From an optimization exercise on the open Yosys and OpenROAD flow, aimed at small area; shortcuts taken in it are not production practice. The RTL was checked by simulation tests, not by an equivalence proof against the original design. The series may have gaps, and a smaller design here may also do less where the tests do not look.

`flow/design.v`:
```
`default_nettype wire
module tv80_alu ( 
  Q, F_Out, 
  Arith16, Z16, ALU_Op, IR, ISet, BusA, BusB, F_In
  );
  parameter		Mode   = 0;
  parameter		Flag_C = 0;
  parameter		Flag_N = 1;
  parameter		Flag_P = 2;
  parameter		Flag_X = 3;
  parameter		Flag_H = 4;
  parameter		Flag_Y = 5;
  parameter		Flag_Z = 6;
  parameter		Flag_S = 7;
  input 		Arith16;
  input 		Z16;
  input [3:0]           ALU_Op ;
  input [5:0]           IR;
  input [1:0]           ISet;
  input [7:0]           BusA;
  input [7:0]           BusB;
  input [7:0]           F_In;
  output [7:0]          Q;
  output [7:0]          F_Out;
  reg [7:0]             Q;
  reg [7:0]             F_Out;
  function [4:0] AddSub4;
    input [3:0] A;
    input [3:0] B;
    input Sub;
    input Carry_In;
    begin
      AddSub4 = { 1'b0, A } + { 1'b0, (Sub)?~B:B } + {4'h0,Carry_In};
    end
  endfunction  
  function [3:0] AddSub3;
    input [2:0] A;
    input [2:0] B;
    input Sub;
    input Carry_In;
    begin
      AddSub3 = { 1'b0, A } + { 1'b0, (Sub)?~B:B } + {3'h0,Carry_In};
    end
  endfunction  
  function [1:0] AddSub1;
    input A;
    input B;
    input Sub;
    input Carry_In;
    begin
      AddSub1 = { 1'b0, A } + { 1'b0, (Sub)?~B:B } + {1'h0,Carry_In};
    end
  endfunction  
  reg UseCarry;
  reg Carry7_v;
  reg OverFlow_v;
  reg HalfCarry_v;
  reg Carry_v;
  reg [7:0] Q_v;
  reg [7:0] BitMask;
  always @( ALU_Op or BusA or BusB or F_In or IR)
    begin
      case (IR[5:3])
        3'b000 : BitMask = 8'b00000001;
        3'b001 : BitMask = 8'b00000010;
        3'b010 : BitMask = 8'b00000100; 
        3'b011 : BitMask = 8'b00001000; 
        3'b100 : BitMask = 8'b00010000; 
        3'b101 : BitMask = 8'b00100000; 
        3'b110 : BitMask = 8'b01000000; 
        default: BitMask = 8'b10000000; 
      endcase  
      UseCarry = ~ ALU_Op[2] && ALU_Op[0];
      { HalfCarry_v, Q_v[3:0] } = AddSub4(BusA[3:0], BusB[3:0], ALU_Op[1], ALU_Op[1] ^ (UseCarry && F_In[Flag_C]) );
      { Carry7_v, Q_v[6:4]  } = AddSub3(BusA[6:4], BusB[6:4], ALU_Op[1], HalfCarry_v);
      { Carry_v, Q_v[7] } = AddSub1(BusA[7], BusB[7], ALU_Op[1], Carry7_v);
      OverFlow_v = Carry_v ^ Carry7_v;
    end  
  reg [7:0] Q_t;
  reg [8:0] DAA_Q;
  always @ ( ALU_Op or Arith16 or BitMask or BusA or BusB
	    or Carry_v or F_In or HalfCarry_v or IR or ISet
	    or OverFlow_v or Q_v or Z16)
    begin
      Q_t = 8'hxx;
      DAA_Q = {9{1'bx}};
      F_Out = F_In;
      case (ALU_Op)
	4'b0000, 4'b0001,  4'b0010, 4'b0011, 4'b0100, 4'b0101, 4'b0110, 4'b0111 :
          begin
	    F_Out[Flag_N] = 1'b0;
	    F_Out[Flag_C] = 1'b0;
	    case (ALU_Op[2:0])
	      3'b000, 3'b001 :  
                begin
		  Q_t = Q_v;
		  F_Out[Flag_C] = Carry_v;
		  F_Out[Flag_H] = HalfCarry_v;
		  F_Out[Flag_P] = OverFlow_v;
                end
	      3'b010, 3'b011, 3'b111 :  
                begin
		  Q_t = Q_v;
		  F_Out[Flag_N] = 1'b1;
		  F_Out[Flag_C] = ~ Carry_v;
		  F_Out[Flag_H] = ~ HalfCarry_v;
		  F_Out[Flag_P] = OverFlow_v;
                end
	      3'b100 :  
                begin
		  Q_t[7:0] = BusA & BusB;
		  F_Out[Flag_H] = 1'b1;
                end
	      3'b101 :  
                begin
		  Q_t[7:0] = BusA ^ BusB;
		  F_Out[Flag_H] = 1'b0;
                end
	      default :  
                begin
		  Q_t[7:0] = BusA | BusB;
		  F_Out[Flag_H] = 1'b0;
                end
	    endcase  
	    if (ALU_Op[2:0] == 3'b111 ) 
              begin  
		F_Out[Flag_X] = BusB[3];
		F_Out[Flag_Y] = BusB[5];
	      end 
            else 
              begin
		F_Out[Flag_X] = Q_t[3];
		F_Out[Flag_Y] = Q_t[5];
	      end
	    if (Q_t[7:0] == 8'b00000000 ) 
              begin
		F_Out[Flag_Z] = 1'b1;
		if (Z16 == 1'b1 ) 
                  begin
		    F_Out[Flag_Z] = F_In[Flag_Z];	 
		  end
	      end 
            else 
              begin
		F_Out[Flag_Z] = 1'b0;
	      end  
	    F_Out[Flag_S] = Q_t[7];
	    case (ALU_Op[2:0])
	      3'b000, 3'b001, 3'b010, 3'b011, 3'b111 :  
                ;
	      default :
	        F_Out[Flag_P] = ~(^Q_t);                    
	    endcase  
	    if (Arith16 == 1'b1 ) 
              begin
		F_Out[Flag_S] = F_In[Flag_S];
		F_Out[Flag_Z] = F_In[Flag_Z];
		F_Out[Flag_P] = F_In[Flag_P];
	      end
          end  
	4'b1100 :
          begin
	    F_Out[Flag_H] = F_In[Flag_H];
	    F_Out[Flag_C] = F_In[Flag_C];
	    DAA_Q[7:0] = BusA;
	    DAA_Q[8] = 1'b0;
	    if (F_In[Flag_N] == 1'b0 ) 
              begin
		if (DAA_Q[3:0] > 9 || F_In[Flag_H] == 1'b1 ) 
                  begin
		    if ((DAA_Q[3:0] > 9) ) 
                      begin
			F_Out[Flag_H] = 1'b1;
		      end 
                    else 
                      begin
			F_Out[Flag_H] = 1'b0;
		      end
		    DAA_Q = DAA_Q + 6;
		  end  
		if (DAA_Q[8:4] > 9 || F_In[Flag_C] == 1'b1 ) 
                  begin
		    DAA_Q = DAA_Q + 96;  
		  end
	      end 
            else 
              begin
		if (DAA_Q[3:0] > 9 || F_In[Flag_H] == 1'b1 ) 
                  begin
		    if (DAA_Q[3:0] > 5 ) 
                      begin
			F_Out[Flag_H] = 1'b0;
		      end
		    DAA_Q[7:0] = DAA_Q[7:0] - 6;
		  end
		if (BusA > 153 || F_In[Flag_C] == 1'b1 ) 
                  begin
		    DAA_Q = DAA_Q - 352;  
		  end
	      end  
	    F_Out[Flag_X] = DAA_Q[3];
	    F_Out[Flag_Y] = DAA_Q[5];
	    F_Out[Flag_C] = F_In[Flag_C] || DAA_Q[8];
	    Q_t = DAA_Q[7:0];
	    if (DAA_Q[7:0] == 8'b00000000 ) 
              begin
		F_Out[Flag_Z] = 1'b1;
	      end 
            else 
              begin
		F_Out[Flag_Z] = 1'b0;
	      end
	    F_Out[Flag_S] = DAA_Q[7];
	    F_Out[Flag_P] = ~ (^DAA_Q);
          end  
	4'b1101, 4'b1110 :
          begin
	    Q_t[7:4] = BusA[7:4];
	    if (ALU_Op[0] == 1'b1 ) 
              begin
		Q_t[3:0] = BusB[7:4];
	      end 
            else 
              begin
		Q_t[3:0] = BusB[3:0];
	      end
	    F_Out[Flag_H] = 1'b0;
	    F_Out[Flag_N] = 1'b0;
	    F_Out[Flag_X] = Q_t[3];
	    F_Out[Flag_Y] = Q_t[5];
	    if (Q_t[7:0] == 8'b00000000 ) 
              begin
		F_Out[Flag_Z] = 1'b1;
	      end 
            else 
              begin
		F_Out[Flag_Z] = 1'b0;
	      end
	    F_Out[Flag_S] = Q_t[7];
            F_Out[Flag_P] = ~(^Q_t);
          end  
	4'b1001 :
          begin
	    Q_t[7:0] = BusB & BitMask;
	    F_Out[Flag_S] = Q_t[7];
	    if (Q_t[7:0] == 8'b00000000 ) 
              begin
		F_Out[Flag_Z] = 1'b1;
		F_Out[Flag_P] = 1'b1;
	      end 
            else 
              begin
		F_Out[Flag_Z] = 1'b0;
		F_Out[Flag_P] = 1'b0;
	      end
	    F_Out[Flag_H] = 1'b1;
	    F_Out[Flag_N] = 1'b0;
	    F_Out[Flag_X] = 1'b0;
	    F_Out[Flag_Y] = 1'b0;
	    if (IR[2:0] != 3'b110 ) 
              begin
		F_Out[Flag_X] = BusB[3];
		F_Out[Flag_Y] = BusB[5];
	      end
          end  
	4'b1010 :
	  Q_t[7:0] = BusB | BitMask;
	4'b1011 :
	  Q_t[7:0] = BusB & ~ BitMask;
	4'b1000 :
          begin
	    case (IR[5:3])
	      3'b000 :  
                begin
		  Q_t[7:1] = BusA[6:0];
		  Q_t[0] = BusA[7];
		  F_Out[Flag_C] = BusA[7];
                end
	      3'b010 :  
                begin
		  Q_t[7:1] = BusA[6:0];
		  Q_t[0] = F_In[Flag_C];
		  F_Out[Flag_C] = BusA[7];
                end
	      3'b001 :  
                begin
		  Q_t[6:0] = BusA[7:1];
		  Q_t[7] = BusA[0];
		  F_Out[Flag_C] = BusA[0];
                end
	      3'b011 :  
                begin                        
		  Q_t[6:0] = BusA[7:1];
		  Q_t[7] = F_In[Flag_C];
		  F_Out[Flag_C] = BusA[0];
                end
	      3'b100 :  
                begin
		  Q_t[7:1] = BusA[6:0];
		  Q_t[0] = 1'b0;
		  F_Out[Flag_C] = BusA[7];
                end
	      3'b110 :  
                begin
		  if (Mode == 3 ) 
                    begin
		      Q_t[7:4] = BusA[3:0];
		      Q_t[3:0] = BusA[7:4];
		      F_Out[Flag_C] = 1'b0;                            
		    end 
                  else 
                    begin
		      Q_t[7:1] = BusA[6:0];
		      Q_t[0] = 1'b1;
		      F_Out[Flag_C] = BusA[7];
		    end  
                end  
	      3'b101 :  
                begin
		  Q_t[6:0] = BusA[7:1];
		  Q_t[7] = BusA[7];
		  F_Out[Flag_C] = BusA[0];
                end
	      default :  
                begin
		  Q_t[6:0] = BusA[7:1];
		  Q_t[7] = 1'b0;
		  F_Out[Flag_C] = BusA[0];
                end
	    endcase  
	    F_Out[Flag_H] = 1'b0;
	    F_Out[Flag_N] = 1'b0;
	    F_Out[Flag_X] = Q_t[3];
	    F_Out[Flag_Y] = Q_t[5];
	    F_Out[Flag_S] = Q_t[7];
	    if (Q_t[7:0] == 8'b00000000 ) 
              begin
		F_Out[Flag_Z] = 1'b1;
	      end 
            else 
              begin
		F_Out[Flag_Z] = 1'b0;
	      end
            F_Out[Flag_P] = ~(^Q_t);
	    if (ISet == 2'b00 ) 
              begin
		F_Out[Flag_P] = F_In[Flag_P];
		F_Out[Flag_S] = F_In[Flag_S];
		F_Out[Flag_Z] = F_In[Flag_Z];
	      end
          end  
	default :
	  ;
      endcase  
      Q = Q_t;
    end  
endmodule  
`default_nettype wire
module tv80_mcode 
  ( 
  MCycles, TStates, Prefix, Inc_PC, Inc_WZ, IncDec_16, Read_To_Reg, 
  Read_To_Acc, Set_BusA_To, Set_BusB_To, ALU_Op, Save_ALU, PreserveC, 
  Arith16, Set_Addr_To, IORQ, Jump, JumpE, JumpXY, Call, RstP, LDZ, 
  LDW, LDSPHL, Special_LD, ExchangeDH, ExchangeRp, ExchangeAF, 
  ExchangeRS, I_DJNZ, I_CPL, I_CCF, I_SCF, I_RETN, I_BT, I_BC, I_BTR, 
  I_RLD, I_RRD, I_INRC, SetDI, SetEI, IMode, Halt, NoRead, Write, 
  IR, ISet, MCycle, F, NMICycle, IntCycle
  );
  parameter             Mode   = 0;
  parameter             Flag_C = 0;
  parameter             Flag_N = 1;
  parameter             Flag_P = 2;
  parameter             Flag_X = 3;
  parameter             Flag_H = 4;
  parameter             Flag_Y = 5;
  parameter             Flag_Z = 6;
  parameter             Flag_S = 7;
  input [7:0]           IR;
  input [1:0]           ISet                    ;
  input [6:0]           MCycle                  ;
  input [7:0]           F                       ;
  input                 NMICycle                ;
  input                 IntCycle                ;
  output [2:0]          MCycles                 ;
  output [2:0]          TStates                 ;
  output [1:0]          Prefix                  ;  
  output                Inc_PC                  ;
  output                Inc_WZ                  ;
  output [3:0]          IncDec_16               ;  
  output                Read_To_Reg             ;
  output                Read_To_Acc             ;
  output [3:0]          Set_BusA_To     ;  
  output [3:0]          Set_BusB_To     ;  
  output [3:0]          ALU_Op                  ;
  output                Save_ALU                ;
  output                PreserveC               ;
  output                Arith16                 ;
  output [2:0]          Set_Addr_To             ;  
  output                IORQ                    ;
  output                Jump                    ;
  output                JumpE                   ;
  output                JumpXY                  ;
  output                Call                    ;
  output                RstP                    ;
  output                LDZ                     ;
  output                LDW                     ;
  output                LDSPHL                  ;
  output [2:0]          Special_LD              ;  
  output                ExchangeDH              ;
  output                ExchangeRp              ;
  output                ExchangeAF              ;
  output                ExchangeRS              ;
  output                I_DJNZ                  ;
  output                I_CPL                   ;
  output                I_CCF                   ;
  output                I_SCF                   ;
  output                I_RETN                  ;
  output                I_BT                    ;
  output                I_BC                    ;
  output                I_BTR                   ;
  output                I_RLD                   ;
  output                I_RRD                   ;
  output                I_INRC                  ;
  output                SetDI                   ;
  output                SetEI                   ;
  output [1:0]          IMode                   ;
  output                Halt                    ;
  output                NoRead                  ;
  output                Write   ;                
  reg [2:0]             MCycles                 ;
  reg [2:0]             TStates                 ;
  reg [1:0]             Prefix                  ;  
  reg                   Inc_PC                  ;
  reg                   Inc_WZ                  ;
  reg [3:0]             IncDec_16               ;  
  reg                   Read_To_Reg             ;
  reg                   Read_To_Acc             ;
  reg [3:0]             Set_BusA_To     ;  
  reg [3:0]             Set_BusB_To     ;  
  reg [3:0]             ALU_Op                  ;
  reg                   Save_ALU                ;
  reg                   PreserveC               ;
  reg                   Arith16                 ;
  reg [2:0]             Set_Addr_To             ;  
  reg                   IORQ                    ;
  reg                   Jump                    ;
  reg                   JumpE                   ;
  reg                   JumpXY                  ;
  reg                   Call                    ;
  reg                   RstP                    ;
  reg                   LDZ                     ;
  reg                   LDW                     ;
  reg                   LDSPHL                  ;
  reg [2:0]             Special_LD              ;  
  reg                   ExchangeDH              ;
  reg                   ExchangeRp              ;
  reg                   ExchangeAF              ;
  reg                   ExchangeRS              ;
  reg                   I_DJNZ                  ;
  reg                   I_CPL                   ;
  reg                   I_CCF                   ;
  reg                   I_SCF                   ;
  reg                   I_RETN                  ;
  reg                   I_BT                    ;
  reg                   I_BC                    ;
  reg                   I_BTR                   ;
  reg                   I_RLD                   ;
  reg                   I_RRD                   ;
  reg                   I_INRC                  ;
  reg                   SetDI                   ;
  reg                   SetEI                   ;
  reg [1:0]             IMode                   ;
  reg                   Halt                    ;
  reg                   NoRead                  ;
  reg                   Write   ;                
  parameter             aNone   = 3'b111;
  parameter             aBC     = 3'b000;
  parameter             aDE     = 3'b001;
  parameter             aXY     = 3'b010;
  parameter             aIOA    = 3'b100;
  parameter             aSP     = 3'b101;
  parameter             aZI     = 3'b110;
  function is_cc_true;
    input [7:0] FF;
    input [2:0] cc;
    begin
      if (Mode == 3 ) 
        begin
          case (cc)
            3'b000  : is_cc_true = FF[7] == 1'b0;  
            3'b001  : is_cc_true = FF[7] == 1'b1;  
            3'b010  : is_cc_true = FF[4] == 1'b0;  
            3'b011  : is_cc_true = FF[4] == 1'b1;  
            3'b100  : is_cc_true = 0;
            3'b101  : is_cc_true = 0;
            3'b110  : is_cc_true = 0;
            3'b111  : is_cc_true = 0;
          endcase
        end 
      else 
        begin
          case (cc)
            3'b000  : is_cc_true = FF[6] == 1'b0;  
            3'b001  : is_cc_true = FF[6] == 1'b1;  
            3'b010  : is_cc_true = FF[0] == 1'b0;  
            3'b011  : is_cc_true = FF[0] == 1'b1;  
            3'b100  : is_cc_true = FF[2] == 1'b0;  
            3'b101  : is_cc_true = FF[2] == 1'b1;  
            3'b110  : is_cc_true = FF[7] == 1'b0;  
            3'b111  : is_cc_true = FF[7] == 1'b1;  
          endcase
        end
    end
  endfunction  
  reg [2:0] DDD;
  reg [2:0] SSS;
  reg [1:0] DPAIR;
  always @ ( F or IR or ISet or IntCycle or MCycle
            or NMICycle)
    begin
      DDD = IR[5:3];
      SSS = IR[2:0];
      DPAIR = IR[5:4];
      MCycles = 3'b001;
      if (MCycle[0] ) 
        begin
          TStates = 3'b100;
        end 
      else 
        begin
          TStates = 3'b011;
        end
      Prefix = 2'b00;
      Inc_PC = 1'b0;
      Inc_WZ = 1'b0;
      IncDec_16 = 4'b0000;
      Read_To_Acc = 1'b0;
      Read_To_Reg = 1'b0;
      Set_BusB_To = 4'b0000;
      Set_BusA_To = 4'b0000;
      ALU_Op = { 1'b0, IR[5:3] };
      Save_ALU = 1'b0;
      PreserveC = 1'b0;
      Arith16 = 1'b0;
      IORQ = 1'b0;
      Set_Addr_To = aNone;
      Jump = 1'b0;
      JumpE = 1'b0;
      JumpXY = 1'b0;
      Call = 1'b0;
      RstP = 1'b0;
      LDZ = 1'b0;
      LDW = 1'b0;
      LDSPHL = 1'b0;
      Special_LD = 3'b000;
      ExchangeDH = 1'b0;
      ExchangeRp = 1'b0;
      ExchangeAF = 1'b0;
      ExchangeRS = 1'b0;
      I_DJNZ = 1'b0;
      I_CPL = 1'b0;
      I_CCF = 1'b0;
      I_SCF = 1'b0;
      I_RETN = 1'b0;
      I_BT = 1'b0;
      I_BC = 1'b0;
      I_BTR = 1'b0;
      I_RLD = 1'b0;
      I_RRD = 1'b0;
      I_INRC = 1'b0;
      SetDI = 1'b0;
      SetEI = 1'b0;
      IMode = 2'b11;
      Halt = 1'b0;
      NoRead = 1'b0;
      Write = 1'b0;
      case (ISet)
        2'b00  :
          begin
            casez (IR)
              8'b01zzzzzz :
                begin
                  if (IR[5:0] == 6'b110110)
                    Halt = 1'b1;
                  else if (IR[2:0] == 3'b110)
                    begin
                      MCycles = 3'b010;
                      if (MCycle[0])
                        Set_Addr_To = aXY;
                      if (MCycle[1])
                        begin
                          Set_BusA_To[2:0] = DDD;
                          Read_To_Reg = 1'b1;
                        end
                    end  
                  else if (IR[5:3] == 3'b110)
                    begin
                      MCycles = 3'b010;
                      if (MCycle[0])
                        begin
                          Set_Addr_To = aXY;
                          Set_BusB_To[2:0] = SSS;
                          Set_BusB_To[3] = 1'b0;
                        end
                      if (MCycle[1])
                        Write = 1'b1;
                    end  
                  else
                    begin
                      Set_BusB_To[2:0] = SSS;
                      ExchangeRp = 1'b1;
                      Set_BusA_To[2:0] = DDD;
                      Read_To_Reg = 1'b1;
                    end  
                end  
              8'b00zzz110 :
                begin
                  if (IR[5:3] == 3'b110)
                    begin
                      MCycles = 3'b011;
                      if (MCycle[1])
                        begin
                          Inc_PC = 1'b1;
                          Set_Addr_To = aXY;
                          Set_BusB_To[2:0] = SSS;
                          Set_BusB_To[3] = 1'b0;
                        end
                      if (MCycle[2])
                        Write = 1'b1;
                    end  
                  else
                    begin
                      MCycles = 3'b010;
                      if (MCycle[1])
                        begin
                          Inc_PC = 1'b1;
                          Set_BusA_To[2:0] = DDD;
                          Read_To_Reg = 1'b1;
                        end
                    end
                end
              8'b00001010  :
                begin
                  MCycles = 3'b010;
                  if (MCycle[0])
                    Set_Addr_To = aBC;
                  if (MCycle[1])
                    Read_To_Acc = 1'b1;
                end  
              8'b00011010  :
                begin
                  MCycles = 3'b010;
                  if (MCycle[0])
                    Set_Addr_To = aDE;
                  if (MCycle[1])
                    Read_To_Acc = 1'b1;
                end  
              8'b00111010  :
                begin
                  if (Mode == 3 ) 
                    begin
                      MCycles = 3'b010;
                      if (MCycle[0])
                        Set_Addr_To = aXY;
                      if (MCycle[1])
                        begin
                          Read_To_Acc = 1'b1;
                          IncDec_16 = 4'b1110;
                        end
                    end 
                  else 
                    begin
                      MCycles = 3'b100;
                      if (MCycle[1])
                        begin
                          Inc_PC = 1'b1;
                          LDZ = 1'b1;
                        end
                      if (MCycle[2])
                        begin
                          Set_Addr_To = aZI;
                          Inc_PC = 1'b1;
                        end
                      if (MCycle[3])
                        begin
                          Read_To_Acc = 1'b1;
                        end
                    end  
                end  
              8'b00000010  :
                begin
                  MCycles = 3'b010;
                  if (MCycle[0])
                    begin
                      Set_Addr_To = aBC;
                      Set_BusB_To = 4'b0111;
                    end
                  if (MCycle[1])
                    begin
                      Write = 1'b1;
                    end
                end  
              8'b00010010  :
                begin
                  MCycles = 3'b010;
                  case (1'b1)  
                    MCycle[0] :
                      begin
                        Set_Addr_To = aDE;
                        Set_BusB_To = 4'b0111;
                      end
                    MCycle[1] :
                      Write = 1'b1;
                    default :;
                  endcase  
                end  
              8'b00110010  :
                begin
                  if (Mode == 3 ) 
                    begin
                      MCycles = 3'b010;
                      case (1'b1)  
                        MCycle[0] :
                          begin
                            Set_Addr_To = aXY;
                            Set_BusB_To = 4'b0111;
                          end
                        MCycle[1] :
                          begin
                            Write = 1'b1;
                            IncDec_16 = 4'b1110;
                          end
                        default :;
                      endcase  
                    end 
                  else 
                    begin
                      MCycles = 3'b100;
                      case (1'b1)  
                        MCycle[1] :
                          begin
                            Inc_PC = 1'b1;
                            LDZ = 1'b1;
                          end
                        MCycle[2] :
                          begin
                            Set_Addr_To = aZI;
                            Inc_PC = 1'b1;
                            Set_BusB_To = 4'b0111;
                          end
                        MCycle[3] :
                          begin
                            Write = 1'b1;
                          end
                        default :;
                      endcase
                    end  
                end  
              8'b00000001,8'b00010001,8'b00100001,8'b00110001  :
                begin
                  MCycles = 3'b011;
                  case (1'b1)  
                    MCycle[1] :
                      begin
                        Inc_PC = 1'b1;
                        Read_To_Reg = 1'b1;
                        if (DPAIR == 2'b11 ) 
                          begin
                            Set_BusA_To[3:0] = 4'b1000;
                          end 
                        else 
                          begin
                            Set_BusA_To[2:1] = DPAIR;
                            Set_BusA_To[0] = 1'b1;
                          end
                      end  
                    MCycle[2] :
                      begin
                        Inc_PC = 1'b1;
                        Read_To_Reg = 1'b1;
                        if (DPAIR == 2'b11 ) 
                          begin
                            Set_BusA_To[3:0] = 4'b1001;
                          end 
                        else 
                          begin
                            Set_BusA_To[2:1] = DPAIR;
                            Set_BusA_To[0] = 1'b0;
                          end
                      end  
                    default :;
                  endcase  
                end  
              8'b00101010  :
                begin
                  if (Mode == 3 ) 
                    begin
                      MCycles = 3'b010;
                      case (1'b1)  
                        MCycle[0] :
                          Set_Addr_To = aXY;
                        MCycle[1] :
                          begin
                            Read_To_Acc = 1'b1;
                            IncDec_16 = 4'b0110;
                          end
                        default :;
                      endcase
                    end 
                  else 
                    begin
                      MCycles = 3'b101;
                      case (1'b1)  
                        MCycle[1] :
                          begin
                            Inc_PC = 1'b1;
                            LDZ = 1'b1;
                          end
                        MCycle[2] :
                          begin
                            Set_Addr_To = aZI;
                            Inc_PC = 1'b1;
                            LDW = 1'b1;
                          end
                        MCycle[3] :
                          begin
                            Set_BusA_To[2:0] = 3'b101;  
                            Read_To_Reg = 1'b1;
                            Inc_WZ = 1'b1;
                            Set_Addr_To = aZI;
                          end
                        MCycle[4] :
                          begin
                            Set_BusA_To[2:0] = 3'b100;  
                            Read_To_Reg = 1'b1;
                          end
                        default :;
                      endcase
                    end  
                end  
              8'b00100010  :
                begin
                  if (Mode == 3 ) 
                    begin
                      MCycles = 3'b010;
                      case (1'b1)  
                        MCycle[0] :
                          begin
                            Set_Addr_To = aXY;
                            Set_BusB_To = 4'b0111;
                          end
                        MCycle[1] :
                          begin
                            Write = 1'b1;
                            IncDec_16 = 4'b0110;
                          end
                        default :;
                      endcase
                    end 
                  else 
                    begin
                      MCycles = 3'b101;
                      case (1'b1)  
                        MCycle[1] :
                          begin
                            Inc_PC = 1'b1;
                            LDZ = 1'b1;
                          end
                        MCycle[2] :
                          begin
                            Set_Addr_To = aZI;
                            Inc_PC = 1'b1;
                            LDW = 1'b1;
                            Set_BusB_To = 4'b0101;  
                          end
                        MCycle[3] :
                          begin
                            Inc_WZ = 1'b1;
                            Set_Addr_To = aZI;
                            Write = 1'b1;
                            Set_BusB_To = 4'b0100;  
                          end
                        MCycle[4] :                          
                          Write = 1'b1;
                        default :;
                      endcase
                    end  
                end  
              8'b11111001  :
                begin
                  TStates = 3'b110;
                  LDSPHL = 1'b1;
                end
              8'b11zz0101 :
                begin
                  MCycles = 3'b011;
                  case (1'b1)  
                    MCycle[0] :
                      begin
                        TStates = 3'b101;
                        IncDec_16 = 4'b1111;
                        Set_Addr_To = aSP;
                        if (DPAIR == 2'b11 ) 
                          begin
                            Set_BusB_To = 4'b0111;
                          end 
                        else
                          begin
                            Set_BusB_To[2:1] = DPAIR;
                            Set_BusB_To[0] = 1'b0;
                            Set_BusB_To[3] = 1'b0;
                          end
                      end  
                    MCycle[1] :
                      begin
                        IncDec_16 = 4'b1111;
                        Set_Addr_To = aSP;
                        if (DPAIR == 2'b11 ) 
                          begin
                            Set_BusB_To = 4'b1011;
                          end 
                        else 
                          begin
                            Set_BusB_To[2:1] = DPAIR;
                            Set_BusB_To[0] = 1'b1;
                            Set_BusB_To[3] = 1'b0;
                          end
                        Write = 1'b1;
                      end  
                    MCycle[2] :
                      Write = 1'b1;
                    default :;
                  endcase  
                end  
              8'b11zz0001 :
                begin
                  MCycles = 3'b011;
                  case (1'b1)  
                    MCycle[0] :
                      Set_Addr_To = aSP;
                    MCycle[1] :
                      begin
                        IncDec_16 = 4'b0111;
                        Set_Addr_To = aSP;
                        Read_To_Reg = 1'b1;
                        if (DPAIR == 2'b11 ) 
                          begin
                            Set_BusA_To[3:0] = 4'b1011;
                          end 
                        else 
                          begin
                            Set_BusA_To[2:1] = DPAIR;
                            Set_BusA_To[0] = 1'b1;
                          end
                      end  
                    MCycle[2] :
                      begin
                        IncDec_16 = 4'b0111;
                        Read_To_Reg = 1'b1;
                        if (DPAIR == 2'b11 ) 
                          begin
                            Set_BusA_To[3:0] = 4'b0111;
                          end 
                        else 
                          begin
                            Set_BusA_To[2:1] = DPAIR;
                            Set_BusA_To[0] = 1'b0;
                          end
                      end  
                    default :;
                  endcase  
                end  
              8'b11101011  :
                begin
                  if (Mode != 3 ) 
                    begin
                      ExchangeDH = 1'b1;
                    end
                end
              8'b00001000  :
                begin
                  if (Mode == 3 ) 
                    begin
                      MCycles = 3'b101;
                      case (1'b1)  
                        MCycle[1] :
                          begin
                            Inc_PC = 1'b1;
                            LDZ = 1'b1;
                          end
                        MCycle[2] :
                          begin
                            Set_Addr_To = aZI;
                            Inc_PC = 1'b1;
                            LDW = 1'b1;
                            Set_BusB_To = 4'b1000;
                          end
                        MCycle[3] :
                          begin
                            Inc_WZ = 1'b1;
                            Set_Addr_To = aZI;
                            Write = 1'b1;
                            Set_BusB_To = 4'b1001;
                          end
                        MCycle[4] :
                          Write = 1'b1;
                        default :;
                      endcase
                    end 
                  else if (Mode < 2 ) 
                    begin
                      ExchangeAF = 1'b1;
                    end
                end  
              8'b11011001  :
                begin
                  if (Mode == 3 ) 
                    begin
                      MCycles = 3'b011;
                      case (1'b1)  
                        MCycle[0] :
                          Set_Addr_To = aSP;
                        MCycle[1] :
                          begin
                            IncDec_16 = 4'b0111;
                            Set_Addr_To = aSP;
                            LDZ = 1'b1;
                          end
                        MCycle[2] :
                          begin
                            Jump = 1'b1;
                            IncDec_16 = 4'b0111;
                            I_RETN = 1'b1;
                            SetEI = 1'b1;
                          end
                        default :;
                      endcase
                    end 
                  else if (Mode < 2 ) 
                    begin
                      ExchangeRS = 1'b1;
                    end
                end  
              8'b11100011  :
                begin
                  if (Mode != 3 ) 
                    begin
                      MCycles = 3'b101;
                      case (1'b1)  
                        MCycle[0] :
                          Set_Addr_To = aSP;
                        MCycle[1] :
                          begin
                            Read_To_Reg = 1'b1;
                            Set_BusA_To = 4'b0101;
                            Set_BusB_To = 4'b0101;
                            Set_Addr_To = aSP;
                          end
                        MCycle[2] :
                          begin
                            IncDec_16 = 4'b0111;
                            Set_Addr_To = aSP;
                            TStates = 3'b100;
                            Write = 1'b1;
                          end
                        MCycle[3] :
                          begin
                            Read_To_Reg = 1'b1;
                            Set_BusA_To = 4'b0100;
                            Set_BusB_To = 4'b0100;
                            Set_Addr_To = aSP;
                          end
                        MCycle[4] :
                          begin
                            IncDec_16 = 4'b1111;
                            TStates = 3'b101;
                            Write = 1'b1;
                          end
                        default :;
                      endcase
                    end  
                end  
              8'b10zzzzzz :
                begin
                  if (IR[2:0] == 3'b110)
                    begin
                      MCycles = 3'b010;
                      case (1'b1)  
                        MCycle[0] :
                          Set_Addr_To = aXY;
                        MCycle[1] :
                          begin
                            Read_To_Reg = 1'b1;
                            Save_ALU = 1'b1;
                            Set_BusB_To[2:0] = SSS;
                            Set_BusA_To[2:0] = 3'b111;
                          end
                        default :;
                      endcase  
                    end  
                  else
                    begin
                      Set_BusB_To[2:0] = SSS;
                      Set_BusA_To[2:0] = 3'b111;
                      Read_To_Reg = 1'b1;
                      Save_ALU = 1'b1;
                    end  
                end  
              8'b11zzz110 :
                begin
                  MCycles = 3'b010;
                  if (MCycle[1] ) 
                    begin
                      Inc_PC = 1'b1;
                      Read_To_Reg = 1'b1;
                      Save_ALU = 1'b1;
                      Set_BusB_To[2:0] = SSS;
                      Set_BusA_To[2:0] = 3'b111;
                    end
                end
              8'b00zzz100 :
                begin
                  if (IR[5:3] == 3'b110)
                    begin
                      MCycles = 3'b011;
                      case (1'b1)  
                        MCycle[0] :
                          Set_Addr_To = aXY;
                        MCycle[1] :
                          begin
                            TStates = 3'b100;
                            Set_Addr_To = aXY;
                            Read_To_Reg = 1'b1;
                            Save_ALU = 1'b1;
                            PreserveC = 1'b1;
                            ALU_Op = 4'b0000;
                            Set_BusB_To = 4'b1010;
                            Set_BusA_To[2:0] = DDD;
                          end  
                        MCycle[2] :
                          Write = 1'b1;
                        default :;
                      endcase  
                    end  
                  else
                    begin
                      Set_BusB_To = 4'b1010;
                      Set_BusA_To[2:0] = DDD;
                      Read_To_Reg = 1'b1;
                      Save_ALU = 1'b1;
                      PreserveC = 1'b1;
                      ALU_Op = 4'b0000;
                    end
                end
              8'b00zzz101 :
                begin               
                  if (IR[5:3] == 3'b110)
                    begin
                      MCycles = 3'b011;
                      case (1'b1)  
                        MCycle[0] :
                          Set_Addr_To = aXY;
                        MCycle[1] :
                          begin
                            TStates = 3'b100;
                            Set_Addr_To = aXY;
                            ALU_Op = 4'b0010;
                            Read_To_Reg = 1'b1;
                            Save_ALU = 1'b1;
                            PreserveC = 1'b1;
                            Set_BusB_To = 4'b1010;
                            Set_BusA_To[2:0] = DDD;
                          end  
                        MCycle[2] :
                          Write = 1'b1;
                        default :;
                      endcase  
                    end
                  else
                    begin
                      Set_BusB_To = 4'b1010;
                      Set_BusA_To[2:0] = DDD;
                      Read_To_Reg = 1'b1;
                      Save_ALU = 1'b1;
                      PreserveC = 1'b1;
                      ALU_Op = 4'b0010;
                    end
                end
              8'b00100111  :
                begin
                  Set_BusA_To[2:0] = 3'b111;
                  Read_To_Reg = 1'b1;
                  ALU_Op = 4'b1100;
                  Save_ALU = 1'b1;
                end
              8'b00101111  :
                I_CPL = 1'b1;
              8'b00111111  :
                I_CCF = 1'b1;
              8'b00110111  :
                I_SCF = 1'b1;
              8'b00000000  :
                begin
                  if (NMICycle == 1'b1 ) 
                    begin
                      MCycles = 3'b011;
                      case (1'b1)  
                        MCycle[0] :
                          begin
                            TStates = 3'b101;
                            IncDec_16 = 4'b1111;
                            Set_Addr_To = aSP;
                            Set_BusB_To = 4'b1101;
                          end
                        MCycle[1] :
                          begin
                            TStates = 3'b100;
                            Write = 1'b1;
                            IncDec_16 = 4'b1111;
                            Set_Addr_To = aSP;
                            Set_BusB_To = 4'b1100;
                          end
                        MCycle[2] :
                          begin
                            TStates = 3'b100;
                            Write = 1'b1;
                          end
                        default :;
                      endcase  
                    end 
                  else if (IntCycle == 1'b1 ) 
                    begin
                      MCycles = 3'b101;
                      case (1'b1)  
                        MCycle[0] :
                          begin
                            LDZ = 1'b1;
                            TStates = 3'b101;
                            IncDec_16 = 4'b1111;
                            Set_Addr_To = aSP;
                            Set_BusB_To = 4'b1101;
                          end
                        MCycle[1] :
                          begin
                            TStates = 3'b100;
                            Write = 1'b1;
                            IncDec_16 = 4'b1111;
                            Set_Addr_To = aSP;
                            Set_BusB_To = 4'b1100;
                          end
                        MCycle[2] :
                          begin
                            TStates = 3'b100;
                            Write = 1'b1;
                          end
                        MCycle[3] :
                          begin
                            Inc_PC = 1'b1;
                            LDZ = 1'b1;
                          end
                        MCycle[4] :
                          Jump = 1'b1;
                        default :;
                      endcase
                    end
                end  
              8'b11110011  :
                SetDI = 1'b1;
              8'b11111011  :
                SetEI = 1'b1;
              8'b00zz1001  :
                begin
                  MCycles = 3'b011;
                  case (1'b1)  
                    MCycle[1] :
                      begin
                        NoRead = 1'b1;
                        ALU_Op = 4'b0000;
                        Read_To_Reg = 1'b1;
                        Save_ALU = 1'b1;
                        Set_BusA_To[2:0] = 3'b101;
                        case (IR[5:4])
                          0,1,2  :
                            begin
                              Set_BusB_To[2:1] = IR[5:4];
                              Set_BusB_To[0] = 1'b1;
                            end
                          default :
                            Set_BusB_To = 4'b1000;
                        endcase  
                        TStates = 3'b100;
                        Arith16 = 1'b1;
                      end  
                    MCycle[2] :
                      begin
                        NoRead = 1'b1;
                        Read_To_Reg = 1'b1;
                        Save_ALU = 1'b1;
                        ALU_Op = 4'b0001;
                        Set_BusA_To[2:0] = 3'b100;
                        case (IR[5:4])
                          0,1,2  :
                            Set_BusB_To[2:1] = IR[5:4];
                          default :
                            Set_BusB_To = 4'b1001;
                        endcase
                        Arith16 = 1'b1;
                      end  
                    default :;
                  endcase  
                end  
              8'b00zz0011 :
                begin
                  TStates = 3'b110;
                  IncDec_16[3:2] = 2'b01;
                  IncDec_16[1:0] = DPAIR;
                end
              8'b00zz1011 :
                begin
                  TStates = 3'b110;
                  IncDec_16[3:2] = 2'b11;
                  IncDec_16[1:0] = DPAIR;
                end
              8'b00000111,
                  8'b00010111,
                  8'b00001111,
                  8'b00011111 :
                    begin
                      Set_BusA_To[2:0] = 3'b111;
                      ALU_Op = 4'b1000;
                      Read_To_Reg = 1'b1;
                      Save_ALU = 1'b1;
                    end  
              8'b11000011  :
                begin
                  MCycles = 3'b011;
                  if (MCycle[1])
                    begin
                      Inc_PC = 1'b1;
                      LDZ = 1'b1;
                    end
                  if (MCycle[2])
                    begin
                      Inc_PC = 1'b1;
                      Jump = 1'b1;
                    end
                end  
              8'b11zzz010  :
                begin
                  if (IR[5] == 1'b1 && Mode == 3 ) 
                    begin
                      case (IR[4:3])
                        2'b00  :
                          begin
                            MCycles = 3'b010;
                            case (1'b1)  
                              MCycle[0] :
                                begin
                                  Set_Addr_To = aBC;
                                  Set_BusB_To   = 4'b0111;
                                end
                              MCycle[1] :
                                begin
                                  Write = 1'b1;
                                  IORQ = 1'b1;
                                end
                              default :;
                            endcase  
                          end  
                        2'b01  :
                          begin
                            MCycles = 3'b100;
                            case (1'b1)  
                              MCycle[1] :
                                begin
                                  Inc_PC = 1'b1;
                                  LDZ = 1'b1;
                                end
                              MCycle[2] :
                                begin
                                  Set_Addr_To = aZI;
                                  Inc_PC = 1'b1;
                                  Set_BusB_To = 4'b0111;
                                end
                              MCycle[3] :
                                Write = 1'b1;
                              default :;
                            endcase  
                          end  
                        2'b10  :
                          begin
                            MCycles = 3'b010;
                            case (1'b1)  
                              MCycle[0] :
                                Set_Addr_To = aBC;
                              MCycle[1] :
                                begin
                                  Read_To_Acc = 1'b1;
                                  IORQ = 1'b1;
                                end
                              default :;
                            endcase  
                          end  
                        2'b11  :
                          begin
                            MCycles = 3'b100;
                            case (1'b1)  
                              MCycle[1] :
                                begin
                                  Inc_PC = 1'b1;
                                  LDZ = 1'b1;
                                end
                              MCycle[2] :
                                begin
                                  Set_Addr_To = aZI;
                                  Inc_PC = 1'b1;
                                end
                              MCycle[3] :
                                Read_To_Acc = 1'b1;
                              default :;
                            endcase  
                          end
                      endcase
                    end 
                  else 
                    begin
                      MCycles = 3'b011;
                      case (1'b1)  
                        MCycle[1] :
                          begin
                            Inc_PC = 1'b1;
                            LDZ = 1'b1;
                          end
                        MCycle[2] :
                          begin
                            Inc_PC = 1'b1;
                            if (is_cc_true(F, IR[5:3]) ) 
                              begin
                                Jump = 1'b1;
                              end
                          end
                        default :;
                      endcase
                    end  
                end  
              8'b00011000  :
                begin
                  if (Mode != 2 ) 
                    begin
                      MCycles = 3'b011;
                      case (1'b1)  
                        MCycle[1] :
                          Inc_PC = 1'b1;
                        MCycle[2] :
                          begin
                            NoRead = 1'b1;
                            JumpE = 1'b1;
                            TStates = 3'b101;
                          end
                        default :;
                      endcase
                    end  
                end  
              8'b001zz000  :
                begin
                  if (Mode != 2 ) 
                    begin
                      MCycles = 3'd3;
                      case (1'b1)  
                        MCycle[1] :
                          begin
                            Inc_PC = 1'b1;
                            case (IR[4:3])
                              0 : MCycles = (F[Flag_Z]) ? 3'd2 : 3'd3;
                              1 : MCycles = (!F[Flag_Z]) ? 3'd2 : 3'd3;
                              2 : MCycles = (F[Flag_C]) ? 3'd2 : 3'd3;
                              3 : MCycles = (!F[Flag_C]) ? 3'd2 : 3'd3;
                            endcase
                          end
                        MCycle[2] :
                          begin
                            NoRead = 1'b1;
                            JumpE = 1'b1;
                            TStates = 3'd5;
                          end
                        default :;
                      endcase
                    end  
                end  
              8'b11101001  :
                JumpXY = 1'b1;
              8'b00010000  :
                begin
                  if (Mode == 3 ) 
                    begin
                      I_DJNZ = 1'b1;
                    end 
                  else if (Mode < 2 ) 
                    begin
                      MCycles = 3'b011;
                      case (1'b1)  
                        MCycle[0] :
                          begin
                            TStates = 3'b101;
                            I_DJNZ = 1'b1;
                            Set_BusB_To = 4'b1010;
                            Set_BusA_To[2:0] = 3'b000;
                            Read_To_Reg = 1'b1;
                            Save_ALU = 1'b1;
                            ALU_Op = 4'b0010;
                          end
                        MCycle[1] :
                          begin
                            I_DJNZ = 1'b1;
                            Inc_PC = 1'b1;
                          end
                        MCycle[2] :
                          begin
                            NoRead = 1'b1;
                            JumpE = 1'b1;
                            TStates = 3'b101;
                          end
                        default :;
                      endcase
                    end  
                end  
              8'b11001101  :
                begin
                  MCycles = 3'b101;
                  case (1'b1)  
                    MCycle[1] :
                      begin
                        Inc_PC = 1'b1;
                        LDZ = 1'b1;
                      end
                    MCycle[2] :
                      begin
                        IncDec_16 = 4'b1111;
                        Inc_PC = 1'b1;
                        TStates = 3'b100;
                        Set_Addr_To = aSP;
                        LDW = 1'b1;
                        Set_BusB_To = 4'b1101;
                      end
                    MCycle[3] :
                      begin
                        Write = 1'b1;
                        IncDec_16 = 4'b1111;
                        Set_Addr_To = aSP;
                        Set_BusB_To = 4'b1100;
                      end
                    MCycle[4] :
                      begin
                        Write = 1'b1;
                        Call = 1'b1;
                      end
                    default :;
                  endcase  
                end  
              8'b11zzz100  :
                begin
                  if (IR[5] == 1'b0 || Mode != 3 ) 
                    begin
                      MCycles = 3'b101;
                      case (1'b1)  
                        MCycle[1] :
                          begin
                            Inc_PC = 1'b1;
                            LDZ = 1'b1;
                          end
                        MCycle[2] :
                          begin
                            Inc_PC = 1'b1;
                            LDW = 1'b1;
                            if (is_cc_true(F, IR[5:3]) ) 
                              begin
                                IncDec_16 = 4'b1111;
                                Set_Addr_To = aSP;
                                TStates = 3'b100;
                                Set_BusB_To = 4'b1101;
                              end 
                            else 
                              begin
                                MCycles = 3'b011;
                              end  
                          end  
                        MCycle[3] :
                          begin
                            Write = 1'b1;
                            IncDec_16 = 4'b1111;
                            Set_Addr_To = aSP;
                            Set_BusB_To = 4'b1100;
                          end
                        MCycle[4] :
                          begin
                            Write = 1'b1;
                            Call = 1'b1;
                          end
                        default :;
                      endcase
                    end  
                end  
              8'b11001001  :
                begin
                  MCycles = 3'b011;
                  case (1'b1)  
                    MCycle[0] :
                      begin
                        TStates = 3'b101;
                        Set_Addr_To = aSP;
                      end
                    MCycle[1] :
                      begin
                        IncDec_16 = 4'b0111;
                        Set_Addr_To = aSP;
                        LDZ = 1'b1;
                      end
                    MCycle[2] :
                      begin
                        Jump = 1'b1;
                        IncDec_16 = 4'b0111;
                      end
                    default :;
                  endcase  
                end  
              8'b11000000,8'b11001000,8'b11010000,8'b11011000,8'b11100000,8'b11101000,8'b11110000,8'b11111000  :
                begin                  
                  if (IR[5] == 1'b1 && Mode == 3 ) 
                    begin
                      case (IR[4:3])
                        2'b00  :
                          begin
                            MCycles = 3'b011;
                            case (1'b1)  
                              MCycle[1] :
                                begin
                                  Inc_PC = 1'b1;
                                  Set_Addr_To = aIOA;
                                  Set_BusB_To   = 4'b0111;
                                end
                              MCycle[2] :
                                Write = 1'b1;
                              default :;
                            endcase  
                          end  
                        2'b01  :
                          begin
                            MCycles = 3'b011;
                            case (1'b1)  
                              MCycle[1] :
                                begin
                                  ALU_Op = 4'b0000;
                                  Inc_PC = 1'b1;
                                  Read_To_Reg = 1'b1;
                                  Save_ALU = 1'b1;
                                  Set_BusA_To = 4'b1000;
                                  Set_BusB_To = 4'b0110;
                                end
                              MCycle[2] :
                                begin
                                  NoRead = 1'b1;
                                  Read_To_Reg = 1'b1;
                                  Save_ALU = 1'b1;
                                  ALU_Op = 4'b0001;
                                  Set_BusA_To = 4'b1001;
                                  Set_BusB_To = 4'b1110;         
                                end
                              default :;
                            endcase  
                          end  
                        2'b10  :
                          begin
                            MCycles = 3'b011;
                            case (1'b1)  
                              MCycle[1] :
                                begin
                                  Inc_PC = 1'b1;
                                  Set_Addr_To = aIOA;
                                end
                              MCycle[2] :
                                Read_To_Acc = 1'b1;
                              default :;
                            endcase  
                          end  
                        2'b11  :
                          begin
                            MCycles = 3'b101;
                            case (1'b1)  
                              MCycle[1] :
                                begin
                                  Inc_PC = 1'b1;
                                  LDZ = 1'b1;
                                end
                              MCycle[2] :
                                begin
                                  Set_Addr_To = aZI;
                                  Inc_PC = 1'b1;
                                  LDW = 1'b1;
                                end
                              MCycle[3] :
                                begin
                                  Set_BusA_To[2:0] = 3'b101;  
                                  Read_To_Reg = 1'b1;
                                  Inc_WZ = 1'b1;
                                  Set_Addr_To = aZI;
                                end
                              MCycle[4] :
                                begin
                                  Set_BusA_To[2:0] = 3'b100;  
                                  Read_To_Reg = 1'b1;
                                end
                              default :;
                            endcase  
                          end  
                      endcase  
                    end 
                  else 
                    begin
                      MCycles = 3'b011;
                      case (1'b1)  
                        MCycle[0] :
                          begin
                            if (is_cc_true(F, IR[5:3]) )                              
                              begin
                                Set_Addr_To = aSP;
                              end 
                            else 
                              begin
                                MCycles = 3'b001;
                              end
                            TStates = 3'b101;
                          end  
                        MCycle[1] :
                          begin
                            IncDec_16 = 4'b0111;
                            Set_Addr_To = aSP;
                            LDZ = 1'b1;
                          end
                        MCycle[2] :
                          begin
                            Jump = 1'b1;
                            IncDec_16 = 4'b0111;
                          end
                        default :;
                      endcase
                    end  
                end  
              8'b11000111,8'b11001111,8'b11010111,8'b11011111,8'b11100111,8'b11101111,8'b11110111,8'b11111111  :
                begin
                  MCycles = 3'b011;
                  case (1'b1)  
                    MCycle[0] :
                      begin
                        TStates = 3'b101;
                        IncDec_16 = 4'b1111;
                        Set_Addr_To = aSP;
                        Set_BusB_To = 4'b1101;
                      end
                    MCycle[1] :
                      begin
                        Write = 1'b1;
                        IncDec_16 = 4'b1111;
                        Set_Addr_To = aSP;
                        Set_BusB_To = 4'b1100;
                      end
                    MCycle[2] :
                      begin
                        Write = 1'b1;
                        RstP = 1'b1;
                      end
                    default :;
                  endcase  
                end  
              8'b11011011  :
                begin
                  if (Mode != 3 ) 
                    begin
                      MCycles = 3'b011;
                      case (1'b1)  
                        MCycle[1] :
                          begin
                            Inc_PC = 1'b1;
                            Set_Addr_To = aIOA;
                          end
                        MCycle[2] :
                          begin
                            Read_To_Acc = 1'b1;
                            IORQ = 1'b1;
                          end
                        default :;
                      endcase
                    end  
                end  
              8'b11010011  :
                begin
                  if (Mode != 3 ) 
                    begin
                      MCycles = 3'b011;
                      case (1'b1)  
                        MCycle[1] :
                          begin
                            Inc_PC = 1'b1;
                            Set_Addr_To = aIOA;
                            Set_BusB_To = 4'b0111;
                          end
                        MCycle[2] :
                          begin
                            Write = 1'b1;
                            IORQ = 1'b1;
                          end
                        default :;
                      endcase
                    end  
                end  
              8'b11001011  :
                begin
                  if (Mode != 2 ) 
                    begin
                      Prefix = 2'b01;
                    end
                end              
              8'b11101101  :
                begin
                  if (Mode < 2 ) 
                    begin
                      Prefix = 2'b10;
                    end
                end
              8'b11011101,8'b11111101  :
                begin
                  if (Mode < 2 ) 
                    begin
                      Prefix = 2'b11;
                    end
                end
            endcase  
          end  
        2'b01  :
          begin
            Set_BusA_To[2:0] = IR[2:0];
            Set_BusB_To[2:0] = IR[2:0];
            casez (IR)
              8'b00000000,8'b00000001,8'b00000010,8'b00000011,8'b00000100,8'b00000101,8'b00000111,
              8'b00010000,8'b00010001,8'b00010010,8'b00010011,8'b00010100,8'b00010101,8'b00010111,
              8'b00001000,8'b00001001,8'b00001010,8'b00001011,8'b00001100,8'b00001101,8'b00001111,
              8'b00011000,8'b00011001,8'b00011010,8'b00011011,8'b00011100,8'b00011101,8'b00011111,
              8'b00100000,8'b00100001,8'b00100010,8'b00100011,8'b00100100,8'b00100101,8'b00100111,
              8'b00101000,8'b00101001,8'b00101010,8'b00101011,8'b00101100,8'b00101101,8'b00101111,
              8'b00110000,8'b00110001,8'b00110010,8'b00110011,8'b00110100,8'b00110101,8'b00110111,
              8'b00111000,8'b00111001,8'b00111010,8'b00111011,8'b00111100,8'b00111101,8'b00111111 :
                begin
                  if (MCycle[0] ) begin
                    ALU_Op = 4'b1000;
                    Read_To_Reg = 1'b1;
                    Save_ALU = 1'b1;
                  end
                end  
              8'b00zzz110  :
                begin
                  MCycles = 3'b011;
                  case (1'b1)  
                    MCycle[0], MCycle[6] :
                      Set_Addr_To = aXY;
                    MCycle[1] :
                      begin
                        ALU_Op = 4'b1000;
                        Read_To_Reg = 1'b1;
                        Save_ALU = 1'b1;
                        Set_Addr_To = aXY;
                        TStates = 3'b100;
                      end
                    MCycle[2] :
                      Write = 1'b1;
                    default :;
                  endcase  
                end  
              8'b01000000,8'b01000001,8'b01000010,8'b01000011,8'b01000100,8'b01000101,8'b01000111,
                  8'b01001000,8'b01001001,8'b01001010,8'b01001011,8'b01001100,8'b01001101,8'b01001111,
                  8'b01010000,8'b01010001,8'b01010010,8'b01010011,8'b01010100,8'b01010101,8'b01010111,
                  8'b01011000,8'b01011001,8'b01011010,8'b01011011,8'b01011100,8'b01011101,8'b01011111,
                  8'b01100000,8'b01100001,8'b01100010,8'b01100011,8'b01100100,8'b01100101,8'b01100111,
                  8'b01101000,8'b01101001,8'b01101010,8'b01101011,8'b01101100,8'b01101101,8'b01101111,
                  8'b01110000,8'b01110001,8'b01110010,8'b01110011,8'b01110100,8'b01110101,8'b01110111,
                  8'b01111000,8'b01111001,8'b01111010,8'b01111011,8'b01111100,8'b01111101,8'b01111111 :
                    begin
                      if (MCycle[0] )
                        begin
                          Set_BusB_To[2:0] = IR[2:0];
                          ALU_Op = 4'b1001;
                        end
                    end  
              8'b01000110,8'b01001110,8'b01010110,8'b01011110,8'b01100110,8'b01101110,8'b01110110,8'b01111110  :
                begin
                  MCycles = 3'b010;
                  case (1'b1)  
                    MCycle[0], MCycle[6] :
                      Set_Addr_To = aXY;
                    MCycle[1] :
                      begin
                        ALU_Op = 4'b1001;
                        TStates = 3'b100;
                      end
                    default :;
                  endcase  
                end  
              8'b11000000,8'b11000001,8'b11000010,8'b11000011,8'b11000100,8'b11000101,8'b11000111,
                  8'b11001000,8'b11001001,8'b11001010,8'b11001011,8'b11001100,8'b11001101,8'b11001111,
                  8'b11010000,8'b11010001,8'b11010010,8'b11010011,8'b11010100,8'b11010101,8'b11010111,
                  8'b11011000,8'b11011001,8'b11011010,8'b11011011,8'b11011100,8'b11011101,8'b11011111,
                  8'b11100000,8'b11100001,8'b11100010,8'b11100011,8'b11100100,8'b11100101,8'b11100111,
                  8'b11101000,8'b11101001,8'b11101010,8'b11101011,8'b11101100,8'b11101101,8'b11101111,
                  8'b11110000,8'b11110001,8'b11110010,8'b11110011,8'b11110100,8'b11110101,8'b11110111,
                  8'b11111000,8'b11111001,8'b11111010,8'b11111011,8'b11111100,8'b11111101,8'b11111111 :
                    begin
                      if (MCycle[0] ) 
                        begin
                          ALU_Op = 4'b1010;
                          Read_To_Reg = 1'b1;
                          Save_ALU = 1'b1;
                        end
                    end  
              8'b11000110,8'b11001110,8'b11010110,8'b11011110,8'b11100110,8'b11101110,8'b11110110,8'b11111110  :
                begin
                  MCycles = 3'b011;
                  case (1'b1)  
                    MCycle[0], MCycle[6] :
                      Set_Addr_To = aXY;
                    MCycle[1] :
                      begin
                        ALU_Op = 4'b1010;
                        Read_To_Reg = 1'b1;
                        Save_ALU = 1'b1;
                        Set_Addr_To = aXY;
                        TStates = 3'b100;
                      end
                    MCycle[2] :
                      Write = 1'b1;
                    default :;
                  endcase  
                end  
              8'b10000000,8'b10000001,8'b10000010,8'b10000011,8'b10000100,8'b10000101,8'b10000111,
                  8'b10001000,8'b10001001,8'b10001010,8'b10001011,8'b10001100,8'b10001101,8'b10001111,
                  8'b10010000,8'b10010001,8'b10010010,8'b10010011,8'b10010100,8'b10010101,8'b10010111,
                  8'b10011000,8'b10011001,8'b10011010,8'b10011011,8'b10011100,8'b10011101,8'b10011111,
                  8'b10100000,8'b10100001,8'b10100010,8'b10100011,8'b10100100,8'b10100101,8'b10100111,
                  8'b10101000,8'b10101001,8'b10101010,8'b10101011,8'b10101100,8'b10101101,8'b10101111,
                  8'b10110000,8'b10110001,8'b10110010,8'b10110011,8'b10110100,8'b10110101,8'b10110111,
                  8'b10111000,8'b10111001,8'b10111010,8'b10111011,8'b10111100,8'b10111101,8'b10111111 :
                    begin
                      if (MCycle[0] ) 
                        begin
                          ALU_Op = 4'b1011;
                          Read_To_Reg = 1'b1;
                          Save_ALU = 1'b1;
                        end
                    end  
              8'b10000110,8'b10001110,8'b10010110,8'b10011110,8'b10100110,8'b10101110,8'b10110110,8'b10111110  :
                begin
                  MCycles = 3'b011;
                  case (1'b1)  
                    MCycle[0], MCycle[6] :
                      Set_Addr_To = aXY;
                    MCycle[1] :
                      begin
                        ALU_Op = 4'b1011;
                        Read_To_Reg = 1'b1;
                        Save_ALU = 1'b1;
                        Set_Addr_To = aXY;
                        TStates = 3'b100;
                      end
                    MCycle[2] :
                      Write = 1'b1;
                    default :;
                  endcase  
                end  
            endcase  
          end  
        default :
          begin : default_ed_block
            casez (IR)
              8'b01010111  :
                begin
                  Special_LD = 3'b100;
                  TStates = 3'b101;
                end
              8'b01011111  :
                begin
                  Special_LD = 3'b101;
                  TStates = 3'b101;
                end
              8'b01000111  :
                begin
                  Special_LD = 3'b110;
                  TStates = 3'b101;
                end
              8'b01001111  :
                begin
                  Special_LD = 3'b111;
                  TStates = 3'b101;
                end
              8'b01001011,8'b01011011,8'b01101011,8'b01111011  :
                begin
                  MCycles = 3'b101;
                  case (1'b1)  
                    MCycle[1] :
                      begin
                        Inc_PC = 1'b1;
                        LDZ = 1'b1;
                      end
                    MCycle[2] :
                      begin
                        Set_Addr_To = aZI;
                        Inc_PC = 1'b1;
                        LDW = 1'b1;
                      end
                    MCycle[3] :
                      begin
                        Read_To_Reg = 1'b1;
                        if (IR[5:4] == 2'b11 ) 
                          begin
                            Set_BusA_To = 4'b1000;
                          end 
                        else 
                          begin
                            Set_BusA_To[2:1] = IR[5:4];
                            Set_BusA_To[0] = 1'b1;
                          end
                        Inc_WZ = 1'b1;
                        Set_Addr_To = aZI;
                      end  
                    MCycle[4] :
                      begin
                        Read_To_Reg = 1'b1;
                        if (IR[5:4] == 2'b11 ) 
                          begin
                            Set_BusA_To = 4'b1001;
                          end 
                        else 
                          begin
                            Set_BusA_To[2:1] = IR[5:4];
                            Set_BusA_To[0] = 1'b0;
                          end
                      end  
                    default :;
                  endcase  
                end  
              8'b01000011,8'b01010011,8'b01100011,8'b01110011  :
                begin
                  MCycles = 3'b101;
                  case (1'b1)  
                    MCycle[1] :
                      begin
                        Inc_PC = 1'b1;
                        LDZ = 1'b1;
                      end
                    MCycle[2] :
                      begin
                        Set_Addr_To = aZI;
                        Inc_PC = 1'b1;
                        LDW = 1'b1;
                        if (IR[5:4] == 2'b11 ) 
                          begin
                            Set_BusB_To = 4'b1000;
                          end 
                        else 
                          begin
                            Set_BusB_To[2:1] = IR[5:4];
                            Set_BusB_To[0] = 1'b1;
                            Set_BusB_To[3] = 1'b0;
                          end
                      end  
                    MCycle[3] :
                      begin
                        Inc_WZ = 1'b1;
                        Set_Addr_To = aZI;
                        Write = 1'b1;
                        if (IR[5:4] == 2'b11 ) 
                          begin
                            Set_BusB_To = 4'b1001;
                          end 
                        else 
                          begin
                            Set_BusB_To[2:1] = IR[5:4];
                            Set_BusB_To[0] = 1'b0;
                            Set_BusB_To[3] = 1'b0;
                          end
                      end  
                    MCycle[4] :
                      begin
                        Write = 1'b1;
                      end
                    default :;
                  endcase  
                end  
              8'b10100000 , 8'b10101000 , 8'b10110000 , 8'b10111000  :
                begin
                  MCycles = 3'b100;
                  case (1'b1)  
                    MCycle[0] :
                      begin
                        Set_Addr_To = aXY;
                        IncDec_16 = 4'b1100;  
                      end
                    MCycle[1] :
                      begin
                        Set_BusB_To = 4'b0110;
                        Set_BusA_To[2:0] = 3'b111;
                        ALU_Op = 4'b0000;
                        Set_Addr_To = aDE;
                        if (IR[3] == 1'b0 ) 
                          begin
                            IncDec_16 = 4'b0110;  
                          end 
                        else 
                          begin
                            IncDec_16 = 4'b1110;
                          end
                      end  
                    MCycle[2] :
                      begin
                        I_BT = 1'b1;
                        TStates = 3'b101;
                        Write = 1'b1;
                        if (IR[3] == 1'b0 ) 
                          begin
                            IncDec_16 = 4'b0101;  
                          end 
                        else 
                          begin
                            IncDec_16 = 4'b1101;
                          end
                      end  
                    MCycle[3] :
                      begin
                        NoRead = 1'b1;
                        TStates = 3'b101;
                      end
                    default :;
                  endcase  
                end  
              8'b10100001 , 8'b10101001 , 8'b10110001 , 8'b10111001  :
                begin
                  MCycles = 3'b100;
                  case (1'b1)  
                    MCycle[0] :
                      begin
                        Set_Addr_To = aXY;
                        IncDec_16 = 4'b1100;  
                      end
                    MCycle[1] :
                      begin
                        Set_BusB_To = 4'b0110;
                        Set_BusA_To[2:0] = 3'b111;
                        ALU_Op = 4'b0111;
                        Save_ALU = 1'b1;
                        PreserveC = 1'b1;
                        if (IR[3] == 1'b0 ) 
                          begin
                            IncDec_16 = 4'b0110;
                          end 
                        else 
                          begin
                            IncDec_16 = 4'b1110;
                          end
                      end  
                    MCycle[2] :
                      begin
                        NoRead = 1'b1;
                        I_BC = 1'b1;
                        TStates = 3'b101;
                      end
                    MCycle[3] :
                      begin
                        NoRead = 1'b1;
                        TStates = 3'b101;
                      end
                    default :;
                  endcase  
                end  
              8'b01000100,8'b01001100,8'b01010100,8'b01011100,8'b01100100,8'b01101100,8'b01110100,8'b01111100  :
                begin
                  ALU_Op = 4'b0010;
                  Set_BusB_To = 4'b0111;
                  Set_BusA_To = 4'b1010;
                  Read_To_Acc = 1'b1;
                  Save_ALU = 1'b1;
                end
              8'b01000110,8'b01001110,8'b01100110,8'b01101110  :
                begin
                  IMode = 2'b00;
                end
              8'b01010110,8'b01110110  :
                IMode = 2'b01;
              8'b01011110,8'b01110111  :
                IMode = 2'b10;
              8'b01001010,8'b01011010,8'b01101010,8'b01111010  :
                begin
                  MCycles = 3'b011;
                  case (1'b1)  
                    MCycle[1] :
                      begin
                        NoRead = 1'b1;
                        ALU_Op = 4'b0001;
                        Read_To_Reg = 1'b1;
                        Save_ALU = 1'b1;
                        Set_BusA_To[2:0] = 3'b101;
                        case (IR[5:4])
                          0,1,2  :
                            begin
                              Set_BusB_To[2:1] = IR[5:4];
                              Set_BusB_To[0] = 1'b1;
                            end
                          default :
                            Set_BusB_To = 4'b1000;
                        endcase
                        TStates = 3'b100;
                      end  
                    MCycle[2] :
                      begin
                        NoRead = 1'b1;
                        Read_To_Reg = 1'b1;
                        Save_ALU = 1'b1;
                        ALU_Op = 4'b0001;
                        Set_BusA_To[2:0] = 3'b100;
                        case (IR[5:4])
                          0,1,2  :
                            begin
                              Set_BusB_To[2:1] = IR[5:4];
                              Set_BusB_To[0] = 1'b0;
                            end
                          default :
                            Set_BusB_To = 4'b1001;
                        endcase  
                      end  
                    default :;
                  endcase  
                end  
              8'b01000010,8'b01010010,8'b01100010,8'b01110010  :
                begin
                  MCycles = 3'b011;
                  case (1'b1)  
                    MCycle[1] :
                      begin
                        NoRead = 1'b1;
                        ALU_Op = 4'b0011;
                        Read_To_Reg = 1'b1;
                        Save_ALU = 1'b1;
                        Set_BusA_To[2:0] = 3'b101;
                        case (IR[5:4])
                          0,1,2  :
                            begin
                              Set_BusB_To[2:1] = IR[5:4];
                              Set_BusB_To[0] = 1'b1;
                            end
                          default :
                            Set_BusB_To = 4'b1000;
                        endcase
                        TStates = 3'b100;
                      end  
                    MCycle[2] :
                      begin
                        NoRead = 1'b1;
                        ALU_Op = 4'b0011;
                        Read_To_Reg = 1'b1;
                        Save_ALU = 1'b1;
                        Set_BusA_To[2:0] = 3'b100;
                        case (IR[5:4])
                          0,1,2  :
                            Set_BusB_To[2:1] = IR[5:4];
                          default :
                            Set_BusB_To = 4'b1001;
                        endcase
                      end  
                    default :;
                  endcase  
                end  
              8'b01101111  :
                begin
                  MCycles = 3'b100;
                  case (1'b1)  
                    MCycle[1] :
                      begin
                        NoRead = 1'b1;
                        Set_Addr_To = aXY;
                      end
                    MCycle[2] :
                      begin
                        Read_To_Reg = 1'b1;
                        Set_BusB_To[2:0] = 3'b110;
                        Set_BusA_To[2:0] = 3'b111;
                        ALU_Op = 4'b1101;
                        TStates = 3'b100;
                        Set_Addr_To = aXY;
                        Save_ALU = 1'b1;
                      end
                    MCycle[3] :
                      begin
                        I_RLD = 1'b1;
                        Write = 1'b1;
                      end
                    default :;
                  endcase  
                end  
              8'b01100111  :
                begin
                  MCycles = 3'b100;
                  case (1'b1)  
                    MCycle[1] :
                      Set_Addr_To = aXY;
                    MCycle[2] :
                      begin
                        Read_To_Reg = 1'b1;
                        Set_BusB_To[2:0] = 3'b110;
                        Set_BusA_To[2:0] = 3'b111;
                        ALU_Op = 4'b1110;
                        TStates = 3'b100;
                        Set_Addr_To = aXY;
                        Save_ALU = 1'b1;
                      end
                    MCycle[3] :
                      begin
                        I_RRD = 1'b1;
                        Write = 1'b1;
                      end
                    default :;
                  endcase  
                end  
              8'b01000101,8'b01001101,8'b01010101,8'b01011101,8'b01100101,8'b01101101,8'b01110101,8'b01111101  :
                begin
                  MCycles = 3'b011;
                  case (1'b1)  
                    MCycle[0] :
                      Set_Addr_To = aSP;
                    MCycle[1] :
                      begin
                        IncDec_16 = 4'b0111;
                        Set_Addr_To = aSP;
                        LDZ = 1'b1;
                      end
                    MCycle[2] :
                      begin
                        Jump = 1'b1;
                        IncDec_16 = 4'b0111;
                        I_RETN = 1'b1;
                      end
                    default :;
                  endcase  
                end  
              8'b01000000,8'b01001000,8'b01010000,8'b01011000,8'b01100000,8'b01101000,8'b01110000,8'b01111000  :
                begin
                  MCycles = 3'b010;
                  case (1'b1)  
                    MCycle[0] :
                      Set_Addr_To = aBC;
                    MCycle[1] :
                      begin
                        IORQ = 1'b1;
                        if (IR[5:3] != 3'b110 ) 
                          begin
                            Read_To_Reg = 1'b1;
                            Set_BusA_To[2:0] = IR[5:3];
                          end
                        I_INRC = 1'b1;
                      end
                    default :;
                  endcase  
                end  
              8'b01000001,8'b01001001,8'b01010001,8'b01011001,8'b01100001,8'b01101001,8'b01110001,8'b01111001  :
                begin
                  MCycles = 3'b010;
                  case (1'b1)  
                    MCycle[0] :
                      begin
                        Set_Addr_To = aBC;
                        Set_BusB_To[2:0]        = IR[5:3];
                        if (IR[5:3] == 3'b110 ) 
                          begin
                            Set_BusB_To[3] = 1'b1;
                          end
                      end
                    MCycle[1] :
                      begin
                        Write = 1'b1;
                        IORQ = 1'b1;
                      end
                    default :;
                  endcase  
                end  
              8'b10100010 , 8'b10101010 , 8'b10110010 , 8'b10111010  :
                begin
                  MCycles = 3'b100;
                  case (1'b1)  
                    MCycle[0] :
                      begin
                        Set_Addr_To = aBC;
                        Set_BusB_To = 4'b1010;
                        Set_BusA_To = 4'b0000;
                        Read_To_Reg = 1'b1;
                        Save_ALU = 1'b1;
                        ALU_Op = 4'b0010;
                      end
                    MCycle[1] :
                      begin
                        IORQ = 1'b1;
                        Set_BusB_To = 4'b0110;
                        Set_Addr_To = aXY;
                      end
                    MCycle[2] :
                      begin
                        if (IR[3] == 1'b0 ) 
                          begin
			    IncDec_16 = 4'b0110;
                          end 
                        else 
                          begin
			    IncDec_16 = 4'b1110;
                          end
                        TStates = 3'b100;
                        Write = 1'b1;
                        I_BTR = 1'b1;
                      end  
                    MCycle[3] :
                      begin
                        NoRead = 1'b1;
                        TStates = 3'b101;
                      end
                    default :;
                  endcase  
                end  
              8'b10100011 , 8'b10101011 , 8'b10110011 , 8'b10111011  :
                begin
                  MCycles = 3'b100;
                  case (1'b1)  
                    MCycle[0] :
                      begin
                        TStates = 3'b101;
                        Set_Addr_To = aXY;
                        Set_BusB_To = 4'b1010;
                        Set_BusA_To = 4'b0000;
                        Read_To_Reg = 1'b1;
                        Save_ALU = 1'b1;
                        ALU_Op = 4'b0010;
                      end
                    MCycle[1] :
                      begin
                        Set_BusB_To = 4'b0110;
                        Set_Addr_To = aBC;
                        if (IR[3] == 1'b0 ) 
                          begin
                            IncDec_16 = 4'b0110;
                          end 
                        else 
                          begin
                            IncDec_16 = 4'b1110;
                          end
                      end
                    MCycle[2] :
                      begin
                        if (IR[3] == 1'b0 ) 
                          begin
                            IncDec_16 = 4'b0010;
                          end 
                        else 
                          begin
                            IncDec_16 = 4'b1010;
                          end
                        IORQ = 1'b1;
                        Write = 1'b1;
                        I_BTR = 1'b1;
                      end  
                    MCycle[3] :
                      begin
                        NoRead = 1'b1;
                        TStates = 3'b101;
                      end
                    default :;
                  endcase  
                end  
              default : ;
            endcase  
          end  
      endcase  
      if (Mode == 1 ) 
        begin
          if (MCycle[0] ) 
            begin
            end 
          else 
            begin
              TStates = 3'b011;
            end
        end
      if (Mode == 3 ) 
        begin
          if (MCycle[0] ) 
            begin
            end 
          else 
            begin
              TStates = 3'b100;
            end
        end
      if (Mode < 2 ) 
        begin
          if (MCycle[5] ) 
            begin
              Inc_PC = 1'b1;
              if (Mode == 1 ) 
                begin
                  Set_Addr_To = aXY;
                  TStates = 3'b100;
                  Set_BusB_To[2:0] = SSS;
                  Set_BusB_To[3] = 1'b0;
                end
              if (IR == 8'b00110110 || IR == 8'b11001011 ) 
                begin
                  Set_Addr_To = aNone;
                end
            end
          if (MCycle[6] ) 
            begin
              if (Mode == 0 ) 
                begin
                  TStates = 3'b101;
                end
              if (ISet != 2'b01 ) 
                begin
                  Set_Addr_To = aXY;
                end
              Set_BusB_To[2:0] = SSS;
              Set_BusB_To[3] = 1'b0;
              if (IR == 8'b00110110 || ISet == 2'b01 ) 
                begin
                  Inc_PC = 1'b1;
                end 
              else 
                begin
                  NoRead = 1'b1;
                end
            end
        end  
    end  
endmodule  
`default_nettype wire
module tv80_reg ( 
  DOBH, DOAL, DOCL, DOBL, DOCH, DOAH, 
  AddrC, AddrA, AddrB, DIH, DIL, clk, CEN, WEH, WEL
  );
    input  [2:0] AddrC;
    output [7:0] DOBH;
    input  [2:0] AddrA;
    input  [2:0] AddrB;
    input  [7:0] DIH;
    output [7:0] DOAL;
    output [7:0] DOCL;
    input  [7:0] DIL;
    output [7:0] DOBL;
    output [7:0] DOCH;
    output [7:0] DOAH;
    input  clk, CEN, WEH, WEL;
  reg [7:0] RegsH [0:7];
  reg [7:0] RegsL [0:7];
  always @(posedge clk)
    begin
      if (CEN)
        begin
          if (WEH) RegsH[AddrA] <= DIH;
          if (WEL) RegsL[AddrA] <= DIL;
        end
    end
  assign DOAH = RegsH[AddrA];
  assign DOAL = RegsL[AddrA];
  assign DOBH = RegsH[AddrB];
  assign DOBL = RegsL[AddrB];
  assign DOCH = RegsH[AddrC];
  assign DOCL = RegsL[AddrC];
  wire [7:0] B = RegsH[0];
  wire [7:0] C = RegsL[0];
  wire [7:0] D = RegsH[1];
  wire [7:0] E = RegsL[1];
  wire [7:0] H = RegsH[2];
  wire [7:0] L = RegsL[2];
  wire [15:0] IX = { RegsH[3], RegsL[3] };
  wire [15:0] IY = { RegsH[7], RegsL[7] };
endmodule
`default_nettype wire
module tv80_core ( 
  m1_n, iorq, no_read, write, rfsh_n, halt_n, busak_n, A, dout, mc,
  ts, intcycle_n, IntE, stop,
  reset_n, clk, cen, wait_n, int_n, nmi_n, busrq_n, dinst, di
  );
  parameter Mode = 0;    
  parameter IOWait = 1;  
  parameter Flag_C = 0;
  parameter Flag_N = 1;
  parameter Flag_P = 2;
  parameter Flag_X = 3;
  parameter Flag_H = 4;
  parameter Flag_Y = 5;
  parameter Flag_Z = 6;
  parameter Flag_S = 7;
  input     reset_n;            
  input     clk;                
  input     cen;                
  input     wait_n;             
  input     int_n;              
  input     nmi_n;              
  input     busrq_n;            
  output    m1_n;               
  output    iorq;               
  output    no_read;            
  output    write;              
  output    rfsh_n;             
  output    halt_n;             
  output    busak_n;            
  output [15:0] A; 
  input [7:0]   dinst;  
  input [7:0]   di;     
  output [7:0]  dout;     
  output [6:0]  mc;     
  output [6:0]  ts;     
  output        intcycle_n;     
  output        IntE;           
  output        stop;           
  reg    m1_n;          
  reg    iorq; 
  reg    rfsh_n;   
  reg    halt_n;                
  reg    busak_n;               
  reg [15:0] A; 
  reg [7:0]  dout;        
  reg [6:0]  mc;        
  reg [6:0]  ts;        
  reg   intcycle_n;     
  reg   IntE;           
  reg   stop;           
  parameter     aNone    = 3'b111;
  parameter     aBC      = 3'b000;
  parameter     aDE      = 3'b001;
  parameter     aXY      = 3'b010;
  parameter     aIOA     = 3'b100;
  parameter     aSP      = 3'b101;
  parameter     aZI      = 3'b110;
  reg [7:0]     ACC, F;
  reg [7:0]     Ap, Fp;
  reg [7:0]     I;
  reg [7:0]     R;
  reg [15:0]    SP, PC;
  reg [7:0]     RegDIH;
  reg [7:0]     RegDIL;
  wire [15:0]   RegBusA;
  wire [15:0]   RegBusB;
  wire [15:0]   RegBusC;
  reg [2:0]     RegAddrA_r;
  reg [2:0]     RegAddrA;
  reg [2:0]     RegAddrB_r;
  reg [2:0]     RegAddrB;
  reg [2:0]     RegAddrC;
  reg           RegWEH;
  reg           RegWEL;
  reg           Alternate;
  reg [15:0]    TmpAddr;         
  reg [7:0]     IR;              
  reg [1:0]     ISet;            
  reg [15:0]    RegBusA_r;
  reg [15:0]    ID16;
  reg [7:0]     Save_Mux;
  reg [6:0]     tstate;
  reg [6:0]     mcycle;
  reg           last_mcycle, last_tstate;
  reg           IntE_FF1;
  reg           IntE_FF2;
  reg           Halt_FF;
  reg           BusReq_s;
  reg           BusAck;
  reg           ClkEn;
  reg           NMI_s;
  reg           INT_s;
  reg [1:0]     IStatus;
  reg [7:0]     DI_Reg;
  reg           T_Res;
  reg [1:0]     XY_State;
  reg [2:0]     Pre_XY_F_M;
  reg           NextIs_XY_Fetch;
  reg           XY_Ind;
  reg           No_BTR;
  reg           BTR_r;
  reg           Auto_Wait;
  reg           Auto_Wait_t1;
  reg           Auto_Wait_t2;
  reg           IncDecZ;
  reg [7:0]     BusB;
  reg [7:0]     BusA;
  wire [7:0]    ALU_Q;
  wire [7:0]    F_Out;
  reg [4:0]     Read_To_Reg_r;
  reg           Arith16_r;
  reg           Z16_r;
  reg [3:0]     ALU_Op_r;
  reg           Save_ALU_r;
  reg           PreserveC_r;
  reg [2:0]     mcycles;
  wire [2:0]    mcycles_d;
  wire [2:0]    tstates;
  reg           IntCycle;
  reg           NMICycle;
  wire          Inc_PC;
  wire          Inc_WZ;
  wire [3:0]    IncDec_16;
  wire [1:0]    Prefix;
  wire          Read_To_Acc;
  wire          Read_To_Reg;
  wire [3:0]     Set_BusB_To;
  wire [3:0]     Set_BusA_To;
  wire [3:0]     ALU_Op;
  wire           Save_ALU;
  wire           PreserveC;
  wire           Arith16;
  wire [2:0]     Set_Addr_To;
  wire           Jump;
  wire           JumpE;
  wire           JumpXY;
  wire           Call;
  wire           RstP;
  wire           LDZ;
  wire           LDW;
  wire           LDSPHL;
  wire           iorq_i;
  wire [2:0]     Special_LD;
  wire           ExchangeDH;
  wire           ExchangeRp;
  wire           ExchangeAF;
  wire           ExchangeRS;
  wire           I_DJNZ;
  wire           I_CPL;
  wire           I_CCF;
  wire           I_SCF;
  wire           I_RETN;
  wire           I_BT;
  wire           I_BC;
  wire           I_BTR;
  wire           I_RLD;
  wire           I_RRD;
  wire           I_INRC;
  wire           SetDI;
  wire           SetEI;
  wire [1:0]     IMode;
  wire           Halt;
  reg [15:0]     PC16;
  reg [15:0]     PC16_B;
  reg [15:0]     SP16, SP16_A, SP16_B;
  reg [15:0]     ID16_B;
  reg            Oldnmi_n;
  tv80_mcode #(Mode, Flag_C, Flag_N, Flag_P, Flag_X, Flag_H, Flag_Y, Flag_Z, Flag_S) i_mcode
    (
     .IR                   (IR),
     .ISet                 (ISet),
     .MCycle               (mcycle),
     .F                    (F),
     .NMICycle             (NMICycle),
     .IntCycle             (IntCycle),
     .MCycles              (mcycles_d),
     .TStates              (tstates),
     .Prefix               (Prefix),
     .Inc_PC               (Inc_PC),
     .Inc_WZ               (Inc_WZ),
     .IncDec_16            (IncDec_16),
     .Read_To_Acc          (Read_To_Acc),
     .Read_To_Reg          (Read_To_Reg),
     .Set_BusB_To          (Set_BusB_To),
     .Set_BusA_To          (Set_BusA_To),
     .ALU_Op               (ALU_Op),
     .Save_ALU             (Save_ALU),
     .PreserveC            (PreserveC),
     .Arith16              (Arith16),
     .Set_Addr_To          (Set_Addr_To),
     .IORQ                 (iorq_i),
     .Jump                 (Jump),
     .JumpE                (JumpE),
     .JumpXY               (JumpXY),
     .Call                 (Call),
     .RstP                 (RstP),
     .LDZ                  (LDZ),
     .LDW                  (LDW),
     .LDSPHL               (LDSPHL),
     .Special_LD           (Special_LD),
     .ExchangeDH           (ExchangeDH),
     .ExchangeRp           (ExchangeRp),
     .ExchangeAF           (ExchangeAF),
     .ExchangeRS           (ExchangeRS),
     .I_DJNZ               (I_DJNZ),
     .I_CPL                (I_CPL),
     .I_CCF                (I_CCF),
     .I_SCF                (I_SCF),
     .I_RETN               (I_RETN),
     .I_BT                 (I_BT),
     .I_BC                 (I_BC),
     .I_BTR                (I_BTR),
     .I_RLD                (I_RLD),
     .I_RRD                (I_RRD),
     .I_INRC               (I_INRC),
     .SetDI                (SetDI),
     .SetEI                (SetEI),
     .IMode                (IMode),
     .Halt                 (Halt),
     .NoRead               (no_read),
     .Write                (write)
     );
  tv80_alu #(Mode, Flag_C, Flag_N, Flag_P, Flag_X, Flag_H, Flag_Y, Flag_Z, Flag_S) i_alu
    (
     .Arith16              (Arith16_r),
     .Z16                  (Z16_r),
     .ALU_Op               (ALU_Op_r),
     .IR                   (IR[5:0]),
     .ISet                 (ISet),
     .BusA                 (BusA),
     .BusB                 (BusB),
     .F_In                 (F),
     .Q                    (ALU_Q),
     .F_Out                (F_Out)
     );
  function [6:0] number_to_bitvec;
    input [2:0] num;
    begin
      case (num)
        1 : number_to_bitvec = 7'b0000001;
        2 : number_to_bitvec = 7'b0000010;
        3 : number_to_bitvec = 7'b0000100;
        4 : number_to_bitvec = 7'b0001000;
        5 : number_to_bitvec = 7'b0010000;
        6 : number_to_bitvec = 7'b0100000;
        7 : number_to_bitvec = 7'b1000000;
        default : number_to_bitvec = 7'bx;
      endcase  
    end
  endfunction  
  function [2:0] mcyc_to_number;
    input [6:0] mcyc;
    begin
      casez (mcyc)
        7'b1zzzzzz : mcyc_to_number = 3'h7;
        7'b01zzzzz : mcyc_to_number = 3'h6;
        7'b001zzzz : mcyc_to_number = 3'h5;
        7'b0001zzz : mcyc_to_number = 3'h4;
        7'b00001zz : mcyc_to_number = 3'h3;
        7'b000001z : mcyc_to_number = 3'h2;
        7'b0000001 : mcyc_to_number = 3'h1;
        default : mcyc_to_number = 3'h1;
      endcase
    end
  endfunction
  always @( mcycle or mcycles or tstate or tstates)
    begin
      case (mcycles)
        1 : last_mcycle = mcycle[0];
        2 : last_mcycle = mcycle[1];
        3 : last_mcycle = mcycle[2];
        4 : last_mcycle = mcycle[3];
        5 : last_mcycle = mcycle[4];
        6 : last_mcycle = mcycle[5];
        7 : last_mcycle = mcycle[6];
        default : last_mcycle = 1'bx;
      endcase  
      case (tstates)
        0 : last_tstate = tstate[0];
        1 : last_tstate = tstate[1];
        2 : last_tstate = tstate[2];
        3 : last_tstate = tstate[3];
        4 : last_tstate = tstate[4];
        5 : last_tstate = tstate[5];
        6 : last_tstate = tstate[6];
        default : last_tstate = 1'bx;
      endcase
    end  
  always @( ALU_Q or BusAck or BusB or DI_Reg
	   or ExchangeRp or IR or Save_ALU_r or Set_Addr_To or XY_Ind
	   or XY_State or cen or last_tstate or mcycle)
    begin
      ClkEn = cen && ~ BusAck;
      if (last_tstate)
        T_Res = 1'b1;
      else T_Res = 1'b0;
      if (XY_State != 2'b00 && XY_Ind == 1'b0 &&
          ((Set_Addr_To == aXY) ||
           (mcycle[0] && IR == 8'b11001011) ||
           (mcycle[0] && IR == 8'b00110110)))
        NextIs_XY_Fetch = 1'b1;
      else 
        NextIs_XY_Fetch = 1'b0;
      if (ExchangeRp)
        Save_Mux = BusB;
      else if (!Save_ALU_r)
        Save_Mux = DI_Reg;
      else
        Save_Mux = ALU_Q;
    end  
  always @ (posedge clk or negedge reset_n)
    begin
      if (reset_n == 1'b0 ) 
        begin
          PC <= 0;   
          A <= 0;
          TmpAddr <= 0;
          IR <= 8'b00000000;
          ISet <= 2'b00;
          XY_State <= 2'b00;
          IStatus <= 2'b00;
          mcycles <= 3'b000;
          dout <= 8'b00000000;
          ACC <= 8'hFF;
          F <= 8'hFF;
          Ap <= 8'hFF;
          Fp <= 8'hFF;
          I <= 0;
          R <= 0;
          SP <= 16'hFFFF;
          Alternate <= 1'b0;
          Read_To_Reg_r <= 5'b00000;
          Arith16_r <= 1'b0;
          BTR_r <= 1'b0;
          Z16_r <= 1'b0;
          ALU_Op_r <= 4'b0000;
          Save_ALU_r <= 1'b0;
          PreserveC_r <= 1'b0;
          XY_Ind <= 1'b0;
        end 
      else 
        begin
          if (ClkEn == 1'b1 ) 
            begin
              ALU_Op_r <= 4'b0000;
              Save_ALU_r <= 1'b0;
              Read_To_Reg_r <= 5'b00000;
              mcycles <= mcycles_d;
              if (IMode != 2'b11 ) 
                begin
                  IStatus <= IMode;
                end
              Arith16_r <= Arith16;
              PreserveC_r <= PreserveC;
              if (ISet == 2'b10 && ALU_Op[2] == 1'b0 && ALU_Op[0] == 1'b1 && mcycle[2] ) 
                begin
                  Z16_r <= 1'b1;
                end 
              else 
                begin
                  Z16_r <= 1'b0;
                end
              if (mcycle[0] && (tstate[1] | tstate[2] | tstate[3] )) 
                begin
                  if (tstate[2] && wait_n == 1'b1 ) 
                    begin
                      if (Mode < 2 ) 
                        begin
                          A[7:0] <= R;
                          A[15:8] <= I;
                          R[6:0] <= R[6:0] + 1;
                        end
                      if (Jump == 1'b0 && Call == 1'b0 && NMICycle == 1'b0 && IntCycle == 1'b0 && ~ (Halt_FF == 1'b1 || Halt == 1'b1) ) 
                        begin
                          PC <= PC16;
                        end
                      if (IntCycle == 1'b1 && IStatus == 2'b01 ) 
                        begin
                          IR <= 8'b11111111;
                        end 
                      else if (Halt_FF == 1'b1 || (IntCycle == 1'b1 && IStatus == 2'b10) || NMICycle == 1'b1 ) 
                        begin
                          IR <= 8'b00000000;
			  TmpAddr[7:0] <= dinst;  
                        end 
                      else 
                        begin
                          IR <= dinst;
                        end
                      ISet <= 2'b00;
                      if (Prefix != 2'b00 ) 
                        begin
                          if (Prefix == 2'b11 ) 
                            begin
                              if (IR[5] == 1'b1 ) 
                                begin
                                  XY_State <= 2'b10;
                                end 
                              else 
                                begin
                                  XY_State <= 2'b01;
                                end
                            end 
                          else 
                            begin
                              if (Prefix == 2'b10 ) 
                                begin
                                  XY_State <= 2'b00;
                                  XY_Ind <= 1'b0;
                                end
                              ISet <= Prefix;
                            end
                        end 
                      else 
                        begin
                          XY_State <= 2'b00;
                          XY_Ind <= 1'b0;
                        end
                    end  
                end 
              else 
                begin
                  if (mcycle[5] ) 
                    begin
                      XY_Ind <= 1'b1;
                      if (Prefix == 2'b01 ) 
                        begin
                          ISet <= 2'b01;
                        end
                    end
                  if (T_Res == 1'b1 ) 
                    begin
                      BTR_r <= (I_BT || I_BC || I_BTR) && ~ No_BTR;
                      if (Jump == 1'b1 ) 
                        begin
                          A[15:8] <= DI_Reg;
                          A[7:0] <= TmpAddr[7:0];
                          PC[15:8] <= DI_Reg;
                          PC[7:0] <= TmpAddr[7:0];
                        end 
                      else if (JumpXY == 1'b1 ) 
                        begin
                          A <= RegBusC;
                          PC <= RegBusC;
                        end else if (Call == 1'b1 || RstP == 1'b1 ) 
                          begin
                            A <= TmpAddr;
                            PC <= TmpAddr;
                          end 
                        else if (last_mcycle && NMICycle == 1'b1 ) 
                          begin
                            A <= 16'b0000000001100110;
                            PC <= 16'b0000000001100110;
                          end 
                        else if (mcycle[2] && IntCycle == 1'b1 && IStatus == 2'b10 ) 
                          begin
                            A[15:8] <= I;
                            A[7:0] <= TmpAddr[7:0];
                            PC[15:8] <= I;
                            PC[7:0] <= TmpAddr[7:0];
                          end 
                        else 
                          begin
                            case (Set_Addr_To)
                              aXY :
                                begin
                                  if (XY_State == 2'b00 ) 
                                    begin
                                      A <= RegBusC;
                                    end 
                                  else 
                                    begin
                                      if (NextIs_XY_Fetch == 1'b1 )
                                        begin
                                          A <= PC;
                                        end 
                                      else 
                                        begin
                                          A <= TmpAddr;
                                        end
                                    end  
                                end  
                              aIOA :
                                begin
                                  if (Mode == 3 ) 
                                    begin
                                      A[15:8] <= 8'hFF;
                                    end 
                                  else if (Mode == 2 ) 
                                    begin
                                      A[15:8] <= DI_Reg;
                                    end 
                                  else 
                                    begin
                                      A[15:8] <= ACC;
                                    end
                                  A[7:0] <= DI_Reg;
                                end  
                              aSP :
                                begin
                                  A <= SP;
                                end
                              aBC :
                                begin
                                  if (Mode == 3 && iorq_i == 1'b1 ) 
                                    begin
                                      A[15:8] <= 8'hFF;
                                      A[7:0] <= RegBusC[7:0];
                                    end 
                                  else 
                                    begin
                                      A <= RegBusC;
                                    end
                                end  
                              aDE :
                                begin
                                  A <= RegBusC;
                                end
                              aZI :
                                begin                                  
                                  if (Inc_WZ == 1'b1 ) 
                                    begin
                                      A <= TmpAddr + 1;
                                    end 
                                  else 
                                    begin
                                      A[15:8] <= DI_Reg;
                                      A[7:0] <= TmpAddr[7:0];
                                    end
                                end  
                              default   :
                                begin                                    
                                  A <= PC;
                                end
                            endcase  
                          end  
                      Save_ALU_r <= Save_ALU;
                      ALU_Op_r <= ALU_Op;
                      if (I_CPL == 1'b1 ) 
                        begin
                          ACC <= ~ ACC;
                          F[Flag_Y] <= ~ ACC[5];
                          F[Flag_H] <= 1'b1;
                          F[Flag_X] <= ~ ACC[3];
                          F[Flag_N] <= 1'b1;
                        end
                      if (I_CCF == 1'b1 ) 
                        begin
                          F[Flag_C] <= ~ F[Flag_C];
                          F[Flag_Y] <= ACC[5];
                          F[Flag_H] <= F[Flag_C];
                          F[Flag_X] <= ACC[3];
                          F[Flag_N] <= 1'b0;
                        end
                      if (I_SCF == 1'b1 ) 
                        begin
                          F[Flag_C] <= 1'b1;
                          F[Flag_Y] <= ACC[5];
                          F[Flag_H] <= 1'b0;
                          F[Flag_X] <= ACC[3];
                          F[Flag_N] <= 1'b0;
                        end
                    end  
                  if (tstate[2] && wait_n == 1'b1 ) 
                    begin
                      if (ISet == 2'b01 && mcycle[6] ) 
                        begin
                          IR <= dinst;
                        end
                      if (JumpE == 1'b1 ) 
                        begin
                          PC <= PC16;
                        end 
                      else if (Inc_PC == 1'b1 ) 
                        begin
                          PC <= PC16;
                        end
                      if (BTR_r == 1'b1 ) 
                        begin
                          PC <= PC16;
                        end
                      if (RstP == 1'b1 ) 
                        begin
                          TmpAddr <= { 10'h0, IR[5:3], 3'h0 };
                        end
                    end
                  if (tstate[3] && mcycle[5] ) 
                    begin
                      TmpAddr <= SP16;
                    end
                  if ((tstate[2] && wait_n == 1'b1) || (tstate[4] && mcycle[0]) ) 
                    begin
                      if (IncDec_16[2:0] == 3'b111 ) 
                        begin
                          SP <= SP16;
                        end
                    end
                  if (LDSPHL == 1'b1 ) 
                    begin
                      SP <= RegBusC;
                    end
                  if (ExchangeAF == 1'b1 ) 
                    begin
                      Ap <= ACC;
                      ACC <= Ap;
                      Fp <= F;
                      F <= Fp;
                    end
                  if (ExchangeRS == 1'b1 ) 
                    begin
                      Alternate <= ~ Alternate;
                    end
                end  
              if (tstate[3] ) 
                begin
                  if (LDZ == 1'b1 ) 
                    begin
                      TmpAddr[7:0] <= DI_Reg;
                    end
                  if (LDW == 1'b1 ) 
                    begin
                      TmpAddr[15:8] <= DI_Reg;
                    end
                  if (Special_LD[2] == 1'b1 ) 
                    begin
                      case (Special_LD[1:0])
                        2'b00 :
                          begin
                            ACC <= I;
                            F[Flag_P] <= IntE_FF2;
			    F[Flag_Z] <= (I == 0);
			    F[Flag_S] <= I[7];
			    F[Flag_H] <= 0;
			    F[Flag_N] <= 0; 
                          end
                        2'b01 :
                          begin
                            ACC <= R;
                            F[Flag_P] <= IntE_FF2;
			    F[Flag_Z] <= (I == 0);
			    F[Flag_S] <= I[7];
			    F[Flag_H] <= 0;
			    F[Flag_N] <= 0; 
                          end
                        2'b10 :
                          I <= ACC;
                        default :
                          R <= ACC;
                      endcase
                    end
                end  
              if ((I_DJNZ == 1'b0 && Save_ALU_r == 1'b1) || ALU_Op_r == 4'b1001 ) 
                begin
                  if (Mode == 3 ) 
                    begin
                      F[6] <= F_Out[6];
                      F[5] <= F_Out[5];
                      F[7] <= F_Out[7];
                      if (PreserveC_r == 1'b0 ) 
                        begin
                          F[4] <= F_Out[4];
                        end
                    end 
                  else 
                    begin
                      F[7:1] <= F_Out[7:1];
                      if (PreserveC_r == 1'b0 ) 
                        begin
                          F[Flag_C] <= F_Out[0];
                        end
                    end
                end  
              if (T_Res == 1'b1 && I_INRC == 1'b1 ) 
                begin
                  F[Flag_H] <= 1'b0;
                  F[Flag_N] <= 1'b0;
                  if (DI_Reg[7:0] == 8'b00000000 ) 
                    begin
                      F[Flag_Z] <= 1'b1;
                    end 
                  else 
                    begin
                      F[Flag_Z] <= 1'b0;
                    end
                  F[Flag_S] <= DI_Reg[7];
                  F[Flag_P] <= ~ (^DI_Reg[7:0]);
                end  
              if (tstate[1] && Auto_Wait_t1 == 1'b0 ) 
                begin
                  dout <= BusB;
                  if (I_RLD == 1'b1 ) 
                    begin
                      dout[3:0] <= BusA[3:0];
                      dout[7:4] <= BusB[3:0];
                    end
                  if (I_RRD == 1'b1 ) 
                    begin
                      dout[3:0] <= BusB[7:4];
                      dout[7:4] <= BusA[3:0];
                    end
                end
              if (T_Res == 1'b1 ) 
                begin
                  Read_To_Reg_r[3:0] <= Set_BusA_To;
                  Read_To_Reg_r[4] <= Read_To_Reg;
                  if (Read_To_Acc == 1'b1 ) 
                    begin
                      Read_To_Reg_r[3:0] <= 4'b0111;
                      Read_To_Reg_r[4] <= 1'b1;
                    end
                end
              if (tstate[1] && I_BT == 1'b1 ) 
                begin
                  F[Flag_X] <= ALU_Q[3];
                  F[Flag_Y] <= ALU_Q[1];
                  F[Flag_H] <= 1'b0;
                  F[Flag_N] <= 1'b0;
                end
              if (I_BC == 1'b1 || I_BT == 1'b1 ) 
                begin
                  F[Flag_P] <= IncDecZ;
                end
              if ((tstate[1] && Save_ALU_r == 1'b0 && Auto_Wait_t1 == 1'b0) ||
                  (Save_ALU_r == 1'b1 && ALU_Op_r != 4'b0111) ) 
                begin
                  case (Read_To_Reg_r)
                    5'b10111 :
                      ACC <= Save_Mux;
                    5'b10110 :
                      dout <= Save_Mux;
                    5'b11000 :
                      SP[7:0] <= Save_Mux;
                    5'b11001 :
                      SP[15:8] <= Save_Mux;
                    5'b11011 :
                      F <= Save_Mux;
                    default : ;
                  endcase
                end  
            end  
        end  
    end
  always @ (posedge clk)
    begin
      if (ClkEn == 1'b1 ) 
        begin
          RegAddrA_r <= { Alternate, Set_BusA_To[2:1] };
          if (XY_Ind == 1'b0 && XY_State != 2'b00 && Set_BusA_To[2:1] == 2'b10 ) 
            begin
              RegAddrA_r <= { XY_State[1],  2'b11 };
            end
          RegAddrB_r <= { Alternate, Set_BusB_To[2:1] };
          if (XY_Ind == 1'b0 && XY_State != 2'b00 && Set_BusB_To[2:1] == 2'b10 ) 
            begin
              RegAddrB_r <= { XY_State[1],  2'b11 };
            end
          RegAddrC <= { Alternate,  Set_Addr_To[1:0] };
          if ((JumpXY == 1'b1 || LDSPHL == 1'b1) ) 
            begin
              RegAddrC <= { Alternate, 2'b10 };
            end
          if (((JumpXY == 1'b1 || LDSPHL == 1'b1) && XY_State != 2'b00) || (mcycle[5]) ) 
            begin
              RegAddrC <= { XY_State[1],  2'b11 };
            end
          if (I_DJNZ == 1'b1 && Save_ALU_r == 1'b1 && Mode < 2 ) 
            begin
              IncDecZ <= F_Out[Flag_Z];
            end
          if ((tstate[2] || (tstate[3] && mcycle[0])) && IncDec_16[2:0] == 3'b100 ) 
            begin
              if (ID16 == 0 ) 
                begin
                  IncDecZ <= 1'b0;
                end 
              else 
                begin
                  IncDecZ <= 1'b1;
                end
            end
          RegBusA_r <= RegBusA;
        end
    end  
  always @( Alternate or ExchangeDH or IncDec_16
	   or RegAddrA_r or RegAddrB_r or XY_State or mcycle or tstate)
    begin
      if ((tstate[2] || (tstate[3] && mcycle[0] && IncDec_16[2] == 1'b1)) && XY_State == 2'b00)
        RegAddrA = { Alternate, IncDec_16[1:0] };
      else if ((tstate[2] || (tstate[3] && mcycle[0] && IncDec_16[2] == 1'b1)) && IncDec_16[1:0] == 2'b10)
        RegAddrA = { XY_State[1], 2'b11 };
      else if (ExchangeDH == 1'b1 && tstate[3])
        RegAddrA = { Alternate, 2'b10 };
      else if (ExchangeDH == 1'b1 && tstate[4])
        RegAddrA = { Alternate, 2'b01 };
      else
        RegAddrA = RegAddrA_r;
      if (ExchangeDH == 1'b1 && tstate[3])
        RegAddrB = { Alternate, 2'b01 };
      else
        RegAddrB = RegAddrB_r;
    end  
  always @( ALU_Op_r or Auto_Wait_t1 or ExchangeDH
	   or IncDec_16 or Read_To_Reg_r or Save_ALU_r or mcycle
	   or tstate or wait_n)
    begin
      RegWEH = 1'b0;
      RegWEL = 1'b0;
      if ((tstate[1] && ~Save_ALU_r && ~Auto_Wait_t1) ||
          (Save_ALU_r && (ALU_Op_r != 4'b0111)) ) 
        begin
          case (Read_To_Reg_r)
            5'b10000 , 5'b10001 , 5'b10010 , 5'b10011 , 5'b10100 , 5'b10101 :
              begin
                RegWEH = ~ Read_To_Reg_r[0];
                RegWEL = Read_To_Reg_r[0];
              end  
            default : ;
          endcase  
        end  
      if (ExchangeDH && (tstate[3] || tstate[4]) ) 
        begin
          RegWEH = 1'b1;
          RegWEL = 1'b1;
        end
      if (IncDec_16[2] && ((tstate[2] && wait_n && ~mcycle[0]) || (tstate[3] && mcycle[0])) ) 
        begin
          case (IncDec_16[1:0])
            2'b00 , 2'b01 , 2'b10 :
              begin
                RegWEH = 1'b1;
                RegWEL = 1'b1;
              end  
            default : ;
          endcase
        end
    end  
  always @( ExchangeDH or ID16 or IncDec_16 or RegBusA_r
	   or RegBusB or Save_Mux or mcycle or tstate)
    begin
      RegDIH = Save_Mux;
      RegDIL = Save_Mux;
      if (ExchangeDH == 1'b1 && tstate[3] ) 
        begin
          RegDIH = RegBusB[15:8];
          RegDIL = RegBusB[7:0];
        end
      else if (ExchangeDH == 1'b1 && tstate[4] ) 
        begin
          RegDIH = RegBusA_r[15:8];
          RegDIL = RegBusA_r[7:0];
        end
      else if (IncDec_16[2] == 1'b1 && ((tstate[2] && ~mcycle[0]) || (tstate[3] && mcycle[0])) ) 
        begin
          RegDIH = ID16[15:8];
          RegDIL = ID16[7:0];
        end
    end
  tv80_reg i_reg
    (
     .clk                  (clk),
     .CEN                  (ClkEn),
     .WEH                  (RegWEH),
     .WEL                  (RegWEL),
     .AddrA                (RegAddrA),
     .AddrB                (RegAddrB),
     .AddrC                (RegAddrC),
     .DIH                  (RegDIH),
     .DIL                  (RegDIL),
     .DOAH                 (RegBusA[15:8]),
     .DOAL                 (RegBusA[7:0]),
     .DOBH                 (RegBusB[15:8]),
     .DOBL                 (RegBusB[7:0]),
     .DOCH                 (RegBusC[15:8]),
     .DOCL                 (RegBusC[7:0])
     );
  always @ (posedge clk)
    begin
      if (ClkEn == 1'b1 ) 
        begin
          case (Set_BusB_To)
            4'b0111 :
              BusB <= ACC;
            4'b0000 , 4'b0001 , 4'b0010 , 4'b0011 , 4'b0100 , 4'b0101 :
              begin
                if (Set_BusB_To[0] == 1'b1 ) 
                  begin
                    BusB <= RegBusB[7:0];
                  end 
                else 
                  begin
                    BusB <= RegBusB[15:8];
                  end
              end
            4'b0110 :
              BusB <= DI_Reg;
            4'b1000 :
              BusB <= SP[7:0];
            4'b1001 :
              BusB <= SP[15:8];
            4'b1010 :
              BusB <= 8'b00000001;
            4'b1011 :
              BusB <= F;
            4'b1100 :
              BusB <= PC[7:0];
            4'b1101 :
              BusB <= PC[15:8];
            4'b1110 :
              BusB <= 8'b00000000;
            default :
              BusB <= 8'h0;
          endcase
          case (Set_BusA_To)
            4'b0111 :
              BusA <= ACC;
            4'b0000 , 4'b0001 , 4'b0010 , 4'b0011 , 4'b0100 , 4'b0101 :
              begin
                if (Set_BusA_To[0] == 1'b1 )
                  begin
                    BusA <= RegBusA[7:0];
                  end 
                else 
                  begin
                    BusA <= RegBusA[15:8];
                  end
              end
            4'b0110 :
              BusA <= DI_Reg;
            4'b1000 :
              BusA <= SP[7:0];
            4'b1001 :
              BusA <= SP[15:8];
            4'b1010 :
              BusA <= 8'b00000000;
            default :
              BusA <= 8'h0;
          endcase
        end
    end
  always @ (posedge clk or negedge reset_n)
    begin
      if (reset_n == 1'b0 ) 
        begin
          rfsh_n <= 1'b1;
        end 
      else
        begin
          if (cen == 1'b1 ) 
            begin
              if (mcycle[0] && ((tstate[2]  && wait_n == 1'b1) || tstate[3]) ) 
                begin
                  rfsh_n <= 1'b0;
                end 
              else 
                begin
                  rfsh_n <= 1'b1;
                end
            end
        end
    end  
  always @( BusAck or Halt_FF or I_DJNZ or IntCycle
	   or IntE_FF1 or di or iorq_i or mcycle or tstate)
    begin
      mc = mcycle;
      ts = tstate;
      DI_Reg = di;
      halt_n = ~ Halt_FF;
      busak_n = ~ BusAck;
      intcycle_n = ~ IntCycle;
      IntE = IntE_FF1;
      iorq = iorq_i;
      stop = I_DJNZ;
    end
  always @ (posedge clk or negedge reset_n)
    begin : sync_inputs
      if (~reset_n) 
        begin
          BusReq_s <= 1'b0;
          INT_s <= 1'b0;
          NMI_s <= 1'b0;
          Oldnmi_n <= 1'b0;
        end 
      else
        begin
          if (cen == 1'b1 ) 
            begin
              BusReq_s <= ~ busrq_n;
              INT_s <= ~ int_n;
              if (NMICycle == 1'b1 ) 
                begin
                  NMI_s <= 1'b0;
                end 
              else if (nmi_n == 1'b0 && Oldnmi_n == 1'b1 ) 
                begin
                  NMI_s <= 1'b1;
                end
              Oldnmi_n <= nmi_n;
            end
        end
    end
  always @ (posedge clk or negedge reset_n)
    begin
      if (reset_n == 1'b0 ) 
        begin
          mcycle <= 7'b0000001;
          tstate <= 7'b0000001;
          Pre_XY_F_M <= 3'b000;
          Halt_FF <= 1'b0;
          BusAck <= 1'b0;
          NMICycle <= 1'b0;
          IntCycle <= 1'b0;
          IntE_FF1 <= 1'b0;
          IntE_FF2 <= 1'b0;
          No_BTR <= 1'b0;
          Auto_Wait_t1 <= 1'b0;
          Auto_Wait_t2 <= 1'b0;
          m1_n <= 1'b1;
        end 
      else
        begin
          if (cen == 1'b1 ) 
            begin
              if (T_Res == 1'b1 ) 
                begin
                  Auto_Wait_t1 <= 1'b0;
                end 
              else 
                begin
		  Auto_Wait_t1 <= Auto_Wait || (iorq_i & ~Auto_Wait_t2);
                end
              Auto_Wait_t2 <= Auto_Wait_t1 & !T_Res;
              No_BTR <= (I_BT && (~ IR[4] || ~ F[Flag_P])) ||
                        (I_BC && (~ IR[4] || F[Flag_Z] || ~ F[Flag_P])) ||
                        (I_BTR && (~ IR[4] || F[Flag_Z]));
              if (tstate[2] ) 
                begin
                  if (SetEI == 1'b1 ) 
                    begin
                      if (!NMICycle)
                        IntE_FF1 <= 1'b1;
                      IntE_FF2 <= 1'b1;
                    end
                  if (I_RETN == 1'b1 ) 
                    begin
                      IntE_FF1 <= IntE_FF2;
                    end
                end
              if (tstate[3] ) 
                begin
                  if (SetDI == 1'b1 ) 
                    begin
                      IntE_FF1 <= 1'b0;
                      IntE_FF2 <= 1'b0;
                    end
                end
              if (IntCycle == 1'b1 || NMICycle == 1'b1 ) 
                begin
                  Halt_FF <= 1'b0;
                end
              if (mcycle[0] && tstate[2] && wait_n == 1'b1 ) 
                begin
                  m1_n <= 1'b1;
                end
              if (BusReq_s == 1'b1 && BusAck == 1'b1 ) 
                begin
                end 
              else 
                begin
                  BusAck <= 1'b0;
                  if (tstate[2] && wait_n == 1'b0 ) 
                    begin
                    end 
                  else if (T_Res == 1'b1 ) 
                    begin
                      if (Halt == 1'b1 ) 
                        begin
                          Halt_FF <= 1'b1;
                        end
                      if (BusReq_s == 1'b1 ) 
                        begin
                          BusAck <= 1'b1;
                        end 
                      else 
                        begin
                          tstate <= 7'b0000010;
                          if (NextIs_XY_Fetch == 1'b1 ) 
                            begin
                              mcycle <= 7'b0100000;
                              Pre_XY_F_M <= mcyc_to_number(mcycle);
                              if (IR == 8'b00110110 && Mode == 0 ) 
                                begin
                                  Pre_XY_F_M <= 3'b010;
                                end
                            end 
                          else if ((mcycle[6]) || (mcycle[5] && Mode == 1 && ISet != 2'b01) ) 
                            begin
                              mcycle <= number_to_bitvec(Pre_XY_F_M + 1);
                            end 
                          else if ((last_mcycle) ||
                                   No_BTR == 1'b1 ||
                                   (mcycle[1] && I_DJNZ == 1'b1 && IncDecZ == 1'b1) ) 
                            begin
                              m1_n <= 1'b0;
                              mcycle <= 7'b0000001;
                              IntCycle <= 1'b0;
                              NMICycle <= 1'b0;
                              if (NMI_s == 1'b1 && Prefix == 2'b00 ) 
                                begin
                                  NMICycle <= 1'b1;
                                  IntE_FF1 <= 1'b0;
                                end 
                              else if ((IntE_FF1 == 1'b1 && INT_s == 1'b1) && Prefix == 2'b00 && SetEI == 1'b0 ) 
                                begin
                                  IntCycle <= 1'b1;
                                  IntE_FF1 <= 1'b0;
                                  IntE_FF2 <= 1'b0;
                                end
                            end 
                          else 
                            begin
                              mcycle <= { mcycle[5:0], mcycle[6] };
                            end
                        end
                    end 
                  else 
                    begin    
                      if ( ~(Auto_Wait == 1'b1 && Auto_Wait_t2 == 1'b0) &&
                           ~(IOWait == 1 && iorq_i == 1'b1 && Auto_Wait_t1 == 1'b0) ) 
                        begin
                          tstate <= { tstate[5:0], tstate[6] };
                        end
                    end
                end
              if (tstate[0]) 
                begin
                  m1_n <= 1'b0;
                end
            end
        end
    end
  always @( BTR_r or DI_Reg or IncDec_16 or JumpE or PC
	   or RegBusA or RegBusC or SP or tstate)
    begin
      if (JumpE == 1'b1 ) 
        begin
          PC16_B = { {8{DI_Reg[7]}}, DI_Reg };
        end 
      else if (BTR_r == 1'b1 ) 
        begin
          PC16_B = -2;
        end
      else
        begin
          PC16_B = 1;
        end
      if (tstate[3])
        begin
          SP16_A = RegBusC;
          SP16_B = { {8{DI_Reg[7]}}, DI_Reg };
        end
      else
        begin
          SP16_A = SP;
          if (IncDec_16[3] == 1'b1)
            SP16_B = -1;
          else
            SP16_B = 1;
        end
      if (IncDec_16[3])  
        ID16_B = -1;
      else
        ID16_B = 1;
      ID16 = RegBusA + ID16_B;
      PC16 = PC + PC16_B;
      SP16 = SP16_A + SP16_B;
    end  
  always @( IntCycle or NMICycle or mcycle)
    begin
      Auto_Wait = 1'b0;
      if (IntCycle == 1'b1 || NMICycle == 1'b1 ) 
        begin
          if (mcycle[0] ) 
            begin
              Auto_Wait = 1'b1;
            end
        end
    end  
endmodule  
module tv80a ( 
  m1_n, mreq_n, iorq_n, rd_n, wr_n, rfsh_n, halt_n, busak_n, A, dout,
  reset_n, clk, wait_n, int_n, nmi_n, busrq_n, di
  );
  parameter Mode = 0;     
  parameter T2Write = 1;  
  parameter IOWait  = 1;  
  input         reset_n; 
  input         clk; 
  input         wait_n; 
  input         int_n; 
  input         nmi_n; 
  input         busrq_n; 
  output        m1_n; 
  output        mreq_n; 
  output        iorq_n; 
  output        rd_n; 
  output        wr_n; 
  output        rfsh_n; 
  output        halt_n; 
  output        busak_n; 
  output [15:0] A;
  input [7:0]   di;
  output [7:0]  dout;
  reg           mreq_n; 
  reg           iorq_n; 
  reg           rd_n; 
  reg           wr_n; 
  wire          cen;
  wire          intcycle_n;
  wire          no_read;
  wire          write;
  wire          iorq;
  reg [7:0]     di_reg;
  wire [6:0]    mcycle;
  wire [6:0]    tstate;
  assign    cen = 1;
  tv80_core #(Mode, IOWait) i_tv80_core
    (
     .cen (cen),
     .m1_n (m1_n),
     .iorq (iorq),
     .no_read (no_read),
     .write (write),
     .rfsh_n (rfsh_n),
     .halt_n (halt_n),
     .wait_n (wait_n),
     .int_n (int_n),
     .nmi_n (nmi_n),
     .reset_n (reset_n),
     .busrq_n (busrq_n),
     .busak_n (busak_n),
     .clk (clk),
     .IntE (),
     .stop (),
     .A (A),
     .dinst (di),
     .di (di_reg),
     .dout (dout),
     .mc (mcycle),
     .ts (tstate),
     .intcycle_n (intcycle_n)
     );  
    reg [6:0] tstate_r;
    reg [6:0] tstate_rr;
    always @(negedge clk) begin
        tstate_r <= tstate;
    end
    always @(posedge clk) begin
        tstate_rr <= tstate;
    end
    wire mreq_read  = ~iorq & ~no_read & ~write;
    wire mreq_write = ~iorq & ~no_read & write;
    wire iorq_read  = iorq & ~no_read & ~write;
    wire iorq_write = iorq & ~no_read & write;
    always @* begin
        mreq_n = 1;
        rd_n   = 1;
        iorq_n = 1;
        wr_n   = 1;
        if (mcycle[0]) begin
            if (intcycle_n == 1'b1) begin
                if (tstate_r[1] || tstate[2]) begin
                    mreq_n = 1'b0;
                    rd_n = 1'b0;
                end
                else if (rfsh_n == 1'b0 && tstate_r[3]) begin
                    mreq_n = 1'b0;
                end
            end
            else begin
                if (tstate[2]) begin
                    iorq_n = 1'b0;
                end
            end
        end
        else begin
            if (mreq_read == 1'b1) begin
                if (tstate_r[1] || tstate_r[2]) begin
                    mreq_n = 1'b0;
                    rd_n = 1'b0;
                end
            end
            else if (mreq_write == 1'b1) begin
                if (tstate_r[1] || tstate_r[2]) begin
                    mreq_n = 1'b0;
                    if (tstate_r[2]) begin
                        wr_n = 1'b0;
                    end 
                end
            end
            else if (iorq_read == 1'b1) begin
                if (tstate_rr[1] || tstate_r[2]) begin
                    iorq_n = 1'b0;
                    rd_n = 1'b0;
                end
            end
            else if (iorq_write == 1'b1) begin
                if (tstate_rr[1] || tstate_r[2]) begin
                    iorq_n = 1'b0;
                    wr_n = 1'b0;
                end
            end
        end
    end
    always @(posedge clk) begin
        if (!reset_n) begin
            di_reg <= 0;
        end
        else begin
            if (tstate[2] && wait_n == 1'b1)
                di_reg <= di;
        end  
    end  
endmodule  
```
`flow/constraint.sdc`:
```
create_clock -name core_clock -period 20.0 [get_ports {clk}]
set_input_delay 4.0000 -clock core_clock [delete_from_list [all_inputs] [get_ports {clk}]]
set_output_delay 4.0000 -clock core_clock [all_outputs]
set_load 0.01 [all_outputs]
```
`flow/config.mk`:
```
export PLATFORM = sky130hd
export DESIGN_NAME = tv80a
export DESIGN_NICKNAME = tv80a
export VERILOG_FILES = /design/flow/design.v
export SDC_FILE = /design/flow/constraint.sdc
export NUM_CORES = 4
export LEC_CHECK = 0
export CAP_MARGIN = 20
export CORE_MARGIN = 2
export CORE_UTILIZATION = 30
export SLEW_MARGIN = 20
```
`flow/run.sh`:
```
#!/bin/bash
# synth_recipe.tcl (not shown) runs the flow's synth.tcl, then flattens the netlist and writes it again
# the make line also repeats each setting of config.mk as NAME=value (left out here)
make -C /OpenROAD-flow-scripts/flow DESIGN_CONFIG=/design/flow/config.mk WORK_HOME=/design/flow/orfs CLKGATE_MAP_FILE= SYNTH_SCRIPT=/design/flow/synth_recipe.tcl finish
```
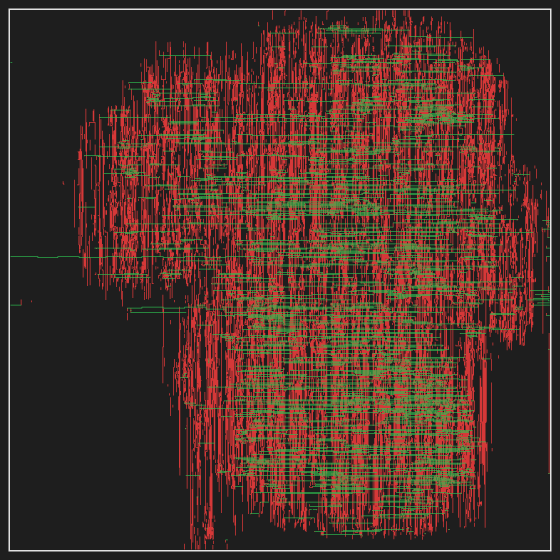
*Signal wires by layer, run 1*
Two of the layers only.
colour	layer	wire length
red	M2	78.0 mm
green	M3	23.6 mm

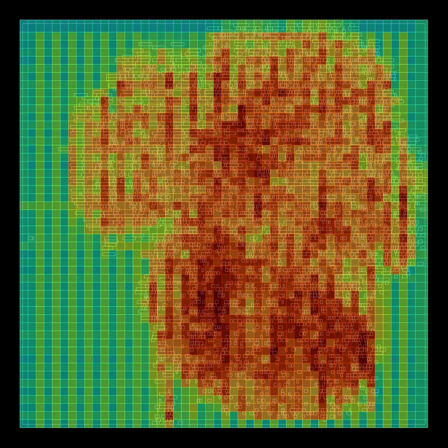
*Routing congestion map, run 1*
Top Usage Layer GRT: met2
Routed WL per cell: 31.72 µm
GR Layer Usage met2: 44.06%
grt met3 use: 8.037%
final core occ: 33.31%

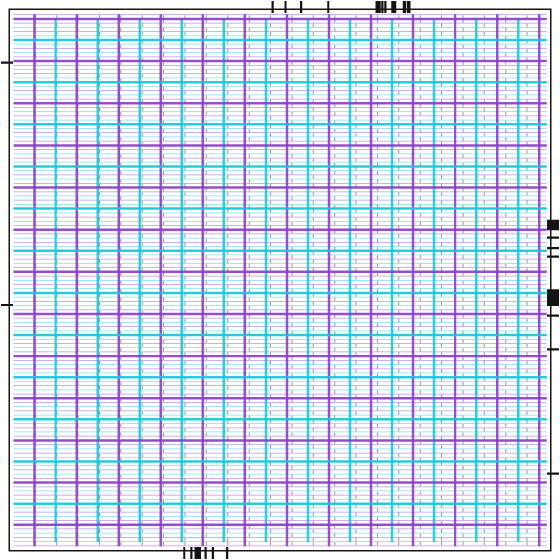
*Power grid, run 1*
Pins as bars on the die edge. Tap cells in grey.
colour	net
cyan	VDD
purple	VSS
met5 straps	25
met4 straps	25
rows	126
signal pins	46
met1 rails	127

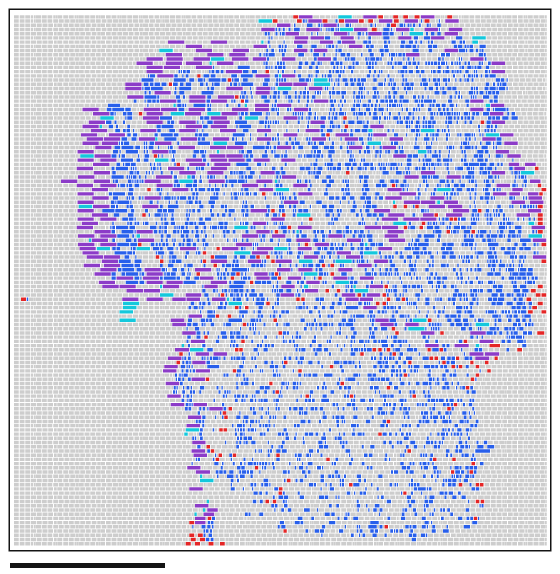
*Placed cells, one colour a class, run 1*
Bar = 100 µm. Fill, decap, tap and diode cells in grey.
colour	class	cells	share of their area
purple	registers	367	27%
blue	remaining logic cells	3760	64%
red	remaining buffers and delay cells	211	4.6%
cyan	clock drivers and dummy loads	84	4.0%

==> flow_metrics.py, run 1 <==
metrics = {
    "run_status": {
        "status": "finished clean",
    },
    "placed_design": {
        "port_buffers": 45,
        "finalWeightedCongestion": 1.078,
        "dp_slack_ns": 4.787,
        "placed_cell_area_um2": 37740,
        "hpwl_um": 138400,
    },
    "yosys": {
        "ys_seq_elements": 367,
        "synthArstFlopShare_pct": 50.41,
        "synth_top_area_share_pct": 14.34,
        "synth_top_area_cell": "edfxtp_1",
        "synth-edff-count": 170,
        "synth_fa_ha_area_share_pct": 4.105,
        "synth.avg_cell_area_um2": 7.910,
        "yosysMostFrequentCell": "nand2_1",
        "synthCells": 4501,
        "synth_cell_types": 124,
        "synthXorXnorAreaFrac_pct": 2.523,
        "synth_compound_area_share_pct": 28.30,
        "syn_area_um2": 35600,
        "synth_common_cells": "573 x nand2_1, 417 x nor2_1, 389 x a21oi_1, 345 x o21ai_0, 266 x clkbuf_1",
        "synthesis.yosys.warnings": 5,
        "synthSimpleGateAreaFrac_pct": 21.76,
    },
    "cells_and_area": {
        "layout.nets": 4513,
        "final_area_um2": 39280,
        "areaGrowthSynthToFinish_pct": 10.32,
        "drive_gt1_share_pct": 11.96,
    },
    "job": {
        "drv_cap": 0,
    },
    "global_route": {
        "antenna_found_initial": 9,
        "grt_pass1_wl_um": 268700,
        "gr-total-overflow": 0,
        "grt_max_degree": 92,
        "grt.total_usage_pct": 30.03,
        "grt_pass1_vias": 36220,
    },
    "clocking": {
        "cts_buffer_depth": 3,
        "cts.sinks": 367,
        "clock_latency_ns": 0.65,
        "cts_tree": "done",
        "cts-resized-gates": 0,
        "post-cts-setup-buffer-count": 0,
    },
    "sta": {
        "finalSetupViolCount": 0,
        "fin_ws_ns": 4.143,
        "rsz0062_at_grt": "no",
        "slew_headroom_pct": 10.62,
        "drv_slew": 0,
        "setup-tns-final_ns": 0,
        "fin_skew_ns": 0.05065,
    },
    "critical_path": {
        "crit_cells": 4,
        "rr_startpoint": "i_tv80_core.tstate[1]",
        "crit_start": "tstate_r[1]",
        "endpoint": "mreq_n",
        "crit_chain": "nor2_1, a21oi_1, a21oi_1, clkdlybuf4s50_1",
        "path_common_cell": "a21oi_1",
        "crit_arrival_ns": 11.86,
        "crit_path_top_delay_cell": "clkdlybuf4s50_1",
        "reg2reg_depth": 0,
        "crit_path_max_fanout": 3,
        "crit_required_ns": 16.00,
        "worstReg2RegEnd": "tstate_r[1]",
        "cp_top_family": "buffers and inverters",
        "path_buf_inv": 1,
        "worst-setup-path-type": "reg -> out",
        "cp-end-kind": "output pin",
    },
    "routing": {
        "antenna_left": 0,
        "drtIter0Drc": 6353,
        "drt-pass1-iter-count": 12,
        "viasPerCell": 6.602,
        "drc_errors": 0,
    },
    "die": {
        "core_area_um2": 117900,
        "initial_core_util_pct": 30.19,
    },
}
[run 1: placed cells by master, fill, tap and decap left out, types with 32 or more instances in the layout]
master,instances
nor3_1,80
o211ai_1,64
a22oi_1,78
a221oi_1,33
dfrtp_1,125
nand2b_1,48
mux2i_1,128
xnor2_1,65
a21o_1,35
inv_1,134
ha_1,104
a31oi_1,66
clkbuf_16,45
clkdlybuf4s50_1,44
nand4_1,44
mux2_2,70
nand3_1,114
nor2b_1,46
a21oi_1,387
a211oi_1,81
o22ai_1,59
o21ai_0,343
edfxtp_1,170
xor2_1,32
nor4_1,42
dfstp_2,52
mux4_2,48
nand2_1,573
nor2_1,412
buf_4,165
o31ai_1,45
[run 1: metal layers]
layer | up-vias | wire, µm | global-route usage, %
met2 | 2821 | 78030 | 44.06
met5 | - | 46 | 0
met1 | 19240 | 75340 | 40.57
li1 | 16680 | - | -
met4 | 6 | 11980 | 14.72
met3 | 591 | 23610 | 8.037
[run 1: metrics by stage]
step	instances	hold slack (ns)
after floorplan	4501	0.4210
after global placement	5874	0.4512
after detailed placement	5874	0.4565
after CTS	5957	0.4596
after global routing	5958	0.4861
final	5959	0.4635
[run 1: cell families after synthesis]
logic type | after synthesis
XOR/XNOR | 100
buffers and inverters | 511
AND/OR/NAND/NOR | 1620
adder cells (fa/ha/maj) | 112
AO/OA/AOI/OAI | 1540
multiplexers | 251
flip-flops | 367
[run 1: worst min path at each step]
stage | startpoint | endpoint | slack (ns) | cells after the start
global route | i_tv80_core.No_BTR | i_tv80_core.BTR_r | 0.49 | 1
CTS | i_tv80_core.No_BTR | i_tv80_core.BTR_r | 0.46 | 1
floorplan | i_tv80_core.tstate[1] | tstate_rr[1] | 0.42 | 0
detailed placement | i_tv80_core.No_BTR | i_tv80_core.BTR_r | 0.46 | 1
global placement | i_tv80_core.No_BTR | i_tv80_core.BTR_r | 0.45 | 1
finish | i_tv80_core.No_BTR | i_tv80_core.BTR_r | 0.46 | 1
[run 1: final cells by class]
cell class,count,area (µm²)
Sequential cell,367,10050
Clock inverter,36,370.4
Timing Repair Buffer,211,1713
Tap cell,1536,1922
Antenna cell,1,2.502
Multi-Input combinational cell,3623,23560
Fill cell,12480,78650
Clock buffer,48,1137
Inverter,137,515.5
### Routed clock nets over the placement, run 1

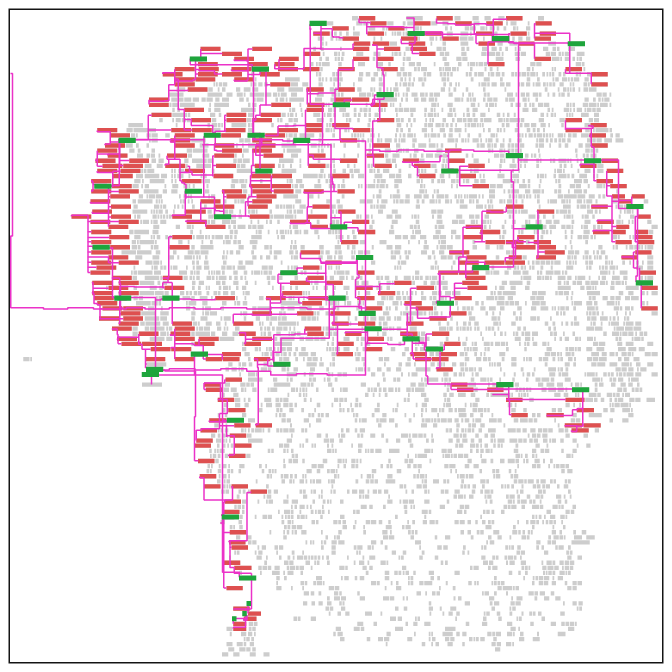

==> run 2, diff against run 1 <==
==> flow/flow/run.sh (new file) <==
#!/bin/bash
# Own flow: the standard layout (standard.sh), but synthesis maps the
# combinational logic with an area-oriented abc script (see my_synth.tcl),
# and CTS runs without dummy loads. Each tool's output goes to a log here.
set -euo pipefail
W=$(pwd)
F=$W/flow
export MY_ABC_SCRIPT=$F/abc_area_deep.script
CTS="-sink_clustering_enable -repair_clock_nets -dont_use_dummy_load"
bash standard.sh SYNTH_SCRIPT=$F/my_synth.tcl "CTS_ARGS=$CTS" finish > $W/flow_make.log 2>&1
cp orfs/logs/sky130hd/tv80a/base/*.log $W/ 2>/dev/null || true
test -f out/final.def
==> flow/flow/abc_area_deep.script (new file) <==
&get -n
&st
&deepsyn -T 120
&dch -f
&nf -a
&put
topo
==> flow/flow/my_synth.tcl (new file) <==
# The standard synthesis script (synth_recipe.tcl), with one change: the
# combinational logic is mapped by abc with an area-oriented script
# (flow/abc_area_deep.script) instead of ORFS's speed script. Registers are
# mapped before abc, so they are the same as the standard synthesis's.
proc synth {args} { yosys synth -nofsm -noshare {*}$args }
proc abc {args} {
  set i [lsearch $args -script]
  lset args [expr {$i+1}] $::env(MY_ABC_SCRIPT)
  set j [lsearch $args -D]
  if {$j >= 0} { set args [lreplace $args $j [expr {$j+1}]] }
  puts "my_synth: abc $args"
  yosys abc {*}$args
}
source $::env(SCRIPTS_DIR)/synth.tcl
# left out here: clear keep_hierarchy, flatten, clean up, hide names made inside functions, write 1_2_yosys.v
==> flow/standard.sh (new file) <==
#!/bin/bash
# synth_recipe.tcl (not shown) runs the flow's synth.tcl, then flattens the netlist and writes it again
# the make line also repeats each setting of config.mk as NAME=value (left out here)
make -C /OpenROAD-flow-scripts/flow DESIGN_CONFIG=/design/flow/config.mk WORK_HOME=/design/flow/orfs CLKGATE_MAP_FILE= SYNTH_SCRIPT=/design/flow/synth_recipe.tcl "${@:-finish}"
removed: flow/run.sh
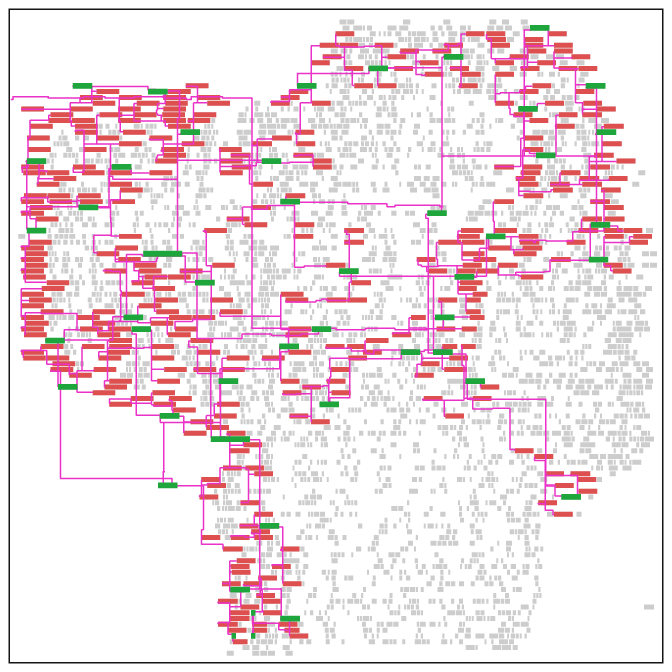
*Routed clock nets over the placement, run 2*
[red] flip-flops | count: 367
[green] clock-net drivers | count: 49
[magenta] clock wires | length: 5700 µm
flops lie	spread over the die
routed clock nets	50

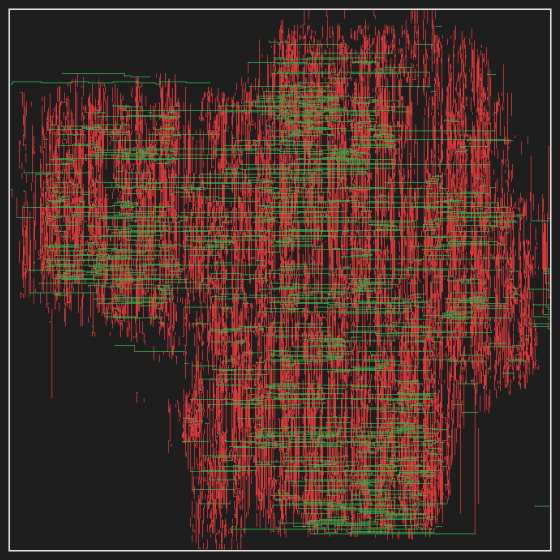
*Signal wires by layer, run 2*
Two of the layers only.
colour	layer	wire length
green	M3	18000 µm
red	M2	66.1 mm

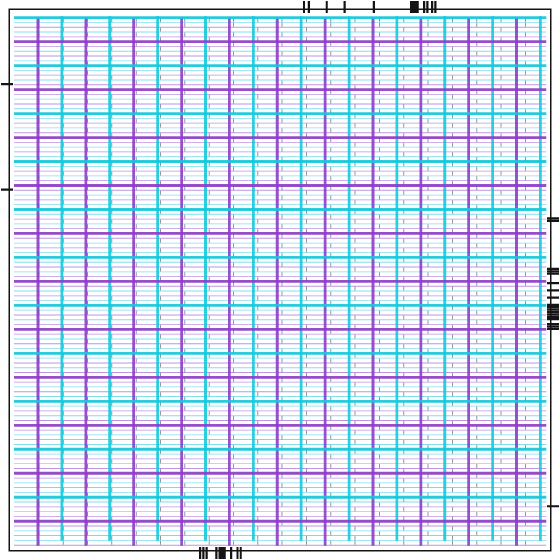
*Power grid, run 2*
Pins as bars on the die edge. Tap cells in grey.
colour	net
cyan	VDD
purple	VSS
met4 straps	22
met1 rails	111
signal pins	46

==> run 2 against run 1 <==
  * Synthesized cell count shrank 28%
  * Design area shrank 20%
  * Critical path type unchanged
  * Critical path depth grew 2
  * Via count shrank 21%
  * Critical endpoint is now rd_n
  * Non-clock buffer count shrank 41
==> flow_metrics.py, run 2 <==
metrics = {
    "run_status": {
        "status": "finished clean",
    },
    "global_route": {
        "grt_max_degree": 85,
        "grt_pass1_wl_um": 218900,
        "antenna_found_initial": 6,
        "grt.total_usage_pct": 31.77,
        "grt_pass1_vias": 29380,
    },
    "yosys": {
        "synth_top_area_share_pct": 18.63,
        "ys_seq_elements": 367,
        "synth_top_area_cell": "edfxtp_1",
        "yosysMostFrequentCell": "nor2_1",
        "syn_area_um2": 27410,
        "synth.avg_cell_area_um2": 8.433,
        "synth_cell_types": 74,
    },
    "cells_and_area": {
        "layout.nets": 3596,
        "final_area_um2": 31530,
        "mostFrequentLayoutCell": "nor2_1",
        "areaGrowthSynthToFinish_pct": 15.03,
        "layout_common_cells": "469 x nor2_1, 343 x nand2_1, 267 x o21ai_0",
        "final_util_pct": 34.92,
        "drive_gt1_share_pct": 7.065,
    },
    "critical_path": {
        "path_common_cell": "nor2_1",
        "crit_chain": "nor2_1, nor2_1, nand2_1, o21ai_0, o221ai_1, clkdlybuf4s50_1",
        "path_buf_inv": 1,
        "cp_top_family": "buffers and inverters",
        "crit_required_ns": 16.00,
        "crit_path_top_delay_cell": "clkdlybuf4s50_1",
        "crit_path_max_fanout": 3,
        "cp-end-kind": "output pin",
    },
    "clocking": {
        "cts.sinks": 367,
        "cts_buffer_depth": 3,
        "cts_tree": "done",
    },
    "sta": {
        "setup-tns-final_ns": 0,
        "finalSetupViolCount": 0,
        "slew_headroom_pct": 21.79,
        "fin_skew_ns": 0.07076,
        "holdWs_ns": 0.4809,
        "drv_slew": 0,
    },
    "placed_design": {
        "placed_cell_area_um2": 30330,
        "dp_slack_ns": 4.549,
    },
    "die": {
        "core_area_um2": 90290,
    },
    "routing": {
        "drtIter0Drc": 5228,
        "antenna_left": 0,
        "drc_errors": 0,
    },
}
-- run 2: cell types whose count changed in the layout (fill, tap and decap cells not counted), sizes merged, moves of 84 or more --
cell | previous run | this run
o22ai | 59 | 143
o21ai | 371 | 271
clkinv | 20 | 114
mux2i | 133 | 23
a21oi | 391 | 255
nand2 | 574 | 343
inv | 143 | 1
-- run 2: logic make-up (layout without fill, tap and decap cells) --
| kind of cell | count (synthesis) | in the layout | synth area share [%] |
|---|---|---|---|
| fa+ha+maj | 112 | 112 | 5.332 |
| xor+xnor | 88 | 88 | 2.812 |
| simple gates | 1310 | 1310 | 22.02 |
| buf+inv | 113 | 331 | 1.548 |
| mux | 59 | 59 | 2.401 |
| flops | 367 | 367 | 36.63 |
| other cells | 0 | 1 | 0 |
| compound gates | 1201 | 1201 | 29.25 |
-- run 2: metal layers --
metal  up-vias  GRT usage [%]  share of wire, %
li1      13180              -                 -
met1     15130          41.42                39
met2      2308          48.39                43
met3       531          7.686                12
met4         8          17.19               6.6
met5         -              0             0.031
-- run 2: final timing paths --
path / end / cells after the start / startpoint
max in group asynchronous: i_tv80_core.PC[10] / 3 / reset_n
worst min-delay path: i_tv80_core.NMI_s / 2 / i_tv80_core.Oldnmi_n
worst max register to register: i_tv80_core.i_reg.RegsH[7][7] / 35 / i_tv80_core.IR[5]
min in group asynchronous: i_tv80_core.tstate[2] / 1 / reset_n
worst min register to register: i_tv80_core.NMI_s / 2 / i_tv80_core.Oldnmi_n
worst max-delay path: rd_n / 6 / tstate_r[2]
-- run 2: layout make-up --
cell class | instances | area (µm²)
Fill cell | 9432 | 58760
Inverter | 112 | 420.4
Sequential cell | 367 | 10040
Clock buffer | 46 | 1151
Antenna cell | 1 | 2.502
Clock inverter | 3 | 11.26
Tap cell | 1176 | 1471
Multi-Input combinational cell | 2770 | 17030
Timing Repair Buffer | 170 | 1396
-- run 2: tightest hold or removal path: stages, from the launching register on --
cell,delay [ns]
dfrtp_1,0.32
a21oi_1,0.05
nor2_1,0.07
### Placed cells, one colour a class, run 2

Bar = 100 µm. Fill, decap, tap and diode cells in grey.
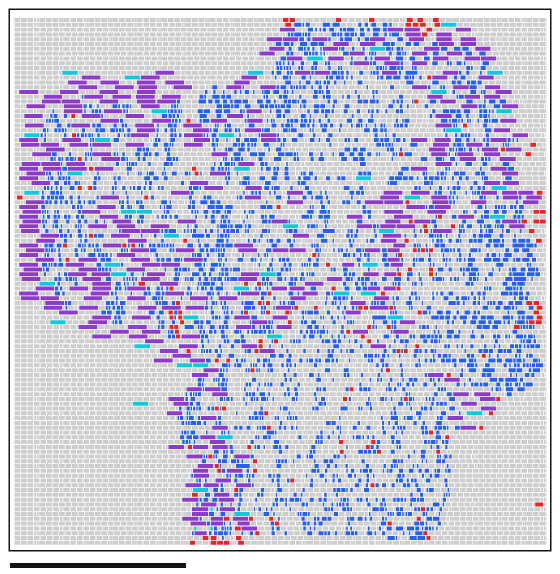

==> run 3, diff against run 2 <==
==> flow/config.mk (replaced) <==
export PLATFORM = sky130hd
export DESIGN_NAME = tv80a
export DESIGN_NICKNAME = tv80a
export VERILOG_FILES = /design/flow/design.v
export SDC_FILE = /design/flow/constraint.sdc
export NUM_CORES = 4
export LEC_CHECK = 0
export CAP_MARGIN = 10
export CORE_MARGIN = 2
export CORE_UTILIZATION = 50
export SLEW_MARGIN = 10
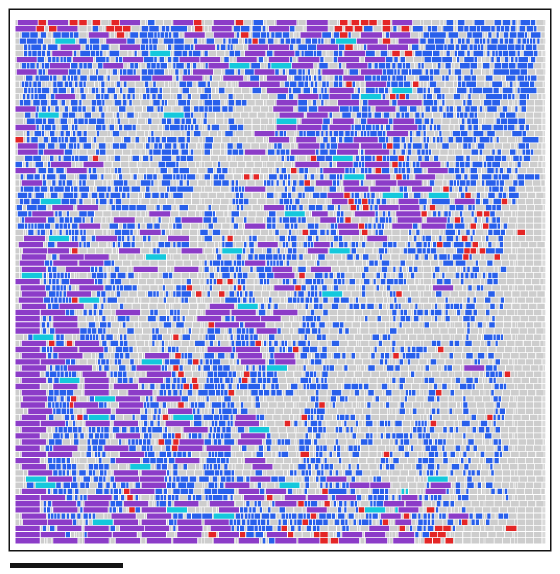
*Placed cells, one colour a class, run 3*
Bar = 50 µm. Fill, decap, tap and diode cells in grey.
colour	class	cells	share of their area
purple	registers	367	34%
blue	remaining logic cells	2882	59%
cyan	clock-net drivers	44	3.5%
red	remaining buffers and delay cells	155	4.3%

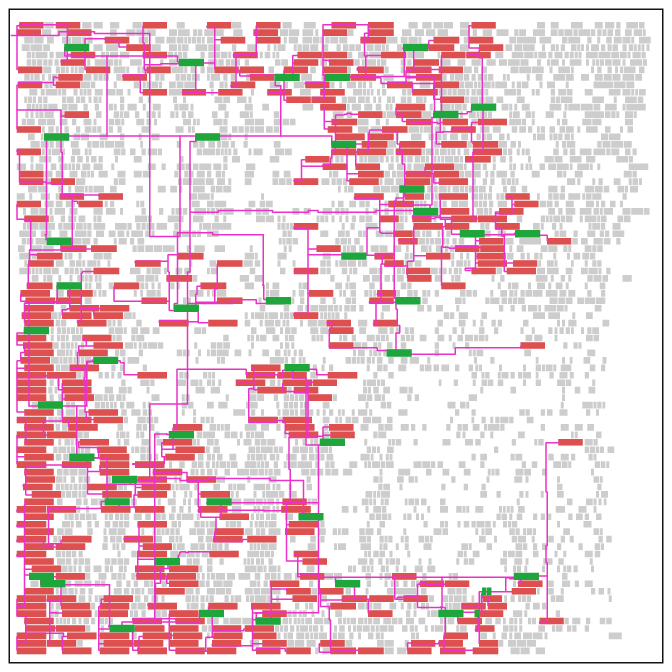
*Routed clock nets over the placement, run 3*
[magenta] clock wires | length: 5000 µm
[green] clock-net drivers | count: 44
[red] flip-flops | count: 367
routed clock nets	45

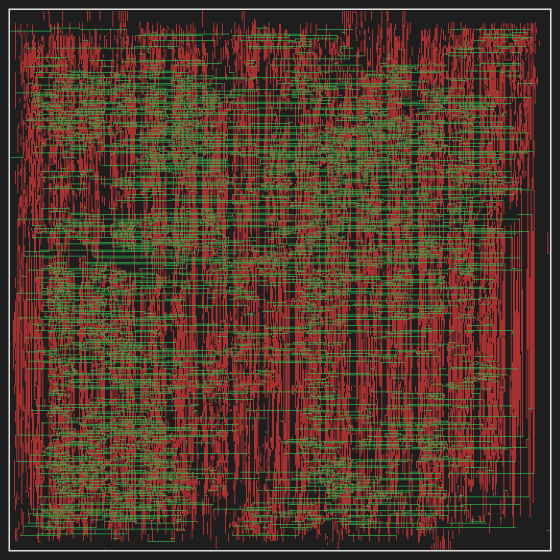
*Signal wires by layer, run 3*
Two of the layers only.
colour	layer	wire length
red	M2	60.4 mm
green	M3	25.1 mm

==> run 3 against run 2 <==
  * Still clean on timing, DRC and antenna
  * Worst setup slack worse by 0.044 ns
  * Via count rose by 6.5%
==> flow_metrics.py, run 3 <==
metrics = {
    "sta": {
        "fin_skew_ns": 0.06405,
        "hold_violations": 0,
        "setup-tns-final_ns": 0,
        "fin_ws_ns": 3.905,
        "rsz0062_at_grt": "no",
        "holdWs_ns": 0.4780,
    },
    "global_route": {
        "grt_max_degree": 60,
        "grt_pass1_vias": 31220,
        "antenna_found_initial": 12,
        "grt_pass1_wl_um": 216100,
        "gr-total-overflow": 0,
        "grt.total_usage_pct": 52.24,
    },
    "clocking": {
        "cts-resized-gates": 0,
        "cts.sinks": 367,
        "cts_buffer_depth": 3,
        "clock_latency_ns": 0.62,
        "post-cts-setup-buffer-count": 0,
        "cts_tree": "done",
    },
    "cells_and_area": {
        "layout_common_cells": "470 x nor2_1, 343 x nand2_1, 269 x o21ai_0",
        "areaGrowthSynthToFinish_pct": 12.00,
        "layout.nets": 3576,
        "layoutNonFillerInstCount": 4154,
        "mostFrequentLayoutCell": "nor2_1",
    },
    "critical_path": {
        "crit_required_ns": 16.00,
        "path_common_cell": "nor2_1",
        "cp_top_family": "buffers and inverters",
        "worst-setup-path-type": "reg -> out",
        "max_stage_delay_ns": 0.58,
        "crit_chain": "nor2_1, nor2_1, nand2_1, o21ai_0, o221ai_1, clkdlybuf4s50_1",
        "path_buf_inv": 1,
        "crit_path_top_delay_cell": "clkdlybuf4s50_1",
        "cp-end-kind": "output pin",
    },
    "yosys": {
        "synth_common_cells": "470 x nor2_1, 343 x nand2_1, 271 x o21ai_0, 255 x a21oi_1, 170 x edfxtp_1",
        "synthArstFlopShare_pct": 50.41,
        "synth_top_area_cell": "edfxtp_1",
        "synth.avg_cell_area_um2": 8.433,
        "synthCells": 3250,
        "synth_cell_types": 74,
        "synth-edff-count": 170,
        "synthesis.yosys.warnings": 5,
        "ys_seq_elements": 367,
    },
    "routing": {
        "drt-pass1-iter-count": 17,
        "avgRoutedWirePerCell_um": 36.35,
        "drtIter0Drc": 7034,
        "viasPerCell": 7.991,
        "antenna_left": 0,
    },
    "placed_design": {
        "dp_cells": 4098,
        "dp_slack_ns": 4.540,
        "hpwl_um": 109600,
    },
    "run_status": {
        "status": "finished clean",
    },
    "die": {
        "core_area_um2": 54030,
        "initial_core_util_pct": 50.73,
    },
}
## run 3: cell count changes in the layout (fill, tap and decap cells not counted), moves of 2 or more
cell,change
o21ai_1,-2
buf_4,-17
o21ai_0,+2
diode_2,+9
clkbuf_16,-5
## run 3: per-stage QoR
step / cell area [µm²] / util (%)
final: 30700 / 56.82
after global routing: 30670 / 56.77
after detailed placement: 29580 / 54.75
after global placement: 29580 / 54.75
after floorplan: 27410 / -
after CTS: 30610 / 56.67
## run 3: layout make-up
| class | count | area, µm² | share of cell area (%) |
|---|---|---|---|
| inverter | 112 | 420.4 | 1.370 |
| clock buffer | 41 | 1026 | 3.342 |
| multi-input combinational | 2770 | 17020 | 55.45 |
| sequential | 367 | 10040 | 32.72 |
| tap | 696 | 870.8 | 2.837 |
| clock inverter | 3 | 11.26 | 0.03669 |
| timing repair buffer | 155 | 1279 | 4.166 |
| antenna | 10 | 25.02 | 0.08152 |
## run 3: final timing paths
kind                                                      end  slack, ns  depth (start not counted)          startpoint
worst min register to register              i_tv80_core.BTR_r       0.48                          1  i_tv80_core.No_BTR
worst min-delay path                        i_tv80_core.BTR_r       0.48                          1  i_tv80_core.No_BTR
worst max-delay path                                     rd_n       3.90                          6         tstate_r[2]
max in group asynchronous                   i_tv80_core.A[13]      14.85                          3             reset_n
worst max register to register  i_tv80_core.i_reg.RegsH[0][7]       8.86                         35   i_tv80_core.IR[6]
min in group asynchronous               i_tv80_core.tstate[3]       3.34                          1             reset_n
## run 3: cell families (layout without fill, tap and decap cells)
family	after synthesis	in the layout	share of synthesized area, %
other cells	0	10	0
simple gates	1310	1310	22.02
buf+inv	113	311	1.548
flops	367	367	36.63
fa+ha+maj	112	112	5.332
mux	59	59	2.401
xor+xnor	88	88	2.812
compound gates	1201	1201	29.25
## run 3: per-layer routing
layer	GRT usage (%)	wire, µm
met1	63.04	50320
met2	73.87	60360
met4	39.22	15160
met5	0	46
met3	22.15	25120
### Power grid, run 3

Pins as bars on the die edge. Tap cells in grey.
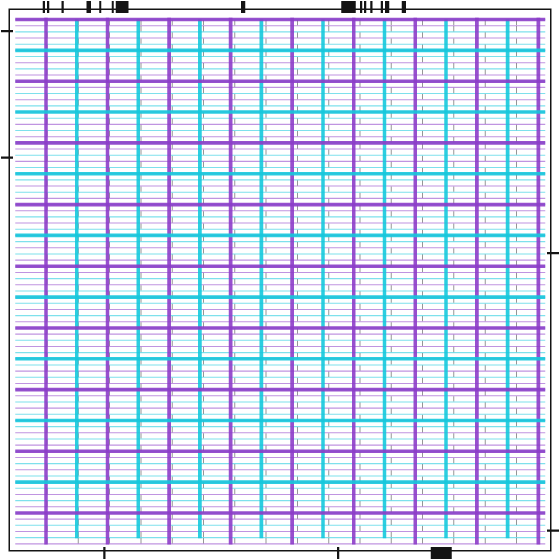

==> run 4, diff against run 3 <==
==> flow/flow/run.sh (replaced) <==
#!/bin/bash
# Own flow: the standard layout (standard.sh), with these changes:
#  - synthesis maps the combinational logic with an area-oriented abc script
#    (see my_synth.tcl; registers are mapped before abc, as in the standard one);
#  - ports are buffered with the smallest buffer;
#  - CTS uses no dummy loads and clkbuf_8 buffers.
# Each tool's output goes to a log file in this folder.
set -euo pipefail
W=$(pwd)
F=$W/flow
export MY_ABC_SCRIPT=$F/abc_area_deep.script
CTS="-sink_clustering_enable -repair_clock_nets -dont_use_dummy_load -buf_list sky130_fd_sc_hd__clkbuf_8"
bash standard.sh SYNTH_SCRIPT=$F/my_synth.tcl "CTS_ARGS=$CTS" \
  "BUFFER_PORTS_ARGS=-buffer_cell sky130_fd_sc_hd__buf_1" finish > $W/flow_make.log 2>&1
cp orfs/logs/sky130hd/tv80a/base/*.log $W/ 2>/dev/null || true
test -f out/final.def
--- a/flow/config.mk
+++ b/flow/config.mk
@@ -5,7 +5,8 @@
 export SDC_FILE = /design/flow/constraint.sdc
 export NUM_CORES = 4
 export LEC_CHECK = 0
-export CAP_MARGIN = 10
+export CAP_MARGIN = 20
 export CORE_MARGIN = 2
 export CORE_UTILIZATION = 50
-export SLEW_MARGIN = 10
+export GPL_TIMING_DRIVEN = 0
+export SLEW_MARGIN = 20
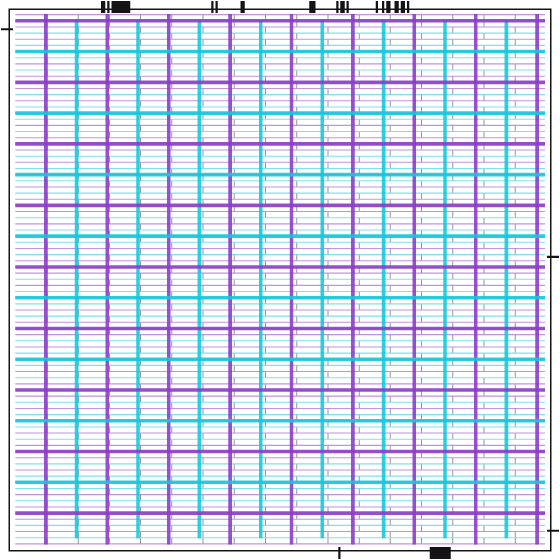
*Power grid, run 4*
Pins as bars on the die edge. Tap cells in grey.
colour	net
purple	VSS
cyan	VDD
met4 straps	17
signal pins	46
met5 straps	17
met1 rails	87

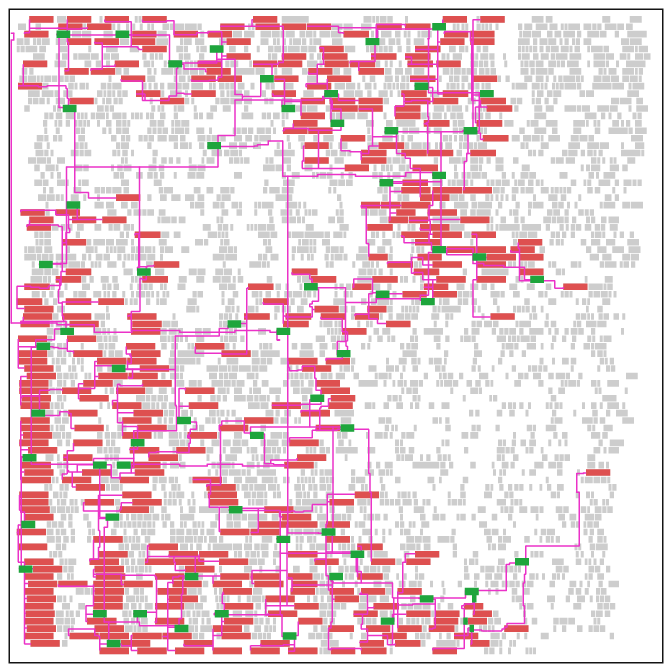
*Routed clock nets over the placement, run 4*
[green] clock-net drivers | count: 64
[magenta] clock wires | length: 5310 µm
[red] flip-flops | count: 367
routed clock nets	65
flops lie	spread over the die

==> run 4 against run 3 <==
  * Non-clock buffer count shrank 61
  * First-iteration DRC count shrank 14%
  * Highest routed layer unchanged
  * Via count decreased by 3.2%
  * Largest cell class unchanged
  * Die area increased by 0.48%
  * Critical endpoint unchanged
  * Still clean
  * Cell count is 0.63% lower
==> flow_metrics.py, run 4 <==
metrics = {
    "routing": {
        "drtIter0Drc": 6020,
        "viasPerCell": 7.787,
        "drt-total-wl_um": 140900,
        "antenna_left": 0,
        "drt-pass1-iter-count": 10,
        "vias": 32140,
        "drc_errors": 0,
    },
    "min_path": {
        "min_from": "i_tv80_core.No_BTR",
        "worstHoldEndpoint": "i_tv80_core.BTR_r",
        "worstHoldPathCells": 1,
        "hold_class": "reg -> reg",
    },
    "sta": {
        "finalSetupViolCount": 0,
        "drv_slew": 0,
        "worstMarginPinSlew_ns": 1.233,
        "setup-tns-final_ns": 0,
        "fin_skew_ns": 0.08000,
        "hold_violations": 0,
        "rsz0062_at_grt": "no",
        "slew_headroom_pct": 16.95,
    },
    "die": {
        "top_level_ports": 46,
        "die_area_um2": 56970,
        "rows": 86,
        "initial_core_util_pct": 50.28,
        "fp.dieH_um": 238.7,
        "die_w_um": 238.7,
        "core_area_um2": 54770,
    },
    "yosys": {
        "synth.avg_cell_area_um2": 8.440,
        "synthArstFlopShare_pct": 50.41,
        "ys_seq_elements": 367,
        "syn_area_um2": 27540,
        "netlist_top_cells_area": "edfxtp_1 19%, dfrtp_1 12%, nor2_1 6.0%, dfstp_2 5.0%, nand2_1 4.8%",
        "synth_common_cells": "440 x nor2_1, 352 x nand2_1, 262 x a21oi_1, 262 x o21ai_0, 170 x edfxtp_1",
        "synth_top_area_share_pct": 18.54,
        "yosysMostFrequentCell": "nor2_1",
        "synth_top_area_cell": "edfxtp_1",
        "synthesis.yosys.warnings": 5,
        "synthCells": 3263,
        "synth_flop_cell": "edfxtp_1",
        "ys_seq_area_share_pct": 36.45,
        "synth_cell_types": 77,
        "synth-edff-count": 170,
    },
    "cells_and_area": {
        "areaGrowthSynthToFinish_pct": 10.48,
        "regArea_um2": 10060,
        "final_util_pct": 55.55,
        "reg_top3": "i_tv80_core.i_reg.RegsH (64), i_tv80_core.i_reg.RegsL (64)",
        "layoutNonFillerInstCount": 4128,
        "layout.nets": 3548,
        "multi_input_area_um2": 17350,
        "fillers": 5037,
        "mostFrequentLayoutCell": "nor2_1",
        "layout_common_cells": "436 x nor2_1, 349 x nand2_1, 261 x a21oi_1",
        "drive_gt1_share_pct": 6.579,
    },
    "critical_path": {
        "crit_required_ns": 16.00,
        "cp_top_family": "flip-flops",
        "path_buf_inv": 1,
        "crit_cells": 5,
        "worstReg2RegEnd": "i_tv80_core.IncDecZ",
        "crit_path_top_delay_cell": "dfxtp_1",
        "max_stage_delay_ns": 0.34,
        "start_kind": "flip-flop",
        "crit_chain": "nor2_1, nor3_1, o32a_1, o21ai_0, buf_1",
        "rr_startpoint": "i_tv80_core.IR[6]",
        "endpoint": "rd_n",
        "worst-setup-path-type": "reg -> out",
        "crit_path_max_fanout": 3,
        "cp-end-kind": "output pin",
        "crit_start": "tstate_r[2]",
        "crit_arrival_ns": 11.73,
        "reg2reg_depth": 35,
        "r2r_slack_ns": 7.85,
    },
    "clocking": {
        "cts_tree": "done",
        "clk_transition_reported_paths_ns": 0.05,
        "htree_levels": 2,
        "cts_buffers": 61,
        "post-cts-setup-buffer-count": 0,
        "clock-root-buffer": "clkbuf_8",
        "cts_buffer_depth": 3,
        "cts.sinks": 367,
        "cts-resized-gates": 0,
        "hold_buffers": 0,
        "clock_latency_ns": 0.72,
    },
    "global_route": {
        "grt_pass1_wl_um": 201900,
        "gr-total-overflow": 0,
        "top_usage_layer": "met2",
        "antenna_found_initial": 3,
        "grtUsageMet3_pct": 14.35,
        "grt_pass1_vias": 29760,
        "grt_max_degree": 61,
    },
    "placed_design": {
        "hpwl_um": 104400,
        "finalWeightedCongestion": 1.051,
        "port_buffers": 45,
        "dp_cells": 4061,
    },
    "run_status": {
        "status": "finished clean",
    },
    "job": {
        "drv_cap": 0,
    },
}
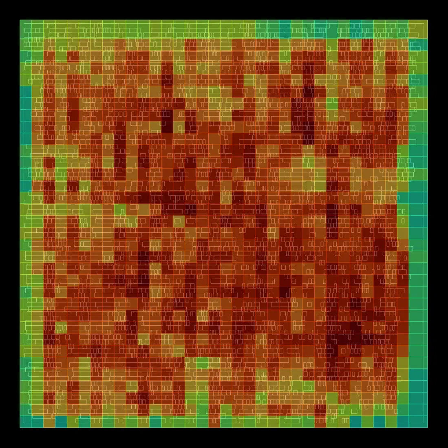
*Routing congestion map, run 4*
Routed WL per cell: 34.13 µm
met1 Use GR: 60.68%
All-Layer GR Usage: 48.08%
GR Layer Usage met2: 70.45%

==> run 4: metrics by stage <==
stage               hold slack [ns]  cell area (µm²)  setup WS (ns)
finish                       0.4519            30430          4.269
global route                 0.4923            30420          4.168
CTS                          0.4635            30380          4.256
detailed placement           0.4504            29540          4.918
global placement             0.4550            28590          4.954
floorplan                    0.4335            27540          5.121
==> run 4: worst reg2reg max path: cells and delay by family (launching register included) <==
kind                       cells  cell delay, ns
buffers and inverters          1            0.08
adders and majority gates      2            1.07
xor gates and xnor gates       1            0.13
DFF                            1            0.66
and+or+nand+nor               16            6.07
AOI/OAI and AO/OA             15            3.89
==> run 4: metal layers <==
metal / part of all wire (%) / routed length [µm] / vias up
met1: 35 / 49750 / 15170
met2: 41 / 58280 / 3072
met4: 9.0 / 12680 / 2
li1: - / - / 13100
met5: 0.0071 / 10 / -
met3: 14 / 20180 / 802
==> run 4: kinds of logic (layout without fill, tap and decap cells) <==
group	after synthesis	count (layout)	share of synthesized area, %
flip-flops	367	367	36.45
multiplexers	58	58	2.303
buffers and inverters	108	265	1.472
other	0	4	0
adder cells (fa/ha/maj)	113	113	5.343
AND/OR/NAND/NOR	1300	1300	21.93
AO/OA/AOI/OAI	1218	1218	29.35
XOR/XNOR	99	99	3.148
==> run 4: area by class of cell <==
| type | count | share of cell area (%) |
|---|---|---|
| multi-input combinational | 2788 | 57.02 |
| sequential | 367 | 33.06 |
| tap | 704 | 2.895 |
| timing repair buffer | 94 | 2.858 |
| clock buffer | 61 | 2.759 |
| inverter | 107 | 1.337 |
| clock inverter | 3 | 0.03701 |
| antenna | 4 | 0.03290 |
### Signal wires by layer, run 4

Two of the layers only.
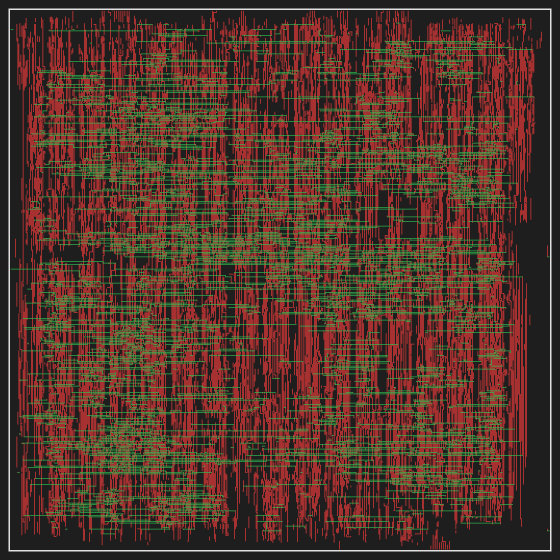

==> run 5, diff against run 4 <==
--- a/flow/design.v
+++ b/flow/design.v
@@ -2662,7 +2662,6 @@
   reg [15:0]    TmpAddr;         
   reg [7:0]     IR;              
   reg [1:0]     ISet;            
-  reg [15:0]    RegBusA_r;
   reg [15:0]    ID16;
   reg [7:0]     Save_Mux;
   reg [6:0]     tstate;
@@ -3364,9 +3363,24 @@
                   IncDecZ <= 1'b1;
                 end
             end
-          RegBusA_r <= RegBusA;
         end
     end  
+  reg           DHswap0, DHswap1;
+  wire [1:0]    DHswap = { DHswap1, DHswap0 };
+  always @ (posedge clk)
+    begin
+      if (ClkEn == 1'b1 && ExchangeDH == 1'b1 && tstate[4] && Alternate == 1'b0)
+        DHswap0 <= ~ DHswap0;
+      if (ClkEn == 1'b1 && ExchangeDH == 1'b1 && tstate[4] && Alternate == 1'b1)
+        DHswap1 <= ~ DHswap1;
+    end
+  function [2:0] dh_map;
+    input [2:0] a;
+    input [1:0] swp;
+    begin
+      dh_map = (swp[a[2]] && (a[1] ^ a[0])) ? { a[2], ~a[1:0] } : a;
+    end
+  endfunction
   always @( Alternate or ExchangeDH or IncDec_16
 	   or RegAddrA_r or RegAddrB_r or XY_State or mcycle or tstate)
     begin
@@ -3403,11 +3417,6 @@
             default : ;
           endcase  
         end  
-      if (ExchangeDH && (tstate[3] || tstate[4]) ) 
-        begin
-          RegWEH = 1'b1;
-          RegWEL = 1'b1;
-        end
       if (IncDec_16[2] && ((tstate[2] && wait_n && ~mcycle[0]) || (tstate[3] && mcycle[0])) ) 
         begin
           case (IncDec_16[1:0])
@@ -3420,22 +3429,12 @@
           endcase
         end
     end  
-  always @( ExchangeDH or ID16 or IncDec_16 or RegBusA_r
+  always @( ExchangeDH or ID16 or IncDec_16
 	   or RegBusB or Save_Mux or mcycle or tstate)
     begin
       RegDIH = Save_Mux;
       RegDIL = Save_Mux;
-      if (ExchangeDH == 1'b1 && tstate[3] ) 
-        begin
-          RegDIH = RegBusB[15:8];
-          RegDIL = RegBusB[7:0];
-        end
-      else if (ExchangeDH == 1'b1 && tstate[4] ) 
-        begin
-          RegDIH = RegBusA_r[15:8];
-          RegDIL = RegBusA_r[7:0];
-        end
-      else if (IncDec_16[2] == 1'b1 && ((tstate[2] && ~mcycle[0]) || (tstate[3] && mcycle[0])) ) 
+      if (IncDec_16[2] == 1'b1 && ((tstate[2] && ~mcycle[0]) || (tstate[3] && mcycle[0])) ) 
         begin
           RegDIH = ID16[15:8];
           RegDIL = ID16[7:0];
@@ -3447,9 +3446,9 @@
      .CEN                  (ClkEn),
      .WEH                  (RegWEH),
      .WEL                  (RegWEL),
-     .AddrA                (RegAddrA),
-     .AddrB                (RegAddrB),
-     .AddrC                (RegAddrC),
+     .AddrA                (dh_map(RegAddrA, DHswap)),
+     .AddrB                (dh_map(RegAddrB, DHswap)),
+     .AddrC                (dh_map(RegAddrC, DHswap)),
      .DIH                  (RegDIH),
      .DIL                  (RegDIL),
      .DOAH                 (RegBusA[15:8]),
@@ -3739,26 +3738,25 @@
         begin
           PC16_B = 1;
         end
-      if (tstate[3])
+      if (tstate[3] && mcycle[5])
         begin
           SP16_A = RegBusC;
           SP16_B = { {8{DI_Reg[7]}}, DI_Reg };
         end
       else
         begin
-          SP16_A = SP;
+          if (IncDec_16[1:0] == 2'b11)
+            SP16_A = SP;
+          else
+            SP16_A = RegBusA;
           if (IncDec_16[3] == 1'b1)
             SP16_B = -1;
           else
             SP16_B = 1;
         end
-      if (IncDec_16[3])  
-        ID16_B = -1;
-      else
-        ID16_B = 1;
-      ID16 = RegBusA + ID16_B;
       PC16 = PC + PC16_B;
       SP16 = SP16_A + SP16_B;
+      ID16 = SP16;
     end  
   always @( IntCycle or NMICycle or mcycle)
     begin
==> flow/flow/run.sh (replaced) <==
#!/bin/bash
# Own flow: the standard layout (standard.sh), with these changes:
#  - synthesis maps the combinational logic of each module with an
#    area-oriented abc script (see my_synth.tcl; registers are mapped before
#    abc, exactly as in the standard synthesis);
#  - ports are buffered with the smallest buffer;
#  - CTS uses no dummy loads, clkbuf_16 buffers and larger sink clusters.
# Each tool's output goes to a log file in this folder.
set -euo pipefail
W=$(pwd)
F=$W/flow
export MY_ABC_SCRIPT=$F/abc_area_deep.script
CTS="-sink_clustering_enable -repair_clock_nets -dont_use_dummy_load -buf_list sky130_fd_sc_hd__clkbuf_16 -sink_clustering_size 24 -sink_clustering_max_diameter 60"
bash standard.sh SYNTH_SCRIPT=$F/my_synth.tcl "CTS_ARGS=$CTS" \
  "BUFFER_PORTS_ARGS=-buffer_cell sky130_fd_sc_hd__buf_1" finish > $W/flow_make.log 2>&1
cp orfs/logs/sky130hd/tv80a/base/*.log $W/ 2>/dev/null || true
test -f out/final.def
==> flow/flow/abc_area_deep.script (replaced) <==
&get -n
&st
&deepsyn -T 30
&dch -f
&nf -a -p -F 8 -A 4
&st
&dch -f
&nf -a -p -F 8 -A 4
&put
topo
==> flow/config.mk (replaced) <==
export PLATFORM = sky130hd
export DESIGN_NAME = tv80a
export DESIGN_NICKNAME = tv80a
export VERILOG_FILES = /design/flow/design.v
export SDC_FILE = /design/flow/constraint.sdc
export NUM_CORES = 4
export LEC_CHECK = 0
export CAP_MARGIN = 5
export CORE_MARGIN = 2
export CORE_UTILIZATION = 35
export GPL_TIMING_DRIVEN = 0
export SLEW_MARGIN = 5
export SYNTH_HIERARCHICAL = 1
export SYNTH_MINIMUM_KEEP_SIZE = 0
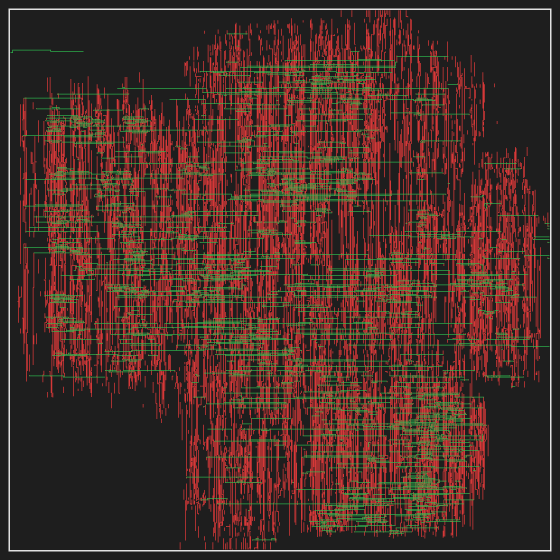
*Signal wires by layer, run 5*
Two of the layers only.
colour	layer	wire length
green	M3	14000 µm
red	M2	54.1 mm

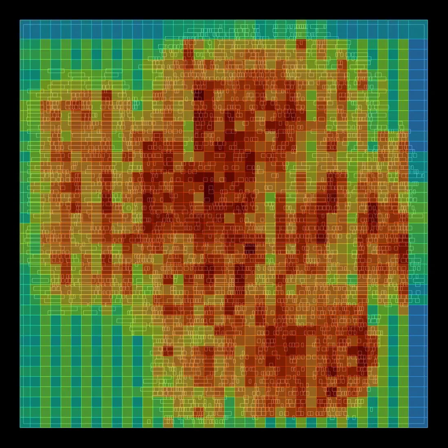
*Routing congestion map, run 5*
met1 Use GR: 44.21%
GR Layer Usage met2: 49.10%
All-Layer GR Usage: 32.65%
final core occ: 39.04%
Routed WL per cell: 31.06 µm

==> run 5 against run 4 <==
  * The layout now fails its checks (max-capacitance violations, max-slew violations)
  * Synthesized cell count fell by 7.7%
  * Design area down 6.5%
  * Utilization is 17 points lower
  * Global-route usage fell by 15 points
  * Sequential share of layout area up 0.79 points
  * Clock skew down 0.024 ns
  * Critical path depth fell by 1
  * Worst setup slack better by 0.12 ns
  * First-iteration DRC count fell by 27%
  * Die area rose by 33%
  * Non-clock buffer count down 22
==> flow_metrics.py, run 5 <==
metrics = {
    "yosys": {
        "synth_common_cells": "394 x nor2_1, 298 x nand2_1, 258 x o21ai_0, 196 x o22ai_1, 171 x a21oi_1",
        "synthSimpleGateAreaFrac_pct": 21.58,
        "synth_flop_cell": "edfxtp_1",
        "synth_top_area_cell": "edfxtp_1",
        "synthesis.yosys.warnings": 11,
        "netlist_top_cells_area": "edfxtp_1 18%, dfrtp_1 13%, nor2_1 5.8%, dfstp_2 5.3%, o21ai_0 5.0%",
        "synth_top_area_share_pct": 18.22,
        "synth.avg_cell_area_um2": 8.537,
        "yosysMostFrequentCell": "nor2_1",
        "synth_compound_area_share_pct": 29.87,
        "synth_top_family_by_area": "compound AO/OA/AOI/OAI gates",
        "ys_seq_elements": 353,
        "ys_seq_area_share_pct": 37.41,
        "synthMuxAreaShare_pct": 2.579,
        "synthCells": 3012,
    },
    "job": {
        "drv_cap": 3,
    },
    "cells_and_area": {
        "areaGrowthSynthToFinish_pct": 10.60,
        "drive_gt1_share_pct": 4.748,
        "mostFrequentLayoutCell": "nor2_1",
        "layout.nets": 3238,
        "fillers": 7470,
    },
    "routing": {
        "drc_errors": 0,
        "drtIter0Drc": 4413,
        "drt-pass1-iter-count": 7,
        "drt-total-wl_um": 127300,
        "antenna_left": 0,
        "vias": 28250,
    },
    "run_status": {
        "failed_checks": "max-capacitance violations, max-slew violations",
        "status": "failed layout checks",
    },
    "clocking": {
        "hold_buffers": 0,
        "clock_latency_ns": 0.62,
        "clock-root-buffer": "clkbuf_16",
        "cts.sinks": 353,
        "cts_buffer_depth": 3,
        "post-cts-setup-buffer-count": 0,
        "clk_transition_reported_paths_ns": 0.05,
        "htree_levels": 1,
    },
    "sta": {
        "holdWs_ns": 0.4806,
        "worstMarginPinSlew_ns": 1.626,
        "hold_violations": 0,
        "fin_skew_ns": 0.05591,
        "drv_slew": 8,
        "finalSetupViolCount": 0,
    },
    "critical_path": {
        "crit_required_ns": 16.00,
        "cp-end-kind": "output pin",
        "r2r_slack_ns": 6.50,
        "worst-setup-path-type": "reg -> out",
        "crit_path_max_fanout": 2,
        "rr_startpoint": "i_tv80_core.IR[1]",
        "worstReg2RegEnd": "i_tv80_core.IncDecZ",
        "crit_arrival_ns": 11.61,
        "endpoint": "rd_n",
        "reg2reg_depth": 38,
    },
    "global_route": {
        "grt_pass1_vias": 26040,
        "grt_max_degree": 64,
        "grt_pass1_wl_um": 183700,
        "gr-total-overflow": 0,
        "antenna_found_initial": 7,
    },
    "die": {
        "initial_core_util_pct": 35.30,
        "top_level_ports": 46,
        "die_w_um": 275.0,
    },
    "placed_design": {
        "hpwl_um": 92680,
    },
    "min_path": {
        "hold_class": "reg -> reg",
    },
}
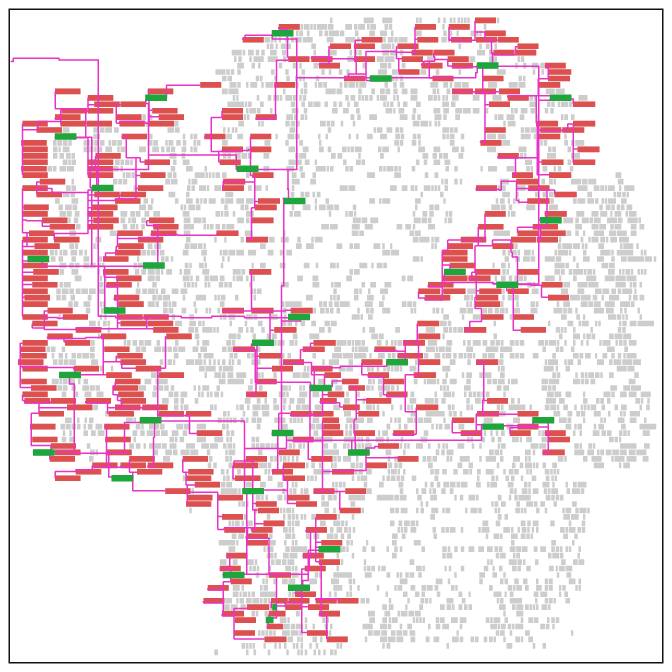
*Routed clock nets over the placement, run 5*
[magenta] clock wires | length: 4660 µm
[green] clock-net drivers | count: 34
[red] flip-flops | count: 353
flops lie	spread over the die

run 5: layer usage:
metal  share of wire [%]  global-route usage (%)  up-vias
met5               0.060                       0        -
met4                 6.4                   17.38       12
met3                  11                   6.398      403
met2                  43                   49.10     1985
met1                  40                   44.21    13720
li1                    -                       -    12130
run 5: kinds of logic after synthesis:
| kind of cell | count (synthesis) |
|---|---|
| adder cells (fa/ha/maj) | 84 |
| other | 1 |
| multiplexers | 60 |
| XOR/XNOR | 73 |
| buffers and inverters | 121 |
| flip-flops | 353 |
| AO/OA/AOI/OAI | 1137 |
| AND/OR/NAND/NOR | 1183 |
run 5: area by class of cell:
class                      count  area (µm²)  area share, %
buffer                         2       7.507        0.02640
clock inverter                 3       11.26        0.03960
multi-input combinational   2561       15850          55.75
tap                          959        1200          4.219
inverter                     118       444.2          1.562
sequential                   353        9627          33.85
antenna                        2       5.005        0.01760
timing repair buffer          70       514.2          1.808
clock buffer                  31       775.7          2.728
run 5: worst max-delay path, stage by stage (launching register included):
cell and delay (ns):
dfxtp_1 0.32, a21oi_1 0.06, o32a_1 0.34, o21a_1 0.16, buf_1 0.12
run 5: worst min-delay path by stage:
stage,startpoint,cells past startpoint,endpoint,slack [ns]
global placement,i_tv80_core.A[5],1,i_tv80_core.A[5],0.46
global route,i_tv80_core.Z16_r,2,i_tv80_core.Z16_r,0.51
floorplan,i_tv80_core.Z16_r,2,i_tv80_core.Z16_r,0.44
finish,i_tv80_core.Fp[0],2,i_tv80_core.Fp[0],0.48
CTS,i_tv80_core.Fp[0],2,i_tv80_core.Fp[0],0.48
detailed placement,i_tv80_core.A[5],1,i_tv80_core.A[5],0.47
run 5: through the flow:
| stage | setup WS [ns] | std cells | cell area (µm²) |
|---|---|---|---|
| after floorplan | 5.159 | 3035 | 25800 |
| after global placement | 5.018 | 4039 | 27170 |
| after detailed placement | 5.006 | 4061 | 27610 |
| after CTS | 4.359 | 4094 | 28390 |
| after global routing | 4.305 | 4097 | 28430 |
| final | 4.386 | 4099 | 28440 |
### Power grid, run 5

Pins as bars on the die edge. Tap cells in grey.
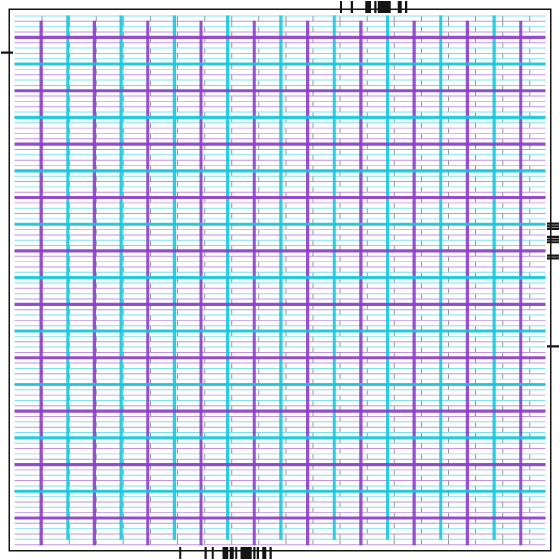

==> run 6, diff against run 5 <==
==> flow/flow/run.sh (replaced) <==
#!/bin/bash
# Own flow: the standard layout (standard.sh), with these changes:
#  - synthesis maps the combinational logic of each module with an
#    area-oriented abc script (see my_synth.tcl; registers are mapped before
#    abc, exactly as in the standard synthesis);
#  - ports are buffered with the smallest buffer;
#  - CTS uses no dummy loads and clkbuf_8 buffers.
# Each tool's output goes to a log file in this folder.
set -euo pipefail
W=$(pwd)
F=$W/flow
export MY_ABC_SCRIPT=$F/abc_area_deep.script
CTS="-sink_clustering_enable -repair_clock_nets -dont_use_dummy_load -buf_list sky130_fd_sc_hd__clkbuf_8 -sink_clustering_size 12 -sink_clustering_max_diameter 80"
bash standard.sh SYNTH_SCRIPT=$F/my_synth.tcl "CTS_ARGS=$CTS" \
  "BUFFER_PORTS_ARGS=-buffer_cell sky130_fd_sc_hd__buf_1" finish > $W/flow_make.log 2>&1
cp orfs/logs/sky130hd/tv80a/base/*.log $W/ 2>/dev/null || true
test -f out/final.def
==> flow/flow/abc_area_deep.script (replaced) <==
&get -n
&st
&deepsyn -T 30
&dch -f
&nf -a -p -F 8 -A 4
&put
mfs2 -a
&get -n
&st
&dch -f
&nf -a -p -F 8 -A 4
&put
mfs2 -a
&get -n
&st
&dch -f
&nf -a -p -F 8 -A 4
&put
topo
--- a/flow/config.mk
+++ b/flow/config.mk
@@ -5,10 +5,10 @@
 export SDC_FILE = /design/flow/constraint.sdc
 export NUM_CORES = 4
 export LEC_CHECK = 0
-export CAP_MARGIN = 5
+export CAP_MARGIN = 18
 export CORE_MARGIN = 2
 export CORE_UTILIZATION = 35
 export GPL_TIMING_DRIVEN = 0
-export SLEW_MARGIN = 5
+export SLEW_MARGIN = 18
 export SYNTH_HIERARCHICAL = 1
 export SYNTH_MINIMUM_KEEP_SIZE = 0
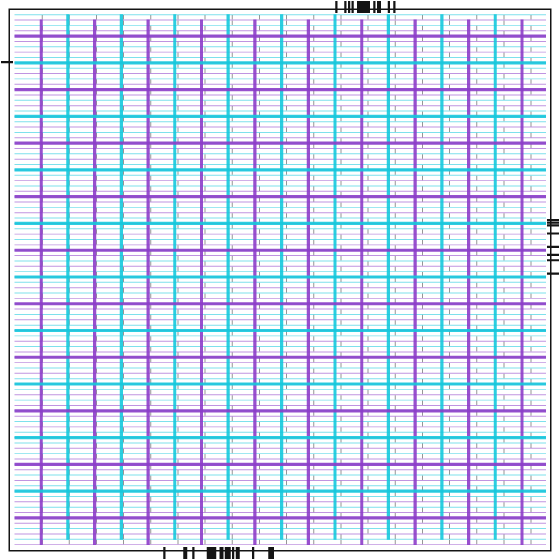
*Power grid, run 6*
Pins as bars on the die edge. Tap cells in grey.
colour	net
purple	VSS
cyan	VDD
rows	99
met5 straps	19
signal pins	46
met1 rails	100
met4 straps	19

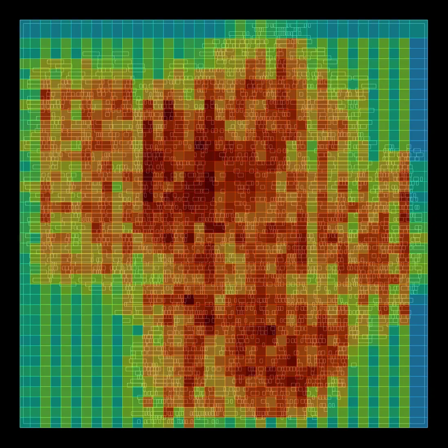
*Routing congestion map, run 6*
met1 Use GR: 42.76%
All-Layer GR Usage: 31.80%
Routed WL per cell: 29.70 µm

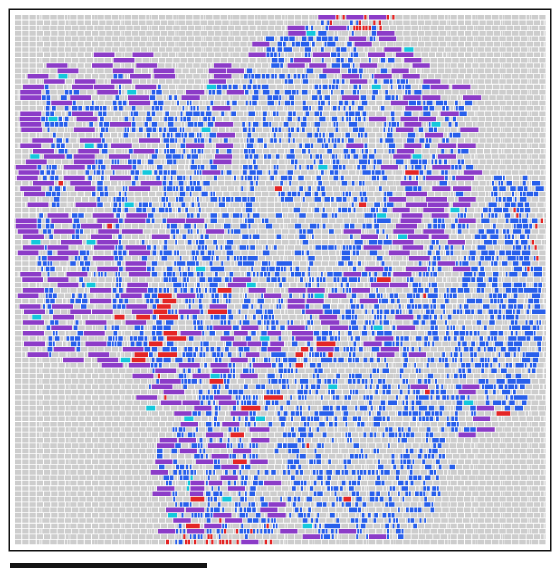
*Placed cells, one colour a class, run 6*
Bar = 100 µm. Fill, decap, tap and diode cells in grey.
colour	class	cells	share of their area
blue	remaining logic cells	2667	60%
red	remaining buffers and delay cells	85	3.1%
purple	registers	353	35%
cyan	clock-net drivers	40	1.9%

==> run 6 against run 5 <==
  * The run now finishes clean
  * Clock skew grew 0.032 ns
  * Via count shrank 0.57%
  * Worst hold slack gained 0.0072 ns
  * Critical path depth is the same
  * First-iteration DRC count grew 11%
  * Critical path type unchanged
  * Largest cell class unchanged
==> flow_metrics.py, run 6 <==
metrics = {
    "clocking": {
        "cts.sinks": 353,
        "htree_levels": 2,
        "cts_tree": "done",
        "post-cts-setup-buffer-count": 0,
        "clock_latency_ns": 0.68,
        "cts_buffers": 37,
        "clk_transition_reported_paths_ns": 0.08,
        "cts_buffer_depth": 3,
    },
    "critical_path": {
        "reg2reg_depth": 40,
        "endpoint": "rd_n",
        "crit_start": "tstate_r[2]",
        "rr_startpoint": "i_tv80_core.IR[2]",
        "r2r_slack_ns": 8.72,
        "crit_required_ns": 16.00,
        "crit_arrival_ns": 11.67,
        "start_kind": "flip-flop",
        "cp-end-kind": "output pin",
        "worst-setup-path-type": "reg -> out",
        "crit_path_max_fanout": 2,
    },
    "yosys": {
        "synth_fa_ha_area_share_pct": 4.313,
        "synthXorXnorAreaFrac_pct": 2.602,
        "synth_common_cells": "341 x nor2_1, 315 x nand2_1, 277 x o21ai_0, 209 x o22ai_1, 182 x a21oi_1",
        "synthArstFlopShare_pct": 52.41,
        "synthSimpleGateAreaFrac_pct": 21.94,
        "synthCells": 3000,
        "synth_top_area_cell": "edfxtp_1",
        "synth_cell_types": 74,
        "ys_seq_elements": 353,
        "synth_flop_cell": "edfxtp_1",
        "synth_top_family_by_area": "compound AO/OA/AOI/OAI gates",
        "synth_top_area_share_pct": 18.31,
        "synth_compound_area_share_pct": 29.45,
        "synth-edff-count": 156,
        "synthMuxAreaShare_pct": 2.514,
    },
    "min_path": {
        "worstHoldPathCells": 2,
        "hold_class": "reg -> reg",
        "worstHoldEndpoint": "i_tv80_core.A[7]",
        "min_from": "i_tv80_core.A[7]",
    },
    "global_route": {
        "antenna_found_initial": 2,
        "grtUsageMet3_pct": 7.339,
        "gr-total-overflow": 0,
        "top_usage_layer": "met2",
        "grt_pass1_vias": 26080,
        "met2_usage_pct": 47.71,
        "grt_max_degree": 66,
    },
    "routing": {
        "viasPerCell": 6.839,
        "drtIter0Drc": 4885,
        "drt-pass1-iter-count": 8,
        "vias": 28090,
        "antenna_left": 0,
        "drt-total-wl_um": 122000,
    },
    "sta": {
        "slew_headroom_pct": 9.176,
        "setup-tns-final_ns": 0,
        "fin_skew_ns": 0.08783,
        "rsz0062_at_grt": "no",
        "drv_slew": 0,
        "finalSetupViolCount": 0,
        "hold_violations": 0,
    },
    "cells_and_area": {
        "areaGrowthSynthToFinish_pct": 11.23,
        "layoutNonFillerInstCount": 4107,
        "layout.nets": 3245,
        "drive_gt1_share_pct": 5.978,
        "multi_input_area_um2": 15850,
        "final_area_um2": 28460,
        "reg_top3": "i_tv80_core.i_reg.RegsH (64), i_tv80_core.i_reg.RegsL (64)",
        "fillers": 7434,
        "mostFrequentLayoutCell": "nor2_1",
    },
    "die": {
        "die_area_um2": 75280,
        "initial_core_util_pct": 35.19,
        "core_area_um2": 72710,
        "fp.dieH_um": 274.4,
        "rows": 99,
        "top_level_ports": 46,
    },
    "placed_design": {
        "finalWeightedCongestion": 1.049,
        "port_buffers": 45,
        "dp_cells": 4063,
    },
    "job": {
        "drv_cap": 0,
    },
    "run_status": {
        "status": "finished clean",
    },
}
[run 6: changes by cell type in the layout (fill, tap and decap cells not counted), sizes merged, moves of 14 or more]
cell / previous run / this run
clkinv: 121 / 107
nand3: 75 / 96
o221ai: 86 / 60
nand2: 298 / 315
o21ai: 258 / 277
nor3: 101 / 115
or4: 5 / 28
nor2: 394 / 341
[run 6: routing by layer]
layer  vias to the layer above  part of all wire [%]
li1                      12120                     -
met1                     13520                    39
met2                      2058                    43
met3                       393                    12
met4                         2                   6.1
met5                         -                0.0074
[run 6: Yosys stat by module (local to each module, per instance), a selection]
module    cells  cell area, µm²
tv80a        38           405.4
tv80_reg    468            5904
[run 6: worst max-delay path, stage by stage, from the launching register on]
cell and delay (ns):
dfxtp_1 0.32, o21bai_1 0.10, a2111oi_0 0.42, nor2_1 0.08, buf_1 0.14
[run 6: area by class of cell]
type / count / share of cell area [%]
clock inverter: 3 / 0.03957
multi-input combinational: 2563 / 55.71
sequential: 353 / 33.84
timing repair buffer: 83 / 2.972
clock buffer: 37 / 1.789
buffer: 2 / 0.02638
inverter: 104 / 1.376
tap: 959 / 4.216
antenna: 3 / 0.02638
[run 6: metrics by stage]
| stage | setup WS (ns) | util, % | hold slack, ns |
|---|---|---|---|
| 2_1_floorplan | 5.122 | - | 0.4466 |
| 3_3_place_gp | 3.937 | 37.19 | 0.4634 |
| 3_5_place_dp | 4.954 | 38.34 | 0.4690 |
| 4_1_cts | 4.306 | 39.05 | 0.4887 |
| 5_1_grt | 4.187 | 39.13 | 0.5114 |
| 6_report | 4.335 | 39.14 | 0.4878 |
[run 6: kinds of logic (layout without fill, tap and decap cells)]
group                    Yosys count  after routing
flip-flops                       353            353
adder cells (fa/ha/maj)           84             84
buffers and inverters            107            229
AND/OR/NAND/NOR                 1184           1184
XOR/XNOR                          76             76
other                              1             27
multiplexers                      58             58
AO/OA/AOI/OAI                   1137           1137
### Routed clock nets over the placement, run 6

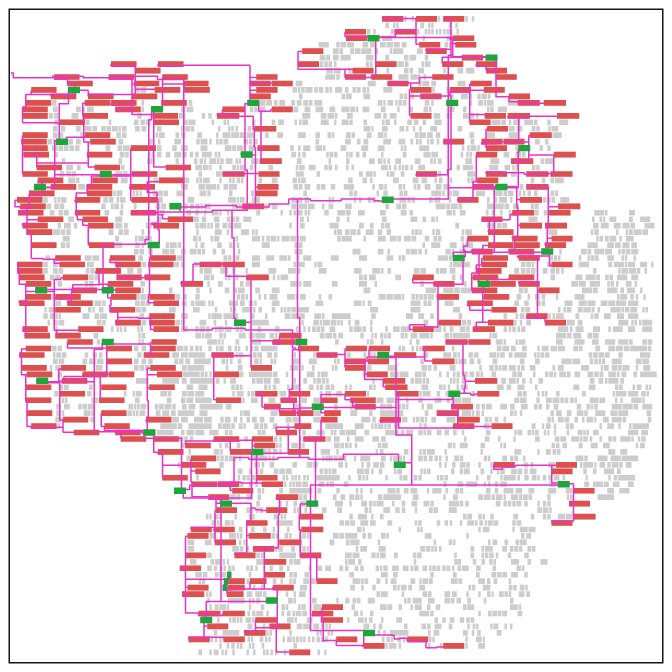

==> run 7, diff against run 6 <==
--- a/flow/flow/abc_area_deep.script
+++ b/flow/flow/abc_area_deep.script
@@ -1,6 +1,8 @@
 &get -n
 &st
 &deepsyn -T 30
+&st
+&deepsyn -T 30 -S 3
 &dch -f
 &nf -a -p -F 8 -A 4
 &put
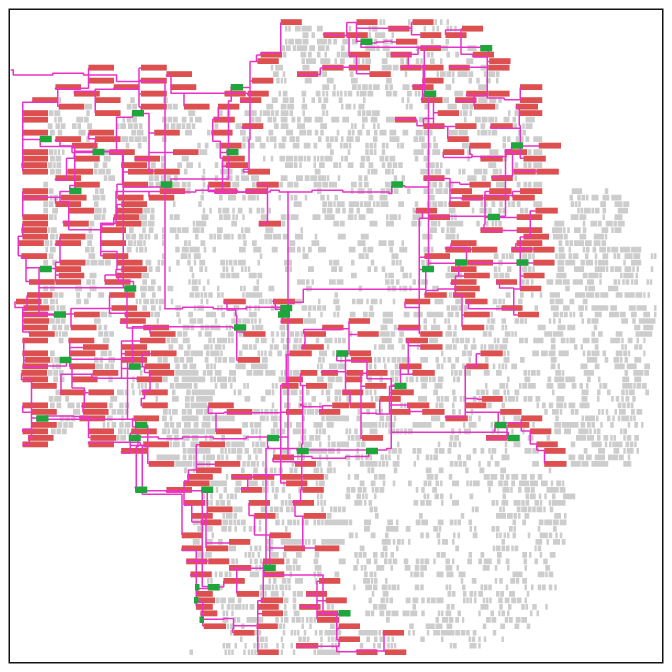
*Routed clock nets over the placement, run 7*
[magenta] clock wires | length: 4970 µm
[red] flip-flops | count: 353
[green] clock-net drivers | count: 42
routed clock nets	43

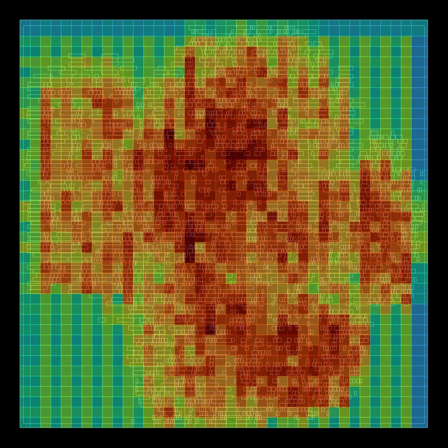
*Routing congestion map, run 7*
grt met3 use: 6.581%
GR Layer Usage met2: 48.55%
All-Layer GR Usage: 31.56%

==> run 7 against run 6 <==
  * Global-route usage shrank 0.23 points
  * Still clean on timing, DRC and antenna
  * Die area down 0.97%
  * Sequential share of layout area grew 0.25 points
  * Via count fell by 0.66%
  * Routed wire length decreased by 0.69%
  * Flip-flop and latch count is the same
==> flow_metrics.py, run 7 <==
metrics = {
    "sta": {
        "rsz0062_at_grt": "no",
        "fin_ws_ns": 4.289,
        "finalSetupViolCount": 0,
        "setup-tns-final_ns": 0,
        "drv_slew": 0,
        "fin_skew_ns": 0.06981,
        "holdWs_ns": 0.4882,
        "hold_violations": 0,
        "slew_headroom_pct": 14.94,
        "worstMarginPinSlew_ns": 1.263,
    },
    "routing": {
        "drt-total-wl_um": 121200,
        "drt-met1-wl_um": 47680,
        "drtIter0Drc": 4322,
        "wl_met3_um": 13400,
        "antenna_left": 0,
        "viasPerCell": 6.839,
        "avgRoutedWirePerCell_um": 29.69,
        "drt-pass1-iter-count": 10,
        "top_layer_used": "met4",
        "wl_met2_um": 52710,
        "drc_errors": 0,
        "vias": 27900,
    },
    "clocking": {
        "htree_levels": 2,
        "cts_buffers": 39,
        "clock-root-buffer": "clkbuf_8",
        "post-cts-setup-buffer-count": 0,
        "cts_buffer_depth": 3,
        "cts_tree": "done",
        "clk_transition_reported_paths_ns": 0.08,
        "cts.sinks": 353,
        "clock_latency_ns": 0.65,
        "cts-resized-gates": 0,
        "hold_buffers": 0,
    },
    "global_route": {
        "grt_pass1_wl_um": 177300,
        "grt_max_degree": 65,
        "gr-total-overflow": 0,
        "antenna_found_initial": 1,
        "grt_pass1_vias": 25770,
    },
    "die": {
        "top_level_ports": 46,
        "initial_core_util_pct": 35.38,
        "fp.dieH_um": 273.0,
        "core_area_um2": 71610,
        "rows": 98,
        "die_area_um2": 74550,
        "die_w_um": 273.0,
    },
    "yosys": {
        "synth_common_cells": "340 x nor2_1, 317 x nand2_1, 279 x o21ai_0, 209 x a21oi_1, 192 x o22ai_1",
        "synth_cell_types": 70,
        "synth_top_area_share_pct": 18.49,
        "ys_seq_area_share_pct": 37.97,
        "synth-edff-count": 156,
        "synth_top_area_cell": "edfxtp_1",
        "netlist_top_cells_area": "edfxtp_1 18%, dfrtp_1 13%, o21ai_0 5.5%, dfstp_2 5.4%, nor2_1 5.0%",
        "synthArstFlopShare_pct": 52.41,
        "ys_seq_elements": 353,
        "synthCells": 2977,
        "synth.avg_cell_area_um2": 8.509,
        "synth_flop_cell": "edfxtp_1",
        "syn_area_um2": 25330,
        "synthesis.yosys.warnings": 11,
        "yosysMostFrequentCell": "nor2_1",
    },
    "cells_and_area": {
        "layout_common_cells": "334 x nor2_1, 313 x nand2_1, 271 x o21ai_0",
        "reg_top3": "i_tv80_core.i_reg.RegsH (64), i_tv80_core.i_reg.RegsL (64)",
        "areaGrowthSynthToFinish_pct": 11.49,
        "final_area_um2": 28240,
        "fillers": 7385,
        "final_util_pct": 39.44,
        "drive_gt1_share_pct": 5.691,
        "mostFrequentLayoutCell": "nor2_1",
        "layoutNonFillerInstCount": 4080,
        "layout.nets": 3228,
    },
    "critical_path": {
        "start_kind": "flip-flop",
        "worst-setup-path-type": "reg -> out",
        "crit_path_max_fanout": 2,
        "crit_arrival_ns": 11.71,
        "crit_required_ns": 16.00,
        "cp-end-kind": "output pin",
    },
    "placed_design": {
        "hpwl_um": 88800,
        "port_buffers": 45,
        "finalWeightedCongestion": 1.021,
        "placed_cell_area_um2": 27670,
        "dp_cells": 4036,
        "dp_slack_ns": 4.909,
    },
    "job": {
        "drv_cap": 0,
    },
    "run_status": {
        "status": "finished clean",
    },
    "min_path": {
        "hold_class": "reg -> reg",
    },
}
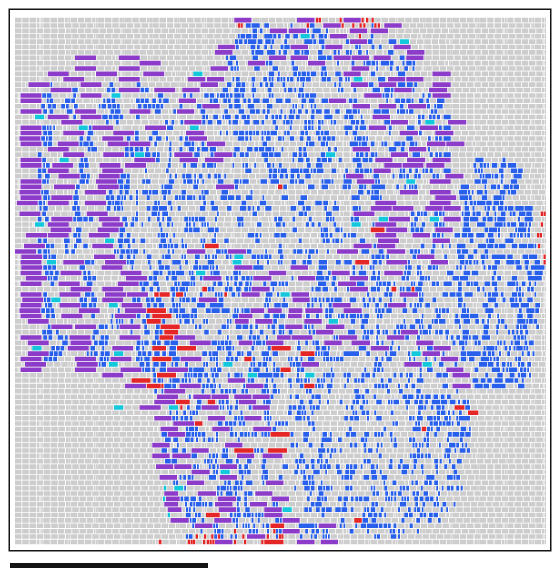
*Placed cells, one colour a class, run 7*
Bar = 100 µm. Fill, decap, tap and diode cells in grey.
colour	class	cells	share of their area
cyan	clock-net drivers	42	2.0%
red	remaining buffers and delay cells	88	3.4%
purple	registers	353	36%
blue	remaining logic cells	2645	59%

==> run 7: worst paths after layout <==
| kind | start | to | slack [ns] | cells after the start |
|---|---|---|---|---|
| worst max-delay path | tstate_r[2] | rd_n | 4.29 | 4 |
| worst min-delay path | i_tv80_core.Fp[0] | i_tv80_core.Fp[0] | 0.49 | 2 |
| worst max register to register | i_tv80_core.ISet[1] | i_tv80_core.i_reg.RegsH[1][7] | 8.63 | 36 |
| worst min register to register | i_tv80_core.Fp[0] | i_tv80_core.Fp[0] | 0.49 | 2 |
| max in group asynchronous | reset_n | i_tv80_core.ACC[0] | 15.10 | 6 |
| min in group asynchronous | reset_n | i_tv80_core.Pre_XY_F_M[2] | 3.35 | 1 |
==> run 7: logic make-up (layout without fill, tap and decap cells) <==
kind of cell	Yosys count	after routing	share of synthesized area [%]
XOR/XNOR	79	79	2.731
other	1	27	0.01480
flip-flops	353	353	37.97
multiplexers	58	58	2.529
AND/OR/NAND/NOR	1140	1140	21.07
adder cells (fa/ha/maj)	84	84	4.356
AO/OA/AOI/OAI	1151	1151	29.68
buffers and inverters	111	238	1.645
==> run 7: per-module statistics from Yosys (local to each module, per instance), a selection <==
module    cells  flops+latches  cell area (µm²)
tv80a        38             12            405.4
tv80_reg    468            128             5904
==> run 7: routing by layer <==
metal | up-vias | global-route usage (%)
met5 | - | 0
met4 | 0 | 15.49
met3 | 435 | 6.581
met2 | 2007 | 48.55
met1 | 13480 | 42.13
li1 | 11990 | -
==> run 7: worst max-delay path, stage by stage (launching register included) <==
cell and delay (ns):
dfxtp_1 0.32, o21bai_1 0.09, a2111oi_0 0.47, nor2_1 0.08, buf_1 0.14
==> run 7: cell type report <==
| cell class | instances | area, µm² | share of cell area, % |
|---|---|---|---|
| multi-input cells | 2537 | 15540 | 55.02 |
| flip-flops and latches | 353 | 9629 | 34.09 |
| well taps | 950 | 1189 | 4.209 |
| repair buffers | 86 | 919.6 | 3.256 |
| clock buffers | 39 | 536.8 | 1.901 |
| inverters | 108 | 406.6 | 1.440 |
| clock inverters | 3 | 11.26 | 0.03987 |
| plain buffers | 2 | 7.507 | 0.02658 |
| diodes | 2 | 5.005 | 0.01772 |
### Power grid, run 7

Pins as bars on the die edge. Tap cells in grey.
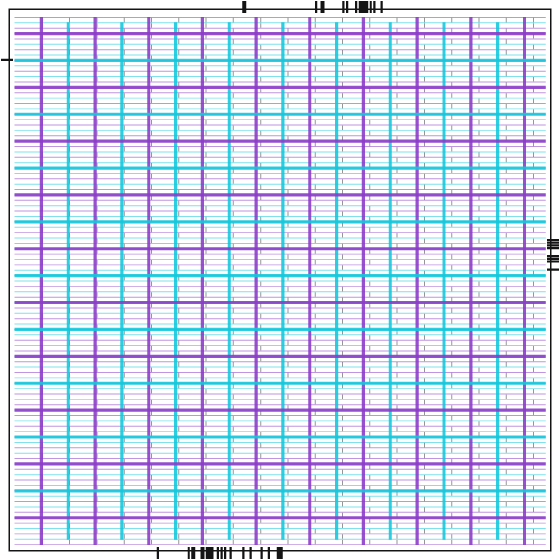

==> run 8, diff against run 7 <==
--- a/flow/design.v
+++ b/flow/design.v
@@ -364,7 +364,7 @@
   LDW, LDSPHL, Special_LD, ExchangeDH, ExchangeRp, ExchangeAF, 
   ExchangeRS, I_DJNZ, I_CPL, I_CCF, I_SCF, I_RETN, I_BT, I_BC, I_BTR, 
   I_RLD, I_RRD, I_INRC, SetDI, SetEI, IMode, Halt, NoRead, Write, 
-  IR, ISet, MCycle, F, NMICycle, IntCycle
+  IR, ISet, MCycle_b, F, NMICycle, IntCycle
   );
   parameter             Mode   = 0;
   parameter             Flag_C = 0;
@@ -377,7 +377,8 @@
   parameter             Flag_S = 7;
   input [7:0]           IR;
   input [1:0]           ISet                    ;
-  input [6:0]           MCycle                  ;
+  input [2:0]           MCycle_b                ;
+  wire [6:0]            MCycle = 7'b0000001 << MCycle_b;
   input [7:0]           F                       ;
   input                 NMICycle                ;
   input                 IntCycle                ;
@@ -2664,8 +2665,10 @@
   reg [1:0]     ISet;            
   reg [15:0]    ID16;
   reg [7:0]     Save_Mux;
-  reg [6:0]     tstate;
-  reg [6:0]     mcycle;
+  reg [2:0]     ts_b;
+  reg [2:0]     mc_b;
+  wire [6:0]    tstate = 7'b0000001 << ts_b;
+  wire [6:0]    mcycle = 7'b0000001 << mc_b;
   reg           last_mcycle, last_tstate;
   reg           IntE_FF1;
   reg           IntE_FF2;
@@ -2754,7 +2757,7 @@
     (
      .IR                   (IR),
      .ISet                 (ISet),
-     .MCycle               (mcycle),
+     .MCycle_b             (mc_b),
      .F                    (F),
      .NMICycle             (NMICycle),
      .IntCycle             (IntCycle),
@@ -3587,8 +3590,8 @@
     begin
       if (reset_n == 1'b0 ) 
         begin
-          mcycle <= 7'b0000001;
-          tstate <= 7'b0000001;
+          mc_b <= 3'd0;
+          ts_b <= 3'd0;
           Pre_XY_F_M <= 3'b000;
           Halt_FF <= 1'b0;
           BusAck <= 1'b0;
@@ -3667,10 +3670,10 @@
                         end 
                       else 
                         begin
-                          tstate <= 7'b0000010;
+                          ts_b <= 3'd1;
                           if (NextIs_XY_Fetch == 1'b1 ) 
                             begin
-                              mcycle <= 7'b0100000;
+                              mc_b <= 3'd5;
                               Pre_XY_F_M <= mcyc_to_number(mcycle);
                               if (IR == 8'b00110110 && Mode == 0 ) 
                                 begin
@@ -3679,14 +3682,14 @@
                             end 
                           else if ((mcycle[6]) || (mcycle[5] && Mode == 1 && ISet != 2'b01) ) 
                             begin
-                              mcycle <= number_to_bitvec(Pre_XY_F_M + 1);
+                              mc_b <= Pre_XY_F_M;
                             end 
                           else if ((last_mcycle) ||
                                    No_BTR == 1'b1 ||
                                    (mcycle[1] && I_DJNZ == 1'b1 && IncDecZ == 1'b1) ) 
                             begin
                               m1_n <= 1'b0;
-                              mcycle <= 7'b0000001;
+                              mc_b <= 3'd0;
                               IntCycle <= 1'b0;
                               NMICycle <= 1'b0;
                               if (NMI_s == 1'b1 && Prefix == 2'b00 ) 
@@ -3703,7 +3706,7 @@
                             end 
                           else 
                             begin
-                              mcycle <= { mcycle[5:0], mcycle[6] };
+                              mc_b <= (mc_b == 3'd6) ? 3'd0 : mc_b + 3'd1;
                             end
                         end
                     end 
@@ -3712,7 +3715,7 @@
                       if ( ~(Auto_Wait == 1'b1 && Auto_Wait_t2 == 1'b0) &&
                            ~(IOWait == 1 && iorq_i == 1'b1 && Auto_Wait_t1 == 1'b0) ) 
                         begin
-                          tstate <= { tstate[5:0], tstate[6] };
+                          ts_b <= (ts_b == 3'd6) ? 3'd0 : ts_b + 3'd1;
                         end
                     end
                 end
==> flow/flow/run.sh (replaced) <==
#!/bin/bash
# Own flow: the standard layout (standard.sh), with these changes:
#  - synthesis maps the combinational logic of each module with an
#    area-oriented abc script (see my_synth.tcl; registers are mapped before
#    abc, exactly as in the standard synthesis), and leaves adders to abc
#    instead of mapping them to full/half-adder cells first;
#  - ports are buffered with the smallest buffer;
#  - CTS uses no dummy loads and clkbuf_8 buffers.
# Each tool's output goes to a log file in this folder.
set -euo pipefail
W=$(pwd)
F=$W/flow
export MY_ABC_SCRIPT=$F/abc_area_deep.script
CTS="-sink_clustering_enable -repair_clock_nets -dont_use_dummy_load -buf_list sky130_fd_sc_hd__clkbuf_8 -sink_clustering_size 12 -sink_clustering_max_diameter 80"
bash standard.sh SYNTH_SCRIPT=$F/my_synth.tcl ADDER_MAP_FILE= RECOVER_POWER=100 "CTS_ARGS=$CTS" \
  "BUFFER_PORTS_ARGS=-buffer_cell sky130_fd_sc_hd__buf_1" finish > $W/flow_make.log 2>&1
cp orfs/logs/sky130hd/tv80a/base/*.log $W/ 2>/dev/null || true
test -f out/final.def
--- a/flow/config.mk
+++ b/flow/config.mk
@@ -5,7 +5,7 @@
 export SDC_FILE = /design/flow/constraint.sdc
 export NUM_CORES = 4
 export LEC_CHECK = 0
-export CAP_MARGIN = 18
+export CAP_MARGIN = 25
 export CORE_MARGIN = 2
 export CORE_UTILIZATION = 35
 export GPL_TIMING_DRIVEN = 0
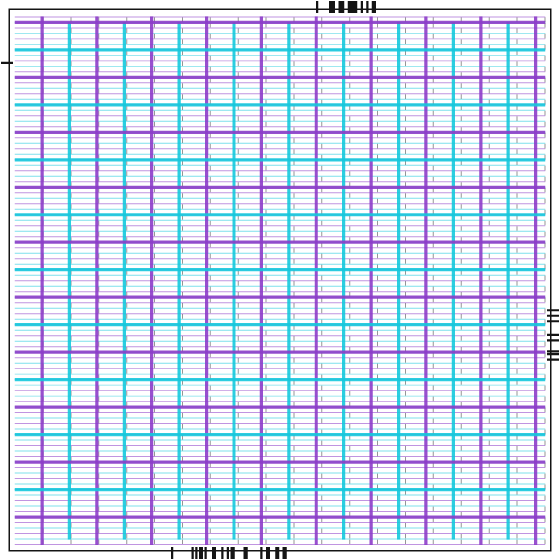
*Power grid, run 8*
Pins as bars on the die edge. Tap cells in grey.
colour	net
cyan	VDD
purple	VSS
tap cells	931
met4 straps	19

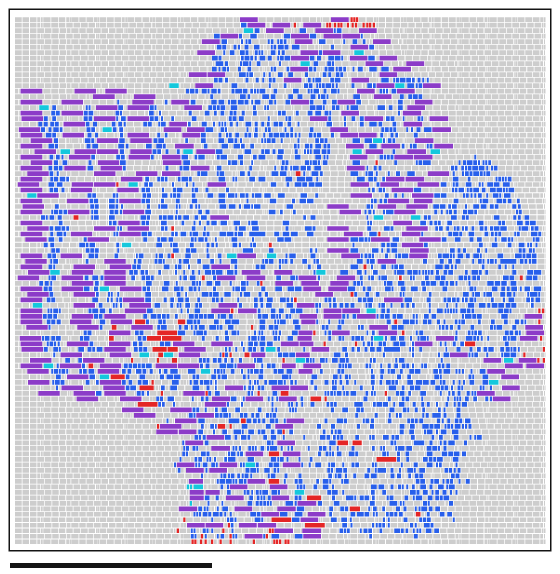
*Placed cells, one colour a class, run 8*
Bar = 100 µm. Fill, decap, tap and diode cells in grey.
colour	class	cells	share of their area
red	remaining buffers and delay cells	113	3.2%
cyan	clock-net drivers	40	2.0%
blue	remaining logic cells	2502	58%
purple	registers	345	37%

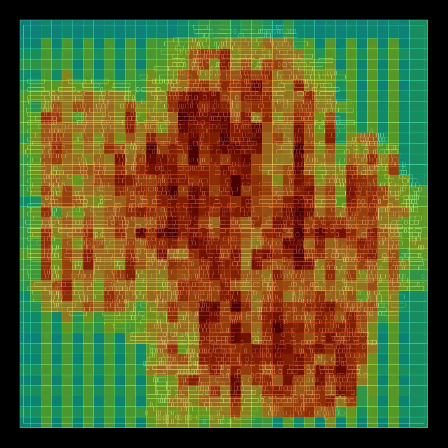
*Routing congestion map, run 8*
Routed WL per cell: 29.14 µm
grt met3 use: 6.629%
All-Layer GR Usage: 31.42%
final core occ: 39.26%

==> run 8 against run 7 <==
  * The layout now fails its checks (max-capacitance violations, max-slew violations)
  * Die area decreased by 4.2%
  * Synthesized cell count fell by 5.1%
  * Cell count shrank 3.6%
  * Routed wire length down 5.4%
  * Non-clock buffer count increased by 25
  * Register-to-register slack got worse by 3.7 ns
  * Global-route usage decreased by 0.15 points
==> flow_metrics.py, run 8 <==
metrics = {
    "routing": {
        "vias": 26910,
        "antenna_left": 0,
        "drc_errors": 0,
        "drtIter0Drc": 4342,
        "viasPerCell": 6.843,
        "drt-total-wl_um": 114600,
    },
    "yosys": {
        "syn_area_um2": 24260,
        "synth.avg_cell_area_um2": 8.586,
        "synthesis.yosys.warnings": 11,
    },
    "global_route": {
        "gr-total-overflow": 0,
        "grt_max_degree": 62,
        "grt_pass1_vias": 24900,
        "antenna_found_initial": 1,
        "grt_pass1_wl_um": 168600,
    },
    "sta": {
        "fin_skew_ns": 0.1054,
        "setup-tns-final_ns": 0,
        "slew_headroom_pct": -82.09,
        "drv_slew": 312,
    },
    "clocking": {
        "post-cts-setup-buffer-count": 0,
        "clock-root-buffer": "clkbuf_8",
        "cts.sinks": 345,
        "clock_latency_ns": 0.67,
        "htree_levels": 2,
    },
    "placed_design": {
        "finalWeightedCongestion": 1.026,
        "hpwl_um": 83450,
        "port_buffers": 45,
    },
    "critical_path": {
        "r2r_slack_ns": 4.95,
        "worst-setup-path-type": "reg -> out",
        "reg2reg_depth": 29,
        "rr_startpoint": "i_tv80_core.IR[7]",
        "worstReg2RegEnd": "i_tv80_core.i_reg.RegsH[7][7]",
        "start_kind": "flip-flop",
    },
    "die": {
        "top_level_ports": 46,
        "die_w_um": 267.3,
        "initial_core_util_pct": 35.37,
        "core_area_um2": 68590,
    },
    "cells_and_area": {
        "fillers": 7075,
        "areaGrowthSynthToFinish_pct": 11.00,
    },
    "min_path": {
        "min_from": "i_tv80_core.Ap[3]",
        "worstHoldPathCells": 2,
    },
    "run_status": {
        "status": "failed layout checks",
        "failed_checks": "max-capacitance violations, max-slew violations",
    },
    "job": {
        "drv_cap": 11,
    },
}
run 8: per-stage QoR:
stage | setup slack (ns) | std cells | instance area [µm²]
2_1_floorplan | 5.123 | 2850 | 24350
3_3_place_gp | 1.447 | 3826 | 25680
3_5_place_dp | 4.960 | 3877 | 26600
4_1_cts | 4.281 | 3916 | 27110
5_1_grt | 4.239 | 3931 | 26920
6_report | 4.321 | 3932 | 26920
run 8: per-layer routing:
| metal | vias up | wire (µm) | global-route usage, % |
|---|---|---|---|
| li1 | 11660 | - | - |
| met1 | 12830 | 44290 | 41.17 |
| met2 | 1967 | 48660 | 47.69 |
| met3 | 445 | 13220 | 6.629 |
| met4 | 2 | 8405 | 18.52 |
| met5 | - | 10 | 0 |
run 8: final cells by class:
| type | count | area, µm² | share of cell area, % |
|---|---|---|---|
| diodes | 1 | 2.502 | 0.009294 |
| plain buffers | 2 | 7.507 | 0.02788 |
| clock buffers | 37 | 509.2 | 1.891 |
| clock inverters | 3 | 11.26 | 0.04182 |
| inverters | 66 | 249.0 | 0.9248 |
| multi-input cells | 2436 | 14740 | 54.75 |
| flip-flops and latches | 345 | 9423 | 35.00 |
| well taps | 931 | 1165 | 4.326 |
| repair buffers | 111 | 815.8 | 3.030 |
run 8: worst max-delay path, cell delays in order (launching register included):
cell and delay, ns:
dfxtp_1 0.31, o21bai_1 0.09, a2111oi_0 0.41, nor2_1 0.08, buf_1 0.13
run 8: worst max-delay path by stage:
stage                           start                       endpoint  slack [ns]  depth (start not counted)
global placement    i_tv80_core.IR[5]  i_tv80_core.i_reg.RegsH[0][7]        1.45                         28
detailed placement        tstate_r[2]                           rd_n        4.96                          4
global route              tstate_r[1]                           rd_n        4.24                          4
floorplan                 tstate_r[2]                           rd_n        5.12                          3
CTS                       tstate_r[2]                           rd_n        4.28                          4
finish                    tstate_r[2]                           rd_n        4.32                          4
### Signal wires by layer, run 8

Two of the layers only.
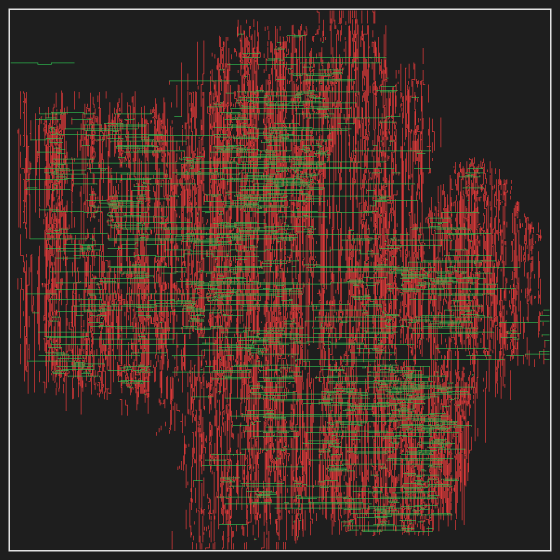

==> run 9, diff against run 8 <==
--- a/flow/flow/run.sh
+++ b/flow/flow/run.sh
@@ -12,7 +12,7 @@
 F=$W/flow
 export MY_ABC_SCRIPT=$F/abc_area_deep.script
 CTS="-sink_clustering_enable -repair_clock_nets -dont_use_dummy_load -buf_list sky130_fd_sc_hd__clkbuf_8 -sink_clustering_size 12 -sink_clustering_max_diameter 80"
-bash standard.sh SYNTH_SCRIPT=$F/my_synth.tcl ADDER_MAP_FILE= RECOVER_POWER=100 "CTS_ARGS=$CTS" \
+bash standard.sh SYNTH_SCRIPT=$F/my_synth.tcl ADDER_MAP_FILE= "CTS_ARGS=$CTS" \
   "BUFFER_PORTS_ARGS=-buffer_cell sky130_fd_sc_hd__buf_1" finish > $W/flow_make.log 2>&1
 cp orfs/logs/sky130hd/tv80a/base/*.log $W/ 2>/dev/null || true
 test -f out/final.def
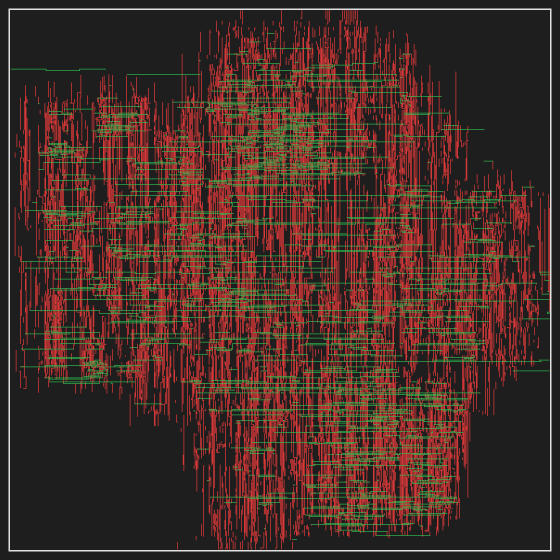
*Signal wires by layer, run 9*
Two of the layers only.
colour	layer	wire length
green	M3	13300 µm
red	M2	49.1 mm

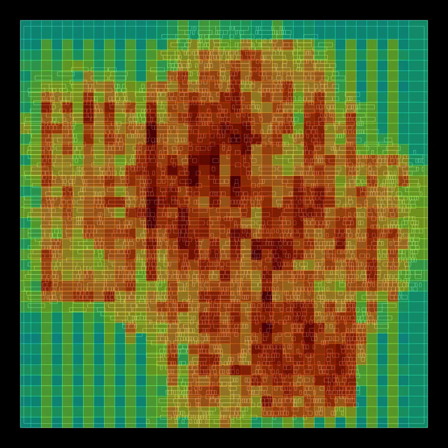
*Routing congestion map, run 9*
Routed WL per cell: 29.31 µm
All-Layer GR Usage: 31.94%

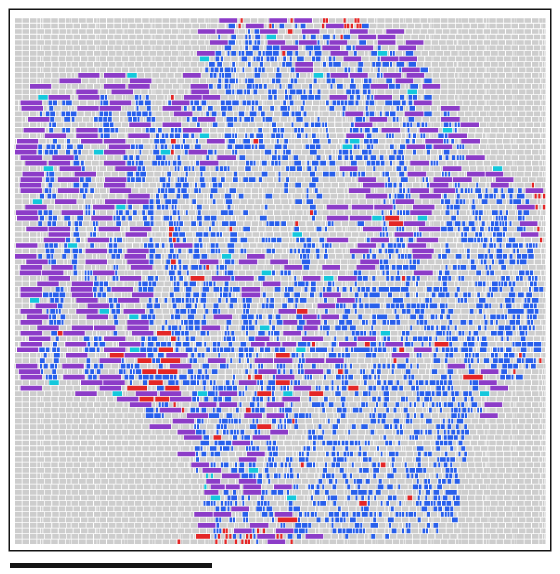
*Placed cells, one colour a class, run 9*
Bar = 100 µm. Fill, decap, tap and diode cells in grey.
colour	class	cells	share of their area
purple	registers	345	36%
cyan	clock-net drivers	42	2.1%
blue	remaining logic cells	2555	58%
red	remaining buffers and delay cells	105	3.6%

==> run 9 against run 8 <==
  * The run now finishes clean
  * Synthesized area is 0.34% higher
  * Via count is 0.55% higher
  * Synthesized cell count is 1.9% higher
  * Utilization is 0.39 points higher
  * Worst hold slack worse by 0.025 ns
  * Register-to-register slack better by 2.0 ns
  * Critical path depth stayed put
==> flow_metrics.py, run 9 <==
metrics = {
    "cells_and_area": {
        "final_area_um2": 27240,
        "reg_top3": "i_tv80_core.i_reg.RegsH (64), i_tv80_core.i_reg.RegsL (64)",
        "layout_common_cells": "389 x nor2_1, 271 x nand2_1, 242 x o21ai_0",
        "regArea_um2": 9425,
        "layout.nets": 3063,
        "drive_gt1_share_pct": 6.400,
        "multi_input_area_um2": 14940,
        "layoutNonFillerInstCount": 3978,
        "num_antenna_cells": 0,
        "fillers": 7081,
        "mostFrequentLayoutCell": "nor2_1",
        "areaGrowthSynthToFinish_pct": 11.91,
    },
    "placed_design": {
        "port_buffers": 45,
        "dp_slack_ns": 4.931,
        "hpwl_um": 84010,
        "placed_cell_area_um2": 26570,
        "dp_cells": 3923,
        "finalWeightedCongestion": 1.024,
    },
    "run_status": {
        "status": "finished clean",
    },
    "critical_path": {
        "crit_path_top_delay_cell": "a2111oi_0",
        "path_buf_inv": 1,
        "cp_top_family": "compound AO/OA/AOI/OAI gates",
        "crit_required_ns": 16.00,
        "worst-setup-path-type": "reg -> out",
        "start_kind": "flip-flop",
        "cp-end-kind": "output pin",
        "crit_chain": "o21bai_1, a2111oi_0, nor2_1, buf_1",
        "r2r_slack_ns": 6.90,
        "max_stage_delay_ns": 0.45,
        "crit_arrival_ns": 11.72,
        "crit_path_max_fanout": 2,
    },
    "yosys": {
        "synthCells": 2879,
        "synth.avg_cell_area_um2": 8.454,
        "synthesis.yosys.warnings": 11,
        "syn_area_um2": 24340,
    },
    "clocking": {
        "cts_tree": "done",
        "cts-resized-gates": 0,
        "hold_buffers": 0,
        "clk_transition_reported_paths_ns": 0.07,
        "clock_latency_ns": 0.67,
        "cts.sinks": 345,
        "htree_levels": 2,
        "post-cts-setup-buffer-count": 0,
        "clock-root-buffer": "clkbuf_8",
        "cts_buffer_depth": 3,
        "cts_buffers": 39,
    },
    "global_route": {
        "grt_max_degree": 55,
        "antenna_found_initial": 3,
        "gr-total-overflow": 0,
        "grt_pass1_wl_um": 170900,
        "grt_pass1_vias": 25010,
    },
    "routing": {
        "drt-total-wl_um": 116600,
        "drt-pass1-iter-count": 8,
        "antenna_left": 0,
        "drc_errors": 0,
        "vias": 27060,
        "viasPerCell": 6.802,
        "drtIter0Drc": 4201,
    },
    "die": {
        "die_area_um2": 71660,
        "die_w_um": 267.7,
        "core_area_um2": 68710,
        "rows": 96,
        "fp.dieH_um": 267.7,
        "initial_core_util_pct": 35.42,
        "top_level_ports": 46,
    },
    "sta": {
        "fin_skew_ns": 0.09562,
        "fin_ws_ns": 4.276,
        "worstMarginPinSlew_ns": 1.210,
        "hold_violations": 0,
        "drv_slew": 0,
        "slew_headroom_pct": 18.49,
        "setup-tns-final_ns": 0,
        "rsz0062_at_grt": "no",
        "finalSetupViolCount": 0,
    },
    "job": {
        "drv_cap": 0,
    },
    "min_path": {
        "hold_class": "reg -> reg",
    },
}
## run 9: cell count changes in the layout (fill, tap and decap cells not counted), sizes merged, moves of 15 or more
cell and delta:
a221oi +18, clkbuf -20, buf +15, nand2b +24
mux2 -18, a21o +15, a222oi -29, nor2 +58
## run 9: tightest hold or removal path: cells and delay by family (launching register included)
kind	cells	cell delay, ns
DFF	1	0.37
and+or+nand+nor	2	0.10
## run 9: layer usage
metal	vias to the layer above	wire, µm	part of all wire (%)	track usage (%)
met3	410	13350	11	7.613
met5	-	57	0.049	0
met4	8	7708	6.6	17.12
met1	13070	46350	40	42.80
met2	1843	49140	42	47.54
li1	11730	-	-	-
## run 9: final timing paths
| check | depth (start not counted) | to | from |
|---|---|---|---|
| setup / recovery | 4 | rd_n | tstate_r[2] |
| setup reg to reg | 28 | i_tv80_core.i_reg.RegsH[2][6] | i_tv80_core.IR[1] |
| hold / removal | 2 | i_tv80_core.Ap[6] | i_tv80_core.Ap[6] |
| hold reg to reg | 2 | i_tv80_core.Ap[6] | i_tv80_core.Ap[6] |
| min in group asynchronous | 1 | i_tv80_core.Oldnmi_n | reset_n |
| max in group asynchronous | 4 | i_tv80_core.ACC[0] | reset_n |
## run 9: final cells by class
cell class,instances,area share [%]
plain buffers,2,0.02756
clock buffers,39,1.971
clock inverters,3,0.04134
inverters,57,0.8039
multi-input cells,2498,54.87
flip-flops and latches,345,34.60
well taps,931,4.277
repair buffers,103,3.409
## run 9: stage by stage
step | hold WS [ns] | utilization, %
after global routing | 0.5021 | 39.64
after CTS | 0.4645 | 39.47
after global placement | 0.4483 | 37.50
after detailed placement | 0.4543 | 38.67
final | 0.4632 | 39.64
after floorplan | 0.4392 | -
### Routed clock nets over the placement, run 9

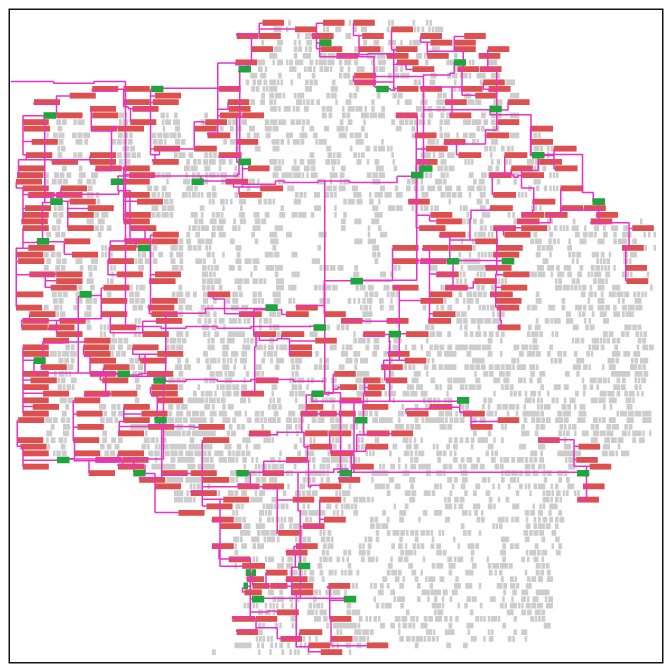

==> run 10, diff against run 9 <==
--- a/flow/config.mk
+++ b/flow/config.mk
@@ -9,6 +9,7 @@
 export CORE_MARGIN = 2
 export CORE_UTILIZATION = 35
 export GPL_TIMING_DRIVEN = 0
+export PLACE_DENSITY = 0.7
 export SLEW_MARGIN = 18
 export SYNTH_HIERARCHICAL = 1
 export SYNTH_MINIMUM_KEEP_SIZE = 0
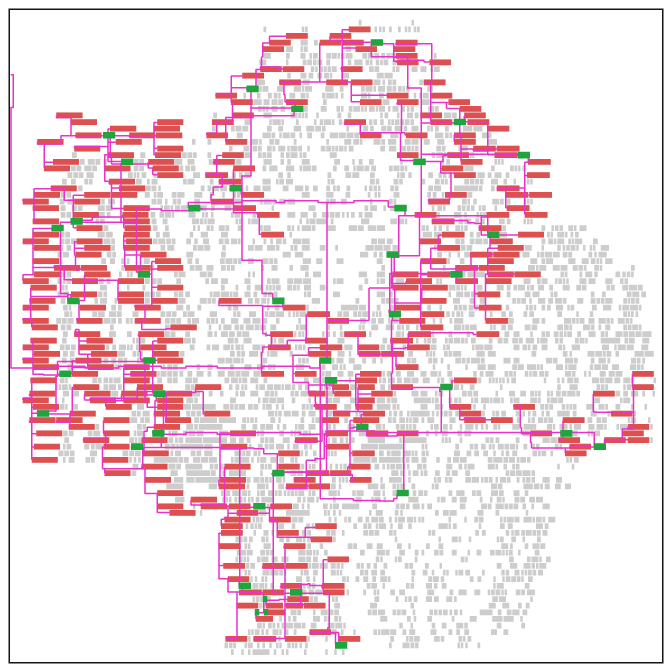
*Routed clock nets over the placement, run 10*
[magenta] clock wires | length: 4860 µm
[red] flip-flops | count: 345
[green] clock-net drivers | count: 41
routed clock nets	42

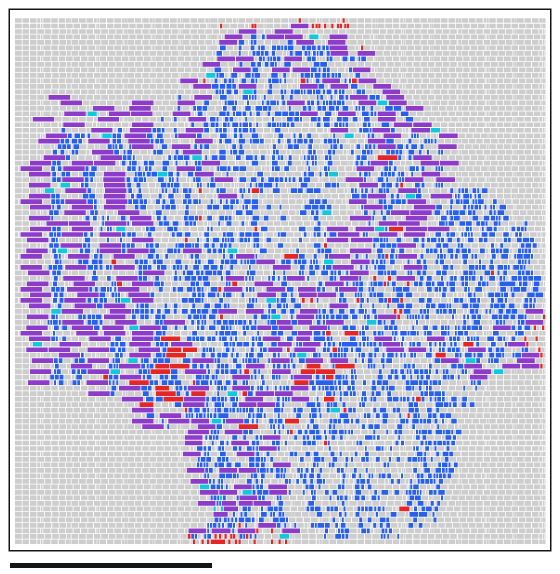
*Placed cells, one colour a class, run 10*
Bar = 100 µm. Fill, decap, tap and diode cells in grey.
colour	class	cells	share of their area
red	remaining buffers and delay cells	116	4.1%
blue	remaining logic cells	2560	58%
cyan	clock-net drivers	41	2.0%
purple	registers	345	36%

==> run 10 against run 9 <==
  * Cell count is 0.43% higher
  * Design area grew 0.23%
  * Highest routed layer unchanged
==> flow_metrics.py, run 10 <==
metrics = {
    "placed_design": {
        "dp_cells": 3939,
        "finalWeightedCongestion": 1.045,
        "hpwl_um": 81150,
        "placed_cell_area_um2": 26660,
        "port_buffers": 45,
    },
    "min_path": {
        "hold_class": "reg -> reg",
    },
    "run_status": {
        "status": "finished clean",
    },
    "cells_and_area": {
        "mostFrequentLayoutCell": "nor2_1",
        "fillers": 7036,
        "layout.nets": 3078,
        "drive_gt1_share_pct": 6.336,
        "areaGrowthSynthToFinish_pct": 12.17,
        "layout_common_cells": "386 x nor2_1, 286 x nand2_1, 218 x o21ai_0",
    },
    "sta": {
        "holdWs_ns": 0.4779,
        "slew_headroom_pct": 22.93,
        "hold_violations": 0,
        "worstMarginPinSlew_ns": 1.154,
        "setup-tns-final_ns": 0,
    },
    "critical_path": {
        "cp-end-kind": "output pin",
        "crit_path_top_delay_cell": "a2111oi_0",
        "crit_chain": "o21bai_1, a2111oi_0, nor2_1, buf_1",
        "crit_required_ns": 16.00,
    },
    "yosys": {
        "synthesis.yosys.warnings": 11,
    },
    "clocking": {
        "cts-resized-gates": 0,
        "cts_buffer_depth": 3,
        "clock-root-buffer": "clkbuf_8",
        "htree_levels": 2,
        "cts_buffers": 38,
        "cts.sinks": 345,
        "clock_latency_ns": 0.65,
        "clk_transition_reported_paths_ns": 0.08,
    },
    "global_route": {
        "gr-total-overflow": 0,
        "grt_pass1_vias": 25190,
        "antenna_found_initial": 6,
        "grt_max_degree": 43,
        "grt_pass1_wl_um": 165300,
    },
    "routing": {
        "antenna_left": 0,
        "drt-pass1-iter-count": 10,
        "drtIter0Drc": 4169,
        "viasPerCell": 6.842,
    },
    "die": {
        "die_area_um2": 71660,
        "initial_core_util_pct": 35.42,
    },
    "job": {
        "drv_cap": 0,
    },
}
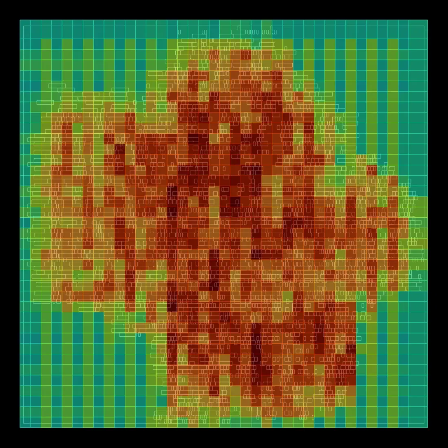
*Routing congestion map, run 10*
All-Layer GR Usage: 30.51%
Routed WL per cell: 27.95 µm
grt met3 use: 8.266%
met1 Use GR: 39.04%

## run 10: worst max-delay path: cells and delay by family (launching register included)
kind	cells	cell delay [ns]
flops	1	0.31
buf+inv	1	0.14
compound gates	2	0.56
simple gates	1	0.08
## run 10: worst min path at each step
stage,start,endpoint,slack [ns],cells past startpoint
global placement,i_tv80_core.Ap[5],i_tv80_core.Ap[5],0.45,2
detailed placement,i_tv80_core.Ap[5],i_tv80_core.Ap[5],0.46,2
CTS,i_tv80_core.Ap[5],i_tv80_core.Ap[5],0.48,2
global route,i_tv80_core.Pre_XY_F_M[0],i_tv80_core.Pre_XY_F_M[0],0.50,1
finish,i_tv80_core.Ap[5],i_tv80_core.Ap[5],0.48,2
floorplan,i_tv80_core.Ap[5],i_tv80_core.Ap[5],0.43,2
## run 10: metal layers
layer | vias up | global-route usage (%) | wire, µm
li1 | 11780 | - | -
met1 | 12960 | 39.04 | 41130
met2 | 2112 | 45.99 | 47570
met3 | 479 | 8.266 | 14780
met4 | 6 | 18.07 | 8128
met5 | - | 0 | 37
## run 10: final cells by class
type / count / area [µm²] / area share [%]
Tap cell: 931 / 1165 / 4.267
Antenna cell: 2 / 5.005 / 0.01833
Clock inverter: 3 / 11.26 / 0.04125
Timing Repair Buffer: 114 / 1052 / 3.855
Buffer: 2 / 7.507 / 0.02750
Sequential cell: 345 / 9424 / 34.52
Clock buffer: 38 / 523.0 / 1.916
Inverter: 51 / 192.7 / 0.7058
Multi-Input combinational cell: 2509 / 14920 / 54.65
## run 10: through the flow
stage / utilization, % / setup WS, ns
global placement: 37.50 / 4.839
detailed placement: 38.80 / 4.945
global route: 39.73 / 4.158
floorplan: - / 5.122
CTS: 39.57 / 4.312
finish: 39.73 / 4.307
### Power grid, run 10

Pins as bars on the die edge. Tap cells in grey.
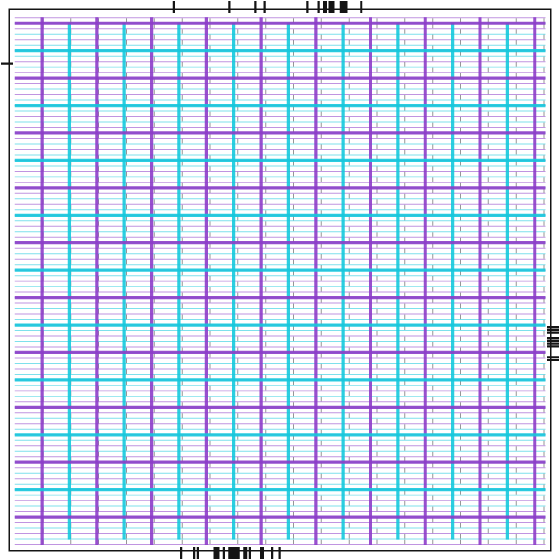

==> run 11, diff against run 10 <==
==> flow/flow/abc_area_deep.script (replaced) <==
&get -n
&st
&deepsyn -T 60
&st
&deepsyn -T 60 -S 3
&dch -f
&nf -a -p -F 8 -A 4
&put
mfs2 -a
&get -n
&st
&dch -f
&nf -a -p -F 8 -A 4
&put
mfs2 -a
&get -n
&st
&dch -f
&nf -a -p -F 8 -A 4
&put
topo
--- a/flow/config.mk
+++ b/flow/config.mk
@@ -9,7 +9,6 @@
 export CORE_MARGIN = 2
 export CORE_UTILIZATION = 35
 export GPL_TIMING_DRIVEN = 0
-export PLACE_DENSITY = 0.7
 export SLEW_MARGIN = 18
 export SYNTH_HIERARCHICAL = 1
 export SYNTH_MINIMUM_KEEP_SIZE = 0
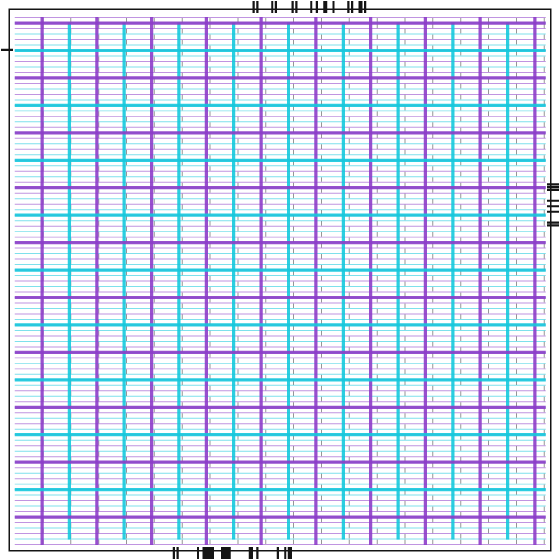
*Power grid, run 11*
Pins as bars on the die edge. Tap cells in grey.
colour	net
purple	VSS
cyan	VDD
met4 straps	19
met5 straps	19
rows	96
tap cells	931
met1 rails	97

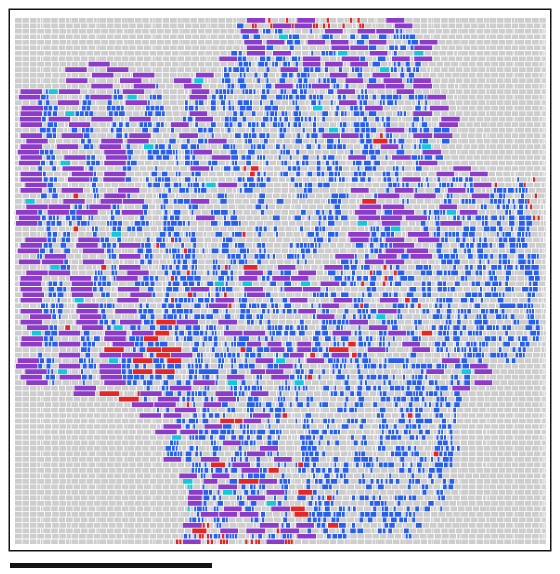
*Placed cells, one colour a class, run 11*
Bar = 100 µm. Fill, decap, tap and diode cells in grey.
colour	class	cells	share of their area
cyan	clock-net drivers	40	2.0%
purple	registers	345	36%
red	remaining buffers and delay cells	113	4.0%
blue	remaining logic cells	2527	58%

==> run 11 against run 10 <==
  * Still clean
  * Non-clock buffer count fell by 3
  * Count of clock-buffer cells in the layout fell by 1
  * First-iteration DRC count rose by 2.7%
  * Routed wire length rose by 2.7%
  * Clock skew rose by 0.033 ns
  * Via count fell by 1.5%
==> flow_metrics.py, run 11 <==
metrics = {
    "routing": {
        "drc_errors": 0,
        "drtIter0Drc": 4282,
        "antenna_left": 0,
        "viasPerCell": 6.803,
        "drt-pass1-iter-count": 10,
        "avgRoutedWirePerCell_um": 28.97,
        "drt-total-wl_um": 114600,
        "vias": 26920,
    },
    "global_route": {
        "antenna_found_initial": 3,
        "gr-total-overflow": 0,
        "grt_pass1_wl_um": 167600,
        "use_met1_pct": 41.84,
        "met2_usage_pct": 47.44,
        "grt.total_usage_pct": 31.29,
        "grt_max_degree": 65,
        "grt_pass1_vias": 24720,
        "top_usage_layer": "met2",
        "grtUsageMet3_pct": 6.298,
    },
    "die": {
        "fp.dieH_um": 267.6,
        "core_area_um2": 68710,
        "die_area_um2": 71600,
        "top_level_ports": 46,
        "die_w_um": 267.6,
        "initial_core_util_pct": 35.39,
        "rows": 96,
    },
    "yosys": {
        "synthesis.yosys.warnings": 11,
        "syn_area_um2": 24320,
        "synth.avg_cell_area_um2": 8.526,
        "synthCells": 2852,
    },
    "cells_and_area": {
        "multi_input_area_um2": 14900,
        "reg_top3": "i_tv80_core.i_reg.RegsH (64), i_tv80_core.i_reg.RegsL (64)",
        "fillers": 7075,
        "areaGrowthSynthToFinish_pct": 12.04,
        "drive_gt1_share_pct": 6.380,
        "layout_common_cells": "346 x nor2_1, 295 x nand2_1, 236 x o21ai_0",
        "mostFrequentLayoutCell": "nor2_1",
        "regArea_um2": 9425,
        "layout.nets": 3041,
        "final_util_pct": 39.65,
    },
    "placed_design": {
        "hpwl_um": 83190,
        "finalWeightedCongestion": 1.035,
        "port_buffers": 45,
        "dp_slack_ns": 4.958,
    },
    "clocking": {
        "cts_buffer_depth": 3,
        "cts_tree": "done",
        "post-cts-setup-buffer-count": 0,
        "htree_levels": 2,
        "cts_buffers": 37,
        "clk_transition_reported_paths_ns": 0.09,
        "cts-resized-gates": 0,
        "clock_latency_ns": 0.69,
        "cts.sinks": 345,
        "hold_buffers": 0,
        "clock-root-buffer": "clkbuf_8",
    },
    "critical_path": {
        "cp-end-kind": "output pin",
        "worst-setup-path-type": "reg -> out",
        "crit_path_top_delay_cell": "a2111oi_0",
        "crit_required_ns": 16.00,
        "max_stage_delay_ns": 0.46,
        "crit_chain": "o21bai_1, a2111oi_0, nor2_1, buf_1",
        "crit_path_max_fanout": 2,
        "crit_arrival_ns": 11.71,
        "start_kind": "flip-flop",
    },
    "sta": {
        "setup-tns-final_ns": 0,
        "fin_skew_ns": 0.09258,
        "drv_slew": 0,
        "finalSetupViolCount": 0,
        "worstMarginPinSlew_ns": 1.277,
        "fin_ws_ns": 4.293,
        "hold_violations": 0,
        "rsz0062_at_grt": "no",
        "slew_headroom_pct": 14.66,
    },
    "run_status": {
        "status": "finished clean",
    },
    "job": {
        "drv_cap": 0,
    },
    "min_path": {
        "hold_class": "reg -> reg",
    },
}
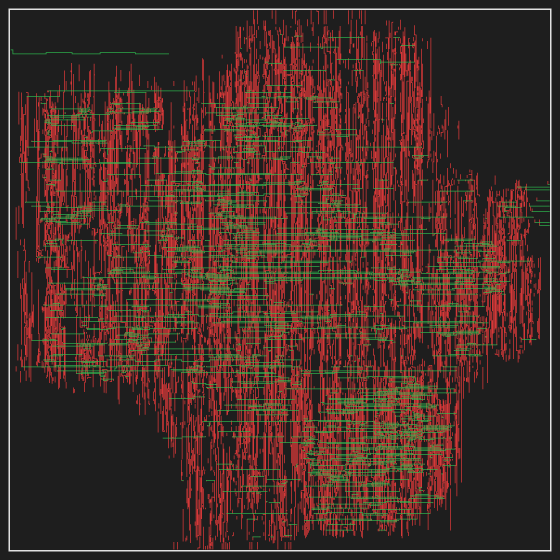
*Signal wires by layer, run 11*
Two of the layers only.
colour	layer	wire length
red	M2	49.3 mm
green	M3	12500 µm

## run 11: changes by cell type in the layout (fill, tap and decap cells not counted), moves of 10 or more
cell      change
nand2b_1     +21
o21ai_0      +18
a31oi_1      -10
a21oi_1      -25
nor2_1       -40
mux2_1       +16
o221ai_1     +12
## run 11: worst max-delay path, delay by kind of cell (launching register included)
family	cells	cell delay (ns)
flip-flops	1	0.32
buffers and inverters	1	0.14
AND/OR/NAND/NOR	1	0.10
AO/OA/AOI/OAI	2	0.54
## run 11: worst paths after layout
kind,end,cells past startpoint,start,slack [ns]
max,rd_n,4,tstate_r[1],4.29
min,i_tv80_core.Ap[3],2,i_tv80_core.Ap[3],0.47
max reg2reg,i_tv80_core.i_reg.RegsH[7][3],33,i_tv80_core.IR[1],6.99
min reg2reg,i_tv80_core.Ap[3],2,i_tv80_core.Ap[3],0.47
max in group asynchronous,i_tv80_core.ACC[3],5,reset_n,15.30
min in group asynchronous,i_tv80_core.mcycles[1],1,reset_n,3.32
## run 11: layout make-up
| cell class | count | share of cell area, % |
|---|---|---|
| Clock buffer | 37 | 1.869 |
| Buffer | 2 | 0.02755 |
| Tap cell | 931 | 4.276 |
| Multi-Input combinational cell | 2475 | 54.69 |
| Sequential cell | 345 | 34.59 |
| Clock inverter | 3 | 0.04133 |
| Inverter | 52 | 0.7348 |
| Antenna cell | 1 | 0.009185 |
| Timing Repair Buffer | 111 | 3.761 |
## run 11: through the flow
step	cells	hold WS (ns)	instance area (µm²)
2_1_floorplan	2875	0.4381	24400
4_1_cts	3944	0.4689	27150
3_5_place_dp	3905	0.4550	26630
3_3_place_gp	3851	0.4484	25740
6_report	3957	0.4709	27240
5_1_grt	3957	0.4815	27240
## run 11: layer usage
| layer | vias up | part of all wire [%] |
|---|---|---|
| li1 | 11670 | - |
| met1 | 12980 | 40 |
| met2 | 1855 | 43 |
| met3 | 415 | 11 |
| met4 | 4 | 6.3 |
| met5 | - | 0.025 |
### Routing congestion map, run 11

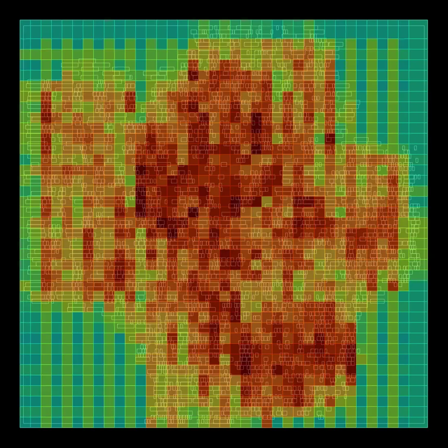

==> run 12, diff against run 11 <==
--- a/flow/flow/run.sh
+++ b/flow/flow/run.sh
@@ -11,7 +11,7 @@
 W=$(pwd)
 F=$W/flow
 export MY_ABC_SCRIPT=$F/abc_area_deep.script
-CTS="-sink_clustering_enable -repair_clock_nets -dont_use_dummy_load -buf_list sky130_fd_sc_hd__clkbuf_8 -sink_clustering_size 12 -sink_clustering_max_diameter 80"
+CTS="-sink_clustering_enable -repair_clock_nets -dont_use_dummy_load -buf_list sky130_fd_sc_hd__clkbuf_8 -sink_clustering_size 14 -sink_clustering_max_diameter 80"
 bash standard.sh SYNTH_SCRIPT=$F/my_synth.tcl ADDER_MAP_FILE= "CTS_ARGS=$CTS" \
   "BUFFER_PORTS_ARGS=-buffer_cell sky130_fd_sc_hd__buf_1" finish > $W/flow_make.log 2>&1
 cp orfs/logs/sky130hd/tv80a/base/*.log $W/ 2>/dev/null || true
==> flow/flow/abc_area_deep.script (replaced) <==
&get -n
&st
&deepsyn -T 30
&st
&deepsyn -T 30 -S 3
&dch -f
&nf -a -p -F 8 -A 4
&put
mfs2 -a
&get -n
&st
&dch -f
&nf -a -p -F 8 -A 4
&put
mfs2 -a
&get -n
&st
&dch -f
&nf -a -p -F 8 -A 4
&put
topo
--- a/flow/config.mk
+++ b/flow/config.mk
@@ -9,6 +9,6 @@
 export CORE_MARGIN = 2
 export CORE_UTILIZATION = 35
 export GPL_TIMING_DRIVEN = 0
-export SLEW_MARGIN = 18
+export SLEW_MARGIN = 16
 export SYNTH_HIERARCHICAL = 1
 export SYNTH_MINIMUM_KEEP_SIZE = 0
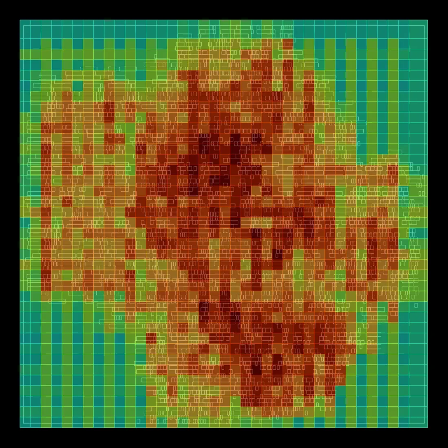
*Routing congestion map, run 12*
met1 Use GR: 41.37%
grt met3 use: 6.427%
Routed WL per cell: 28.60 µm

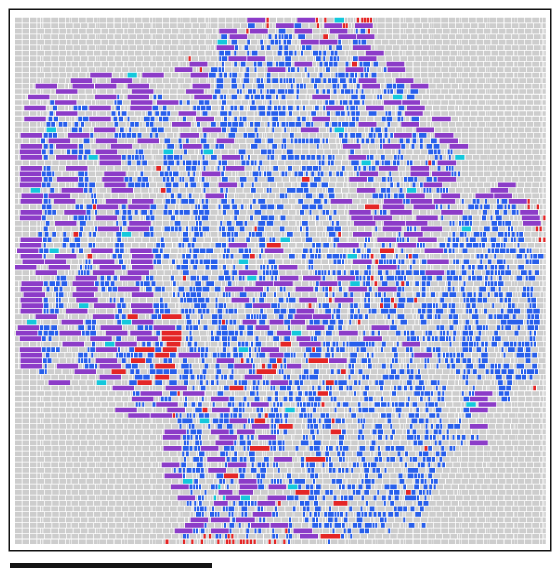
*Placed cells, one colour a class, run 12*
Bar = 100 µm. Fill, decap, tap and diode cells in grey.
colour	class	cells	share of their area
red	remaining buffers and delay cells	120	4.2%
purple	registers	345	36%
cyan	clock-net drivers	37	1.8%
blue	remaining logic cells	2554	58%

==> run 12 against run 11 <==
  * Still clean on timing, DRC and antenna
  * Non-clock buffer count grew 7
  * Utilization about the same
  * Critical path depth stayed put
  * Routed wire length down 0.49%
  * Worst hold slack worse by 0.00094 ns
  * Largest cell class unchanged
==> flow_metrics.py, run 12 <==
metrics = {
    "job": {
        "drv_cap": 0,
    },
    "sta": {
        "setup-tns-final_ns": 0,
        "slew_headroom_pct": 24.54,
        "rsz0062_at_grt": "no",
        "drv_slew": 0,
        "finalSetupViolCount": 0,
        "holdWs_ns": 0.4700,
        "worstMarginPinSlew_ns": 1.128,
        "fin_skew_ns": 0.1141,
        "hold_violations": 0,
    },
    "cells_and_area": {
        "reg_top3": "i_tv80_core.i_reg.RegsH (64), i_tv80_core.i_reg.RegsL (64)",
        "layout_common_cells": "379 x nor2_1, 285 x nand2_1, 208 x o21ai_0",
        "regArea_um2": 9424,
        "mostFrequentLayoutCell": "nor2_1",
        "layout.nets": 3072,
        "fillers": 7172,
        "areaGrowthSynthToFinish_pct": 12.10,
        "multi_input_area_um2": 14890,
        "drive_gt1_share_pct": 6.479,
    },
    "clocking": {
        "clock-root-buffer": "clkbuf_8",
        "cts_buffer_depth": 3,
        "cts-resized-gates": 0,
        "cts.sinks": 345,
        "cts_tree": "done",
        "cts_buffers": 34,
        "hold_buffers": 0,
        "post-cts-setup-buffer-count": 0,
        "clk_transition_reported_paths_ns": 0.09,
        "htree_levels": 2,
        "clock_latency_ns": 0.68,
    },
    "run_status": {
        "status": "finished clean",
    },
    "global_route": {
        "grt_max_degree": 38,
        "gr-total-overflow": 0,
        "antenna_found_initial": 3,
        "grt.total_usage_pct": 31.05,
        "grt_pass1_vias": 24840,
        "grt_pass1_wl_um": 167200,
    },
    "routing": {
        "vias": 27310,
        "drt-total-wl_um": 114100,
        "drt-pass1-iter-count": 10,
        "viasPerCell": 6.849,
        "antenna_left": 0,
        "drtIter0Drc": 4466,
        "drc_errors": 0,
    },
    "die": {
        "top_level_ports": 46,
        "fp.dieH_um": 267.5,
        "rows": 96,
        "initial_core_util_pct": 35.37,
        "die_area_um2": 71560,
        "die_w_um": 267.5,
        "core_area_um2": 68710,
    },
    "yosys": {
        "synth.avg_cell_area_um2": 8.447,
        "syn_area_um2": 24300,
        "synthesis.yosys.warnings": 11,
        "synthCells": 2877,
    },
    "critical_path": {
        "crit_arrival_ns": 11.72,
        "cp-end-kind": "output pin",
        "worst-setup-path-type": "reg -> out",
        "crit_required_ns": 16.00,
        "start_kind": "flip-flop",
        "crit_path_max_fanout": 2,
    },
    "min_path": {
        "hold_class": "reg -> reg",
    },
    "placed_design": {
        "hpwl_um": 82430,
        "finalWeightedCongestion": 1.019,
        "port_buffers": 45,
    },
}
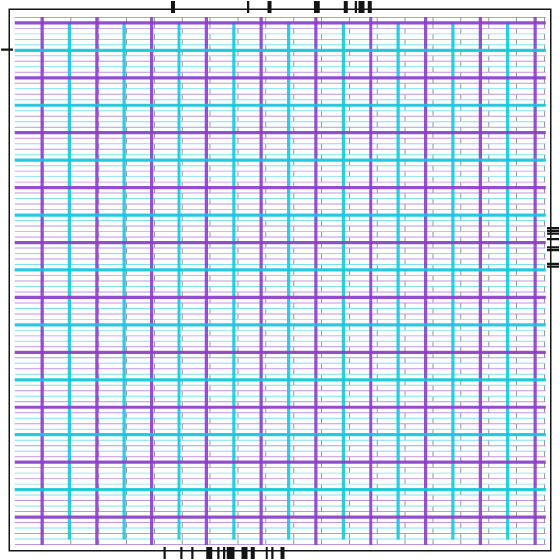
*Power grid, run 12*
Pins as bars on the die edge. Tap cells in grey.
colour	net
cyan	VDD
purple	VSS
rows	96
tap cells	931
met1 rails	97

[run 12: area by class of cell]
type	count	area share, %
diodes	1	0.009186
plain buffers	2	0.02756
clock buffers	34	1.718
clock inverters	3	0.04134
inverters	53	0.7349
multi-input cells	2501	54.65
flip-flops and latches	345	34.59
well taps	931	4.276
repair buffers	118	3.954
[run 12: final timing paths]
path	from	end	slack, ns	cells after the start
max in group asynchronous	reset_n	i_tv80_core.ACC[0]	15.07	6
min in group asynchronous	reset_n	i_tv80_core.INT_s	3.33	1
worst max-delay path	tstate_r[2]	rd_n	4.28	4
worst min register to register	i_tv80_core.Ap[5]	i_tv80_core.Ap[5]	0.47	2
worst min-delay path	i_tv80_core.Ap[5]	i_tv80_core.Ap[5]	0.47	2
worst max register to register	i_tv80_core.IR[7]	i_tv80_core.i_reg.RegsH[7][6]	7.17	30
[run 12: routing by layer]
metal,part of all wire [%],track usage (%),up-vias,wire length (µm)
met3,12,6.427,457,13500
met1,39,41.37,13090,44510
li1,-,-,11780,-
met2,42,46.47,1983,48170
met5,0,0,-,0
met4,6.9,18.25,0,7901
[run 12: critical path, stage by stage (launching register included)]
cell and delay [ns]:
dfxtp_1 0.31, o21bai_1 0.09, a2111oi_0 0.44, nor2_1 0.08, buf_1 0.14
[run 12: through the flow]
stage	instance area, µm²	setup WS, ns	std cells	util, %
floorplan	24400	5.123	2902	-
global placement	25730	4.326	3878	37.45
detailed placement	26730	4.922	3945	38.90
CTS	27200	4.239	3981	39.59
global route	27240	4.192	3988	39.65
finish	27240	4.275	3988	39.65

==> notes/layouts.md <==
Pictures saved along the way, in no particular order.

Signal wires by layer.
Two of the layers only.
panel A
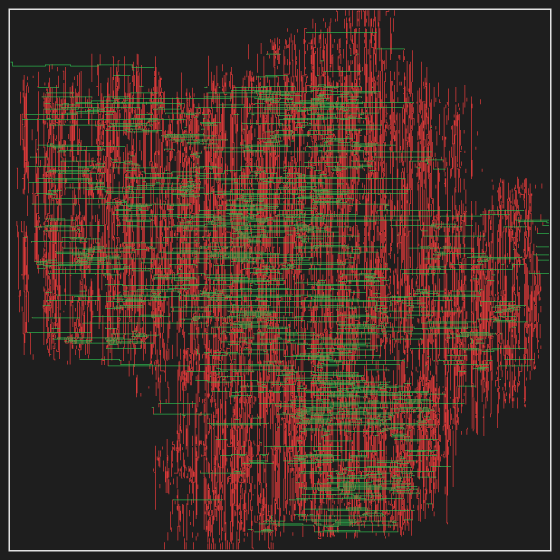
panel B
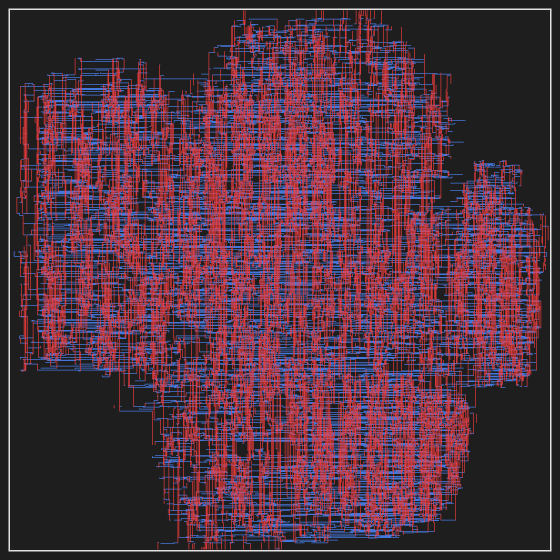
run 7 -> panel B
run 6 -> panel A

Key to panel A:
colour	layer	wire length
green	M3	15000 µm
red	M2	52.0 mm

